Background: an optimization exercise with open tools, aiming at small area and a short achievable clock period. Do not read the settings as production practice. Some runs may be left out. An edit can pass the tests and still lose a function that they never use. No run shown here included a check of the RTL's function; only the layout flow was run.

==> flow/design.v <==
module lab2_pipe (
    input clk,
    input rst,
    input start,
    input [31:0] x,
    output reg rdy,
    output [31:0] y
);
reg rdy1, rdy2;
always @(posedge clk) begin
    if (rst) begin
        rdy1 <= 1'b0;
        rdy2 <= 1'b0;
        rdy  <= 1'b1;
    end else begin
        if (start) rdy1 <= 1'b1;
        rdy2 <= rdy1;
        rdy  <= rdy2;
    end
end
reg [3:0] v;
always @(posedge clk) v <= rst ? 4'b0 : {v[2:0], 1'b1};
reg [31:0] r1_x;
reg [31:0] r2_x;
reg [19:0] r2_x2l;
reg [23:0] r2_x2h;
reg [31:0] r3_x;
reg [30:0] r3_x2;
reg [18:0] r3_x4l;
reg [21:0] r3_x4h;
reg [85:0] r4_cs;
wire p1 = ~(r1_x[1] & ~r1_x[0]);
wire p2 = ~(r1_x[1] & r1_x[0]);
wire p3 = ~(r1_x[2] & ~r1_x[1]);
wire p4 = ~(r1_x[2] & r1_x[1]);
wire p5 = ~(r1_x[3] & ~r1_x[2]);
wire p6 = ~(r1_x[3] & r1_x[2]);
wire p7 = ~(r1_x[4] & ~r1_x[3]);
wire p8 = ~(r1_x[4] & r1_x[3]);
wire p9 = ~(r1_x[5] & ~r1_x[4]);
wire p10 = ~(r1_x[5] & r1_x[4]);
wire p11 = ~(r1_x[6] & ~r1_x[5]);
wire p12 = ~(r1_x[6] & r1_x[5]);
wire p13 = ~(r1_x[7] & ~r1_x[6]);
wire p14 = ~(r1_x[7] & r1_x[6]);
wire p15 = ~(r1_x[8] & ~r1_x[7]);
wire p16 = ~(r1_x[8] & r1_x[7]);
wire p17 = ~(r1_x[9] & ~r1_x[8]);
wire p18 = ~(r1_x[9] & r1_x[8]);
wire p19 = ~(r1_x[10] & ~r1_x[9]);
wire p20 = ~(r1_x[10] & r1_x[9]);
wire p21 = ~(r1_x[11] & ~r1_x[10]);
wire p22 = ~(r1_x[11] & r1_x[10]);
wire p23 = ~(r1_x[12] & ~r1_x[11]);
wire p24 = ~(r1_x[12] & r1_x[11]);
wire p25 = ~(r1_x[13] & ~r1_x[12]);
wire p26 = ~(r1_x[13] & r1_x[12]);
wire p27 = ~(r1_x[14] & ~r1_x[13]);
wire p28 = ~(r1_x[14] & r1_x[13]);
wire p29 = ~(r1_x[15] & ~r1_x[14]);
wire p30 = ~(r1_x[15] & r1_x[14]);
wire p31 = ~(r1_x[0] & r1_x[2]);
wire p32 = ~(r1_x[0] & r1_x[3]);
wire p33 = ~(r1_x[0] & r1_x[4]);
wire p34 = ~(r1_x[0] & r1_x[5]);
wire p35 = ~(r1_x[0] & r1_x[6]);
wire p36 = ~(r1_x[0] & r1_x[7]);
wire p37 = ~(r1_x[0] & r1_x[8]);
wire p38 = ~(r1_x[0] & r1_x[9]);
wire p39 = ~(r1_x[0] & r1_x[10]);
wire p40 = ~(r1_x[0] & r1_x[11]);
wire p41 = ~(r1_x[0] & r1_x[12]);
wire p42 = ~(r1_x[0] & r1_x[13]);
wire p43 = ~(r1_x[0] & r1_x[14]);
wire p44 = ~(r1_x[0] & r1_x[15]);
wire p45 = ~(r1_x[0] & r1_x[16]);
wire p46 = ~(r1_x[0] & r1_x[17]);
wire p47 = ~(r1_x[0] & r1_x[18]);
wire p48 = ~(r1_x[0] & r1_x[19]);
wire p49 = ~(r1_x[0] & r1_x[20]);
wire p50 = ~(r1_x[0] & r1_x[21]);
wire p51 = ~(r1_x[0] & r1_x[22]);
wire p52 = ~(r1_x[0] & r1_x[23]);
wire p53 = ~(r1_x[0] & r1_x[24]);
wire p54 = ~(r1_x[0] & r1_x[25]);
wire p55 = ~(r1_x[0] & r1_x[26]);
wire p56 = ~(r1_x[0] & r1_x[27]);
wire p57 = ~(r1_x[0] & r1_x[28]);
wire p58 = ~(r1_x[0] & r1_x[29]);
wire p59 = ~(r1_x[0] & r1_x[30]);
wire p60 = ~(r1_x[1] & r1_x[3]);
wire p61 = ~(r1_x[1] & r1_x[4]);
wire p62 = ~(r1_x[1] & r1_x[5]);
wire p63 = ~(r1_x[1] & r1_x[6]);
wire p64 = ~(r1_x[1] & r1_x[7]);
wire p65 = ~(r1_x[1] & r1_x[8]);
wire p66 = ~(r1_x[1] & r1_x[9]);
wire p67 = ~(r1_x[1] & r1_x[10]);
wire p68 = ~(r1_x[1] & r1_x[11]);
wire p69 = ~(r1_x[1] & r1_x[12]);
wire p70 = ~(r1_x[1] & r1_x[13]);
wire p71 = ~(r1_x[1] & r1_x[14]);
wire p72 = ~(r1_x[1] & r1_x[15]);
wire p73 = ~(r1_x[1] & r1_x[16]);
wire p74 = ~(r1_x[1] & r1_x[17]);
wire p75 = ~(r1_x[1] & r1_x[18]);
wire p76 = ~(r1_x[1] & r1_x[19]);
wire p77 = ~(r1_x[1] & r1_x[20]);
wire p78 = ~(r1_x[1] & r1_x[21]);
wire p79 = ~(r1_x[1] & r1_x[22]);
wire p80 = ~(r1_x[1] & r1_x[23]);
wire p81 = ~(r1_x[1] & r1_x[24]);
wire p82 = ~(r1_x[1] & r1_x[25]);
wire p83 = ~(r1_x[1] & r1_x[26]);
wire p84 = ~(r1_x[1] & r1_x[27]);
wire p85 = ~(r1_x[1] & r1_x[28]);
wire p86 = ~(r1_x[1] & r1_x[29]);
wire p87 = ~(r1_x[2] & r1_x[4]);
wire p88 = ~(r1_x[2] & r1_x[5]);
wire p89 = ~(r1_x[2] & r1_x[6]);
wire p90 = ~(r1_x[2] & r1_x[7]);
wire p91 = ~(r1_x[2] & r1_x[8]);
wire p92 = ~(r1_x[2] & r1_x[9]);
wire p93 = ~(r1_x[2] & r1_x[10]);
wire p94 = ~(r1_x[2] & r1_x[11]);
wire p95 = ~(r1_x[2] & r1_x[12]);
wire p96 = ~(r1_x[2] & r1_x[13]);
wire p97 = ~(r1_x[2] & r1_x[14]);
wire p98 = ~(r1_x[2] & r1_x[15]);
wire p99 = ~(r1_x[2] & r1_x[16]);
wire p100 = ~(r1_x[2] & r1_x[17]);
wire p101 = ~(r1_x[2] & r1_x[18]);
wire p102 = ~(r1_x[2] & r1_x[19]);
wire p103 = ~(r1_x[2] & r1_x[20]);
wire p104 = ~(r1_x[2] & r1_x[21]);
wire p105 = ~(r1_x[2] & r1_x[22]);
wire p106 = ~(r1_x[2] & r1_x[23]);
wire p107 = ~(r1_x[2] & r1_x[24]);
wire p108 = ~(r1_x[2] & r1_x[25]);
wire p109 = ~(r1_x[2] & r1_x[26]);
wire p110 = ~(r1_x[2] & r1_x[27]);
wire p111 = ~(r1_x[2] & r1_x[28]);
wire p112 = ~(r1_x[3] & r1_x[5]);
wire p113 = ~(r1_x[3] & r1_x[6]);
wire p114 = ~(r1_x[3] & r1_x[7]);
wire p115 = ~(r1_x[3] & r1_x[8]);
wire p116 = ~(r1_x[3] & r1_x[9]);
wire p117 = ~(r1_x[3] & r1_x[10]);
wire p118 = ~(r1_x[3] & r1_x[11]);
wire p119 = ~(r1_x[3] & r1_x[12]);
wire p120 = ~(r1_x[3] & r1_x[13]);
wire p121 = ~(r1_x[3] & r1_x[14]);
wire p122 = ~(r1_x[3] & r1_x[15]);
wire p123 = ~(r1_x[3] & r1_x[16]);
wire p124 = ~(r1_x[3] & r1_x[17]);
wire p125 = ~(r1_x[3] & r1_x[18]);
wire p126 = ~(r1_x[3] & r1_x[19]);
wire p127 = ~(r1_x[3] & r1_x[20]);
wire p128 = ~(r1_x[3] & r1_x[21]);
wire p129 = ~(r1_x[3] & r1_x[22]);
wire p130 = ~(r1_x[3] & r1_x[23]);
wire p131 = ~(r1_x[3] & r1_x[24]);
wire p132 = ~(r1_x[3] & r1_x[25]);
wire p133 = ~(r1_x[3] & r1_x[26]);
wire p134 = ~(r1_x[3] & r1_x[27]);
wire p135 = ~(r1_x[4] & r1_x[6]);
wire p136 = ~(r1_x[4] & r1_x[7]);
wire p137 = ~(r1_x[4] & r1_x[8]);
wire p138 = ~(r1_x[4] & r1_x[9]);
wire p139 = ~(r1_x[4] & r1_x[10]);
wire p140 = ~(r1_x[4] & r1_x[11]);
wire p141 = ~(r1_x[4] & r1_x[12]);
wire p142 = ~(r1_x[4] & r1_x[13]);
wire p143 = ~(r1_x[4] & r1_x[14]);
wire p144 = ~(r1_x[4] & r1_x[15]);
wire p145 = ~(r1_x[4] & r1_x[16]);
wire p146 = ~(r1_x[4] & r1_x[17]);
wire p147 = ~(r1_x[4] & r1_x[18]);
wire p148 = ~(r1_x[4] & r1_x[19]);
wire p149 = ~(r1_x[4] & r1_x[20]);
wire p150 = ~(r1_x[4] & r1_x[21]);
wire p151 = ~(r1_x[4] & r1_x[22]);
wire p152 = ~(r1_x[4] & r1_x[23]);
wire p153 = ~(r1_x[4] & r1_x[24]);
wire p154 = ~(r1_x[4] & r1_x[25]);
wire p155 = ~(r1_x[4] & r1_x[26]);
wire p156 = ~(r1_x[5] & r1_x[7]);
wire p157 = ~(r1_x[5] & r1_x[8]);
wire p158 = ~(r1_x[5] & r1_x[9]);
wire p159 = ~(r1_x[5] & r1_x[10]);
wire p160 = ~(r1_x[5] & r1_x[11]);
wire p161 = ~(r1_x[5] & r1_x[12]);
wire p162 = ~(r1_x[5] & r1_x[13]);
wire p163 = ~(r1_x[5] & r1_x[14]);
wire p164 = ~(r1_x[5] & r1_x[15]);
wire p165 = ~(r1_x[5] & r1_x[16]);
wire p166 = ~(r1_x[5] & r1_x[17]);
wire p167 = ~(r1_x[5] & r1_x[18]);
wire p168 = ~(r1_x[5] & r1_x[19]);
wire p169 = ~(r1_x[5] & r1_x[20]);
wire p170 = ~(r1_x[5] & r1_x[21]);
wire p171 = ~(r1_x[5] & r1_x[22]);
wire p172 = ~(r1_x[5] & r1_x[23]);
wire p173 = ~(r1_x[5] & r1_x[24]);
wire p174 = ~(r1_x[5] & r1_x[25]);
wire p175 = ~(r1_x[6] & r1_x[8]);
wire p176 = ~(r1_x[6] & r1_x[9]);
wire p177 = ~(r1_x[6] & r1_x[10]);
wire p178 = ~(r1_x[6] & r1_x[11]);
wire p179 = ~(r1_x[6] & r1_x[12]);
wire p180 = ~(r1_x[6] & r1_x[13]);
wire p181 = ~(r1_x[6] & r1_x[14]);
wire p182 = ~(r1_x[6] & r1_x[15]);
wire p183 = ~(r1_x[6] & r1_x[16]);
wire p184 = ~(r1_x[6] & r1_x[17]);
wire p185 = ~(r1_x[6] & r1_x[18]);
wire p186 = ~(r1_x[6] & r1_x[19]);
wire p187 = ~(r1_x[6] & r1_x[20]);
wire p188 = ~(r1_x[6] & r1_x[21]);
wire p189 = ~(r1_x[6] & r1_x[22]);
wire p190 = ~(r1_x[6] & r1_x[23]);
wire p191 = ~(r1_x[6] & r1_x[24]);
wire p192 = ~(r1_x[7] & r1_x[9]);
wire p193 = ~(r1_x[7] & r1_x[10]);
wire p194 = ~(r1_x[7] & r1_x[11]);
wire p195 = ~(r1_x[7] & r1_x[12]);
wire p196 = ~(r1_x[7] & r1_x[13]);
wire p197 = ~(r1_x[7] & r1_x[14]);
wire p198 = ~(r1_x[7] & r1_x[15]);
wire p199 = ~(r1_x[7] & r1_x[16]);
wire p200 = ~(r1_x[7] & r1_x[17]);
wire p201 = ~(r1_x[7] & r1_x[18]);
wire p202 = ~(r1_x[7] & r1_x[19]);
wire p203 = ~(r1_x[7] & r1_x[20]);
wire p204 = ~(r1_x[7] & r1_x[21]);
wire p205 = ~(r1_x[7] & r1_x[22]);
wire p206 = ~(r1_x[7] & r1_x[23]);
wire p207 = ~(r1_x[8] & r1_x[10]);
wire p208 = ~(r1_x[8] & r1_x[11]);
wire p209 = ~(r1_x[8] & r1_x[12]);
wire p210 = ~(r1_x[8] & r1_x[13]);
wire p211 = ~(r1_x[8] & r1_x[14]);
wire p212 = ~(r1_x[8] & r1_x[15]);
wire p213 = ~(r1_x[8] & r1_x[16]);
wire p214 = ~(r1_x[8] & r1_x[17]);
wire p215 = ~(r1_x[8] & r1_x[18]);
wire p216 = ~(r1_x[8] & r1_x[19]);
wire p217 = ~(r1_x[8] & r1_x[20]);
wire p218 = ~(r1_x[8] & r1_x[21]);
wire p219 = ~(r1_x[8] & r1_x[22]);
wire p220 = ~(r1_x[9] & r1_x[11]);
wire p221 = ~(r1_x[9] & r1_x[12]);
wire p222 = ~(r1_x[9] & r1_x[13]);
wire p223 = ~(r1_x[9] & r1_x[14]);
wire p224 = ~(r1_x[9] & r1_x[15]);
wire p225 = ~(r1_x[9] & r1_x[16]);
wire p226 = ~(r1_x[9] & r1_x[17]);
wire p227 = ~(r1_x[9] & r1_x[18]);
wire p228 = ~(r1_x[9] & r1_x[19]);
wire p229 = ~(r1_x[9] & r1_x[20]);
wire p230 = ~(r1_x[9] & r1_x[21]);
wire p231 = ~(r1_x[10] & r1_x[12]);
wire p232 = ~(r1_x[10] & r1_x[13]);
wire p233 = ~(r1_x[10] & r1_x[14]);
wire p234 = ~(r1_x[10] & r1_x[15]);
wire p235 = ~(r1_x[10] & r1_x[16]);
wire p236 = ~(r1_x[10] & r1_x[17]);
wire p237 = ~(r1_x[10] & r1_x[18]);
wire p238 = ~(r1_x[10] & r1_x[19]);
wire p239 = ~(r1_x[10] & r1_x[20]);
wire p240 = ~(r1_x[11] & r1_x[13]);
wire p241 = ~(r1_x[11] & r1_x[14]);
wire p242 = ~(r1_x[11] & r1_x[15]);
wire p243 = ~(r1_x[11] & r1_x[16]);
wire p244 = ~(r1_x[11] & r1_x[17]);
wire p245 = ~(r1_x[11] & r1_x[18]);
wire p246 = ~(r1_x[11] & r1_x[19]);
wire p247 = ~(r1_x[12] & r1_x[14]);
wire p248 = ~(r1_x[12] & r1_x[15]);
wire p249 = ~(r1_x[12] & r1_x[16]);
wire p250 = ~(r1_x[12] & r1_x[17]);
wire p251 = ~(r1_x[12] & r1_x[18]);
wire p252 = ~(r1_x[13] & r1_x[15]);
wire p253 = ~(r1_x[13] & r1_x[16]);
wire p254 = ~(r1_x[13] & r1_x[17]);
wire p255 = ~(r1_x[14] & r1_x[16]);
wire s256 = p4 ^ p33;
wire c257;
lab2_nor u257 (.a(p4), .b(p33), .y(c257));
wire s258, c258;
lab2_fa u258 (.a(p5), .b(p34), .c(p61), .s(s258), .co(c258));
wire s259, c259;
lab2_fa u259 (.a(p6), .b(p35), .c(p62), .s(s259), .co(c259));
wire s260 = p87 ^ c258;
wire c261;
lab2_nor u261 (.a(p87), .b(c258), .y(c261));
wire s262, c262;
lab2_fa u262 (.a(p7), .b(p36), .c(p63), .s(s262), .co(c262));
wire s263, c263;
lab2_fa u263 (.a(p88), .b(c259), .c(s262), .s(s263), .co(c263));
wire s264, c264;
lab2_fa u264 (.a(p8), .b(p37), .c(p64), .s(s264), .co(c264));
wire s265, c265;
lab2_fa u265 (.a(p89), .b(p112), .c(c262), .s(s265), .co(c265));
wire s266 = s264 ^ c263;
wire c267;
lab2_nor u267 (.a(s264), .b(c263), .y(c267));
wire s268, c268;
lab2_fa u268 (.a(p9), .b(p38), .c(p65), .s(s268), .co(c268));
wire s269, c269;
lab2_fa u269 (.a(p90), .b(p113), .c(c264), .s(s269), .co(c269));
wire s270, c270;
lab2_fa u270 (.a(s268), .b(c265), .c(s269), .s(s270), .co(c270));
wire s271, c271;
lab2_fa u271 (.a(p10), .b(p39), .c(p66), .s(s271), .co(c271));
wire s272, c272;
lab2_fa u272 (.a(p91), .b(p114), .c(p135), .s(s272), .co(c272));
wire s273, c273;
lab2_fa u273 (.a(c268), .b(s271), .c(s272), .s(s273), .co(c273));
wire s274 = c269 ^ s273;
wire c275;
lab2_nor u275 (.a(c269), .b(s273), .y(c275));
wire s276, c276;
lab2_fa u276 (.a(p11), .b(p40), .c(p67), .s(s276), .co(c276));
wire s277, c277;
lab2_fa u277 (.a(p92), .b(p115), .c(p136), .s(s277), .co(c277));
wire s278, c278;
lab2_fa u278 (.a(c271), .b(c272), .c(s276), .s(s278), .co(c278));
wire s279, c279;
lab2_fa u279 (.a(s277), .b(c273), .c(s278), .s(s279), .co(c279));
wire s280, c280;
lab2_fa u280 (.a(p12), .b(p41), .c(p68), .s(s280), .co(c280));
wire s281, c281;
lab2_fa u281 (.a(p93), .b(p116), .c(p137), .s(s281), .co(c281));
wire s282, c282;
lab2_fa u282 (.a(p156), .b(c276), .c(c277), .s(s282), .co(c282));
wire s283, c283;
lab2_fa u283 (.a(s280), .b(s281), .c(c278), .s(s283), .co(c283));
wire s284 = s282 ^ s283;
wire c285;
lab2_nor u285 (.a(s282), .b(s283), .y(c285));
wire s286, c286;
lab2_fa u286 (.a(p13), .b(p42), .c(p69), .s(s286), .co(c286));
wire s287, c287;
lab2_fa u287 (.a(p94), .b(p117), .c(p138), .s(s287), .co(c287));
wire s288, c288;
lab2_fa u288 (.a(p157), .b(c280), .c(c281), .s(s288), .co(c288));
wire s289, c289;
lab2_fa u289 (.a(s286), .b(s287), .c(c282), .s(s289), .co(c289));
wire s290, c290;
lab2_fa u290 (.a(s288), .b(c283), .c(s289), .s(s290), .co(c290));
wire s291, c291;
lab2_fa u291 (.a(p14), .b(p43), .c(p70), .s(s291), .co(c291));
wire s292, c292;
lab2_fa u292 (.a(p95), .b(p118), .c(p139), .s(s292), .co(c292));
wire s293, c293;
lab2_fa u293 (.a(p158), .b(p175), .c(c286), .s(s293), .co(c293));
wire s294, c294;
lab2_fa u294 (.a(c287), .b(s291), .c(s292), .s(s294), .co(c294));
wire s295, c295;
lab2_fa u295 (.a(c288), .b(s293), .c(s294), .s(s295), .co(c295));
wire s296 = c289 ^ s295;
wire c297;
lab2_nor u297 (.a(c289), .b(s295), .y(c297));
wire s298, c298;
lab2_fa u298 (.a(p15), .b(p44), .c(p71), .s(s298), .co(c298));
wire s299, c299;
lab2_fa u299 (.a(p96), .b(p119), .c(p140), .s(s299), .co(c299));
wire s300, c300;
lab2_fa u300 (.a(p159), .b(p176), .c(c291), .s(s300), .co(c300));
wire s301, c301;
lab2_fa u301 (.a(c292), .b(s298), .c(s299), .s(s301), .co(c301));
wire s302, c302;
lab2_fa u302 (.a(c293), .b(c294), .c(s300), .s(s302), .co(c302));
wire s303, c303;
lab2_fa u303 (.a(s301), .b(c295), .c(s302), .s(s303), .co(c303));
wire s304, c304;
lab2_fa u304 (.a(p16), .b(p45), .c(p72), .s(s304), .co(c304));
wire s305, c305;
lab2_fa u305 (.a(p97), .b(p120), .c(p141), .s(s305), .co(c305));
wire s306, c306;
lab2_fa u306 (.a(p160), .b(p177), .c(p192), .s(s306), .co(c306));
wire s307, c307;
lab2_fa u307 (.a(c298), .b(c299), .c(s304), .s(s307), .co(c307));
wire s308, c308;
lab2_fa u308 (.a(s305), .b(s306), .c(c300), .s(s308), .co(c308));
wire s309, c309;
lab2_fa u309 (.a(c301), .b(s307), .c(c302), .s(s309), .co(c309));
wire s310 = s308 ^ c303;
wire c311;
lab2_nor u311 (.a(s308), .b(c303), .y(c311));
wire s312, c312;
lab2_fa u312 (.a(p17), .b(p46), .c(p73), .s(s312), .co(c312));
wire s313, c313;
lab2_fa u313 (.a(p98), .b(p121), .c(p142), .s(s313), .co(c313));
wire s314, c314;
lab2_fa u314 (.a(p161), .b(p178), .c(p193), .s(s314), .co(c314));
wire s315, c315;
lab2_fa u315 (.a(c304), .b(c305), .c(c306), .s(s315), .co(c315));
wire s316, c316;
lab2_fa u316 (.a(s312), .b(s313), .c(s314), .s(s316), .co(c316));
wire s317, c317;
lab2_fa u317 (.a(c307), .b(s315), .c(s316), .s(s317), .co(c317));
wire s318, c318;
lab2_fa u318 (.a(c308), .b(s317), .c(c309), .s(s318), .co(c318));
wire s319, c319;
lab2_fa u319 (.a(p18), .b(p47), .c(p74), .s(s319), .co(c319));
wire s320, c320;
lab2_fa u320 (.a(p99), .b(p122), .c(p143), .s(s320), .co(c320));
wire s321, c321;
lab2_fa u321 (.a(p162), .b(p179), .c(p194), .s(s321), .co(c321));
wire s322, c322;
lab2_fa u322 (.a(p207), .b(c312), .c(c313), .s(s322), .co(c322));
wire s323, c323;
lab2_fa u323 (.a(c314), .b(s319), .c(s320), .s(s323), .co(c323));
wire s324, c324;
lab2_fa u324 (.a(s321), .b(c315), .c(c316), .s(s324), .co(c324));
wire s325, c325;
lab2_fa u325 (.a(s322), .b(s323), .c(s324), .s(s325), .co(c325));
wire s326 = c317 ^ s325;
wire c327;
lab2_nor u327 (.a(c317), .b(s325), .y(c327));
wire s328, c328;
lab2_fa u328 (.a(p19), .b(p48), .c(p75), .s(s328), .co(c328));
wire s329, c329;
lab2_fa u329 (.a(p100), .b(p123), .c(p144), .s(s329), .co(c329));
wire s330, c330;
lab2_fa u330 (.a(p163), .b(p180), .c(p195), .s(s330), .co(c330));
wire s331, c331;
lab2_fa u331 (.a(p208), .b(c319), .c(c320), .s(s331), .co(c331));
wire s332, c332;
lab2_fa u332 (.a(c321), .b(s328), .c(s329), .s(s332), .co(c332));
wire s333, c333;
lab2_fa u333 (.a(s330), .b(c322), .c(c323), .s(s333), .co(c333));
wire s334, c334;
lab2_fa u334 (.a(s331), .b(s332), .c(c324), .s(s334), .co(c334));
wire s335, c335;
lab2_fa u335 (.a(s333), .b(c325), .c(s334), .s(s335), .co(c335));
wire s336, c336;
lab2_fa u336 (.a(p20), .b(p49), .c(p76), .s(s336), .co(c336));
wire s337, c337;
lab2_fa u337 (.a(p101), .b(p124), .c(p145), .s(s337), .co(c337));
wire s338, c338;
lab2_fa u338 (.a(p164), .b(p181), .c(p196), .s(s338), .co(c338));
wire s339, c339;
lab2_fa u339 (.a(p209), .b(p220), .c(c328), .s(s339), .co(c339));
wire s340, c340;
lab2_fa u340 (.a(c329), .b(c330), .c(s336), .s(s340), .co(c340));
wire s341, c341;
lab2_fa u341 (.a(s337), .b(s338), .c(c331), .s(s341), .co(c341));
wire s342, c342;
lab2_fa u342 (.a(c332), .b(s339), .c(s340), .s(s342), .co(c342));
wire s343, c343;
lab2_fa u343 (.a(c333), .b(s341), .c(s342), .s(s343), .co(c343));
wire s344 = c334 ^ s343;
wire c345;
lab2_nor u345 (.a(c334), .b(s343), .y(c345));
wire s346, c346;
lab2_fa u346 (.a(p21), .b(p50), .c(p77), .s(s346), .co(c346));
wire s347, c347;
lab2_fa u347 (.a(p102), .b(p125), .c(p146), .s(s347), .co(c347));
wire s348, c348;
lab2_fa u348 (.a(p165), .b(p182), .c(p197), .s(s348), .co(c348));
wire s349, c349;
lab2_fa u349 (.a(p210), .b(p221), .c(c336), .s(s349), .co(c349));
wire s350, c350;
lab2_fa u350 (.a(c337), .b(c338), .c(s346), .s(s350), .co(c350));
wire s351, c351;
lab2_fa u351 (.a(s347), .b(s348), .c(c339), .s(s351), .co(c351));
wire s352, c352;
lab2_fa u352 (.a(c340), .b(s349), .c(s350), .s(s352), .co(c352));
wire s353, c353;
lab2_fa u353 (.a(c341), .b(s351), .c(c342), .s(s353), .co(c353));
wire s354, c354;
lab2_fa u354 (.a(s352), .b(c343), .c(s353), .s(s354), .co(c354));
wire s355, c355;
lab2_fa u355 (.a(p22), .b(p51), .c(p78), .s(s355), .co(c355));
wire s356, c356;
lab2_fa u356 (.a(p103), .b(p126), .c(p147), .s(s356), .co(c356));
wire s357, c357;
lab2_fa u357 (.a(p166), .b(p183), .c(p198), .s(s357), .co(c357));
wire s358, c358;
lab2_fa u358 (.a(p211), .b(p222), .c(p231), .s(s358), .co(c358));
wire s359, c359;
lab2_fa u359 (.a(c346), .b(c347), .c(c348), .s(s359), .co(c359));
wire s360, c360;
lab2_fa u360 (.a(s355), .b(s356), .c(s357), .s(s360), .co(c360));
wire s361, c361;
lab2_fa u361 (.a(s358), .b(c349), .c(c350), .s(s361), .co(c361));
wire s362, c362;
lab2_fa u362 (.a(s359), .b(s360), .c(c351), .s(s362), .co(c362));
wire s363, c363;
lab2_fa u363 (.a(s361), .b(c352), .c(s362), .s(s363), .co(c363));
wire s364 = c353 ^ s363;
wire c365;
lab2_nor u365 (.a(c353), .b(s363), .y(c365));
wire s366, c366;
lab2_fa u366 (.a(p23), .b(p52), .c(p79), .s(s366), .co(c366));
wire s367, c367;
lab2_fa u367 (.a(p104), .b(p127), .c(p148), .s(s367), .co(c367));
wire s368, c368;
lab2_fa u368 (.a(p167), .b(p184), .c(p199), .s(s368), .co(c368));
wire s369, c369;
lab2_fa u369 (.a(p212), .b(p223), .c(p232), .s(s369), .co(c369));
wire s370, c370;
lab2_fa u370 (.a(c355), .b(c356), .c(c357), .s(s370), .co(c370));
wire s371, c371;
lab2_fa u371 (.a(c358), .b(s366), .c(s367), .s(s371), .co(c371));
wire s372, c372;
lab2_fa u372 (.a(s368), .b(s369), .c(c359), .s(s372), .co(c372));
wire s373, c373;
lab2_fa u373 (.a(c360), .b(s370), .c(s371), .s(s373), .co(c373));
wire s374, c374;
lab2_fa u374 (.a(c361), .b(s372), .c(s373), .s(s374), .co(c374));
wire s375, c375;
lab2_fa u375 (.a(c362), .b(s374), .c(c363), .s(s375), .co(c375));
wire s376, c376;
lab2_fa u376 (.a(p24), .b(p53), .c(p80), .s(s376), .co(c376));
wire s377, c377;
lab2_fa u377 (.a(p105), .b(p128), .c(p149), .s(s377), .co(c377));
wire s378, c378;
lab2_fa u378 (.a(p168), .b(p185), .c(p200), .s(s378), .co(c378));
wire s379, c379;
lab2_fa u379 (.a(p213), .b(p224), .c(p233), .s(s379), .co(c379));
wire s380, c380;
lab2_fa u380 (.a(p240), .b(c366), .c(c367), .s(s380), .co(c380));
wire s381, c381;
lab2_fa u381 (.a(c368), .b(c369), .c(s376), .s(s381), .co(c381));
wire s382, c382;
lab2_fa u382 (.a(s377), .b(s378), .c(s379), .s(s382), .co(c382));
wire s383, c383;
lab2_fa u383 (.a(c370), .b(c371), .c(s380), .s(s383), .co(c383));
wire s384, c384;
lab2_fa u384 (.a(s381), .b(s382), .c(c372), .s(s384), .co(c384));
wire s385, c385;
lab2_fa u385 (.a(c373), .b(s383), .c(s384), .s(s385), .co(c385));
wire s386 = c374 ^ s385;
wire c387;
lab2_nor u387 (.a(c374), .b(s385), .y(c387));
wire s388, c388;
lab2_fa u388 (.a(p25), .b(p54), .c(p81), .s(s388), .co(c388));
wire s389, c389;
lab2_fa u389 (.a(p106), .b(p129), .c(p150), .s(s389), .co(c389));
wire s390, c390;
lab2_fa u390 (.a(p169), .b(p186), .c(p201), .s(s390), .co(c390));
wire s391, c391;
lab2_fa u391 (.a(p214), .b(p225), .c(p234), .s(s391), .co(c391));
wire s392, c392;
lab2_fa u392 (.a(p241), .b(c376), .c(c377), .s(s392), .co(c392));
wire s393, c393;
lab2_fa u393 (.a(c378), .b(c379), .c(s388), .s(s393), .co(c393));
wire s394, c394;
lab2_fa u394 (.a(s389), .b(s390), .c(s391), .s(s394), .co(c394));
wire s395, c395;
lab2_fa u395 (.a(c380), .b(c381), .c(c382), .s(s395), .co(c395));
wire s396, c396;
lab2_fa u396 (.a(s392), .b(s393), .c(s394), .s(s396), .co(c396));
wire s397, c397;
lab2_fa u397 (.a(c383), .b(s395), .c(s396), .s(s397), .co(c397));
wire s398, c398;
lab2_fa u398 (.a(c384), .b(s397), .c(c385), .s(s398), .co(c398));
wire s399, c399;
lab2_fa u399 (.a(p26), .b(p55), .c(p82), .s(s399), .co(c399));
wire s400, c400;
lab2_fa u400 (.a(p107), .b(p130), .c(p151), .s(s400), .co(c400));
wire s401, c401;
lab2_fa u401 (.a(p170), .b(p187), .c(p202), .s(s401), .co(c401));
wire s402, c402;
lab2_fa u402 (.a(p215), .b(p226), .c(p235), .s(s402), .co(c402));
wire s403, c403;
lab2_fa u403 (.a(p242), .b(p247), .c(c388), .s(s403), .co(c403));
wire s404, c404;
lab2_fa u404 (.a(c389), .b(c390), .c(c391), .s(s404), .co(c404));
wire s405, c405;
lab2_fa u405 (.a(s399), .b(s400), .c(s401), .s(s405), .co(c405));
wire s406, c406;
lab2_fa u406 (.a(s402), .b(c392), .c(c393), .s(s406), .co(c406));
wire s407, c407;
lab2_fa u407 (.a(c394), .b(s403), .c(s404), .s(s407), .co(c407));
wire s408, c408;
lab2_fa u408 (.a(s405), .b(c395), .c(s406), .s(s408), .co(c408));
wire s409, c409;
lab2_fa u409 (.a(c396), .b(s407), .c(s408), .s(s409), .co(c409));
wire s410 = c397 ^ s409;
wire c411;
lab2_nor u411 (.a(c397), .b(s409), .y(c411));
wire s412, c412;
lab2_fa u412 (.a(p27), .b(p56), .c(p83), .s(s412), .co(c412));
wire s413, c413;
lab2_fa u413 (.a(p108), .b(p131), .c(p152), .s(s413), .co(c413));
wire s414, c414;
lab2_fa u414 (.a(p171), .b(p188), .c(p203), .s(s414), .co(c414));
wire s415, c415;
lab2_fa u415 (.a(p216), .b(p227), .c(p236), .s(s415), .co(c415));
wire s416, c416;
lab2_fa u416 (.a(p243), .b(p248), .c(c399), .s(s416), .co(c416));
wire s417, c417;
lab2_fa u417 (.a(c400), .b(c401), .c(c402), .s(s417), .co(c417));
wire s418, c418;
lab2_fa u418 (.a(s412), .b(s413), .c(s414), .s(s418), .co(c418));
wire s419, c419;
lab2_fa u419 (.a(s415), .b(c403), .c(c404), .s(s419), .co(c419));
wire s420, c420;
lab2_fa u420 (.a(c405), .b(s416), .c(s417), .s(s420), .co(c420));
wire s421, c421;
lab2_fa u421 (.a(s418), .b(c406), .c(c407), .s(s421), .co(c421));
wire s422, c422;
lab2_fa u422 (.a(s419), .b(s420), .c(c408), .s(s422), .co(c422));
wire s423, c423;
lab2_fa u423 (.a(s421), .b(c409), .c(s422), .s(s423), .co(c423));
wire s424, c424;
lab2_fa u424 (.a(p28), .b(p57), .c(p84), .s(s424), .co(c424));
wire s425, c425;
lab2_fa u425 (.a(p109), .b(p132), .c(p153), .s(s425), .co(c425));
wire s426, c426;
lab2_fa u426 (.a(p172), .b(p189), .c(p204), .s(s426), .co(c426));
wire s427, c427;
lab2_fa u427 (.a(p217), .b(p228), .c(p237), .s(s427), .co(c427));
wire s428, c428;
lab2_fa u428 (.a(p244), .b(p249), .c(p252), .s(s428), .co(c428));
wire s429, c429;
lab2_fa u429 (.a(c412), .b(c413), .c(c414), .s(s429), .co(c429));
wire s430, c430;
lab2_fa u430 (.a(c415), .b(s424), .c(s425), .s(s430), .co(c430));
wire s431, c431;
lab2_fa u431 (.a(s426), .b(s427), .c(s428), .s(s431), .co(c431));
wire s432, c432;
lab2_fa u432 (.a(c416), .b(c417), .c(c418), .s(s432), .co(c432));
wire s433, c433;
lab2_fa u433 (.a(s429), .b(s430), .c(s431), .s(s433), .co(c433));
wire s434, c434;
lab2_fa u434 (.a(c419), .b(c420), .c(s432), .s(s434), .co(c434));
wire s435, c435;
lab2_fa u435 (.a(s433), .b(c421), .c(s434), .s(s435), .co(c435));
wire s436 = c422 ^ s435;
wire c437;
lab2_nor u437 (.a(c422), .b(s435), .y(c437));
wire s438, c438;
lab2_fa u438 (.a(p29), .b(p58), .c(p85), .s(s438), .co(c438));
wire s439, c439;
lab2_fa u439 (.a(p110), .b(p133), .c(p154), .s(s439), .co(c439));
wire s440, c440;
lab2_fa u440 (.a(p173), .b(p190), .c(p205), .s(s440), .co(c440));
wire s441, c441;
lab2_fa u441 (.a(p218), .b(p229), .c(p238), .s(s441), .co(c441));
wire s442, c442;
lab2_fa u442 (.a(p245), .b(p250), .c(p253), .s(s442), .co(c442));
wire s443, c443;
lab2_fa u443 (.a(c424), .b(c425), .c(c426), .s(s443), .co(c443));
wire s444, c444;
lab2_fa u444 (.a(c427), .b(c428), .c(s438), .s(s444), .co(c444));
wire s445, c445;
lab2_fa u445 (.a(s439), .b(s440), .c(s441), .s(s445), .co(c445));
wire s446, c446;
lab2_fa u446 (.a(s442), .b(c429), .c(c430), .s(s446), .co(c446));
wire s447, c447;
lab2_fa u447 (.a(c431), .b(s443), .c(s444), .s(s447), .co(c447));
wire s448, c448;
lab2_fa u448 (.a(s445), .b(c432), .c(s446), .s(s448), .co(c448));
wire s449, c449;
lab2_fa u449 (.a(c433), .b(s447), .c(c434), .s(s449), .co(c449));
wire s450, c450;
lab2_fa u450 (.a(s448), .b(c435), .c(s449), .s(s450), .co(c450));
wire s451;
lab2_x2 u451 (.a(p30), .b(p59), .y(s451));
wire s452;
lab2_x2 u452 (.a(p86), .b(p111), .y(s452));
wire s453;
lab2_x2 u453 (.a(p134), .b(p155), .y(s453));
wire s454;
lab2_x2 u454 (.a(p174), .b(p191), .y(s454));
wire s455;
lab2_x2 u455 (.a(p206), .b(p219), .y(s455));
wire s456;
lab2_x2 u456 (.a(p230), .b(p239), .y(s456));
wire s457;
lab2_x2 u457 (.a(p246), .b(p251), .y(s457));
wire s458;
lab2_x2 u458 (.a(p254), .b(p255), .y(s458));
wire s459;
lab2_x2 u459 (.a(s451), .b(s452), .y(s459));
wire s460;
lab2_x2 u460 (.a(s453), .b(s454), .y(s460));
wire s461;
lab2_x2 u461 (.a(s455), .b(s456), .y(s461));
wire s462;
lab2_x2 u462 (.a(s457), .b(s458), .y(s462));
wire s463;
lab2_x2 u463 (.a(c438), .b(c439), .y(s463));
wire s464;
lab2_x2 u464 (.a(c440), .b(c441), .y(s464));
wire s465;
lab2_x2 u465 (.a(c442), .b(s459), .y(s465));
wire s466;
lab2_x2 u466 (.a(s460), .b(s461), .y(s466));
wire s467;
lab2_x2 u467 (.a(s462), .b(s463), .y(s467));
wire s468;
lab2_x2 u468 (.a(s464), .b(s465), .y(s468));
wire s469;
lab2_x2 u469 (.a(s466), .b(c443), .y(s469));
wire s470;
lab2_x2 u470 (.a(s467), .b(c444), .y(s470));
wire s471;
lab2_x2 u471 (.a(c445), .b(s468), .y(s471));
wire s472;
lab2_x2 u472 (.a(s469), .b(s470), .y(s472));
wire s473;
lab2_x2 u473 (.a(s471), .b(c446), .y(s473));
wire s474;
lab2_x2 u474 (.a(s472), .b(c447), .y(s474));
wire s475;
lab2_x2 u475 (.a(s473), .b(s474), .y(s475));
wire s476;
lab2_x2 u476 (.a(c448), .b(s475), .y(s476));
wire s477;
lab2_x2 u477 (.a(s476), .b(c449), .y(s477));
wire i478 = ~r1_x[0];
wire i479 = ~s256;
wire i480 = ~c257;
wire i481 = ~s260;
wire i482 = ~c261;
wire i483 = ~s266;
wire i484 = ~c267;
wire i485 = ~s274;
wire i486 = ~c275;
wire i487 = ~s284;
wire i488 = ~c285;
wire i489 = ~s296;
wire i490 = ~c297;
wire i491 = ~s310;
wire i492 = ~c311;
wire i493 = ~s326;
wire [20:0] x2_lo = ~({1'b1, i493, i492, s309, i490, i489, i488, c279, i486, i485, i484, s265, i482, s259, i480, p60, p3, p2, p1, 1'b1, i478} + {1'b1, c318, s318, i491, s303, c290, s290, i487, s279, c270, s270, i483, s263, i481, s258, i479, p32, p31, 1'b1, 1'b1, 1'b1} + 1'b1);
wire [11:0] x2_hi = {r2_x2h[22], r2_x2h[20], r2_x2h[18], r2_x2h[16], ~r2_x2h[14], r2_x2h[12], r2_x2h[10], r2_x2h[8], ~r2_x2h[6], r2_x2h[4], r2_x2h[2], r2_x2h[0]} + {~r2_x2h[23], ~r2_x2h[21], ~r2_x2h[19], ~r2_x2h[17], r2_x2h[15], ~r2_x2h[13], ~r2_x2h[11], ~r2_x2h[9], r2_x2h[7], ~r2_x2h[5], ~r2_x2h[3], ~r2_x2h[1]} + r2_x2l[19];
wire p494 = ~(r2_x2l[2] & r2_x2l[1]);
wire p495 = ~(r2_x2l[2] & ~r2_x2l[1]);
wire p496 = ~(r2_x2l[3] & ~r2_x2l[2]);
wire p497 = ~(r2_x2l[3] & r2_x2l[2]);
wire p498 = ~(r2_x2l[4] & ~r2_x2l[3]);
wire p499 = ~(r2_x2l[4] & r2_x2l[3]);
wire p500 = ~(r2_x2l[5] & ~r2_x2l[4]);
wire p501 = ~(r2_x2l[5] & r2_x2l[4]);
wire p502 = ~(r2_x2l[6] & ~r2_x2l[5]);
wire p503 = ~(r2_x2l[6] & r2_x2l[5]);
wire p504 = ~(r2_x2l[7] & ~r2_x2l[6]);
wire p505 = ~(r2_x2l[7] & r2_x2l[6]);
wire p506 = ~(r2_x2l[8] & ~r2_x2l[7]);
wire p507 = ~(r2_x2l[8] & r2_x2l[7]);
wire p508 = ~(r2_x2l[9] & ~r2_x2l[8]);
wire p509 = ~(r2_x2l[9] & r2_x2l[8]);
wire p510 = ~(r2_x2l[10] & ~r2_x2l[9]);
wire p511 = ~(r2_x2l[10] & r2_x2l[9]);
wire p512 = ~(r2_x2l[11] & ~r2_x2l[10]);
wire p513 = ~(r2_x2l[11] & r2_x2l[10]);
wire p514 = ~(r2_x2l[12] & ~r2_x2l[11]);
wire p515 = ~(r2_x2l[12] & r2_x2l[11]);
wire p516 = ~(r2_x2l[13] & ~r2_x2l[12]);
wire p517 = ~(r2_x2l[13] & r2_x2l[12]);
wire p518 = ~(r2_x2l[14] & ~r2_x2l[13]);
wire p519 = ~(r2_x2l[14] & r2_x2l[13]);
wire p520 = ~(r2_x2l[0] & ~r2_x2l[1]);
wire p521 = ~(r2_x2l[0] & r2_x2l[2]);
wire p522 = ~(r2_x2l[0] & r2_x2l[3]);
wire p523 = ~(r2_x2l[0] & r2_x2l[4]);
wire p524 = ~(r2_x2l[0] & r2_x2l[5]);
wire p525 = ~(r2_x2l[0] & r2_x2l[6]);
wire p526 = ~(r2_x2l[0] & r2_x2l[7]);
wire p527 = ~(r2_x2l[0] & r2_x2l[8]);
wire p528 = ~(r2_x2l[0] & r2_x2l[9]);
wire p529 = ~(r2_x2l[0] & r2_x2l[10]);
wire p530 = ~(r2_x2l[0] & r2_x2l[11]);
wire p531 = ~(r2_x2l[0] & r2_x2l[12]);
wire p532 = ~(r2_x2l[0] & r2_x2l[13]);
wire p533 = ~(r2_x2l[0] & r2_x2l[14]);
wire p534 = ~(r2_x2l[0] & r2_x2l[15]);
wire p535 = ~(r2_x2l[0] & r2_x2l[16]);
wire p536 = ~(r2_x2l[0] & r2_x2l[17]);
wire p537 = ~(r2_x2l[0] & r2_x2l[18]);
wire p538 = ~(r2_x2l[0] & x2_hi[0]);
wire p539 = ~(r2_x2l[0] & x2_hi[1]);
wire p540 = ~(r2_x2l[0] & x2_hi[2]);
wire p541 = ~(r2_x2l[0] & x2_hi[3]);
wire p542 = ~(r2_x2l[0] & x2_hi[4]);
wire p543 = ~(r2_x2l[0] & x2_hi[5]);
wire p544 = ~(r2_x2l[0] & x2_hi[6]);
wire p545 = ~(r2_x2l[0] & x2_hi[7]);
wire p546 = ~(r2_x2l[0] & x2_hi[8]);
wire p547 = ~(r2_x2l[0] & x2_hi[9]);
wire p548 = ~(r2_x2l[0] & x2_hi[10]);
wire p549 = ~(~r2_x2l[1] & r2_x2l[3]);
wire p550 = ~(~r2_x2l[1] & r2_x2l[4]);
wire p551 = ~(~r2_x2l[1] & r2_x2l[5]);
wire p552 = ~(~r2_x2l[1] & r2_x2l[6]);
wire p553 = ~(~r2_x2l[1] & r2_x2l[7]);
wire p554 = ~(~r2_x2l[1] & r2_x2l[8]);
wire p555 = ~(~r2_x2l[1] & r2_x2l[9]);
wire p556 = ~(~r2_x2l[1] & r2_x2l[10]);
wire p557 = ~(~r2_x2l[1] & r2_x2l[11]);
wire p558 = ~(~r2_x2l[1] & r2_x2l[12]);
wire p559 = ~(~r2_x2l[1] & r2_x2l[13]);
wire p560 = ~(~r2_x2l[1] & r2_x2l[14]);
wire p561 = ~(~r2_x2l[1] & r2_x2l[15]);
wire p562 = ~(~r2_x2l[1] & r2_x2l[16]);
wire p563 = ~(~r2_x2l[1] & r2_x2l[17]);
wire p564 = ~(~r2_x2l[1] & r2_x2l[18]);
wire p565 = ~(~r2_x2l[1] & x2_hi[0]);
wire p566 = ~(~r2_x2l[1] & x2_hi[1]);
wire p567 = ~(~r2_x2l[1] & x2_hi[2]);
wire p568 = ~(~r2_x2l[1] & x2_hi[3]);
wire p569 = ~(~r2_x2l[1] & x2_hi[4]);
wire p570 = ~(~r2_x2l[1] & x2_hi[5]);
wire p571 = ~(~r2_x2l[1] & x2_hi[6]);
wire p572 = ~(~r2_x2l[1] & x2_hi[7]);
wire p573 = ~(~r2_x2l[1] & x2_hi[8]);
wire p574 = ~(r2_x2l[2] & r2_x2l[4]);
wire p575 = ~(r2_x2l[2] & r2_x2l[5]);
wire p576 = ~(r2_x2l[2] & r2_x2l[6]);
wire p577 = ~(r2_x2l[2] & r2_x2l[7]);
wire p578 = ~(r2_x2l[2] & r2_x2l[8]);
wire p579 = ~(r2_x2l[2] & r2_x2l[9]);
wire p580 = ~(r2_x2l[2] & r2_x2l[10]);
wire p581 = ~(r2_x2l[2] & r2_x2l[11]);
wire p582 = ~(r2_x2l[2] & r2_x2l[12]);
wire p583 = ~(r2_x2l[2] & r2_x2l[13]);
wire p584 = ~(r2_x2l[2] & r2_x2l[14]);
wire p585 = ~(r2_x2l[2] & r2_x2l[15]);
wire p586 = ~(r2_x2l[2] & r2_x2l[16]);
wire p587 = ~(r2_x2l[2] & r2_x2l[17]);
wire p588 = ~(r2_x2l[2] & r2_x2l[18]);
wire p589 = ~(r2_x2l[2] & x2_hi[0]);
wire p590 = ~(r2_x2l[2] & x2_hi[1]);
wire p591 = ~(r2_x2l[2] & x2_hi[2]);
wire p592 = ~(r2_x2l[2] & x2_hi[3]);
wire p593 = ~(r2_x2l[2] & x2_hi[4]);
wire p594 = ~(r2_x2l[2] & x2_hi[5]);
wire p595 = ~(r2_x2l[2] & x2_hi[6]);
wire p596 = ~(r2_x2l[2] & x2_hi[7]);
wire p597 = ~(r2_x2l[3] & r2_x2l[5]);
wire p598 = ~(r2_x2l[3] & r2_x2l[6]);
wire p599 = ~(r2_x2l[3] & r2_x2l[7]);
wire p600 = ~(r2_x2l[3] & r2_x2l[8]);
wire p601 = ~(r2_x2l[3] & r2_x2l[9]);
wire p602 = ~(r2_x2l[3] & r2_x2l[10]);
wire p603 = ~(r2_x2l[3] & r2_x2l[11]);
wire p604 = ~(r2_x2l[3] & r2_x2l[12]);
wire p605 = ~(r2_x2l[3] & r2_x2l[13]);
wire p606 = ~(r2_x2l[3] & r2_x2l[14]);
wire p607 = ~(r2_x2l[3] & r2_x2l[15]);
wire p608 = ~(r2_x2l[3] & r2_x2l[16]);
wire p609 = ~(r2_x2l[3] & r2_x2l[17]);
wire p610 = ~(r2_x2l[3] & r2_x2l[18]);
wire p611 = ~(r2_x2l[3] & x2_hi[0]);
wire p612 = ~(r2_x2l[3] & x2_hi[1]);
wire p613 = ~(r2_x2l[3] & x2_hi[2]);
wire p614 = ~(r2_x2l[3] & x2_hi[3]);
wire p615 = ~(r2_x2l[3] & x2_hi[4]);
wire p616 = ~(r2_x2l[3] & x2_hi[5]);
wire p617 = ~(r2_x2l[3] & x2_hi[6]);
wire p618 = ~(r2_x2l[4] & r2_x2l[6]);
wire p619 = ~(r2_x2l[4] & r2_x2l[7]);
wire p620 = ~(r2_x2l[4] & r2_x2l[8]);
wire p621 = ~(r2_x2l[4] & r2_x2l[9]);
wire p622 = ~(r2_x2l[4] & r2_x2l[10]);
wire p623 = ~(r2_x2l[4] & r2_x2l[11]);
wire p624 = ~(r2_x2l[4] & r2_x2l[12]);
wire p625 = ~(r2_x2l[4] & r2_x2l[13]);
wire p626 = ~(r2_x2l[4] & r2_x2l[14]);
wire p627 = ~(r2_x2l[4] & r2_x2l[15]);
wire p628 = ~(r2_x2l[4] & r2_x2l[16]);
wire p629 = ~(r2_x2l[4] & r2_x2l[17]);
wire p630 = ~(r2_x2l[4] & r2_x2l[18]);
wire p631 = ~(r2_x2l[4] & x2_hi[0]);
wire p632 = ~(r2_x2l[4] & x2_hi[1]);
wire p633 = ~(r2_x2l[4] & x2_hi[2]);
wire p634 = ~(r2_x2l[4] & x2_hi[3]);
wire p635 = ~(r2_x2l[4] & x2_hi[4]);
wire p636 = ~(r2_x2l[4] & x2_hi[5]);
wire p637 = ~(r2_x2l[5] & r2_x2l[7]);
wire p638 = ~(r2_x2l[5] & r2_x2l[8]);
wire p639 = ~(r2_x2l[5] & r2_x2l[9]);
wire p640 = ~(r2_x2l[5] & r2_x2l[10]);
wire p641 = ~(r2_x2l[5] & r2_x2l[11]);
wire p642 = ~(r2_x2l[5] & r2_x2l[12]);
wire p643 = ~(r2_x2l[5] & r2_x2l[13]);
wire p644 = ~(r2_x2l[5] & r2_x2l[14]);
wire p645 = ~(r2_x2l[5] & r2_x2l[15]);
wire p646 = ~(r2_x2l[5] & r2_x2l[16]);
wire p647 = ~(r2_x2l[5] & r2_x2l[17]);
wire p648 = ~(r2_x2l[5] & r2_x2l[18]);
wire p649 = ~(r2_x2l[5] & x2_hi[0]);
wire p650 = ~(r2_x2l[5] & x2_hi[1]);
wire p651 = ~(r2_x2l[5] & x2_hi[2]);
wire p652 = ~(r2_x2l[5] & x2_hi[3]);
wire p653 = ~(r2_x2l[5] & x2_hi[4]);
wire p654 = ~(r2_x2l[6] & r2_x2l[8]);
wire p655 = ~(r2_x2l[6] & r2_x2l[9]);
wire p656 = ~(r2_x2l[6] & r2_x2l[10]);
wire p657 = ~(r2_x2l[6] & r2_x2l[11]);
wire p658 = ~(r2_x2l[6] & r2_x2l[12]);
wire p659 = ~(r2_x2l[6] & r2_x2l[13]);
wire p660 = ~(r2_x2l[6] & r2_x2l[14]);
wire p661 = ~(r2_x2l[6] & r2_x2l[15]);
wire p662 = ~(r2_x2l[6] & r2_x2l[16]);
wire p663 = ~(r2_x2l[6] & r2_x2l[17]);
wire p664 = ~(r2_x2l[6] & r2_x2l[18]);
wire p665 = ~(r2_x2l[6] & x2_hi[0]);
wire p666 = ~(r2_x2l[6] & x2_hi[1]);
wire p667 = ~(r2_x2l[6] & x2_hi[2]);
wire p668 = ~(r2_x2l[6] & x2_hi[3]);
wire p669 = ~(r2_x2l[7] & r2_x2l[9]);
wire p670 = ~(r2_x2l[7] & r2_x2l[10]);
wire p671 = ~(r2_x2l[7] & r2_x2l[11]);
wire p672 = ~(r2_x2l[7] & r2_x2l[12]);
wire p673 = ~(r2_x2l[7] & r2_x2l[13]);
wire p674 = ~(r2_x2l[7] & r2_x2l[14]);
wire p675 = ~(r2_x2l[7] & r2_x2l[15]);
wire p676 = ~(r2_x2l[7] & r2_x2l[16]);
wire p677 = ~(r2_x2l[7] & r2_x2l[17]);
wire p678 = ~(r2_x2l[7] & r2_x2l[18]);
wire p679 = ~(r2_x2l[7] & x2_hi[0]);
wire p680 = ~(r2_x2l[7] & x2_hi[1]);
wire p681 = ~(r2_x2l[7] & x2_hi[2]);
wire p682 = ~(r2_x2l[8] & r2_x2l[10]);
wire p683 = ~(r2_x2l[8] & r2_x2l[11]);
wire p684 = ~(r2_x2l[8] & r2_x2l[12]);
wire p685 = ~(r2_x2l[8] & r2_x2l[13]);
wire p686 = ~(r2_x2l[8] & r2_x2l[14]);
wire p687 = ~(r2_x2l[8] & r2_x2l[15]);
wire p688 = ~(r2_x2l[8] & r2_x2l[16]);
wire p689 = ~(r2_x2l[8] & r2_x2l[17]);
wire p690 = ~(r2_x2l[8] & r2_x2l[18]);
wire p691 = ~(r2_x2l[8] & x2_hi[0]);
wire p692 = ~(r2_x2l[8] & x2_hi[1]);
wire p693 = ~(r2_x2l[9] & r2_x2l[11]);
wire p694 = ~(r2_x2l[9] & r2_x2l[12]);
wire p695 = ~(r2_x2l[9] & r2_x2l[13]);
wire p696 = ~(r2_x2l[9] & r2_x2l[14]);
wire p697 = ~(r2_x2l[9] & r2_x2l[15]);
wire p698 = ~(r2_x2l[9] & r2_x2l[16]);
wire p699 = ~(r2_x2l[9] & r2_x2l[17]);
wire p700 = ~(r2_x2l[9] & r2_x2l[18]);
wire p701 = ~(r2_x2l[9] & x2_hi[0]);
wire p702 = ~(r2_x2l[10] & r2_x2l[12]);
wire p703 = ~(r2_x2l[10] & r2_x2l[13]);
wire p704 = ~(r2_x2l[10] & r2_x2l[14]);
wire p705 = ~(r2_x2l[10] & r2_x2l[15]);
wire p706 = ~(r2_x2l[10] & r2_x2l[16]);
wire p707 = ~(r2_x2l[10] & r2_x2l[17]);
wire p708 = ~(r2_x2l[10] & r2_x2l[18]);
wire p709 = ~(r2_x2l[11] & r2_x2l[13]);
wire p710 = ~(r2_x2l[11] & r2_x2l[14]);
wire p711 = ~(r2_x2l[11] & r2_x2l[15]);
wire p712 = ~(r2_x2l[11] & r2_x2l[16]);
wire p713 = ~(r2_x2l[11] & r2_x2l[17]);
wire p714 = ~(r2_x2l[12] & r2_x2l[14]);
wire p715 = ~(r2_x2l[12] & r2_x2l[15]);
wire p716 = ~(r2_x2l[12] & r2_x2l[16]);
wire p717 = ~(r2_x2l[13] & r2_x2l[15]);
wire s718 = p495 ^ p524;
wire c719;
lab2_nor u719 (.a(p495), .b(p524), .y(c719));
wire s720, c720;
lab2_fa u720 (.a(p496), .b(p525), .c(p550), .s(s720), .co(c720));
wire s721, c721;
lab2_fa u721 (.a(p497), .b(p526), .c(p551), .s(s721), .co(c721));
wire s722 = p574 ^ c720;
wire c723;
lab2_nor u723 (.a(p574), .b(c720), .y(c723));
wire s724, c724;
lab2_fa u724 (.a(p498), .b(p527), .c(p552), .s(s724), .co(c724));
wire s725, c725;
lab2_fa u725 (.a(p575), .b(c721), .c(s724), .s(s725), .co(c725));
wire s726, c726;
lab2_fa u726 (.a(p499), .b(p528), .c(p553), .s(s726), .co(c726));
wire s727, c727;
lab2_fa u727 (.a(p576), .b(p597), .c(c724), .s(s727), .co(c727));
wire s728 = s726 ^ c725;
wire c729;
lab2_nor u729 (.a(s726), .b(c725), .y(c729));
wire s730, c730;
lab2_fa u730 (.a(p500), .b(p529), .c(p554), .s(s730), .co(c730));
wire s731, c731;
lab2_fa u731 (.a(p577), .b(p598), .c(c726), .s(s731), .co(c731));
wire s732, c732;
lab2_fa u732 (.a(s730), .b(c727), .c(s731), .s(s732), .co(c732));
wire s733, c733;
lab2_fa u733 (.a(p501), .b(p530), .c(p555), .s(s733), .co(c733));
wire s734, c734;
lab2_fa u734 (.a(p578), .b(p599), .c(p618), .s(s734), .co(c734));
wire s735, c735;
lab2_fa u735 (.a(c730), .b(s733), .c(s734), .s(s735), .co(c735));
wire s736 = c731 ^ s735;
wire c737;
lab2_nor u737 (.a(c731), .b(s735), .y(c737));
wire s738, c738;
lab2_fa u738 (.a(p502), .b(p531), .c(p556), .s(s738), .co(c738));
wire s739, c739;
lab2_fa u739 (.a(p579), .b(p600), .c(p619), .s(s739), .co(c739));
wire s740, c740;
lab2_fa u740 (.a(c733), .b(c734), .c(s738), .s(s740), .co(c740));
wire s741, c741;
lab2_fa u741 (.a(s739), .b(c735), .c(s740), .s(s741), .co(c741));
wire s742, c742;
lab2_fa u742 (.a(p503), .b(p532), .c(p557), .s(s742), .co(c742));
wire s743, c743;
lab2_fa u743 (.a(p580), .b(p601), .c(p620), .s(s743), .co(c743));
wire s744, c744;
lab2_fa u744 (.a(p637), .b(c738), .c(c739), .s(s744), .co(c744));
wire s745, c745;
lab2_fa u745 (.a(s742), .b(s743), .c(c740), .s(s745), .co(c745));
wire s746 = s744 ^ s745;
wire c747;
lab2_nor u747 (.a(s744), .b(s745), .y(c747));
wire s748, c748;
lab2_fa u748 (.a(p504), .b(p533), .c(p558), .s(s748), .co(c748));
wire s749, c749;
lab2_fa u749 (.a(p581), .b(p602), .c(p621), .s(s749), .co(c749));
wire s750, c750;
lab2_fa u750 (.a(p638), .b(c742), .c(c743), .s(s750), .co(c750));
wire s751, c751;
lab2_fa u751 (.a(s748), .b(s749), .c(c744), .s(s751), .co(c751));
wire s752, c752;
lab2_fa u752 (.a(s750), .b(c745), .c(s751), .s(s752), .co(c752));
wire s753, c753;
lab2_fa u753 (.a(p505), .b(p534), .c(p559), .s(s753), .co(c753));
wire s754, c754;
lab2_fa u754 (.a(p582), .b(p603), .c(p622), .s(s754), .co(c754));
wire s755, c755;
lab2_fa u755 (.a(p639), .b(p654), .c(c748), .s(s755), .co(c755));
wire s756, c756;
lab2_fa u756 (.a(c749), .b(s753), .c(s754), .s(s756), .co(c756));
wire s757, c757;
lab2_fa u757 (.a(c750), .b(s755), .c(s756), .s(s757), .co(c757));
wire s758 = c751 ^ s757;
wire c759;
lab2_nor u759 (.a(c751), .b(s757), .y(c759));
wire s760, c760;
lab2_fa u760 (.a(p506), .b(p535), .c(p560), .s(s760), .co(c760));
wire s761, c761;
lab2_fa u761 (.a(p583), .b(p604), .c(p623), .s(s761), .co(c761));
wire s762, c762;
lab2_fa u762 (.a(p640), .b(p655), .c(c753), .s(s762), .co(c762));
wire s763, c763;
lab2_fa u763 (.a(c754), .b(s760), .c(s761), .s(s763), .co(c763));
wire s764, c764;
lab2_fa u764 (.a(c755), .b(c756), .c(s762), .s(s764), .co(c764));
wire s765, c765;
lab2_fa u765 (.a(s763), .b(c757), .c(s764), .s(s765), .co(c765));
wire s766, c766;
lab2_fa u766 (.a(p507), .b(p536), .c(p561), .s(s766), .co(c766));
wire s767, c767;
lab2_fa u767 (.a(p584), .b(p605), .c(p624), .s(s767), .co(c767));
wire s768, c768;
lab2_fa u768 (.a(p641), .b(p656), .c(p669), .s(s768), .co(c768));
wire s769, c769;
lab2_fa u769 (.a(c760), .b(c761), .c(s766), .s(s769), .co(c769));
wire s770, c770;
lab2_fa u770 (.a(s767), .b(s768), .c(c762), .s(s770), .co(c770));
wire s771, c771;
lab2_fa u771 (.a(c763), .b(s769), .c(c764), .s(s771), .co(c771));
wire s772 = s770 ^ c765;
wire c773;
lab2_nor u773 (.a(s770), .b(c765), .y(c773));
wire s774, c774;
lab2_fa u774 (.a(p508), .b(p537), .c(p562), .s(s774), .co(c774));
wire s775, c775;
lab2_fa u775 (.a(p585), .b(p606), .c(p625), .s(s775), .co(c775));
wire s776, c776;
lab2_fa u776 (.a(p642), .b(p657), .c(p670), .s(s776), .co(c776));
wire s777, c777;
lab2_fa u777 (.a(c766), .b(c767), .c(c768), .s(s777), .co(c777));
wire s778, c778;
lab2_fa u778 (.a(s774), .b(s775), .c(s776), .s(s778), .co(c778));
wire s779, c779;
lab2_fa u779 (.a(c769), .b(s777), .c(s778), .s(s779), .co(c779));
wire s780, c780;
lab2_fa u780 (.a(c770), .b(s779), .c(c771), .s(s780), .co(c780));
wire s781, c781;
lab2_fa u781 (.a(p509), .b(p563), .c(p586), .s(s781), .co(c781));
wire s782, c782;
lab2_fa u782 (.a(p607), .b(p626), .c(p643), .s(s782), .co(c782));
wire s783, c783;
lab2_fa u783 (.a(p658), .b(p671), .c(p682), .s(s783), .co(c783));
wire s784, c784;
lab2_fa u784 (.a(c774), .b(c775), .c(c776), .s(s784), .co(c784));
wire s785, c785;
lab2_fa u785 (.a(p538), .b(s781), .c(s782), .s(s785), .co(c785));
wire s786, c786;
lab2_fa u786 (.a(s783), .b(c777), .c(c778), .s(s786), .co(c786));
wire s787, c787;
lab2_fa u787 (.a(s784), .b(s785), .c(s786), .s(s787), .co(c787));
wire s788 = c779 ^ s787;
wire c789;
lab2_nor u789 (.a(c779), .b(s787), .y(c789));
wire s790, c790;
lab2_fa u790 (.a(p510), .b(p564), .c(p587), .s(s790), .co(c790));
wire s791, c791;
lab2_fa u791 (.a(p608), .b(p627), .c(p644), .s(s791), .co(c791));
wire s792, c792;
lab2_fa u792 (.a(p659), .b(p672), .c(p683), .s(s792), .co(c792));
wire s793, c793;
lab2_fa u793 (.a(c781), .b(c782), .c(c783), .s(s793), .co(c793));
wire s794, c794;
lab2_fa u794 (.a(s790), .b(s791), .c(s792), .s(s794), .co(c794));
wire s795, c795;
lab2_fa u795 (.a(p539), .b(c784), .c(c785), .s(s795), .co(c795));
wire s796, c796;
lab2_fa u796 (.a(s793), .b(s794), .c(c786), .s(s796), .co(c796));
wire s797, c797;
lab2_fa u797 (.a(s795), .b(c787), .c(s796), .s(s797), .co(c797));
wire s798, c798;
lab2_fa u798 (.a(p511), .b(p588), .c(p609), .s(s798), .co(c798));
wire s799, c799;
lab2_fa u799 (.a(p628), .b(p645), .c(p660), .s(s799), .co(c799));
wire s800, c800;
lab2_fa u800 (.a(p673), .b(p684), .c(p693), .s(s800), .co(c800));
wire s801, c801;
lab2_fa u801 (.a(c790), .b(c791), .c(c792), .s(s801), .co(c801));
wire s802, c802;
lab2_fa u802 (.a(p565), .b(s798), .c(s799), .s(s802), .co(c802));
wire s803, c803;
lab2_fa u803 (.a(s800), .b(c793), .c(p540), .s(s803), .co(c803));
wire s804, c804;
lab2_fa u804 (.a(c794), .b(s801), .c(s802), .s(s804), .co(c804));
wire s805, c805;
lab2_fa u805 (.a(c795), .b(s803), .c(s804), .s(s805), .co(c805));
wire s806 = c796 ^ s805;
wire c807;
lab2_nor u807 (.a(c796), .b(s805), .y(c807));
wire s808, c808;
lab2_fa u808 (.a(p512), .b(p610), .c(p629), .s(s808), .co(c808));
wire s809, c809;
lab2_fa u809 (.a(p646), .b(p661), .c(p674), .s(s809), .co(c809));
wire s810, c810;
lab2_fa u810 (.a(p685), .b(p694), .c(c798), .s(s810), .co(c810));
wire s811, c811;
lab2_fa u811 (.a(c799), .b(c800), .c(p589), .s(s811), .co(c811));
wire s812, c812;
lab2_fa u812 (.a(s808), .b(s809), .c(p566), .s(s812), .co(c812));
wire s813, c813;
lab2_fa u813 (.a(c801), .b(p541), .c(c802), .s(s813), .co(c813));
wire s814, c814;
lab2_fa u814 (.a(s810), .b(s811), .c(s812), .s(s814), .co(c814));
wire s815, c815;
lab2_fa u815 (.a(c803), .b(s813), .c(c804), .s(s815), .co(c815));
wire s816, c816;
lab2_fa u816 (.a(s814), .b(c805), .c(s815), .s(s816), .co(c816));
wire s817, c817;
lab2_fa u817 (.a(p513), .b(p630), .c(p647), .s(s817), .co(c817));
wire s818, c818;
lab2_fa u818 (.a(p662), .b(p675), .c(p686), .s(s818), .co(c818));
wire s819, c819;
lab2_fa u819 (.a(p695), .b(p702), .c(c808), .s(s819), .co(c819));
wire s820, c820;
lab2_fa u820 (.a(c809), .b(p611), .c(s817), .s(s820), .co(c820));
wire s821, c821;
lab2_fa u821 (.a(s818), .b(p590), .c(c810), .s(s821), .co(c821));
wire s822, c822;
lab2_fa u822 (.a(p567), .b(c811), .c(s819), .s(s822), .co(c822));
wire s823, c823;
lab2_fa u823 (.a(s820), .b(p542), .c(c812), .s(s823), .co(c823));
wire s824, c824;
lab2_fa u824 (.a(c813), .b(s821), .c(s822), .s(s824), .co(c824));
wire s825, c825;
lab2_fa u825 (.a(c814), .b(s823), .c(c815), .s(s825), .co(c825));
wire s826 = s824 ^ s825;
wire c827;
lab2_nor u827 (.a(s824), .b(s825), .y(c827));
wire s828, c828;
lab2_fa u828 (.a(p514), .b(p648), .c(p663), .s(s828), .co(c828));
wire s829, c829;
lab2_fa u829 (.a(p676), .b(p687), .c(p696), .s(s829), .co(c829));
wire s830, c830;
lab2_fa u830 (.a(p703), .b(c817), .c(c818), .s(s830), .co(c830));
wire s831, c831;
lab2_fa u831 (.a(p631), .b(s828), .c(s829), .s(s831), .co(c831));
wire s832, c832;
lab2_fa u832 (.a(p612), .b(c819), .c(p568), .s(s832), .co(c832));
wire s833, c833;
lab2_fa u833 (.a(p591), .b(c820), .c(s830), .s(s833), .co(c833));
wire s834, c834;
lab2_fa u834 (.a(s831), .b(p543), .c(c821), .s(s834), .co(c834));
wire s835, c835;
lab2_fa u835 (.a(c822), .b(s832), .c(s833), .s(s835), .co(c835));
wire s836, c836;
lab2_fa u836 (.a(c823), .b(s834), .c(c824), .s(s836), .co(c836));
wire s837, c837;
lab2_fa u837 (.a(s835), .b(c825), .c(s836), .s(s837), .co(c837));
wire s838, c838;
lab2_fa u838 (.a(p515), .b(p664), .c(p677), .s(s838), .co(c838));
wire s839, c839;
lab2_fa u839 (.a(p688), .b(p697), .c(p704), .s(s839), .co(c839));
wire s840, c840;
lab2_fa u840 (.a(p709), .b(c828), .c(c829), .s(s840), .co(c840));
wire s841, c841;
lab2_fa u841 (.a(p649), .b(s838), .c(s839), .s(s841), .co(c841));
wire s842, c842;
lab2_fa u842 (.a(p632), .b(c830), .c(p592), .s(s842), .co(c842));
wire s843, c843;
lab2_fa u843 (.a(p613), .b(c831), .c(s840), .s(s843), .co(c843));
wire s844, c844;
lab2_fa u844 (.a(s841), .b(p544), .c(p569), .s(s844), .co(c844));
wire s845, c845;
lab2_fa u845 (.a(c832), .b(c833), .c(s842), .s(s845), .co(c845));
wire s846, c846;
lab2_fa u846 (.a(s843), .b(s844), .c(c834), .s(s846), .co(c846));
wire s847, c847;
lab2_fa u847 (.a(c835), .b(s845), .c(s846), .s(s847), .co(c847));
wire s848 = c836 ^ s847;
wire c849;
lab2_nor u849 (.a(c836), .b(s847), .y(c849));
wire s850, c850;
lab2_fa u850 (.a(p516), .b(p678), .c(p689), .s(s850), .co(c850));
wire s851, c851;
lab2_fa u851 (.a(p698), .b(p705), .c(p710), .s(s851), .co(c851));
wire s852, c852;
lab2_fa u852 (.a(c838), .b(c839), .c(p665), .s(s852), .co(c852));
wire s853, c853;
lab2_fa u853 (.a(s850), .b(s851), .c(p650), .s(s853), .co(c853));
wire s854, c854;
lab2_fa u854 (.a(c840), .b(p614), .c(p633), .s(s854), .co(c854));
wire s855, c855;
lab2_fa u855 (.a(c841), .b(s852), .c(p545), .s(s855), .co(c855));
wire s856, c856;
lab2_fa u856 (.a(p570), .b(p593), .c(s853), .s(s856), .co(c856));
wire s857, c857;
lab2_fa u857 (.a(c842), .b(c843), .c(s854), .s(s857), .co(c857));
wire s858, c858;
lab2_fa u858 (.a(c844), .b(s855), .c(s856), .s(s858), .co(c858));
wire s859, c859;
lab2_fa u859 (.a(c845), .b(s857), .c(c846), .s(s859), .co(c859));
wire s860, c860;
lab2_fa u860 (.a(s858), .b(s859), .c(c847), .s(s860), .co(c860));
wire s861, c861;
lab2_fa u861 (.a(p517), .b(p690), .c(p699), .s(s861), .co(c861));
wire s862, c862;
lab2_fa u862 (.a(p706), .b(p711), .c(p714), .s(s862), .co(c862));
wire s863, c863;
lab2_fa u863 (.a(c850), .b(c851), .c(p679), .s(s863), .co(c863));
wire s864, c864;
lab2_fa u864 (.a(s861), .b(s862), .c(p666), .s(s864), .co(c864));
wire s865, c865;
lab2_fa u865 (.a(p634), .b(p651), .c(c852), .s(s865), .co(c865));
wire s866, c866;
lab2_fa u866 (.a(s863), .b(p571), .c(p594), .s(s866), .co(c866));
wire s867, c867;
lab2_fa u867 (.a(p615), .b(c853), .c(s864), .s(s867), .co(c867));
wire s868, c868;
lab2_fa u868 (.a(c854), .b(p546), .c(s865), .s(s868), .co(c868));
wire s869, c869;
lab2_fa u869 (.a(c855), .b(c856), .c(s866), .s(s869), .co(c869));
wire s870, c870;
lab2_fa u870 (.a(s867), .b(c857), .c(s868), .s(s870), .co(c870));
wire s871, c871;
lab2_fa u871 (.a(c858), .b(s869), .c(s870), .s(s871), .co(c871));
wire s872 = c859 ^ s871;
wire c873;
lab2_nor u873 (.a(c859), .b(s871), .y(c873));
wire s874, c874;
lab2_fa u874 (.a(p518), .b(p700), .c(p707), .s(s874), .co(c874));
wire s875, c875;
lab2_fa u875 (.a(p712), .b(p715), .c(c861), .s(s875), .co(c875));
wire s876, c876;
lab2_fa u876 (.a(c862), .b(p691), .c(s874), .s(s876), .co(c876));
wire s877, c877;
lab2_fa u877 (.a(p680), .b(p652), .c(p667), .s(s877), .co(c877));
wire s878, c878;
lab2_fa u878 (.a(c863), .b(s875), .c(s876), .s(s878), .co(c878));
wire s879, c879;
lab2_fa u879 (.a(p572), .b(p595), .c(p616), .s(s879), .co(c879));
wire s880, c880;
lab2_fa u880 (.a(p635), .b(c864), .c(c865), .s(s880), .co(c880));
wire s881, c881;
lab2_fa u881 (.a(p547), .b(s877), .c(s878), .s(s881), .co(c881));
wire s882, c882;
lab2_fa u882 (.a(c866), .b(c867), .c(s879), .s(s882), .co(c882));
wire s883, c883;
lab2_fa u883 (.a(s880), .b(c868), .c(s881), .s(s883), .co(c883));
wire s884, c884;
lab2_fa u884 (.a(c869), .b(s882), .c(c870), .s(s884), .co(c884));
wire s885, c885;
lab2_fa u885 (.a(s883), .b(c871), .c(s884), .s(s885), .co(c885));
wire s886;
lab2_x2 u886 (.a(p519), .b(p708), .y(s886));
wire s887;
lab2_x2 u887 (.a(p713), .b(p716), .y(s887));
wire s888;
lab2_x2 u888 (.a(p717), .b(s886), .y(s888));
wire s889;
lab2_x2 u889 (.a(s887), .b(c874), .y(s889));
wire s890;
lab2_x2 u890 (.a(s888), .b(p701), .y(s890));
wire s891;
lab2_x2 u891 (.a(s889), .b(p692), .y(s891));
wire s892;
lab2_x2 u892 (.a(s890), .b(c875), .y(s892));
wire s893;
lab2_x2 u893 (.a(p668), .b(p681), .y(s893));
wire s894;
lab2_x2 u894 (.a(c876), .b(s891), .y(s894));
wire s895;
lab2_x2 u895 (.a(s892), .b(p596), .y(s895));
wire s896;
lab2_x2 u896 (.a(p617), .b(p636), .y(s896));
wire s897;
lab2_x2 u897 (.a(p653), .b(s893), .y(s897));
wire s898;
lab2_x2 u898 (.a(s894), .b(c877), .y(s898));
wire s899;
lab2_x2 u899 (.a(p548), .b(p573), .y(s899));
wire s900;
lab2_x2 u900 (.a(s895), .b(s896), .y(s900));
wire s901;
lab2_x2 u901 (.a(s897), .b(c878), .y(s901));
wire s902;
lab2_x2 u902 (.a(c879), .b(s898), .y(s902));
wire s903;
lab2_x2 u903 (.a(s899), .b(s900), .y(s903));
wire s904;
lab2_x2 u904 (.a(s901), .b(c880), .y(s904));
wire s905;
lab2_x2 u905 (.a(s902), .b(s903), .y(s905));
wire s906;
lab2_x2 u906 (.a(c881), .b(s904), .y(s906));
wire s907;
lab2_x2 u907 (.a(c882), .b(s905), .y(s907));
wire s908;
lab2_x2 u908 (.a(s906), .b(s907), .y(s908));
wire s909;
lab2_x2 u909 (.a(c883), .b(s908), .y(s909));
wire s910;
lab2_x2 u910 (.a(c884), .b(s909), .y(s910));
wire i911 = ~r2_x2l[0];
wire i912 = ~s718;
wire i913 = ~c719;
wire i914 = ~s722;
wire i915 = ~c723;
wire i916 = ~s728;
wire i917 = ~c729;
wire i918 = ~s736;
wire i919 = ~c737;
wire i920 = ~s746;
wire i921 = ~c747;
wire i922 = ~s758;
wire i923 = ~c759;
wire i924 = ~s772;
wire i925 = ~c773;
wire [21:0] x4_lo = ~({1'b1, i925, s771, i923, i922, i921, c741, i919, i918, i917, s727, i915, s721, i913, p549, p494, p522, r2_x2l[1], p520, 1'b1, 1'b1, i911} + {1'b1, s780, i924, s765, c752, s752, i920, s741, c732, s732, i916, s725, i914, s720, i912, p523, 1'b1, p521, 1'b1, 1'b1, 1'b1, 1'b1} + 1'b1);
wire [10:0] x4_hi = {r3_x4h[20], r3_x4h[18], ~r3_x4h[16], r3_x4h[14], ~r3_x4h[12], r3_x4h[10], ~r3_x4h[8], r3_x4h[6], r3_x4h[4], r3_x4h[2], r3_x4h[0]} + {~r3_x4h[21], ~r3_x4h[19], r3_x4h[17], ~r3_x4h[15], r3_x4h[13], ~r3_x4h[11], r3_x4h[9], ~r3_x4h[7], ~r3_x4h[5], ~r3_x4h[3], ~r3_x4h[1]} + r3_x4l[18];
wire p926 = ~(r3_x4l[0] & r3_x[0]);
wire p927 = ~(r3_x4l[0] & r3_x[1]);
wire p928 = ~(r3_x4l[0] & r3_x[2]);
wire p929 = ~(r3_x4l[0] & r3_x[3]);
wire p930 = ~(r3_x4l[0] & r3_x[4]);
wire p931 = ~(r3_x4l[0] & r3_x[5]);
wire p932 = ~(r3_x4l[0] & r3_x[6]);
wire p933 = ~(r3_x4l[0] & r3_x[7]);
wire p934 = ~(r3_x4l[0] & r3_x[8]);
wire p935 = ~(r3_x4l[0] & r3_x[9]);
wire p936 = ~(r3_x4l[0] & r3_x[10]);
wire p937 = ~(r3_x4l[0] & r3_x[11]);
wire p938 = ~(r3_x4l[0] & r3_x[12]);
wire p939 = ~(r3_x4l[0] & r3_x[13]);
wire p940 = ~(r3_x4l[0] & r3_x[14]);
wire p941 = ~(r3_x4l[0] & r3_x[15]);
wire p942 = ~(r3_x4l[0] & r3_x[16]);
wire p943 = ~(r3_x4l[0] & r3_x[17]);
wire p944 = ~(r3_x4l[0] & r3_x[18]);
wire p945 = ~(r3_x4l[0] & r3_x[19]);
wire p946 = ~(r3_x4l[0] & r3_x[20]);
wire p947 = ~(r3_x4l[0] & r3_x[21]);
wire p948 = ~(r3_x4l[0] & r3_x[22]);
wire p949 = ~(r3_x4l[0] & r3_x[23]);
wire p950 = ~(r3_x4l[0] & r3_x[24]);
wire p951 = ~(r3_x4l[0] & r3_x[25]);
wire p952 = ~(r3_x4l[0] & r3_x[26]);
wire p953 = ~(r3_x4l[0] & r3_x[27]);
wire p954 = ~(r3_x4l[0] & r3_x[28]);
wire p955 = ~(r3_x4l[0] & r3_x[29]);
wire p956 = ~(r3_x4l[0] & r3_x[30]);
wire p957 = ~(r3_x4l[0] & r3_x[31]);
wire p958 = ~(r3_x4l[1] & r3_x[0]);
wire p959 = ~(r3_x4l[1] & r3_x[1]);
wire p960 = ~(r3_x4l[1] & r3_x[2]);
wire p961 = ~(r3_x4l[1] & r3_x[3]);
wire p962 = ~(r3_x4l[1] & r3_x[4]);
wire p963 = ~(r3_x4l[1] & r3_x[5]);
wire p964 = ~(r3_x4l[1] & r3_x[6]);
wire p965 = ~(r3_x4l[1] & r3_x[7]);
wire p966 = ~(r3_x4l[1] & r3_x[8]);
wire p967 = ~(r3_x4l[1] & r3_x[9]);
wire p968 = ~(r3_x4l[1] & r3_x[10]);
wire p969 = ~(r3_x4l[1] & r3_x[11]);
wire p970 = ~(r3_x4l[1] & r3_x[12]);
wire p971 = ~(r3_x4l[1] & r3_x[13]);
wire p972 = ~(r3_x4l[1] & r3_x[14]);
wire p973 = ~(r3_x4l[1] & r3_x[15]);
wire p974 = ~(r3_x4l[1] & r3_x[16]);
wire p975 = ~(r3_x4l[1] & r3_x[17]);
wire p976 = ~(r3_x4l[1] & r3_x[18]);
wire p977 = ~(r3_x4l[1] & r3_x[19]);
wire p978 = ~(r3_x4l[1] & r3_x[20]);
wire p979 = ~(r3_x4l[1] & r3_x[21]);
wire p980 = ~(r3_x4l[1] & r3_x[22]);
wire p981 = ~(r3_x4l[1] & r3_x[23]);
wire p982 = ~(r3_x4l[1] & r3_x[24]);
wire p983 = ~(r3_x4l[1] & r3_x[25]);
wire p984 = ~(r3_x4l[1] & r3_x[26]);
wire p985 = ~(r3_x4l[1] & r3_x[27]);
wire p986 = ~(r3_x4l[2] & r3_x[0]);
wire p987 = ~(r3_x4l[2] & r3_x[1]);
wire p988 = ~(r3_x4l[2] & r3_x[2]);
wire p989 = ~(r3_x4l[2] & r3_x[3]);
wire p990 = ~(r3_x4l[2] & r3_x[4]);
wire p991 = ~(r3_x4l[2] & r3_x[5]);
wire p992 = ~(r3_x4l[2] & r3_x[6]);
wire p993 = ~(r3_x4l[2] & r3_x[7]);
wire p994 = ~(r3_x4l[2] & r3_x[8]);
wire p995 = ~(r3_x4l[2] & r3_x[9]);
wire p996 = ~(r3_x4l[2] & r3_x[10]);
wire p997 = ~(r3_x4l[2] & r3_x[11]);
wire p998 = ~(r3_x4l[2] & r3_x[12]);
wire p999 = ~(r3_x4l[2] & r3_x[13]);
wire p1000 = ~(r3_x4l[2] & r3_x[14]);
wire p1001 = ~(r3_x4l[2] & r3_x[15]);
wire p1002 = ~(r3_x4l[2] & r3_x[16]);
wire p1003 = ~(r3_x4l[2] & r3_x[17]);
wire p1004 = ~(r3_x4l[2] & r3_x[18]);
wire p1005 = ~(r3_x4l[2] & r3_x[19]);
wire p1006 = ~(r3_x4l[2] & r3_x[20]);
wire p1007 = ~(r3_x4l[2] & r3_x[21]);
wire p1008 = ~(r3_x4l[2] & r3_x[22]);
wire p1009 = ~(r3_x4l[2] & r3_x[23]);
wire p1010 = ~(r3_x4l[2] & r3_x[24]);
wire p1011 = ~(r3_x4l[2] & r3_x[25]);
wire p1012 = ~(r3_x4l[2] & r3_x[26]);
wire p1013 = ~(r3_x4l[3] & r3_x[0]);
wire p1014 = ~(r3_x4l[3] & r3_x[1]);
wire p1015 = ~(r3_x4l[3] & r3_x[2]);
wire p1016 = ~(r3_x4l[3] & r3_x[3]);
wire p1017 = ~(r3_x4l[3] & r3_x[4]);
wire p1018 = ~(r3_x4l[3] & r3_x[5]);
wire p1019 = ~(r3_x4l[3] & r3_x[6]);
wire p1020 = ~(r3_x4l[3] & r3_x[7]);
wire p1021 = ~(r3_x4l[3] & r3_x[8]);
wire p1022 = ~(r3_x4l[3] & r3_x[9]);
wire p1023 = ~(r3_x4l[3] & r3_x[10]);
wire p1024 = ~(r3_x4l[3] & r3_x[11]);
wire p1025 = ~(r3_x4l[3] & r3_x[12]);
wire p1026 = ~(r3_x4l[3] & r3_x[13]);
wire p1027 = ~(r3_x4l[3] & r3_x[14]);
wire p1028 = ~(r3_x4l[3] & r3_x[15]);
wire p1029 = ~(r3_x4l[3] & r3_x[16]);
wire p1030 = ~(r3_x4l[3] & r3_x[17]);
wire p1031 = ~(r3_x4l[3] & r3_x[18]);
wire p1032 = ~(r3_x4l[3] & r3_x[19]);
wire p1033 = ~(r3_x4l[3] & r3_x[20]);
wire p1034 = ~(r3_x4l[3] & r3_x[21]);
wire p1035 = ~(r3_x4l[3] & r3_x[22]);
wire p1036 = ~(r3_x4l[3] & r3_x[23]);
wire p1037 = ~(r3_x4l[3] & r3_x[24]);
wire p1038 = ~(r3_x4l[3] & r3_x[25]);
wire p1039 = ~(r3_x4l[4] & r3_x[0]);
wire p1040 = ~(r3_x4l[4] & r3_x[1]);
wire p1041 = ~(r3_x4l[4] & r3_x[2]);
wire p1042 = ~(r3_x4l[4] & r3_x[3]);
wire p1043 = ~(r3_x4l[4] & r3_x[4]);
wire p1044 = ~(r3_x4l[4] & r3_x[5]);
wire p1045 = ~(r3_x4l[4] & r3_x[6]);
wire p1046 = ~(r3_x4l[4] & r3_x[7]);
wire p1047 = ~(r3_x4l[4] & r3_x[8]);
wire p1048 = ~(r3_x4l[4] & r3_x[9]);
wire p1049 = ~(r3_x4l[4] & r3_x[10]);
wire p1050 = ~(r3_x4l[4] & r3_x[11]);
wire p1051 = ~(r3_x4l[4] & r3_x[12]);
wire p1052 = ~(r3_x4l[4] & r3_x[13]);
wire p1053 = ~(r3_x4l[4] & r3_x[14]);
wire p1054 = ~(r3_x4l[4] & r3_x[15]);
wire p1055 = ~(r3_x4l[4] & r3_x[16]);
wire p1056 = ~(r3_x4l[4] & r3_x[17]);
wire p1057 = ~(r3_x4l[4] & r3_x[18]);
wire p1058 = ~(r3_x4l[4] & r3_x[19]);
wire p1059 = ~(r3_x4l[4] & r3_x[20]);
wire p1060 = ~(r3_x4l[4] & r3_x[21]);
wire p1061 = ~(r3_x4l[4] & r3_x[22]);
wire p1062 = ~(r3_x4l[4] & r3_x[23]);
wire p1063 = ~(r3_x4l[4] & r3_x[24]);
wire p1064 = ~(r3_x4l[5] & r3_x[0]);
wire p1065 = ~(r3_x4l[5] & r3_x[1]);
wire p1066 = ~(r3_x4l[5] & r3_x[2]);
wire p1067 = ~(r3_x4l[5] & r3_x[3]);
wire p1068 = ~(r3_x4l[5] & r3_x[4]);
wire p1069 = ~(r3_x4l[5] & r3_x[5]);
wire p1070 = ~(r3_x4l[5] & r3_x[6]);
wire p1071 = ~(r3_x4l[5] & r3_x[7]);
wire p1072 = ~(r3_x4l[5] & r3_x[8]);
wire p1073 = ~(r3_x4l[5] & r3_x[9]);
wire p1074 = ~(r3_x4l[5] & r3_x[10]);
wire p1075 = ~(r3_x4l[5] & r3_x[11]);
wire p1076 = ~(r3_x4l[5] & r3_x[12]);
wire p1077 = ~(r3_x4l[5] & r3_x[13]);
wire p1078 = ~(r3_x4l[5] & r3_x[14]);
wire p1079 = ~(r3_x4l[5] & r3_x[15]);
wire p1080 = ~(r3_x4l[5] & r3_x[16]);
wire p1081 = ~(r3_x4l[5] & r3_x[17]);
wire p1082 = ~(r3_x4l[5] & r3_x[18]);
wire p1083 = ~(r3_x4l[5] & r3_x[19]);
wire p1084 = ~(r3_x4l[5] & r3_x[20]);
wire p1085 = ~(r3_x4l[5] & r3_x[21]);
wire p1086 = ~(r3_x4l[5] & r3_x[22]);
wire p1087 = ~(r3_x4l[5] & r3_x[23]);
wire p1088 = ~(r3_x4l[6] & r3_x[0]);
wire p1089 = ~(r3_x4l[6] & r3_x[1]);
wire p1090 = ~(r3_x4l[6] & r3_x[2]);
wire p1091 = ~(r3_x4l[6] & r3_x[3]);
wire p1092 = ~(r3_x4l[6] & r3_x[4]);
wire p1093 = ~(r3_x4l[6] & r3_x[5]);
wire p1094 = ~(r3_x4l[6] & r3_x[6]);
wire p1095 = ~(r3_x4l[6] & r3_x[7]);
wire p1096 = ~(r3_x4l[6] & r3_x[8]);
wire p1097 = ~(r3_x4l[6] & r3_x[9]);
wire p1098 = ~(r3_x4l[6] & r3_x[10]);
wire p1099 = ~(r3_x4l[6] & r3_x[11]);
wire p1100 = ~(r3_x4l[6] & r3_x[12]);
wire p1101 = ~(r3_x4l[6] & r3_x[13]);
wire p1102 = ~(r3_x4l[6] & r3_x[14]);
wire p1103 = ~(r3_x4l[6] & r3_x[15]);
wire p1104 = ~(r3_x4l[6] & r3_x[16]);
wire p1105 = ~(r3_x4l[6] & r3_x[17]);
wire p1106 = ~(r3_x4l[6] & r3_x[18]);
wire p1107 = ~(r3_x4l[6] & r3_x[19]);
wire p1108 = ~(r3_x4l[6] & r3_x[20]);
wire p1109 = ~(r3_x4l[6] & r3_x[21]);
wire p1110 = ~(r3_x4l[6] & r3_x[22]);
wire p1111 = ~(r3_x4l[7] & r3_x[0]);
wire p1112 = ~(r3_x4l[7] & r3_x[1]);
wire p1113 = ~(r3_x4l[7] & r3_x[2]);
wire p1114 = ~(r3_x4l[7] & r3_x[3]);
wire p1115 = ~(r3_x4l[7] & r3_x[4]);
wire p1116 = ~(r3_x4l[7] & r3_x[5]);
wire p1117 = ~(r3_x4l[7] & r3_x[6]);
wire p1118 = ~(r3_x4l[7] & r3_x[7]);
wire p1119 = ~(r3_x4l[7] & r3_x[8]);
wire p1120 = ~(r3_x4l[7] & r3_x[9]);
wire p1121 = ~(r3_x4l[7] & r3_x[10]);
wire p1122 = ~(r3_x4l[7] & r3_x[11]);
wire p1123 = ~(r3_x4l[7] & r3_x[12]);
wire p1124 = ~(r3_x4l[7] & r3_x[13]);
wire p1125 = ~(r3_x4l[7] & r3_x[14]);
wire p1126 = ~(r3_x4l[7] & r3_x[15]);
wire p1127 = ~(r3_x4l[7] & r3_x[16]);
wire p1128 = ~(r3_x4l[7] & r3_x[17]);
wire p1129 = ~(r3_x4l[7] & r3_x[18]);
wire p1130 = ~(r3_x4l[7] & r3_x[19]);
wire p1131 = ~(r3_x4l[7] & r3_x[20]);
wire p1132 = ~(r3_x4l[7] & r3_x[21]);
wire p1133 = ~(r3_x4l[8] & r3_x[0]);
wire p1134 = ~(r3_x4l[8] & r3_x[1]);
wire p1135 = ~(r3_x4l[8] & r3_x[2]);
wire p1136 = ~(r3_x4l[8] & r3_x[3]);
wire p1137 = ~(r3_x4l[8] & r3_x[4]);
wire p1138 = ~(r3_x4l[8] & r3_x[5]);
wire p1139 = ~(r3_x4l[8] & r3_x[6]);
wire p1140 = ~(r3_x4l[8] & r3_x[7]);
wire p1141 = ~(r3_x4l[8] & r3_x[8]);
wire p1142 = ~(r3_x4l[8] & r3_x[9]);
wire p1143 = ~(r3_x4l[8] & r3_x[10]);
wire p1144 = ~(r3_x4l[8] & r3_x[11]);
wire p1145 = ~(r3_x4l[8] & r3_x[12]);
wire p1146 = ~(r3_x4l[8] & r3_x[13]);
wire p1147 = ~(r3_x4l[8] & r3_x[14]);
wire p1148 = ~(r3_x4l[8] & r3_x[15]);
wire p1149 = ~(r3_x4l[8] & r3_x[16]);
wire p1150 = ~(r3_x4l[8] & r3_x[17]);
wire p1151 = ~(r3_x4l[8] & r3_x[18]);
wire p1152 = ~(r3_x4l[8] & r3_x[19]);
wire p1153 = ~(r3_x4l[8] & r3_x[20]);
wire p1154 = ~(r3_x4l[9] & r3_x[0]);
wire p1155 = ~(r3_x4l[9] & r3_x[1]);
wire p1156 = ~(r3_x4l[9] & r3_x[2]);
wire p1157 = ~(r3_x4l[9] & r3_x[3]);
wire p1158 = ~(r3_x4l[9] & r3_x[4]);
wire p1159 = ~(r3_x4l[9] & r3_x[5]);
wire p1160 = ~(r3_x4l[9] & r3_x[6]);
wire p1161 = ~(r3_x4l[9] & r3_x[7]);
wire p1162 = ~(r3_x4l[9] & r3_x[8]);
wire p1163 = ~(r3_x4l[9] & r3_x[9]);
wire p1164 = ~(r3_x4l[9] & r3_x[10]);
wire p1165 = ~(r3_x4l[9] & r3_x[11]);
wire p1166 = ~(r3_x4l[9] & r3_x[12]);
wire p1167 = ~(r3_x4l[9] & r3_x[13]);
wire p1168 = ~(r3_x4l[9] & r3_x[14]);
wire p1169 = ~(r3_x4l[9] & r3_x[15]);
wire p1170 = ~(r3_x4l[9] & r3_x[16]);
wire p1171 = ~(r3_x4l[9] & r3_x[17]);
wire p1172 = ~(r3_x4l[9] & r3_x[18]);
wire p1173 = ~(r3_x4l[9] & r3_x[19]);
wire p1174 = ~(r3_x4l[10] & r3_x[0]);
wire p1175 = ~(r3_x4l[10] & r3_x[1]);
wire p1176 = ~(r3_x4l[10] & r3_x[2]);
wire p1177 = ~(r3_x4l[10] & r3_x[3]);
wire p1178 = ~(r3_x4l[10] & r3_x[4]);
wire p1179 = ~(r3_x4l[10] & r3_x[5]);
wire p1180 = ~(r3_x4l[10] & r3_x[6]);
wire p1181 = ~(r3_x4l[10] & r3_x[7]);
wire p1182 = ~(r3_x4l[10] & r3_x[8]);
wire p1183 = ~(r3_x4l[10] & r3_x[9]);
wire p1184 = ~(r3_x4l[10] & r3_x[10]);
wire p1185 = ~(r3_x4l[10] & r3_x[11]);
wire p1186 = ~(r3_x4l[10] & r3_x[12]);
wire p1187 = ~(r3_x4l[10] & r3_x[13]);
wire p1188 = ~(r3_x4l[10] & r3_x[14]);
wire p1189 = ~(r3_x4l[10] & r3_x[15]);
wire p1190 = ~(r3_x4l[10] & r3_x[16]);
wire p1191 = ~(r3_x4l[10] & r3_x[17]);
wire p1192 = ~(r3_x4l[10] & r3_x[18]);
wire p1193 = ~(r3_x4l[11] & r3_x[0]);
wire p1194 = ~(r3_x4l[11] & r3_x[1]);
wire p1195 = ~(r3_x4l[11] & r3_x[2]);
wire p1196 = ~(r3_x4l[11] & r3_x[3]);
wire p1197 = ~(r3_x4l[11] & r3_x[4]);
wire p1198 = ~(r3_x4l[11] & r3_x[5]);
wire p1199 = ~(r3_x4l[11] & r3_x[6]);
wire p1200 = ~(r3_x4l[11] & r3_x[7]);
wire p1201 = ~(r3_x4l[11] & r3_x[8]);
wire p1202 = ~(r3_x4l[11] & r3_x[9]);
wire p1203 = ~(r3_x4l[11] & r3_x[10]);
wire p1204 = ~(r3_x4l[11] & r3_x[11]);
wire p1205 = ~(r3_x4l[11] & r3_x[12]);
wire p1206 = ~(r3_x4l[11] & r3_x[13]);
wire p1207 = ~(r3_x4l[11] & r3_x[14]);
wire p1208 = ~(r3_x4l[11] & r3_x[15]);
wire p1209 = ~(r3_x4l[11] & r3_x[16]);
wire p1210 = ~(r3_x4l[11] & r3_x[17]);
wire p1211 = ~(r3_x4l[12] & r3_x[0]);
wire p1212 = ~(r3_x4l[12] & r3_x[1]);
wire p1213 = ~(r3_x4l[12] & r3_x[2]);
wire p1214 = ~(r3_x4l[12] & r3_x[3]);
wire p1215 = ~(r3_x4l[12] & r3_x[4]);
wire p1216 = ~(r3_x4l[12] & r3_x[5]);
wire p1217 = ~(r3_x4l[12] & r3_x[6]);
wire p1218 = ~(r3_x4l[12] & r3_x[7]);
wire p1219 = ~(r3_x4l[12] & r3_x[8]);
wire p1220 = ~(r3_x4l[12] & r3_x[9]);
wire p1221 = ~(r3_x4l[12] & r3_x[10]);
wire p1222 = ~(r3_x4l[12] & r3_x[11]);
wire p1223 = ~(r3_x4l[12] & r3_x[12]);
wire p1224 = ~(r3_x4l[12] & r3_x[13]);
wire p1225 = ~(r3_x4l[12] & r3_x[14]);
wire p1226 = ~(r3_x4l[12] & r3_x[15]);
wire p1227 = ~(r3_x4l[12] & r3_x[16]);
wire p1228 = ~(r3_x4l[13] & r3_x[0]);
wire p1229 = ~(r3_x4l[13] & r3_x[1]);
wire p1230 = ~(r3_x4l[13] & r3_x[2]);
wire p1231 = ~(r3_x4l[13] & r3_x[3]);
wire p1232 = ~(r3_x4l[13] & r3_x[4]);
wire p1233 = ~(r3_x4l[13] & r3_x[5]);
wire p1234 = ~(r3_x4l[13] & r3_x[6]);
wire p1235 = ~(r3_x4l[13] & r3_x[7]);
wire p1236 = ~(r3_x4l[13] & r3_x[8]);
wire p1237 = ~(r3_x4l[13] & r3_x[9]);
wire p1238 = ~(r3_x4l[13] & r3_x[10]);
wire p1239 = ~(r3_x4l[13] & r3_x[11]);
wire p1240 = ~(r3_x4l[13] & r3_x[12]);
wire p1241 = ~(r3_x4l[13] & r3_x[13]);
wire p1242 = ~(r3_x4l[13] & r3_x[14]);
wire p1243 = ~(r3_x4l[13] & r3_x[15]);
wire p1244 = ~(r3_x4l[14] & r3_x[0]);
wire p1245 = ~(r3_x4l[14] & r3_x[1]);
wire p1246 = ~(r3_x4l[14] & r3_x[2]);
wire p1247 = ~(r3_x4l[14] & r3_x[3]);
wire p1248 = ~(r3_x4l[14] & r3_x[4]);
wire p1249 = ~(r3_x4l[14] & r3_x[5]);
wire p1250 = ~(r3_x4l[14] & r3_x[6]);
wire p1251 = ~(r3_x4l[14] & r3_x[7]);
wire p1252 = ~(r3_x4l[14] & r3_x[8]);
wire p1253 = ~(r3_x4l[14] & r3_x[9]);
wire p1254 = ~(r3_x4l[14] & r3_x[10]);
wire p1255 = ~(r3_x4l[14] & r3_x[11]);
wire p1256 = ~(r3_x4l[14] & r3_x[12]);
wire p1257 = ~(r3_x4l[14] & r3_x[13]);
wire p1258 = ~(r3_x4l[14] & r3_x[14]);
wire p1259 = ~(r3_x4l[15] & r3_x[0]);
wire p1260 = ~(r3_x4l[15] & r3_x[1]);
wire p1261 = ~(r3_x4l[15] & r3_x[2]);
wire p1262 = ~(r3_x4l[15] & r3_x[3]);
wire p1263 = ~(r3_x4l[15] & r3_x[4]);
wire p1264 = ~(r3_x4l[15] & r3_x[5]);
wire p1265 = ~(r3_x4l[15] & r3_x[6]);
wire p1266 = ~(r3_x4l[15] & r3_x[7]);
wire p1267 = ~(r3_x4l[15] & r3_x[8]);
wire p1268 = ~(r3_x4l[15] & r3_x[9]);
wire p1269 = ~(r3_x4l[15] & r3_x[10]);
wire p1270 = ~(r3_x4l[15] & r3_x[11]);
wire p1271 = ~(r3_x4l[15] & r3_x[12]);
wire p1272 = ~(r3_x4l[15] & r3_x[13]);
wire p1273 = ~(r3_x4l[16] & r3_x[0]);
wire p1274 = ~(r3_x4l[16] & r3_x[1]);
wire p1275 = ~(r3_x4l[16] & r3_x[2]);
wire p1276 = ~(r3_x4l[16] & r3_x[3]);
wire p1277 = ~(r3_x4l[16] & r3_x[4]);
wire p1278 = ~(r3_x4l[16] & r3_x[5]);
wire p1279 = ~(r3_x4l[16] & r3_x[6]);
wire p1280 = ~(r3_x4l[16] & r3_x[7]);
wire p1281 = ~(r3_x4l[16] & r3_x[8]);
wire p1282 = ~(r3_x4l[16] & r3_x[9]);
wire p1283 = ~(r3_x4l[16] & r3_x[10]);
wire p1284 = ~(r3_x4l[16] & r3_x[11]);
wire p1285 = ~(r3_x4l[16] & r3_x[12]);
wire p1286 = ~(r3_x4l[17] & r3_x[0]);
wire p1287 = ~(r3_x4l[17] & r3_x[1]);
wire p1288 = ~(r3_x4l[17] & r3_x[2]);
wire p1289 = ~(r3_x4l[17] & r3_x[3]);
wire p1290 = ~(r3_x4l[17] & r3_x[4]);
wire p1291 = ~(r3_x4l[17] & r3_x[5]);
wire p1292 = ~(r3_x4l[17] & r3_x[6]);
wire p1293 = ~(r3_x4l[17] & r3_x[7]);
wire p1294 = ~(r3_x4l[17] & r3_x[8]);
wire p1295 = ~(r3_x4l[17] & r3_x[9]);
wire p1296 = ~(r3_x4l[17] & r3_x[10]);
wire p1297 = ~(r3_x4l[17] & r3_x[11]);
wire p1298 = ~(x4_hi[0] & r3_x[0]);
wire p1299 = ~(x4_hi[0] & r3_x[1]);
wire p1300 = ~(x4_hi[0] & r3_x[2]);
wire p1301 = ~(x4_hi[0] & r3_x[3]);
wire p1302 = ~(x4_hi[0] & r3_x[4]);
wire p1303 = ~(x4_hi[0] & r3_x[5]);
wire p1304 = ~(x4_hi[0] & r3_x[6]);
wire p1305 = ~(x4_hi[0] & r3_x[7]);
wire p1306 = ~(x4_hi[0] & r3_x[8]);
wire p1307 = ~(x4_hi[0] & r3_x[9]);
wire p1308 = ~(x4_hi[0] & r3_x[10]);
wire p1309 = ~(x4_hi[1] & r3_x[0]);
wire p1310 = ~(x4_hi[1] & r3_x[1]);
wire p1311 = ~(x4_hi[1] & r3_x[2]);
wire p1312 = ~(x4_hi[1] & r3_x[3]);
wire p1313 = ~(x4_hi[1] & r3_x[4]);
wire p1314 = ~(x4_hi[1] & r3_x[5]);
wire p1315 = ~(x4_hi[1] & r3_x[6]);
wire p1316 = ~(x4_hi[1] & r3_x[7]);
wire p1317 = ~(x4_hi[1] & r3_x[8]);
wire p1318 = ~(x4_hi[1] & r3_x[9]);
wire p1319 = ~(x4_hi[2] & r3_x[0]);
wire p1320 = ~(x4_hi[2] & r3_x[1]);
wire p1321 = ~(x4_hi[2] & r3_x[2]);
wire p1322 = ~(x4_hi[2] & r3_x[3]);
wire p1323 = ~(x4_hi[2] & r3_x[4]);
wire p1324 = ~(x4_hi[2] & r3_x[5]);
wire p1325 = ~(x4_hi[2] & r3_x[6]);
wire p1326 = ~(x4_hi[2] & r3_x[7]);
wire p1327 = ~(x4_hi[2] & r3_x[8]);
wire p1328 = ~(x4_hi[3] & r3_x[0]);
wire p1329 = ~(x4_hi[3] & r3_x[1]);
wire p1330 = ~(x4_hi[3] & r3_x[2]);
wire p1331 = ~(x4_hi[3] & r3_x[3]);
wire p1332 = ~(x4_hi[3] & r3_x[4]);
wire p1333 = ~(x4_hi[3] & r3_x[5]);
wire p1334 = ~(x4_hi[3] & r3_x[6]);
wire p1335 = ~(x4_hi[3] & r3_x[7]);
wire p1336 = ~(x4_hi[4] & r3_x[0]);
wire p1337 = ~(x4_hi[4] & r3_x[1]);
wire p1338 = ~(x4_hi[4] & r3_x[2]);
wire p1339 = ~(x4_hi[4] & r3_x[3]);
wire p1340 = ~(x4_hi[4] & r3_x[4]);
wire p1341 = ~(x4_hi[4] & r3_x[5]);
wire p1342 = ~(x4_hi[4] & r3_x[6]);
wire p1343 = ~(x4_hi[5] & r3_x[0]);
wire p1344 = ~(x4_hi[5] & r3_x[1]);
wire p1345 = ~(x4_hi[5] & r3_x[2]);
wire p1346 = ~(x4_hi[5] & r3_x[3]);
wire p1347 = ~(x4_hi[5] & r3_x[4]);
wire p1348 = ~(x4_hi[5] & r3_x[5]);
wire p1349 = ~(x4_hi[6] & r3_x[0]);
wire p1350 = ~(x4_hi[6] & r3_x[1]);
wire p1351 = ~(x4_hi[6] & r3_x[2]);
wire p1352 = ~(x4_hi[6] & r3_x[3]);
wire p1353 = ~(x4_hi[6] & r3_x[4]);
wire p1354 = ~(x4_hi[7] & r3_x[0]);
wire p1355 = ~(x4_hi[7] & r3_x[1]);
wire p1356 = ~(x4_hi[7] & r3_x[2]);
wire p1357 = ~(x4_hi[7] & r3_x[3]);
wire p1358 = ~(x4_hi[8] & r3_x[0]);
wire p1359 = ~(x4_hi[8] & r3_x[1]);
wire p1360 = ~(x4_hi[8] & r3_x[2]);
wire p1361 = ~(x4_hi[9] & r3_x[0]);
wire p1362 = ~(x4_hi[9] & r3_x[1]);
wire p1363 = ~(x4_hi[10] & r3_x[0]);
wire s1364 = r3_x2[3] ^ p930;
wire c1365;
lab2_nor u1365 (.a(r3_x2[3]), .b(p930), .y(c1365));
wire s1366, c1366;
lab2_fa u1366 (.a(r3_x2[4]), .b(p931), .c(p959), .s(s1366), .co(c1366));
wire s1367 = p986 ^ c1365;
wire i1368 = ~c1365;
wire c1369;
lab2_nor u1369 (.a(i1368), .b(p986), .y(c1369));
wire s1370, c1370;
lab2_fa u1370 (.a(r3_x2[5]), .b(p932), .c(p960), .s(s1370), .co(c1370));
wire s1371, c1371;
lab2_fa u1371 (.a(p987), .b(p1013), .c(c1366), .s(s1371), .co(c1371));
wire s1372 = s1370 ^ c1369;
wire i1373 = ~c1369;
wire c1374;
lab2_nor u1374 (.a(i1373), .b(s1370), .y(c1374));
wire s1375, c1375;
lab2_fa u1375 (.a(r3_x2[6]), .b(p933), .c(p961), .s(s1375), .co(c1375));
wire s1376, c1376;
lab2_fa u1376 (.a(p988), .b(p1014), .c(p1039), .s(s1376), .co(c1376));
wire s1377, c1377;
lab2_fa u1377 (.a(c1370), .b(s1375), .c(s1376), .s(s1377), .co(c1377));
wire s1378 = c1374 ^ c1371;
wire i1379 = ~c1374;
wire c1380;
lab2_nor u1380 (.a(i1379), .b(c1371), .y(c1380));
wire s1381, c1381;
lab2_fa u1381 (.a(r3_x2[7]), .b(p934), .c(p962), .s(s1381), .co(c1381));
wire s1382, c1382;
lab2_fa u1382 (.a(p989), .b(p1015), .c(p1040), .s(s1382), .co(c1382));
wire s1383, c1383;
lab2_fa u1383 (.a(p1064), .b(c1375), .c(c1376), .s(s1383), .co(c1383));
wire s1384, c1384;
lab2_fa u1384 (.a(s1381), .b(s1382), .c(c1377), .s(s1384), .co(c1384));
wire s1385 = s1383 ^ c1380;
wire i1386 = ~c1380;
wire c1387;
lab2_nor u1387 (.a(i1386), .b(s1383), .y(c1387));
wire s1388, c1388;
lab2_fa u1388 (.a(r3_x2[8]), .b(p935), .c(p963), .s(s1388), .co(c1388));
wire s1389, c1389;
lab2_fa u1389 (.a(p990), .b(p1016), .c(p1041), .s(s1389), .co(c1389));
wire s1390, c1390;
lab2_fa u1390 (.a(p1065), .b(p1088), .c(c1381), .s(s1390), .co(c1390));
wire s1391, c1391;
lab2_fa u1391 (.a(c1382), .b(s1388), .c(s1389), .s(s1391), .co(c1391));
wire s1392, c1392;
lab2_fa u1392 (.a(c1383), .b(s1390), .c(s1391), .s(s1392), .co(c1392));
wire s1393 = c1384 ^ c1387;
wire i1394 = ~c1387;
wire c1395;
lab2_nor u1395 (.a(i1394), .b(c1384), .y(c1395));
wire s1396, c1396;
lab2_fa u1396 (.a(r3_x2[9]), .b(p936), .c(p964), .s(s1396), .co(c1396));
wire s1397, c1397;
lab2_fa u1397 (.a(p991), .b(p1017), .c(p1042), .s(s1397), .co(c1397));
wire s1398, c1398;
lab2_fa u1398 (.a(p1066), .b(p1089), .c(p1111), .s(s1398), .co(c1398));
wire s1399, c1399;
lab2_fa u1399 (.a(c1388), .b(c1389), .c(s1396), .s(s1399), .co(c1399));
wire s1400, c1400;
lab2_fa u1400 (.a(s1397), .b(s1398), .c(c1390), .s(s1400), .co(c1400));
wire s1401, c1401;
lab2_fa u1401 (.a(c1391), .b(s1399), .c(s1400), .s(s1401), .co(c1401));
wire s1402 = c1392 ^ c1395;
wire i1403 = ~c1395;
wire c1404;
lab2_nor u1404 (.a(i1403), .b(c1392), .y(c1404));
wire s1405, c1405;
lab2_fa u1405 (.a(r3_x2[10]), .b(p937), .c(p965), .s(s1405), .co(c1405));
wire s1406, c1406;
lab2_fa u1406 (.a(p992), .b(p1018), .c(p1043), .s(s1406), .co(c1406));
wire s1407, c1407;
lab2_fa u1407 (.a(p1067), .b(p1090), .c(p1112), .s(s1407), .co(c1407));
wire s1408, c1408;
lab2_fa u1408 (.a(p1133), .b(c1396), .c(c1397), .s(s1408), .co(c1408));
wire s1409, c1409;
lab2_fa u1409 (.a(c1398), .b(s1405), .c(s1406), .s(s1409), .co(c1409));
wire s1410, c1410;
lab2_fa u1410 (.a(s1407), .b(c1399), .c(s1408), .s(s1410), .co(c1410));
wire s1411, c1411;
lab2_fa u1411 (.a(s1409), .b(c1400), .c(s1410), .s(s1411), .co(c1411));
wire s1412 = c1401 ^ c1404;
wire i1413 = ~c1404;
wire c1414;
lab2_nor u1414 (.a(i1413), .b(c1401), .y(c1414));
wire s1415, c1415;
lab2_fa u1415 (.a(r3_x2[11]), .b(p938), .c(p966), .s(s1415), .co(c1415));
wire s1416, c1416;
lab2_fa u1416 (.a(p993), .b(p1019), .c(p1044), .s(s1416), .co(c1416));
wire s1417, c1417;
lab2_fa u1417 (.a(p1068), .b(p1091), .c(p1113), .s(s1417), .co(c1417));
wire s1418, c1418;
lab2_fa u1418 (.a(p1134), .b(p1154), .c(c1405), .s(s1418), .co(c1418));
wire s1419, c1419;
lab2_fa u1419 (.a(c1406), .b(c1407), .c(s1415), .s(s1419), .co(c1419));
wire s1420, c1420;
lab2_fa u1420 (.a(s1416), .b(s1417), .c(c1408), .s(s1420), .co(c1420));
wire s1421, c1421;
lab2_fa u1421 (.a(c1409), .b(s1418), .c(s1419), .s(s1421), .co(c1421));
wire s1422, c1422;
lab2_fa u1422 (.a(c1410), .b(s1420), .c(s1421), .s(s1422), .co(c1422));
wire s1423 = c1411 ^ s1422;
wire c1424;
lab2_nor u1424 (.a(c1411), .b(s1422), .y(c1424));
wire s1425, c1425;
lab2_fa u1425 (.a(r3_x2[12]), .b(p939), .c(p967), .s(s1425), .co(c1425));
wire s1426, c1426;
lab2_fa u1426 (.a(p994), .b(p1020), .c(p1045), .s(s1426), .co(c1426));
wire s1427, c1427;
lab2_fa u1427 (.a(p1069), .b(p1092), .c(p1114), .s(s1427), .co(c1427));
wire s1428, c1428;
lab2_fa u1428 (.a(p1135), .b(p1155), .c(p1174), .s(s1428), .co(c1428));
wire s1429, c1429;
lab2_fa u1429 (.a(c1415), .b(c1416), .c(c1417), .s(s1429), .co(c1429));
wire s1430, c1430;
lab2_fa u1430 (.a(s1425), .b(s1426), .c(s1427), .s(s1430), .co(c1430));
wire s1431, c1431;
lab2_fa u1431 (.a(s1428), .b(c1418), .c(c1419), .s(s1431), .co(c1431));
wire s1432, c1432;
lab2_fa u1432 (.a(s1429), .b(s1430), .c(c1420), .s(s1432), .co(c1432));
wire s1433, c1433;
lab2_fa u1433 (.a(s1431), .b(c1421), .c(s1432), .s(s1433), .co(c1433));
wire s1434 = c1422 ^ c1424;
wire i1435 = ~c1424;
wire c1436;
lab2_nor u1436 (.a(i1435), .b(c1422), .y(c1436));
wire s1437, c1437;
lab2_fa u1437 (.a(r3_x2[13]), .b(p940), .c(p968), .s(s1437), .co(c1437));
wire s1438, c1438;
lab2_fa u1438 (.a(p995), .b(p1021), .c(p1046), .s(s1438), .co(c1438));
wire s1439, c1439;
lab2_fa u1439 (.a(p1070), .b(p1093), .c(p1115), .s(s1439), .co(c1439));
wire s1440, c1440;
lab2_fa u1440 (.a(p1136), .b(p1156), .c(p1175), .s(s1440), .co(c1440));
wire s1441, c1441;
lab2_fa u1441 (.a(p1193), .b(c1425), .c(c1426), .s(s1441), .co(c1441));
wire s1442, c1442;
lab2_fa u1442 (.a(c1427), .b(c1428), .c(s1437), .s(s1442), .co(c1442));
wire s1443, c1443;
lab2_fa u1443 (.a(s1438), .b(s1439), .c(s1440), .s(s1443), .co(c1443));
wire s1444, c1444;
lab2_fa u1444 (.a(c1429), .b(c1430), .c(s1441), .s(s1444), .co(c1444));
wire s1445, c1445;
lab2_fa u1445 (.a(s1442), .b(s1443), .c(c1431), .s(s1445), .co(c1445));
wire s1446, c1446;
lab2_fa u1446 (.a(s1444), .b(c1432), .c(s1445), .s(s1446), .co(c1446));
wire s1447 = c1433 ^ s1446;
wire c1448;
lab2_nor u1448 (.a(c1433), .b(s1446), .y(c1448));
wire s1449, c1449;
lab2_fa u1449 (.a(r3_x2[14]), .b(p941), .c(p969), .s(s1449), .co(c1449));
wire s1450, c1450;
lab2_fa u1450 (.a(p996), .b(p1022), .c(p1047), .s(s1450), .co(c1450));
wire s1451, c1451;
lab2_fa u1451 (.a(p1071), .b(p1094), .c(p1116), .s(s1451), .co(c1451));
wire s1452, c1452;
lab2_fa u1452 (.a(p1137), .b(p1157), .c(p1176), .s(s1452), .co(c1452));
wire s1453, c1453;
lab2_fa u1453 (.a(p1194), .b(p1211), .c(c1437), .s(s1453), .co(c1453));
wire s1454, c1454;
lab2_fa u1454 (.a(c1438), .b(c1439), .c(c1440), .s(s1454), .co(c1454));
wire s1455, c1455;
lab2_fa u1455 (.a(s1449), .b(s1450), .c(s1451), .s(s1455), .co(c1455));
wire s1456, c1456;
lab2_fa u1456 (.a(s1452), .b(c1441), .c(c1442), .s(s1456), .co(c1456));
wire s1457, c1457;
lab2_fa u1457 (.a(c1443), .b(s1453), .c(s1454), .s(s1457), .co(c1457));
wire s1458, c1458;
lab2_fa u1458 (.a(s1455), .b(c1444), .c(s1456), .s(s1458), .co(c1458));
wire s1459, c1459;
lab2_fa u1459 (.a(s1457), .b(c1445), .c(s1458), .s(s1459), .co(c1459));
wire s1460 = c1446 ^ s1459;
wire c1461;
lab2_nor u1461 (.a(c1446), .b(s1459), .y(c1461));
wire s1462, c1462;
lab2_fa u1462 (.a(r3_x2[15]), .b(p942), .c(p970), .s(s1462), .co(c1462));
wire s1463, c1463;
lab2_fa u1463 (.a(p997), .b(p1023), .c(p1048), .s(s1463), .co(c1463));
wire s1464, c1464;
lab2_fa u1464 (.a(p1072), .b(p1095), .c(p1117), .s(s1464), .co(c1464));
wire s1465, c1465;
lab2_fa u1465 (.a(p1138), .b(p1158), .c(p1177), .s(s1465), .co(c1465));
wire s1466, c1466;
lab2_fa u1466 (.a(p1195), .b(p1212), .c(p1228), .s(s1466), .co(c1466));
wire s1467, c1467;
lab2_fa u1467 (.a(c1449), .b(c1450), .c(c1451), .s(s1467), .co(c1467));
wire s1468, c1468;
lab2_fa u1468 (.a(c1452), .b(s1462), .c(s1463), .s(s1468), .co(c1468));
wire s1469, c1469;
lab2_fa u1469 (.a(s1464), .b(s1465), .c(s1466), .s(s1469), .co(c1469));
wire s1470, c1470;
lab2_fa u1470 (.a(c1453), .b(c1454), .c(c1455), .s(s1470), .co(c1470));
wire s1471, c1471;
lab2_fa u1471 (.a(s1467), .b(s1468), .c(s1469), .s(s1471), .co(c1471));
wire s1472, c1472;
lab2_fa u1472 (.a(c1456), .b(c1457), .c(s1470), .s(s1472), .co(c1472));
wire s1473, c1473;
lab2_fa u1473 (.a(s1471), .b(c1458), .c(s1472), .s(s1473), .co(c1473));
wire s1474 = c1459 ^ s1473;
wire c1475;
lab2_nor u1475 (.a(c1459), .b(s1473), .y(c1475));
wire s1476, c1476;
lab2_fa u1476 (.a(r3_x2[16]), .b(p943), .c(p971), .s(s1476), .co(c1476));
wire s1477, c1477;
lab2_fa u1477 (.a(p998), .b(p1024), .c(p1049), .s(s1477), .co(c1477));
wire s1478, c1478;
lab2_fa u1478 (.a(p1073), .b(p1096), .c(p1118), .s(s1478), .co(c1478));
wire s1479, c1479;
lab2_fa u1479 (.a(p1139), .b(p1159), .c(p1178), .s(s1479), .co(c1479));
wire s1480, c1480;
lab2_fa u1480 (.a(p1196), .b(p1213), .c(p1229), .s(s1480), .co(c1480));
wire s1481, c1481;
lab2_fa u1481 (.a(p1244), .b(c1462), .c(c1463), .s(s1481), .co(c1481));
wire s1482, c1482;
lab2_fa u1482 (.a(c1464), .b(c1465), .c(c1466), .s(s1482), .co(c1482));
wire s1483, c1483;
lab2_fa u1483 (.a(s1476), .b(s1477), .c(s1478), .s(s1483), .co(c1483));
wire s1484, c1484;
lab2_fa u1484 (.a(s1479), .b(s1480), .c(c1467), .s(s1484), .co(c1484));
wire s1485, c1485;
lab2_fa u1485 (.a(c1468), .b(c1469), .c(s1481), .s(s1485), .co(c1485));
wire s1486, c1486;
lab2_fa u1486 (.a(s1482), .b(s1483), .c(c1470), .s(s1486), .co(c1486));
wire s1487, c1487;
lab2_fa u1487 (.a(s1484), .b(c1471), .c(s1485), .s(s1487), .co(c1487));
wire s1488, c1488;
lab2_fa u1488 (.a(c1472), .b(s1486), .c(s1487), .s(s1488), .co(c1488));
wire s1489 = c1473 ^ s1488;
wire c1490;
lab2_nor u1490 (.a(c1473), .b(s1488), .y(c1490));
wire s1491, c1491;
lab2_fa u1491 (.a(r3_x2[17]), .b(p944), .c(p972), .s(s1491), .co(c1491));
wire s1492, c1492;
lab2_fa u1492 (.a(p999), .b(p1025), .c(p1050), .s(s1492), .co(c1492));
wire s1493, c1493;
lab2_fa u1493 (.a(p1074), .b(p1097), .c(p1119), .s(s1493), .co(c1493));
wire s1494, c1494;
lab2_fa u1494 (.a(p1140), .b(p1160), .c(p1179), .s(s1494), .co(c1494));
wire s1495, c1495;
lab2_fa u1495 (.a(p1197), .b(p1214), .c(p1230), .s(s1495), .co(c1495));
wire s1496, c1496;
lab2_fa u1496 (.a(p1245), .b(p1259), .c(c1476), .s(s1496), .co(c1496));
wire s1497, c1497;
lab2_fa u1497 (.a(c1477), .b(c1478), .c(c1479), .s(s1497), .co(c1497));
wire s1498, c1498;
lab2_fa u1498 (.a(c1480), .b(s1491), .c(s1492), .s(s1498), .co(c1498));
wire s1499, c1499;
lab2_fa u1499 (.a(s1493), .b(s1494), .c(s1495), .s(s1499), .co(c1499));
wire s1500, c1500;
lab2_fa u1500 (.a(c1481), .b(c1482), .c(c1483), .s(s1500), .co(c1500));
wire s1501, c1501;
lab2_fa u1501 (.a(s1496), .b(s1497), .c(s1498), .s(s1501), .co(c1501));
wire s1502, c1502;
lab2_fa u1502 (.a(s1499), .b(c1484), .c(c1485), .s(s1502), .co(c1502));
wire s1503, c1503;
lab2_fa u1503 (.a(s1500), .b(s1501), .c(c1486), .s(s1503), .co(c1503));
wire s1504, c1504;
lab2_fa u1504 (.a(c1487), .b(s1502), .c(s1503), .s(s1504), .co(c1504));
wire s1505, c1505;
lab2_fa u1505 (.a(r3_x2[18]), .b(p945), .c(p973), .s(s1505), .co(c1505));
wire s1506, c1506;
lab2_fa u1506 (.a(p1000), .b(p1026), .c(p1051), .s(s1506), .co(c1506));
wire s1507, c1507;
lab2_fa u1507 (.a(p1075), .b(p1098), .c(p1120), .s(s1507), .co(c1507));
wire s1508, c1508;
lab2_fa u1508 (.a(p1141), .b(p1161), .c(p1180), .s(s1508), .co(c1508));
wire s1509, c1509;
lab2_fa u1509 (.a(p1198), .b(p1215), .c(p1231), .s(s1509), .co(c1509));
wire s1510, c1510;
lab2_fa u1510 (.a(p1246), .b(p1260), .c(p1273), .s(s1510), .co(c1510));
wire s1511, c1511;
lab2_fa u1511 (.a(c1491), .b(c1492), .c(c1493), .s(s1511), .co(c1511));
wire s1512, c1512;
lab2_fa u1512 (.a(c1494), .b(c1495), .c(s1505), .s(s1512), .co(c1512));
wire s1513, c1513;
lab2_fa u1513 (.a(s1506), .b(s1507), .c(s1508), .s(s1513), .co(c1513));
wire s1514, c1514;
lab2_fa u1514 (.a(s1509), .b(s1510), .c(c1496), .s(s1514), .co(c1514));
wire s1515, c1515;
lab2_fa u1515 (.a(c1497), .b(c1498), .c(c1499), .s(s1515), .co(c1515));
wire s1516, c1516;
lab2_fa u1516 (.a(s1511), .b(s1512), .c(s1513), .s(s1516), .co(c1516));
wire s1517, c1517;
lab2_fa u1517 (.a(c1500), .b(s1514), .c(s1515), .s(s1517), .co(c1517));
wire s1518, c1518;
lab2_fa u1518 (.a(c1501), .b(s1516), .c(c1502), .s(s1518), .co(c1518));
wire s1519, c1519;
lab2_fa u1519 (.a(s1517), .b(c1503), .c(s1518), .s(s1519), .co(c1519));
wire s1520, c1520;
lab2_fa u1520 (.a(r3_x2[19]), .b(p946), .c(p974), .s(s1520), .co(c1520));
wire s1521, c1521;
lab2_fa u1521 (.a(p1001), .b(p1027), .c(p1052), .s(s1521), .co(c1521));
wire s1522, c1522;
lab2_fa u1522 (.a(p1076), .b(p1099), .c(p1121), .s(s1522), .co(c1522));
wire s1523, c1523;
lab2_fa u1523 (.a(p1142), .b(p1162), .c(p1181), .s(s1523), .co(c1523));
wire s1524, c1524;
lab2_fa u1524 (.a(p1199), .b(p1216), .c(p1232), .s(s1524), .co(c1524));
wire s1525, c1525;
lab2_fa u1525 (.a(p1247), .b(p1261), .c(p1274), .s(s1525), .co(c1525));
wire s1526, c1526;
lab2_fa u1526 (.a(p1286), .b(c1505), .c(c1506), .s(s1526), .co(c1526));
wire s1527, c1527;
lab2_fa u1527 (.a(c1507), .b(c1508), .c(c1509), .s(s1527), .co(c1527));
wire s1528, c1528;
lab2_fa u1528 (.a(c1510), .b(s1520), .c(s1521), .s(s1528), .co(c1528));
wire s1529, c1529;
lab2_fa u1529 (.a(s1522), .b(s1523), .c(s1524), .s(s1529), .co(c1529));
wire s1530, c1530;
lab2_fa u1530 (.a(s1525), .b(c1511), .c(c1512), .s(s1530), .co(c1530));
wire s1531, c1531;
lab2_fa u1531 (.a(c1513), .b(s1526), .c(s1527), .s(s1531), .co(c1531));
wire s1532, c1532;
lab2_fa u1532 (.a(s1528), .b(s1529), .c(c1514), .s(s1532), .co(c1532));
wire s1533, c1533;
lab2_fa u1533 (.a(c1515), .b(s1530), .c(c1516), .s(s1533), .co(c1533));
wire s1534, c1534;
lab2_fa u1534 (.a(s1531), .b(s1532), .c(c1517), .s(s1534), .co(c1534));
wire s1535, c1535;
lab2_fa u1535 (.a(r3_x2[20]), .b(p947), .c(p975), .s(s1535), .co(c1535));
wire s1536, c1536;
lab2_fa u1536 (.a(p1002), .b(p1028), .c(p1053), .s(s1536), .co(c1536));
wire s1537, c1537;
lab2_fa u1537 (.a(p1077), .b(p1100), .c(p1122), .s(s1537), .co(c1537));
wire s1538, c1538;
lab2_fa u1538 (.a(p1143), .b(p1163), .c(p1182), .s(s1538), .co(c1538));
wire s1539, c1539;
lab2_fa u1539 (.a(p1200), .b(p1217), .c(p1233), .s(s1539), .co(c1539));
wire s1540, c1540;
lab2_fa u1540 (.a(p1248), .b(p1262), .c(p1275), .s(s1540), .co(c1540));
wire s1541, c1541;
lab2_fa u1541 (.a(p1287), .b(c1520), .c(c1521), .s(s1541), .co(c1541));
wire s1542, c1542;
lab2_fa u1542 (.a(c1522), .b(c1523), .c(c1524), .s(s1542), .co(c1542));
wire s1543, c1543;
lab2_fa u1543 (.a(c1525), .b(p1298), .c(s1535), .s(s1543), .co(c1543));
wire s1544, c1544;
lab2_fa u1544 (.a(s1536), .b(s1537), .c(s1538), .s(s1544), .co(c1544));
wire s1545, c1545;
lab2_fa u1545 (.a(s1539), .b(s1540), .c(c1526), .s(s1545), .co(c1545));
wire s1546, c1546;
lab2_fa u1546 (.a(c1527), .b(c1528), .c(c1529), .s(s1546), .co(c1546));
wire s1547, c1547;
lab2_fa u1547 (.a(s1541), .b(s1542), .c(s1543), .s(s1547), .co(c1547));
wire s1548, c1548;
lab2_fa u1548 (.a(s1544), .b(c1530), .c(c1531), .s(s1548), .co(c1548));
wire s1549, c1549;
lab2_fa u1549 (.a(s1545), .b(s1546), .c(s1547), .s(s1549), .co(c1549));
wire s1550, c1550;
lab2_fa u1550 (.a(c1532), .b(c1533), .c(s1548), .s(s1550), .co(c1550));
wire s1551 = s1549 ^ c1534;
wire c1552;
lab2_nor u1552 (.a(s1549), .b(c1534), .y(c1552));
wire s1553, c1553;
lab2_fa u1553 (.a(r3_x2[21]), .b(p948), .c(p976), .s(s1553), .co(c1553));
wire s1554, c1554;
lab2_fa u1554 (.a(p1003), .b(p1029), .c(p1054), .s(s1554), .co(c1554));
wire s1555, c1555;
lab2_fa u1555 (.a(p1078), .b(p1101), .c(p1123), .s(s1555), .co(c1555));
wire s1556, c1556;
lab2_fa u1556 (.a(p1144), .b(p1164), .c(p1183), .s(s1556), .co(c1556));
wire s1557, c1557;
lab2_fa u1557 (.a(p1201), .b(p1218), .c(p1234), .s(s1557), .co(c1557));
wire s1558, c1558;
lab2_fa u1558 (.a(p1249), .b(p1263), .c(p1276), .s(s1558), .co(c1558));
wire s1559, c1559;
lab2_fa u1559 (.a(p1288), .b(c1535), .c(c1536), .s(s1559), .co(c1559));
wire s1560, c1560;
lab2_fa u1560 (.a(c1537), .b(c1538), .c(c1539), .s(s1560), .co(c1560));
wire s1561, c1561;
lab2_fa u1561 (.a(c1540), .b(p1299), .c(s1553), .s(s1561), .co(c1561));
wire s1562, c1562;
lab2_fa u1562 (.a(s1554), .b(s1555), .c(s1556), .s(s1562), .co(c1562));
wire s1563, c1563;
lab2_fa u1563 (.a(s1557), .b(s1558), .c(p1309), .s(s1563), .co(c1563));
wire s1564, c1564;
lab2_fa u1564 (.a(c1541), .b(c1542), .c(c1543), .s(s1564), .co(c1564));
wire s1565, c1565;
lab2_fa u1565 (.a(c1544), .b(s1559), .c(s1560), .s(s1565), .co(c1565));
wire s1566, c1566;
lab2_fa u1566 (.a(s1561), .b(s1562), .c(s1563), .s(s1566), .co(c1566));
wire s1567, c1567;
lab2_fa u1567 (.a(c1545), .b(c1546), .c(s1564), .s(s1567), .co(c1567));
wire s1568, c1568;
lab2_fa u1568 (.a(c1547), .b(s1565), .c(s1566), .s(s1568), .co(c1568));
wire s1569, c1569;
lab2_fa u1569 (.a(c1548), .b(s1567), .c(c1549), .s(s1569), .co(c1569));
wire s1570, c1570;
lab2_fa u1570 (.a(r3_x2[22]), .b(p949), .c(p977), .s(s1570), .co(c1570));
wire s1571, c1571;
lab2_fa u1571 (.a(p1004), .b(p1030), .c(p1055), .s(s1571), .co(c1571));
wire s1572, c1572;
lab2_fa u1572 (.a(p1079), .b(p1102), .c(p1124), .s(s1572), .co(c1572));
wire s1573, c1573;
lab2_fa u1573 (.a(p1145), .b(p1165), .c(p1184), .s(s1573), .co(c1573));
wire s1574, c1574;
lab2_fa u1574 (.a(p1202), .b(p1219), .c(p1235), .s(s1574), .co(c1574));
wire s1575, c1575;
lab2_fa u1575 (.a(p1250), .b(p1264), .c(p1277), .s(s1575), .co(c1575));
wire s1576, c1576;
lab2_fa u1576 (.a(p1289), .b(c1553), .c(c1554), .s(s1576), .co(c1576));
wire s1577, c1577;
lab2_fa u1577 (.a(c1555), .b(c1556), .c(c1557), .s(s1577), .co(c1577));
wire s1578, c1578;
lab2_fa u1578 (.a(c1558), .b(p1300), .c(s1570), .s(s1578), .co(c1578));
wire s1579, c1579;
lab2_fa u1579 (.a(s1571), .b(s1572), .c(s1573), .s(s1579), .co(c1579));
wire s1580, c1580;
lab2_fa u1580 (.a(s1574), .b(s1575), .c(p1310), .s(s1580), .co(c1580));
wire s1581, c1581;
lab2_fa u1581 (.a(c1559), .b(c1560), .c(p1319), .s(s1581), .co(c1581));
wire s1582, c1582;
lab2_fa u1582 (.a(c1561), .b(c1562), .c(s1576), .s(s1582), .co(c1582));
wire s1583, c1583;
lab2_fa u1583 (.a(s1577), .b(s1578), .c(s1579), .s(s1583), .co(c1583));
wire s1584, c1584;
lab2_fa u1584 (.a(c1563), .b(s1580), .c(c1564), .s(s1584), .co(c1584));
wire s1585, c1585;
lab2_fa u1585 (.a(c1565), .b(s1581), .c(s1582), .s(s1585), .co(c1585));
wire s1586, c1586;
lab2_fa u1586 (.a(s1583), .b(c1566), .c(c1567), .s(s1586), .co(c1586));
wire s1587, c1587;
lab2_fa u1587 (.a(s1584), .b(s1585), .c(c1568), .s(s1587), .co(c1587));
wire s1588 = c1569 ^ s1586;
wire c1589;
lab2_nor u1589 (.a(c1569), .b(s1586), .y(c1589));
wire s1590, c1590;
lab2_fa u1590 (.a(r3_x2[23]), .b(p950), .c(p978), .s(s1590), .co(c1590));
wire s1591, c1591;
lab2_fa u1591 (.a(p1005), .b(p1031), .c(p1056), .s(s1591), .co(c1591));
wire s1592, c1592;
lab2_fa u1592 (.a(p1080), .b(p1103), .c(p1125), .s(s1592), .co(c1592));
wire s1593, c1593;
lab2_fa u1593 (.a(p1146), .b(p1166), .c(p1185), .s(s1593), .co(c1593));
wire s1594, c1594;
lab2_fa u1594 (.a(p1203), .b(p1220), .c(p1236), .s(s1594), .co(c1594));
wire s1595, c1595;
lab2_fa u1595 (.a(p1251), .b(p1265), .c(p1278), .s(s1595), .co(c1595));
wire s1596, c1596;
lab2_fa u1596 (.a(p1290), .b(c1570), .c(c1571), .s(s1596), .co(c1596));
wire s1597, c1597;
lab2_fa u1597 (.a(c1572), .b(c1573), .c(c1574), .s(s1597), .co(c1597));
wire s1598, c1598;
lab2_fa u1598 (.a(c1575), .b(p1301), .c(s1590), .s(s1598), .co(c1598));
wire s1599, c1599;
lab2_fa u1599 (.a(s1591), .b(s1592), .c(s1593), .s(s1599), .co(c1599));
wire s1600, c1600;
lab2_fa u1600 (.a(s1594), .b(s1595), .c(p1311), .s(s1600), .co(c1600));
wire s1601, c1601;
lab2_fa u1601 (.a(c1576), .b(c1577), .c(p1320), .s(s1601), .co(c1601));
wire s1602, c1602;
lab2_fa u1602 (.a(p1328), .b(c1578), .c(c1579), .s(s1602), .co(c1602));
wire s1603, c1603;
lab2_fa u1603 (.a(s1596), .b(s1597), .c(s1598), .s(s1603), .co(c1603));
wire s1604, c1604;
lab2_fa u1604 (.a(s1599), .b(c1580), .c(s1600), .s(s1604), .co(c1604));
wire s1605, c1605;
lab2_fa u1605 (.a(c1581), .b(c1582), .c(s1601), .s(s1605), .co(c1605));
wire s1606, c1606;
lab2_fa u1606 (.a(s1602), .b(c1583), .c(s1603), .s(s1606), .co(c1606));
wire s1607, c1607;
lab2_fa u1607 (.a(s1604), .b(c1584), .c(c1585), .s(s1607), .co(c1607));
wire s1608, c1608;
lab2_fa u1608 (.a(s1605), .b(s1606), .c(c1586), .s(s1608), .co(c1608));
wire s1609, c1609;
lab2_fa u1609 (.a(r3_x2[24]), .b(p951), .c(p979), .s(s1609), .co(c1609));
wire s1610, c1610;
lab2_fa u1610 (.a(p1006), .b(p1032), .c(p1057), .s(s1610), .co(c1610));
wire s1611, c1611;
lab2_fa u1611 (.a(p1081), .b(p1104), .c(p1126), .s(s1611), .co(c1611));
wire s1612, c1612;
lab2_fa u1612 (.a(p1147), .b(p1167), .c(p1186), .s(s1612), .co(c1612));
wire s1613, c1613;
lab2_fa u1613 (.a(p1204), .b(p1221), .c(p1237), .s(s1613), .co(c1613));
wire s1614, c1614;
lab2_fa u1614 (.a(p1252), .b(p1266), .c(p1279), .s(s1614), .co(c1614));
wire s1615, c1615;
lab2_fa u1615 (.a(p1291), .b(c1590), .c(c1591), .s(s1615), .co(c1615));
wire s1616, c1616;
lab2_fa u1616 (.a(c1592), .b(c1593), .c(c1594), .s(s1616), .co(c1616));
wire s1617, c1617;
lab2_fa u1617 (.a(c1595), .b(p1302), .c(s1609), .s(s1617), .co(c1617));
wire s1618, c1618;
lab2_fa u1618 (.a(s1610), .b(s1611), .c(s1612), .s(s1618), .co(c1618));
wire s1619, c1619;
lab2_fa u1619 (.a(s1613), .b(s1614), .c(p1312), .s(s1619), .co(c1619));
wire s1620, c1620;
lab2_fa u1620 (.a(c1596), .b(c1597), .c(p1321), .s(s1620), .co(c1620));
wire s1621, c1621;
lab2_fa u1621 (.a(p1329), .b(c1598), .c(c1599), .s(s1621), .co(c1621));
wire s1622, c1622;
lab2_fa u1622 (.a(s1615), .b(s1616), .c(s1617), .s(s1622), .co(c1622));
wire s1623, c1623;
lab2_fa u1623 (.a(s1618), .b(p1336), .c(c1600), .s(s1623), .co(c1623));
wire s1624, c1624;
lab2_fa u1624 (.a(s1619), .b(c1601), .c(c1602), .s(s1624), .co(c1624));
wire s1625, c1625;
lab2_fa u1625 (.a(s1620), .b(s1621), .c(c1603), .s(s1625), .co(c1625));
wire s1626, c1626;
lab2_fa u1626 (.a(s1622), .b(c1604), .c(s1623), .s(s1626), .co(c1626));
wire s1627, c1627;
lab2_fa u1627 (.a(c1605), .b(s1624), .c(c1606), .s(s1627), .co(c1627));
wire s1628, c1628;
lab2_fa u1628 (.a(s1625), .b(s1626), .c(c1607), .s(s1628), .co(c1628));
wire s1629, c1629;
lab2_fa u1629 (.a(r3_x2[25]), .b(p952), .c(p980), .s(s1629), .co(c1629));
wire s1630, c1630;
lab2_fa u1630 (.a(p1007), .b(p1033), .c(p1058), .s(s1630), .co(c1630));
wire s1631, c1631;
lab2_fa u1631 (.a(p1082), .b(p1105), .c(p1127), .s(s1631), .co(c1631));
wire s1632, c1632;
lab2_fa u1632 (.a(p1148), .b(p1168), .c(p1187), .s(s1632), .co(c1632));
wire s1633, c1633;
lab2_fa u1633 (.a(p1205), .b(p1222), .c(p1238), .s(s1633), .co(c1633));
wire s1634, c1634;
lab2_fa u1634 (.a(p1253), .b(p1267), .c(p1280), .s(s1634), .co(c1634));
wire s1635, c1635;
lab2_fa u1635 (.a(p1292), .b(c1609), .c(c1610), .s(s1635), .co(c1635));
wire s1636, c1636;
lab2_fa u1636 (.a(c1611), .b(c1612), .c(c1613), .s(s1636), .co(c1636));
wire s1637, c1637;
lab2_fa u1637 (.a(c1614), .b(p1303), .c(s1629), .s(s1637), .co(c1637));
wire s1638, c1638;
lab2_fa u1638 (.a(s1630), .b(s1631), .c(s1632), .s(s1638), .co(c1638));
wire s1639, c1639;
lab2_fa u1639 (.a(s1633), .b(s1634), .c(p1313), .s(s1639), .co(c1639));
wire s1640, c1640;
lab2_fa u1640 (.a(c1615), .b(c1616), .c(p1322), .s(s1640), .co(c1640));
wire s1641, c1641;
lab2_fa u1641 (.a(p1330), .b(c1617), .c(c1618), .s(s1641), .co(c1641));
wire s1642, c1642;
lab2_fa u1642 (.a(s1635), .b(s1636), .c(s1637), .s(s1642), .co(c1642));
wire s1643, c1643;
lab2_fa u1643 (.a(s1638), .b(p1337), .c(p1343), .s(s1643), .co(c1643));
wire s1644, c1644;
lab2_fa u1644 (.a(c1619), .b(s1639), .c(c1620), .s(s1644), .co(c1644));
wire s1645, c1645;
lab2_fa u1645 (.a(c1621), .b(s1640), .c(s1641), .s(s1645), .co(c1645));
wire s1646, c1646;
lab2_fa u1646 (.a(c1622), .b(s1642), .c(c1623), .s(s1646), .co(c1646));
wire s1647, c1647;
lab2_fa u1647 (.a(s1643), .b(c1624), .c(s1644), .s(s1647), .co(c1647));
wire s1648, c1648;
lab2_fa u1648 (.a(c1625), .b(s1645), .c(s1646), .s(s1648), .co(c1648));
wire s1649, c1649;
lab2_fa u1649 (.a(r3_x2[26]), .b(p953), .c(p981), .s(s1649), .co(c1649));
wire s1650, c1650;
lab2_fa u1650 (.a(p1008), .b(p1034), .c(p1059), .s(s1650), .co(c1650));
wire s1651, c1651;
lab2_fa u1651 (.a(p1083), .b(p1106), .c(p1128), .s(s1651), .co(c1651));
wire s1652, c1652;
lab2_fa u1652 (.a(p1149), .b(p1169), .c(p1188), .s(s1652), .co(c1652));
wire s1653, c1653;
lab2_fa u1653 (.a(p1206), .b(p1223), .c(p1239), .s(s1653), .co(c1653));
wire s1654, c1654;
lab2_fa u1654 (.a(p1254), .b(p1268), .c(p1281), .s(s1654), .co(c1654));
wire s1655, c1655;
lab2_fa u1655 (.a(p1293), .b(c1629), .c(c1630), .s(s1655), .co(c1655));
wire s1656, c1656;
lab2_fa u1656 (.a(c1631), .b(c1632), .c(c1633), .s(s1656), .co(c1656));
wire s1657, c1657;
lab2_fa u1657 (.a(c1634), .b(p1304), .c(s1649), .s(s1657), .co(c1657));
wire s1658, c1658;
lab2_fa u1658 (.a(s1650), .b(s1651), .c(s1652), .s(s1658), .co(c1658));
wire s1659, c1659;
lab2_fa u1659 (.a(s1653), .b(s1654), .c(p1314), .s(s1659), .co(c1659));
wire s1660, c1660;
lab2_fa u1660 (.a(c1635), .b(c1636), .c(p1323), .s(s1660), .co(c1660));
wire s1661, c1661;
lab2_fa u1661 (.a(p1331), .b(c1637), .c(c1638), .s(s1661), .co(c1661));
wire s1662, c1662;
lab2_fa u1662 (.a(s1655), .b(s1656), .c(s1657), .s(s1662), .co(c1662));
wire s1663, c1663;
lab2_fa u1663 (.a(s1658), .b(p1338), .c(p1344), .s(s1663), .co(c1663));
wire s1664, c1664;
lab2_fa u1664 (.a(p1349), .b(c1639), .c(s1659), .s(s1664), .co(c1664));
wire s1665, c1665;
lab2_fa u1665 (.a(c1640), .b(c1641), .c(s1660), .s(s1665), .co(c1665));
wire s1666, c1666;
lab2_fa u1666 (.a(s1661), .b(c1642), .c(s1662), .s(s1666), .co(c1666));
wire s1667, c1667;
lab2_fa u1667 (.a(c1643), .b(s1663), .c(s1664), .s(s1667), .co(c1667));
wire s1668, c1668;
lab2_fa u1668 (.a(c1644), .b(c1645), .c(s1665), .s(s1668), .co(c1668));
wire s1669, c1669;
lab2_fa u1669 (.a(c1646), .b(s1666), .c(s1667), .s(s1669), .co(c1669));
wire s1670, c1670;
lab2_fa u1670 (.a(r3_x2[27]), .b(p954), .c(p982), .s(s1670), .co(c1670));
wire s1671, c1671;
lab2_fa u1671 (.a(p1009), .b(p1035), .c(p1060), .s(s1671), .co(c1671));
wire s1672, c1672;
lab2_fa u1672 (.a(p1084), .b(p1107), .c(p1129), .s(s1672), .co(c1672));
wire s1673, c1673;
lab2_fa u1673 (.a(p1150), .b(p1170), .c(p1189), .s(s1673), .co(c1673));
wire s1674, c1674;
lab2_fa u1674 (.a(p1207), .b(p1224), .c(p1240), .s(s1674), .co(c1674));
wire s1675, c1675;
lab2_fa u1675 (.a(p1255), .b(p1269), .c(p1282), .s(s1675), .co(c1675));
wire s1676, c1676;
lab2_fa u1676 (.a(p1294), .b(c1649), .c(c1650), .s(s1676), .co(c1676));
wire s1677, c1677;
lab2_fa u1677 (.a(c1651), .b(c1652), .c(c1653), .s(s1677), .co(c1677));
wire s1678, c1678;
lab2_fa u1678 (.a(c1654), .b(p1305), .c(s1670), .s(s1678), .co(c1678));
wire s1679, c1679;
lab2_fa u1679 (.a(s1671), .b(s1672), .c(s1673), .s(s1679), .co(c1679));
wire s1680, c1680;
lab2_fa u1680 (.a(s1674), .b(s1675), .c(p1315), .s(s1680), .co(c1680));
wire s1681, c1681;
lab2_fa u1681 (.a(c1655), .b(c1656), .c(p1324), .s(s1681), .co(c1681));
wire s1682, c1682;
lab2_fa u1682 (.a(p1332), .b(c1657), .c(c1658), .s(s1682), .co(c1682));
wire s1683, c1683;
lab2_fa u1683 (.a(s1676), .b(s1677), .c(s1678), .s(s1683), .co(c1683));
wire s1684, c1684;
lab2_fa u1684 (.a(s1679), .b(p1339), .c(p1345), .s(s1684), .co(c1684));
wire s1685, c1685;
lab2_fa u1685 (.a(p1350), .b(p1354), .c(c1659), .s(s1685), .co(c1685));
wire s1686, c1686;
lab2_fa u1686 (.a(s1680), .b(c1660), .c(c1661), .s(s1686), .co(c1686));
wire s1687, c1687;
lab2_fa u1687 (.a(s1681), .b(s1682), .c(c1662), .s(s1687), .co(c1687));
wire s1688, c1688;
lab2_fa u1688 (.a(s1683), .b(c1663), .c(c1664), .s(s1688), .co(c1688));
wire s1689, c1689;
lab2_fa u1689 (.a(s1684), .b(s1685), .c(c1665), .s(s1689), .co(c1689));
wire s1690, c1690;
lab2_fa u1690 (.a(s1686), .b(c1666), .c(s1687), .s(s1690), .co(c1690));
wire s1691, c1691;
lab2_fa u1691 (.a(r3_x2[28]), .b(p955), .c(p983), .s(s1691), .co(c1691));
wire s1692, c1692;
lab2_fa u1692 (.a(p1010), .b(p1036), .c(p1061), .s(s1692), .co(c1692));
wire s1693, c1693;
lab2_fa u1693 (.a(p1085), .b(p1108), .c(p1130), .s(s1693), .co(c1693));
wire s1694, c1694;
lab2_fa u1694 (.a(p1151), .b(p1171), .c(p1190), .s(s1694), .co(c1694));
wire s1695, c1695;
lab2_fa u1695 (.a(p1208), .b(p1225), .c(p1241), .s(s1695), .co(c1695));
wire s1696, c1696;
lab2_fa u1696 (.a(p1256), .b(p1270), .c(p1283), .s(s1696), .co(c1696));
wire s1697, c1697;
lab2_fa u1697 (.a(p1295), .b(c1670), .c(c1671), .s(s1697), .co(c1697));
wire s1698, c1698;
lab2_fa u1698 (.a(c1672), .b(c1673), .c(c1674), .s(s1698), .co(c1698));
wire s1699, c1699;
lab2_fa u1699 (.a(c1675), .b(p1306), .c(s1691), .s(s1699), .co(c1699));
wire s1700, c1700;
lab2_fa u1700 (.a(s1692), .b(s1693), .c(s1694), .s(s1700), .co(c1700));
wire s1701, c1701;
lab2_fa u1701 (.a(s1695), .b(s1696), .c(p1316), .s(s1701), .co(c1701));
wire s1702, c1702;
lab2_fa u1702 (.a(c1676), .b(c1677), .c(p1325), .s(s1702), .co(c1702));
wire s1703, c1703;
lab2_fa u1703 (.a(p1333), .b(c1678), .c(c1679), .s(s1703), .co(c1703));
wire s1704, c1704;
lab2_fa u1704 (.a(s1697), .b(s1698), .c(s1699), .s(s1704), .co(c1704));
wire s1705, c1705;
lab2_fa u1705 (.a(s1700), .b(p1340), .c(p1346), .s(s1705), .co(c1705));
wire s1706, c1706;
lab2_fa u1706 (.a(p1351), .b(p1355), .c(c1680), .s(s1706), .co(c1706));
wire s1707, c1707;
lab2_fa u1707 (.a(s1701), .b(c1681), .c(p1358), .s(s1707), .co(c1707));
wire s1708, c1708;
lab2_fa u1708 (.a(c1682), .b(s1702), .c(s1703), .s(s1708), .co(c1708));
wire s1709, c1709;
lab2_fa u1709 (.a(c1683), .b(s1704), .c(c1684), .s(s1709), .co(c1709));
wire s1710, c1710;
lab2_fa u1710 (.a(c1685), .b(s1705), .c(s1706), .s(s1710), .co(c1710));
wire s1711, c1711;
lab2_fa u1711 (.a(c1686), .b(s1707), .c(c1687), .s(s1711), .co(c1711));
wire s1712, c1712;
lab2_fa u1712 (.a(s1708), .b(c1688), .c(s1709), .s(s1712), .co(c1712));
wire s1713, c1713;
lab2_fa u1713 (.a(r3_x2[29]), .b(p956), .c(p984), .s(s1713), .co(c1713));
wire s1714, c1714;
lab2_fa u1714 (.a(p1011), .b(p1037), .c(p1062), .s(s1714), .co(c1714));
wire s1715, c1715;
lab2_fa u1715 (.a(p1086), .b(p1109), .c(p1131), .s(s1715), .co(c1715));
wire s1716, c1716;
lab2_fa u1716 (.a(p1152), .b(p1172), .c(p1191), .s(s1716), .co(c1716));
wire s1717, c1717;
lab2_fa u1717 (.a(p1209), .b(p1226), .c(p1242), .s(s1717), .co(c1717));
wire s1718, c1718;
lab2_fa u1718 (.a(p1257), .b(p1271), .c(p1284), .s(s1718), .co(c1718));
wire s1719, c1719;
lab2_fa u1719 (.a(p1296), .b(c1691), .c(c1692), .s(s1719), .co(c1719));
wire s1720, c1720;
lab2_fa u1720 (.a(c1693), .b(c1694), .c(c1695), .s(s1720), .co(c1720));
wire s1721, c1721;
lab2_fa u1721 (.a(c1696), .b(p1307), .c(s1713), .s(s1721), .co(c1721));
wire s1722, c1722;
lab2_fa u1722 (.a(s1714), .b(s1715), .c(s1716), .s(s1722), .co(c1722));
wire s1723, c1723;
lab2_fa u1723 (.a(s1717), .b(s1718), .c(p1317), .s(s1723), .co(c1723));
wire s1724, c1724;
lab2_fa u1724 (.a(c1697), .b(c1698), .c(p1326), .s(s1724), .co(c1724));
wire s1725, c1725;
lab2_fa u1725 (.a(p1334), .b(c1699), .c(c1700), .s(s1725), .co(c1725));
wire s1726, c1726;
lab2_fa u1726 (.a(s1719), .b(s1720), .c(s1721), .s(s1726), .co(c1726));
wire s1727, c1727;
lab2_fa u1727 (.a(s1722), .b(p1341), .c(p1347), .s(s1727), .co(c1727));
wire s1728, c1728;
lab2_fa u1728 (.a(p1352), .b(p1356), .c(c1701), .s(s1728), .co(c1728));
wire s1729, c1729;
lab2_fa u1729 (.a(s1723), .b(c1702), .c(p1359), .s(s1729), .co(c1729));
wire s1730, c1730;
lab2_fa u1730 (.a(p1361), .b(c1703), .c(s1724), .s(s1730), .co(c1730));
wire s1731, c1731;
lab2_fa u1731 (.a(s1725), .b(c1704), .c(s1726), .s(s1731), .co(c1731));
wire s1732, c1732;
lab2_fa u1732 (.a(c1705), .b(c1706), .c(s1727), .s(s1732), .co(c1732));
wire s1733, c1733;
lab2_fa u1733 (.a(s1728), .b(c1707), .c(s1729), .s(s1733), .co(c1733));
wire s1734, c1734;
lab2_fa u1734 (.a(c1708), .b(s1730), .c(c1709), .s(s1734), .co(c1734));
wire s1735, c1735;
lab2_fa u1735 (.a(s1731), .b(c1710), .c(s1732), .s(s1735), .co(c1735));
wire s1736;
lab2_x2 u1736 (.a(r3_x2[30]), .b(p957), .y(s1736));
wire s1737;
lab2_x2 u1737 (.a(p985), .b(p1012), .y(s1737));
wire s1738;
lab2_x2 u1738 (.a(p1038), .b(p1063), .y(s1738));
wire s1739;
lab2_x2 u1739 (.a(p1087), .b(p1110), .y(s1739));
wire s1740;
lab2_x2 u1740 (.a(p1132), .b(p1153), .y(s1740));
wire s1741;
lab2_x2 u1741 (.a(p1173), .b(p1192), .y(s1741));
wire s1742;
lab2_x2 u1742 (.a(p1210), .b(p1227), .y(s1742));
wire s1743;
lab2_x2 u1743 (.a(p1243), .b(p1258), .y(s1743));
wire s1744;
lab2_x2 u1744 (.a(p1272), .b(p1285), .y(s1744));
wire s1745;
lab2_x2 u1745 (.a(p1297), .b(s1736), .y(s1745));
wire s1746;
lab2_x2 u1746 (.a(s1737), .b(s1738), .y(s1746));
wire s1747;
lab2_x2 u1747 (.a(s1739), .b(s1740), .y(s1747));
wire s1748;
lab2_x2 u1748 (.a(s1741), .b(s1742), .y(s1748));
wire s1749;
lab2_x2 u1749 (.a(s1743), .b(s1744), .y(s1749));
wire s1750;
lab2_x2 u1750 (.a(c1713), .b(c1714), .y(s1750));
wire s1751;
lab2_x2 u1751 (.a(c1715), .b(c1716), .y(s1751));
wire s1752;
lab2_x2 u1752 (.a(c1717), .b(c1718), .y(s1752));
wire s1753;
lab2_x2 u1753 (.a(s1745), .b(s1746), .y(s1753));
wire s1754;
lab2_x2 u1754 (.a(s1747), .b(s1748), .y(s1754));
wire s1755;
lab2_x2 u1755 (.a(s1749), .b(p1308), .y(s1755));
wire s1756;
lab2_x2 u1756 (.a(s1750), .b(s1751), .y(s1756));
wire s1757;
lab2_x2 u1757 (.a(s1752), .b(p1318), .y(s1757));
wire s1758;
lab2_x2 u1758 (.a(s1753), .b(s1754), .y(s1758));
wire s1759;
lab2_x2 u1759 (.a(s1755), .b(c1719), .y(s1759));
wire s1760;
lab2_x2 u1760 (.a(c1720), .b(s1756), .y(s1760));
wire s1761;
lab2_x2 u1761 (.a(p1327), .b(p1335), .y(s1761));
wire s1762;
lab2_x2 u1762 (.a(c1721), .b(c1722), .y(s1762));
wire s1763;
lab2_x2 u1763 (.a(s1757), .b(s1758), .y(s1763));
wire s1764;
lab2_x2 u1764 (.a(s1759), .b(p1342), .y(s1764));
wire s1765;
lab2_x2 u1765 (.a(p1348), .b(p1353), .y(s1765));
wire s1766;
lab2_x2 u1766 (.a(p1357), .b(c1723), .y(s1766));
wire s1767;
lab2_x2 u1767 (.a(s1760), .b(s1761), .y(s1767));
wire s1768;
lab2_x2 u1768 (.a(s1762), .b(s1763), .y(s1768));
wire s1769;
lab2_x2 u1769 (.a(c1724), .b(p1360), .y(s1769));
wire s1770;
lab2_x2 u1770 (.a(p1362), .b(p1363), .y(s1770));
wire s1771;
lab2_x2 u1771 (.a(c1725), .b(s1764), .y(s1771));
wire s1772;
lab2_x2 u1772 (.a(s1765), .b(s1766), .y(s1772));
wire s1773;
lab2_x2 u1773 (.a(s1767), .b(s1768), .y(s1773));
wire s1774;
lab2_x2 u1774 (.a(c1726), .b(c1727), .y(s1774));
wire s1775;
lab2_x2 u1775 (.a(c1728), .b(s1769), .y(s1775));
wire s1776;
lab2_x2 u1776 (.a(s1770), .b(s1771), .y(s1776));
wire s1777;
lab2_x2 u1777 (.a(s1772), .b(s1773), .y(s1777));
wire s1778;
lab2_x2 u1778 (.a(c1729), .b(s1774), .y(s1778));
wire s1779;
lab2_x2 u1779 (.a(s1775), .b(s1776), .y(s1779));
wire s1780;
lab2_x2 u1780 (.a(c1730), .b(s1777), .y(s1780));
wire s1781;
lab2_x2 u1781 (.a(c1731), .b(s1778), .y(s1781));
wire s1782;
lab2_x2 u1782 (.a(c1732), .b(s1779), .y(s1782));
wire s1783;
lab2_x2 u1783 (.a(s1780), .b(s1781), .y(s1783));
wire s1784;
lab2_x2 u1784 (.a(c1733), .b(s1782), .y(s1784));
wire s1785;
lab2_x2 u1785 (.a(c1734), .b(s1783), .y(s1785));
wire s1786;
lab2_x2 u1786 (.a(s1784), .b(c1735), .y(s1786));
wire s1787 = r4_cs[35] ^ r4_cs[36];
wire i1788 = ~r4_cs[36];
wire c1789;
lab2_nor u1789 (.a(i1788), .b(r4_cs[35]), .y(c1789));
wire s1790 = r4_cs[38] ^ r4_cs[39];
wire c1791;
lab2_nor u1791 (.a(r4_cs[38]), .b(r4_cs[39]), .y(c1791));
wire s1792, c1792;
lab2_fa u1792 (.a(r4_cs[40]), .b(r4_cs[41]), .c(r4_cs[42]), .s(s1792), .co(c1792));
wire s1793 = r4_cs[43] ^ c1791;
wire i1794 = ~c1791;
wire c1795;
lab2_nor u1795 (.a(i1794), .b(r4_cs[43]), .y(c1795));
wire i1796 = ~r4_cs[45];
wire s1797, c1797;
lab2_fa u1797 (.a(r4_cs[44]), .b(i1796), .c(c1792), .s(s1797), .co(c1797));
wire s1798, c1798;
lab2_fa u1798 (.a(r4_cs[46]), .b(r4_cs[47]), .c(r4_cs[48]), .s(s1798), .co(c1798));
wire s1799 = r4_cs[49] ^ s1798;
wire i1800 = ~r4_cs[49];
wire c1801;
lab2_nor u1801 (.a(i1800), .b(s1798), .y(c1801));
wire i1802 = ~r4_cs[51];
wire s1803, c1803;
lab2_fa u1803 (.a(r4_cs[50]), .b(i1802), .c(c1798), .s(s1803), .co(c1803));
wire s1804, c1804;
lab2_fa u1804 (.a(r4_cs[52]), .b(r4_cs[53]), .c(r4_cs[55]), .s(s1804), .co(c1804));
wire s1805 = r4_cs[54] ^ s1804;
wire i1806 = ~r4_cs[54];
wire c1807;
lab2_nor u1807 (.a(i1806), .b(s1804), .y(c1807));
wire s1808, c1808;
lab2_fa u1808 (.a(r4_cs[56]), .b(r4_cs[57]), .c(r4_cs[58]), .s(s1808), .co(c1808));
wire s1809 = c1804 ^ s1808;
wire c1810;
lab2_nor u1810 (.a(c1804), .b(s1808), .y(c1810));
wire s1811, c1811;
lab2_fa u1811 (.a(r4_cs[59]), .b(r4_cs[60]), .c(r4_cs[61]), .s(s1811), .co(c1811));
wire s1812, c1812;
lab2_fa u1812 (.a(r4_cs[62]), .b(r4_cs[63]), .c(c1808), .s(s1812), .co(c1812));
wire s1813 = s1811 ^ c1810;
wire i1814 = ~c1810;
wire c1815;
lab2_nor u1815 (.a(i1814), .b(s1811), .y(c1815));
wire s1816, c1816;
lab2_fa u1816 (.a(r4_cs[64]), .b(r4_cs[65]), .c(r4_cs[66]), .s(s1816), .co(c1816));
wire s1817, c1817;
lab2_fa u1817 (.a(r4_cs[67]), .b(c1811), .c(s1816), .s(s1817), .co(c1817));
wire s1818 = c1812 ^ s1817;
wire c1819;
lab2_nor u1819 (.a(c1812), .b(s1817), .y(c1819));
wire s1820, c1820;
lab2_fa u1820 (.a(r4_cs[68]), .b(r4_cs[69]), .c(r4_cs[70]), .s(s1820), .co(c1820));
wire s1821, c1821;
lab2_fa u1821 (.a(r4_cs[71]), .b(r4_cs[72]), .c(r4_cs[73]), .s(s1821), .co(c1821));
wire s1822, c1822;
lab2_fa u1822 (.a(c1816), .b(s1820), .c(s1821), .s(s1822), .co(c1822));
wire s1823 = c1817 ^ s1822;
wire c1824;
lab2_nor u1824 (.a(c1817), .b(s1822), .y(c1824));
wire s1825, c1825;
lab2_fa u1825 (.a(r4_cs[74]), .b(r4_cs[75]), .c(r4_cs[76]), .s(s1825), .co(c1825));
wire s1826, c1826;
lab2_fa u1826 (.a(r4_cs[77]), .b(r4_cs[78]), .c(c1820), .s(s1826), .co(c1826));
wire s1827, c1827;
lab2_fa u1827 (.a(c1821), .b(s1825), .c(c1822), .s(s1827), .co(c1827));
wire s1828 = s1826 ^ c1824;
wire i1829 = ~c1824;
wire c1830;
lab2_nor u1830 (.a(i1829), .b(s1826), .y(c1830));
wire s1831, c1831;
lab2_fa u1831 (.a(r4_cs[79]), .b(r4_cs[80]), .c(r4_cs[81]), .s(s1831), .co(c1831));
wire s1832, c1832;
lab2_fa u1832 (.a(r4_cs[82]), .b(r4_cs[83]), .c(c1825), .s(s1832), .co(c1832));
wire s1833, c1833;
lab2_fa u1833 (.a(s1831), .b(c1826), .c(s1832), .s(s1833), .co(c1833));
wire s1834 = c1827 ^ s1833;
wire c1835;
lab2_nor u1835 (.a(c1827), .b(s1833), .y(c1835));
wire s1836;
lab2_x2 u1836 (.a(r4_cs[84]), .b(r4_cs[85]), .y(s1836));
wire s1837;
lab2_x2 u1837 (.a(s1836), .b(c1831), .y(s1837));
wire s1838;
lab2_x2 u1838 (.a(s1837), .b(c1832), .y(s1838));
wire s1839;
lab2_x2 u1839 (.a(s1838), .b(c1833), .y(s1839));
wire i1840 = ~r4_cs[3];
wire i1841 = ~r4_cs[8];
wire i1842 = ~r4_cs[23];
wire i1843 = ~r4_cs[24];
wire i1844 = ~r4_cs[27];
wire i1845 = ~r4_cs[28];
wire i1846 = ~r4_cs[29];
wire i1847 = ~r4_cs[30];
wire i1848 = ~r4_cs[31];
wire i1849 = ~r4_cs[32];
wire i1850 = ~r4_cs[33];
wire i1851 = ~r4_cs[34];
wire i1852 = ~c1789;
wire i1853 = ~s1790;
wire i1854 = ~c1795;
wire i1855 = ~c1801;
wire i1856 = ~c1807;
wire i1857 = ~s1809;
wire i1858 = ~c1815;
wire i1859 = ~s1818;
wire i1860 = ~c1819;
wire i1861 = ~s1823;
wire i1862 = ~c1830;
wire i1863 = ~s1834;
wire i1864 = ~s1839;
wire i1865 = ~c1835;
wire [31:0] y_s = ~({i1864, i1862, s1827, i1860, i1858, s1812, i1856, s1805, i1855, s1799, i1854, s1792, i1852, r4_cs[37], i1850, i1848, i1846, i1844, r4_cs[25], i1842, r4_cs[21], r4_cs[19], r4_cs[17], r4_cs[15], r4_cs[13], r4_cs[11], r4_cs[9], r4_cs[7], r4_cs[5], i1840, r4_cs[2], r4_cs[0]} + {i1865, i1863, s1828, i1861, i1859, s1813, i1857, c1803, s1803, c1797, s1797, s1793, i1853, s1787, i1851, i1849, i1847, i1845, r4_cs[26], i1843, r4_cs[22], r4_cs[20], r4_cs[18], r4_cs[16], r4_cs[14], r4_cs[12], r4_cs[10], i1841, r4_cs[6], r4_cs[4], 1'b1, r4_cs[1]} + 1'b1);
always @(posedge clk) begin
    r1_x <= {x[31], x[30], x[29], x[28], x[27], x[26], x[25], x[24], x[23], x[22], x[21], x[20], x[19], x[18], x[17], x[16], x[15], x[14], x[13], x[12], x[11], x[10], x[9], x[8], x[7], x[6], x[5], x[4], x[3], x[2], x[1], x[0]};
    r2_x <= {r1_x[31], r1_x[30], r1_x[29], r1_x[28], r1_x[27], r1_x[26], r1_x[25], r1_x[24], r1_x[23], r1_x[22], r1_x[21], r1_x[20], r1_x[19], r1_x[18], r1_x[17], r1_x[16], r1_x[15], r1_x[14], r1_x[13], r1_x[12], r1_x[11], r1_x[10], r1_x[9], r1_x[8], r1_x[7], r1_x[6], r1_x[5], r1_x[4], r1_x[3], r1_x[2], r1_x[1], r1_x[0]};
    r2_x2l <= {x2_lo[20], x2_lo[19], x2_lo[18], x2_lo[17], x2_lo[16], x2_lo[15], x2_lo[14], x2_lo[13], x2_lo[12], x2_lo[11], x2_lo[10], x2_lo[9], x2_lo[8], x2_lo[7], x2_lo[6], x2_lo[5], x2_lo[4], x2_lo[3], p1, r1_x[0]};
    r2_x2h <= {c450, s477, s450, c437, c423, s436, s423, c411, s410, c398, s398, c387, c375, s386, s375, c365, s364, c354, s354, c345, c335, s344, s335, c327};
    r3_x <= {r2_x[31], r2_x[30], r2_x[29], r2_x[28], r2_x[27], r2_x[26], r2_x[25], r2_x[24], r2_x[23], r2_x[22], r2_x[21], r2_x[20], r2_x[19], r2_x[18], r2_x[17], r2_x[16], r2_x[15], r2_x[14], r2_x[13], r2_x[12], r2_x[11], r2_x[10], r2_x[9], r2_x[8], r2_x[7], r2_x[6], r2_x[5], r2_x[4], r2_x[3], r2_x[2], r2_x[1], r2_x[0]};
    r3_x2 <= {~x2_hi[11], ~x2_hi[10], ~x2_hi[9], ~x2_hi[8], ~x2_hi[7], ~x2_hi[6], ~x2_hi[5], ~x2_hi[4], ~x2_hi[3], ~x2_hi[2], ~x2_hi[1], ~x2_hi[0], ~r2_x2l[18], ~r2_x2l[17], ~r2_x2l[16], ~r2_x2l[15], ~r2_x2l[14], ~r2_x2l[13], ~r2_x2l[12], ~r2_x2l[11], ~r2_x2l[10], ~r2_x2l[9], ~r2_x2l[8], ~r2_x2l[7], ~r2_x2l[6], ~r2_x2l[5], ~r2_x2l[4], ~r2_x2l[3], ~r2_x2l[2], ~r2_x2l[1], ~r2_x2l[0]};
    r3_x4l <= {x4_lo[21], x4_lo[20], x4_lo[19], x4_lo[18], x4_lo[17], x4_lo[16], x4_lo[15], x4_lo[14], x4_lo[13], x4_lo[12], x4_lo[11], x4_lo[10], x4_lo[9], x4_lo[8], x4_lo[7], x4_lo[6], x4_lo[5], x4_lo[4], r2_x2l[0]};
    r3_x4h <= {c885, s910, s885, c873, s872, c860, s860, c849, s848, c837, s837, c827, s826, c816, s816, c807, c797, s806, s797, c789, c780, s788};
    r4_cs <= {s1786, s1785, s1735, s1734, c1712, s1733, c1711, s1712, c1690, s1711, c1689, s1710, c1669, s1690, s1689, c1668, s1688, c1667, s1669, c1648, s1668, c1647, c1628, s1648, c1627, s1647, c1626, s1628, c1608, s1627, s1608, c1589, c1587, s1607, s1588, s1587, c1552, s1569, c1550, s1568, s1551, s1550, c1519, s1534, c1518, s1533, s1519, c1504, s1504, c1490, c1488, s1489, c1475, s1474, c1461, s1460, c1448, s1447, c1436, s1434, s1433, s1423, c1414, s1412, s1411, s1402, s1401, s1393, s1392, s1384, s1385, s1378, s1377, s1371, s1372, s1367, s1366, s1364, p958, p929, r3_x2[2], p928, r3_x2[1], p927, p926, r3_x2[0]};
end
wire [31:0] y_d = {y_s[31], y_s[30], y_s[29], y_s[28], y_s[27], y_s[26], y_s[25], y_s[24], y_s[23], y_s[22], y_s[21], y_s[20], y_s[19], y_s[18], y_s[17], y_s[16], y_s[15], y_s[14], y_s[13], y_s[12], y_s[11], y_s[10], y_s[9], y_s[8], y_s[7], y_s[6], y_s[5], y_s[4], y_s[3], y_s[2], y_s[1], y_s[0]};
reg [31:1] y_r;
always @(posedge clk) y_r <= (rst | ~v[3]) ? 31'b0 : y_d[31:1];
assign y = {y_r, 1'b0};
endmodule
module lab2_fa (input a, input b, input c, output s, output co);
assign s = a ^ b ^ c;
assign co = (a & b) | (c & (a ^ b));
endmodule
module lab2_x2 (input a, input b, output y);
assign y = a ^ b;
endmodule
module lab2_bsel (input one, input two, input neg, input m0, input m1, output y);
assign y = ~(((one & m0) | (two & m1)) ^ neg);
endmodule
module lab2_x3 (input a, input b, input c, output y);
assign y = a ^ b ^ c;
endmodule
module lab2_nor (input a, input b, output y);
assign y = ~(a | b);
endmodule
==> flow/flow/run.sh <==
#!/bin/bash
set -euo pipefail
export BUFFER_PORTS_ARGS="-buffer_cell sky130_fd_sc_hd__buf_2"
bash standard.sh > standard_flow.log 2>&1
==> flow/standard.sh <==
#!/bin/bash
# synth_recipe.tcl (not shown) runs the flow's synth.tcl, then flattens the netlist and writes it again
# the make line also repeats each setting of config.mk as NAME=value (left out here)
make -C /OpenROAD-flow-scripts/flow DESIGN_CONFIG=/design/flow/config.mk WORK_HOME=/design/flow/orfs CLKGATE_MAP_FILE= SYNTH_SCRIPT=/design/flow/synth_recipe.tcl "${@:-finish}"
==> flow/config.mk <==
export PLATFORM = sky130hd
export DESIGN_NAME = lab2_pipe
export DESIGN_NICKNAME = lab2_pipe
export VERILOG_FILES = /design/flow/design.v
export SDC_FILE = /design/flow/constraint.sdc
export NUM_CORES = 4
export LEC_CHECK = 0
export CAP_MARGIN = 20
export CORE_MARGIN = 2
export CORE_UTILIZATION = 40
export CTS_CLUSTER_DIAMETER = 80
export CTS_CLUSTER_SIZE = 22
export PLACE_DENSITY = 0.6
export SLEW_MARGIN = 75
export SYNTH_HIERARCHICAL = 1
==> flow/constraint.sdc <==
create_clock -name core_clock -period 15.0 [get_ports {clk}]
set_input_delay 3.0000 -clock core_clock [delete_from_list [all_inputs] [get_ports {clk}]]
set_output_delay 3.0000 -clock core_clock [all_outputs]
set_load 0.01 [all_outputs]
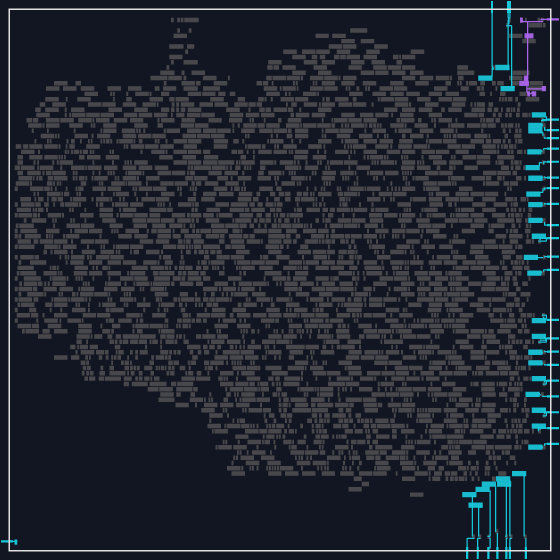
**Above:** run 1 (wires at chosen ports, followed through buffers).
Cyan stands for y, bits 32, direction output, edge 21 right, 7 bottom, 3 top, 1 left, end cells 32, wire 481 um. Purple stands for rst, bits 1, direction input, edge right, end cells 8, wire 72.0 um.

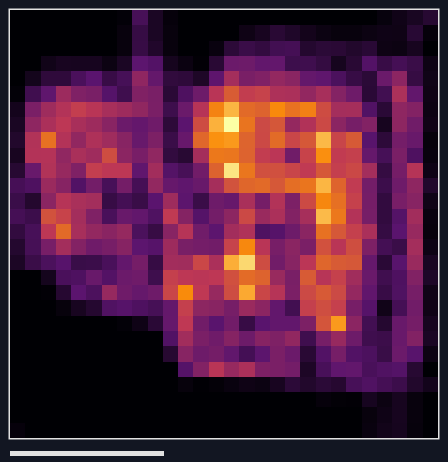
**Above:** run 1 (wire density map).
Bar = 100 um. 28 x 28 tiles, from black (low) to pale yellow (high), scaled to the fullest tile. Values are wire area over tile area, all layers added.
The emptiest ninth of the die: bottom left. The densest ninth of the die: middle. The mean over all tiles is 0.16. 14% of the tiles are over half the peak. The fullest tile reaches 0.66.
Global Route Usage Sum: 20.3%
drt wl/cell: 19.6 um
total wire length after detailed routing: 77200 um
vias post-DR: 20457

==> impl.org, run 1 <==
** Status
- The run finished with no timing, DRC or antenna violations.

** Cells and area
- Compared with the post-synthesis result, the final layout area differs by 8.78%.
- Ranked by flip-flop count, first place goes to r4_cs.
- Across the whole layout, multi-input logic makes up 68.9% of the cell area.
- The top cell types in the final layout, fill and taps aside, are sky130_fd_sc_hd__nand2_1, sky130_fd_sc_hd__fa_1, sky130_fd_sc_hd__dfxtp_1.
- Multi-Input Combinational :: 2337
- Multi-input logic area :: 22600 sq um
- Non-clock buffers in the final layout number 119.
- Clock buffers :: 31
- The layout has 121 inverters outside the clock class.
- Clk tree area frac :: under 10%

** Clocking
- The clock net in this run drives a total of 334 sinks.
- Bufs on Longest Clock Path :: 3
- Count of H-tree levels built during CTS :: 1
- Post-CTS setup buffers :: 0
- TritonCTS clock tree :: done

** Routing
- In the routed layout, each cell is associated on average with a via count of 5.21.
- Met3 wire len :: 5490 um
- For this run, the detailed router's first-pass iteration total came to 8.

** Global routing
- In the global route stage, met3 resource usage came out at 2.92%.
- Met1 routing resource usage after global routing :: around 27%
- Global routing usage on met2 :: 34.7%
- The layer flagged by global routing as most heavily used is met2.
- Maximum number of pins on one net before global-route repair :: 33
- Via count of the first global-routing pass :: approximately 22000
- The first global-routing pass estimated 123000 um of wire.

** Placed design
- Placement-stage worst setup slack :: 10.52 ns
- Summing all placed instances gives a cell area of 31800 sq um.

** Logic synthesis
- Average cell area after synthesis :: 10.2 sq um
- Yosys instantiated no cell more often than sky130_fd_sc_hd__nand2_1.
- After synthesis, the largest family of logic cells by area is adder cells.
- Yosys attributes the largest share of cell area to sky130_fd_sc_hd__fa_1, sky130_fd_sc_hd__dfxtp_1, sky130_fd_sc_hd__nand2_1, sky130_fd_sc_hd__xor2_1, sky130_fd_sc_hd__ha_1.
- Number of enable flip-flop cells after synthesis :: 0
- In this run, distinct cell masters in the synthesized netlist total 57.

** Timing
- Setup repair after global routing left no endpoint under its margin.
- For this run, the top clock speed supported by timing is about 220 MHz.
- Layout Skew :: 0.0467 ns
- The smallest clock period supported by the final layout is computed as 4.51 ns.
- Setup violations remaining at the end of the flow were counted as 0.

** Worst setup path
- Crit path buf inv count :: 1
- Worst setup path start :: r2_x2l[19]
- WP data required :: 15.45 ns
- For the worst setup path, the data arrival time is slightly below 5 ns.
- CP Cell Sequence :: inv_1 -> fa_2 -> fa_2 -> nor2b_1 -> o21ai_0 -> a21boi_1 -> o21ai_0 -> a21oi_1 -> xor2_2 -> nand2_1 -> fa_1 -> fa_1 -> fa_1 -> fa_1
- Kind of cell with the highest combined delay on the critical path :: adder cells
- Biggest cell delay along the critical path :: about 0.53 ns
- Worst setup EP type :: flip-flop

** Flow run
- Maximum Capacitance Violations :: 0

** Min path
- The startpoint identified for the worst hold timing path is r2_x[14].

** Die
- Die Width :: 279 um
- Initial Utilization :: 40.4%
- Number of cell rows :: 100
- just under 70 I/O pins were placed.
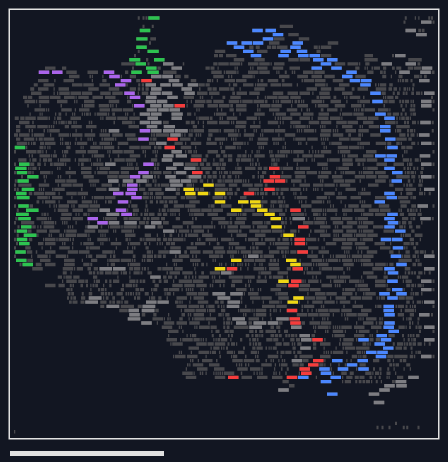
**Above:** run 1 (sequential cells coloured by netlist name).
Bar = 100 um.
Purple stands for r2_x2h, flops 24. Green stands for r1_x, flops 32. Blue stands for r4_cs, flops 86. Red stands for r3_x2, flops 31. Yellow stands for r3_x4h, flops 22, where middle.
Another 139 sequential cells are not coloured.
sequential fraction of total cell area: 20.8%
sequential cell area in the final layout: 6820 sq um
final core occ: 44.0%

**Run 1: routing view**

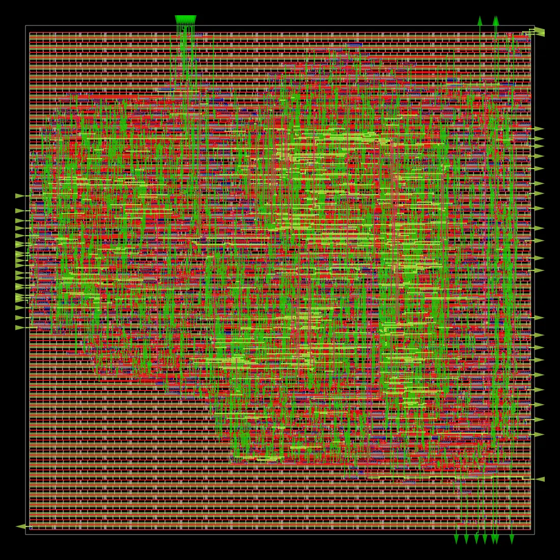

==> run 2: too many edits to list; what changed since run 1 <==
flow/design.v: 2756 -> 2784 lines; modules unchanged: 5
  lab2_pipe: edited, 2740 -> 2768 lines
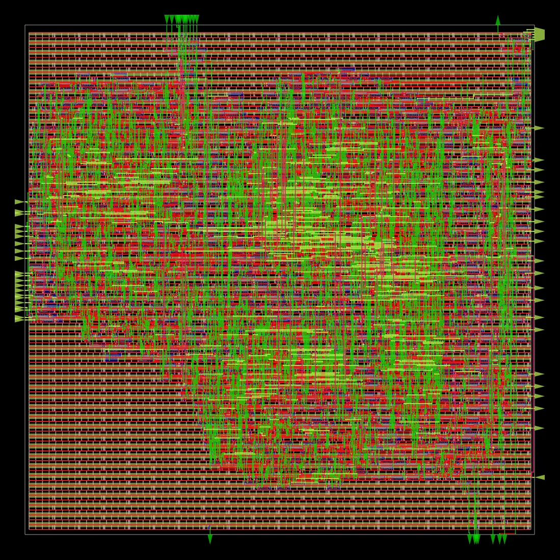
**Above:** run 2 (routing view).
met1 layer wirelength in the final routing: 32500 um
met3 wire len: 5530 um
drt wl/cell: 19.5 um
top routing layer used: met4
total wire length after detailed routing: 78800 um

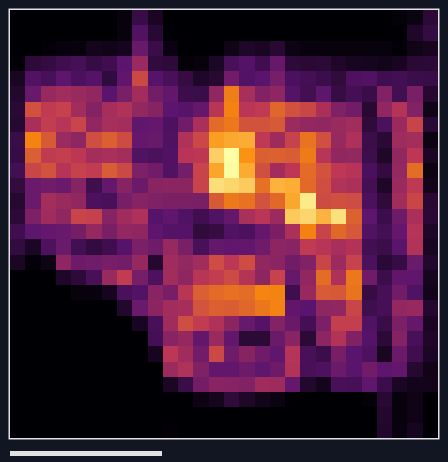
**Above:** run 2 (wire density map).
Bar = 100 um. 28 x 28 tiles, from black (low) to pale yellow (high), scaled to the fullest tile. Values are wire area over tile area, all layers added.
24% of the tiles are nearly empty. The emptiest ninth of the die: bottom left. The densest ninth of the die: middle. 15% of the tiles are over half the peak. The fullest tile reaches 0.64. The mean over all tiles is 0.16.

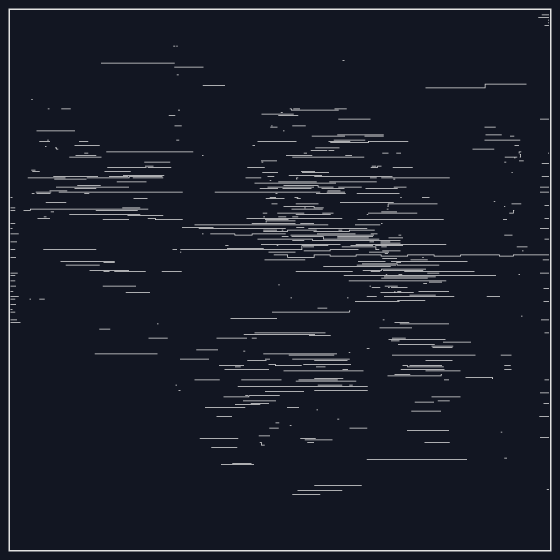
**Above:** run 2 (metal 3).
The layer holds 7.0% of the routed length. The longest straight run is 79.1 um. The layer carries 5530 um of wire. The wires run mostly horizontal. 225 nets have wire on it.
fraction of met3 tracks used by global routing: 3.38%
vias post-DR: 20831

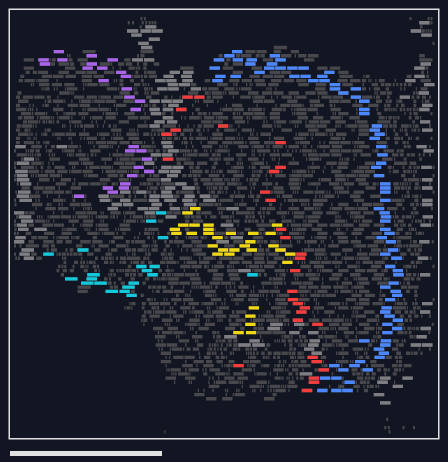
**Above:** run 2 (sequential cells coloured by netlist name).
Bar = 100 um.
Red stands for r3_x2, flops 31. Blue stands for r4_cs, flops 88. Cyan stands for r2_x2l, flops 20. Purple stands for r2_x2h, flops 28, where top left. Yellow stands for r3_x4h, flops 32, where middle.
Another 151 sequential cells are not coloured.
sequential cell area in the final layout: 7150 sq um
sequential fraction of total cell area: 21.2%

==> run 2 against run 1 <==
  * Final area up 2.6%
  * Still clean
  * Critical path type unchanged
  * Register-to-register slack better by 0.33 ns
  * Global-route usage up 0.49 points
  * Non-clock buffer count up 3
  * Synthesized area up 2.3%
  * Cell count up 2.9%
  * Clock skew up 0.0051 ns
  * Sequential share of layout area up 0.46 points
  * Routed wire length up 2.2%
  * Count of clock-buffer cells in the layout up 1
==> impl.org, run 2 <==
** Status
- The run finished with no timing, DRC or antenna violations.

** Clocking
- TritonCTS built the clock tree.
- Post-CTS setup buffers :: 0
- Count of H-tree levels built during CTS :: 1
- Counting every sink on the clock net gives 350.

** Placed design
- In this run the cell area measured after placement is around 33000 sq um.

** Worst setup path
- Crit path buf inv count :: 2
- On the critical path the largest part of the delay comes from adder cells.
- For the worst setup path, the data required time is 15.45 ns.
- Worst setup path start :: r1_x[7]

** Global routing
- Global routing used 20.8% of the available tracks.
- Via count of the first global-routing pass :: 23197

** Die
- In this run the count of I/O pins placed on the die edge is 68.
- In this run the core area contains 101 standard-cell rows.
- Initial Utilization :: 40.5%

** Timing
- Finish-stage setup viols :: 0
- Highest achievable clock rate :: ~240 MHz
- Counting I/O delays and the setup requirement, the final critical path takes 4.18 ns.

** Routing
- Number of detailed-routing iterations run before antenna repair :: 5

** Cells and area
- The layout contains a multi-input combinational cell count of between 2000 and 2500.
- Measured on the finished design, the core utilization comes to 44.1%.
- Fraction of area in multi-input gates :: about two thirds
- Most frequent cells in the layout :: sky130_fd_sc_hd__nand2_1, sky130_fd_sc_hd__fa_1, sky130_fd_sc_hd__dfxtp_1
- Counting flops per register, the top entry is r4_cs.
- Multi-input logic area :: 22900 sq um
- Counting the inverters off the clock network in the layout gives 115.

** Logic synthesis
- Top-count cell post-synth :: sky130_fd_sc_hd__nand2_1
- After synthesis, the largest family of logic cells by area is adder cells.
- Distinct cell type count of the synthesized netlist :: 71

** Flow run
- Maximum Capacitance Violations :: 0

## what the ideal ports hide
Ports are ideal in the flow. The routed layouts listed here were re-timed in OpenROAD.
Step 1 sets driving cells, clkbuf_16 on the clock port and buf_2 on the other inputs (assumed; they add their load-dependent delay and slew).
Step 2, shift: input delay + t, output delay - t, t = (earliest + latest rising clock arrival at the registers) / 2. This alone moves slack from input paths to output paths.
Slacks: no drivers / after step 1 / after step 2; pairs: no drivers / after step 1.
run | t (ns) | setup slack, ns | worst data-port slew with drivers (ns)
run 1 | 0.635 | 10.489 / 10.489 / 10.489 | 0.04
run 2 | 0.647 | 10.824 / 10.824 / 10.817 | 0.05
After both steps setup and hold are still met in every run listed. For run 2, which loses most, drivers alone change the setup slack by 0.000 ns; drivers and shift together by -0.007 ns.
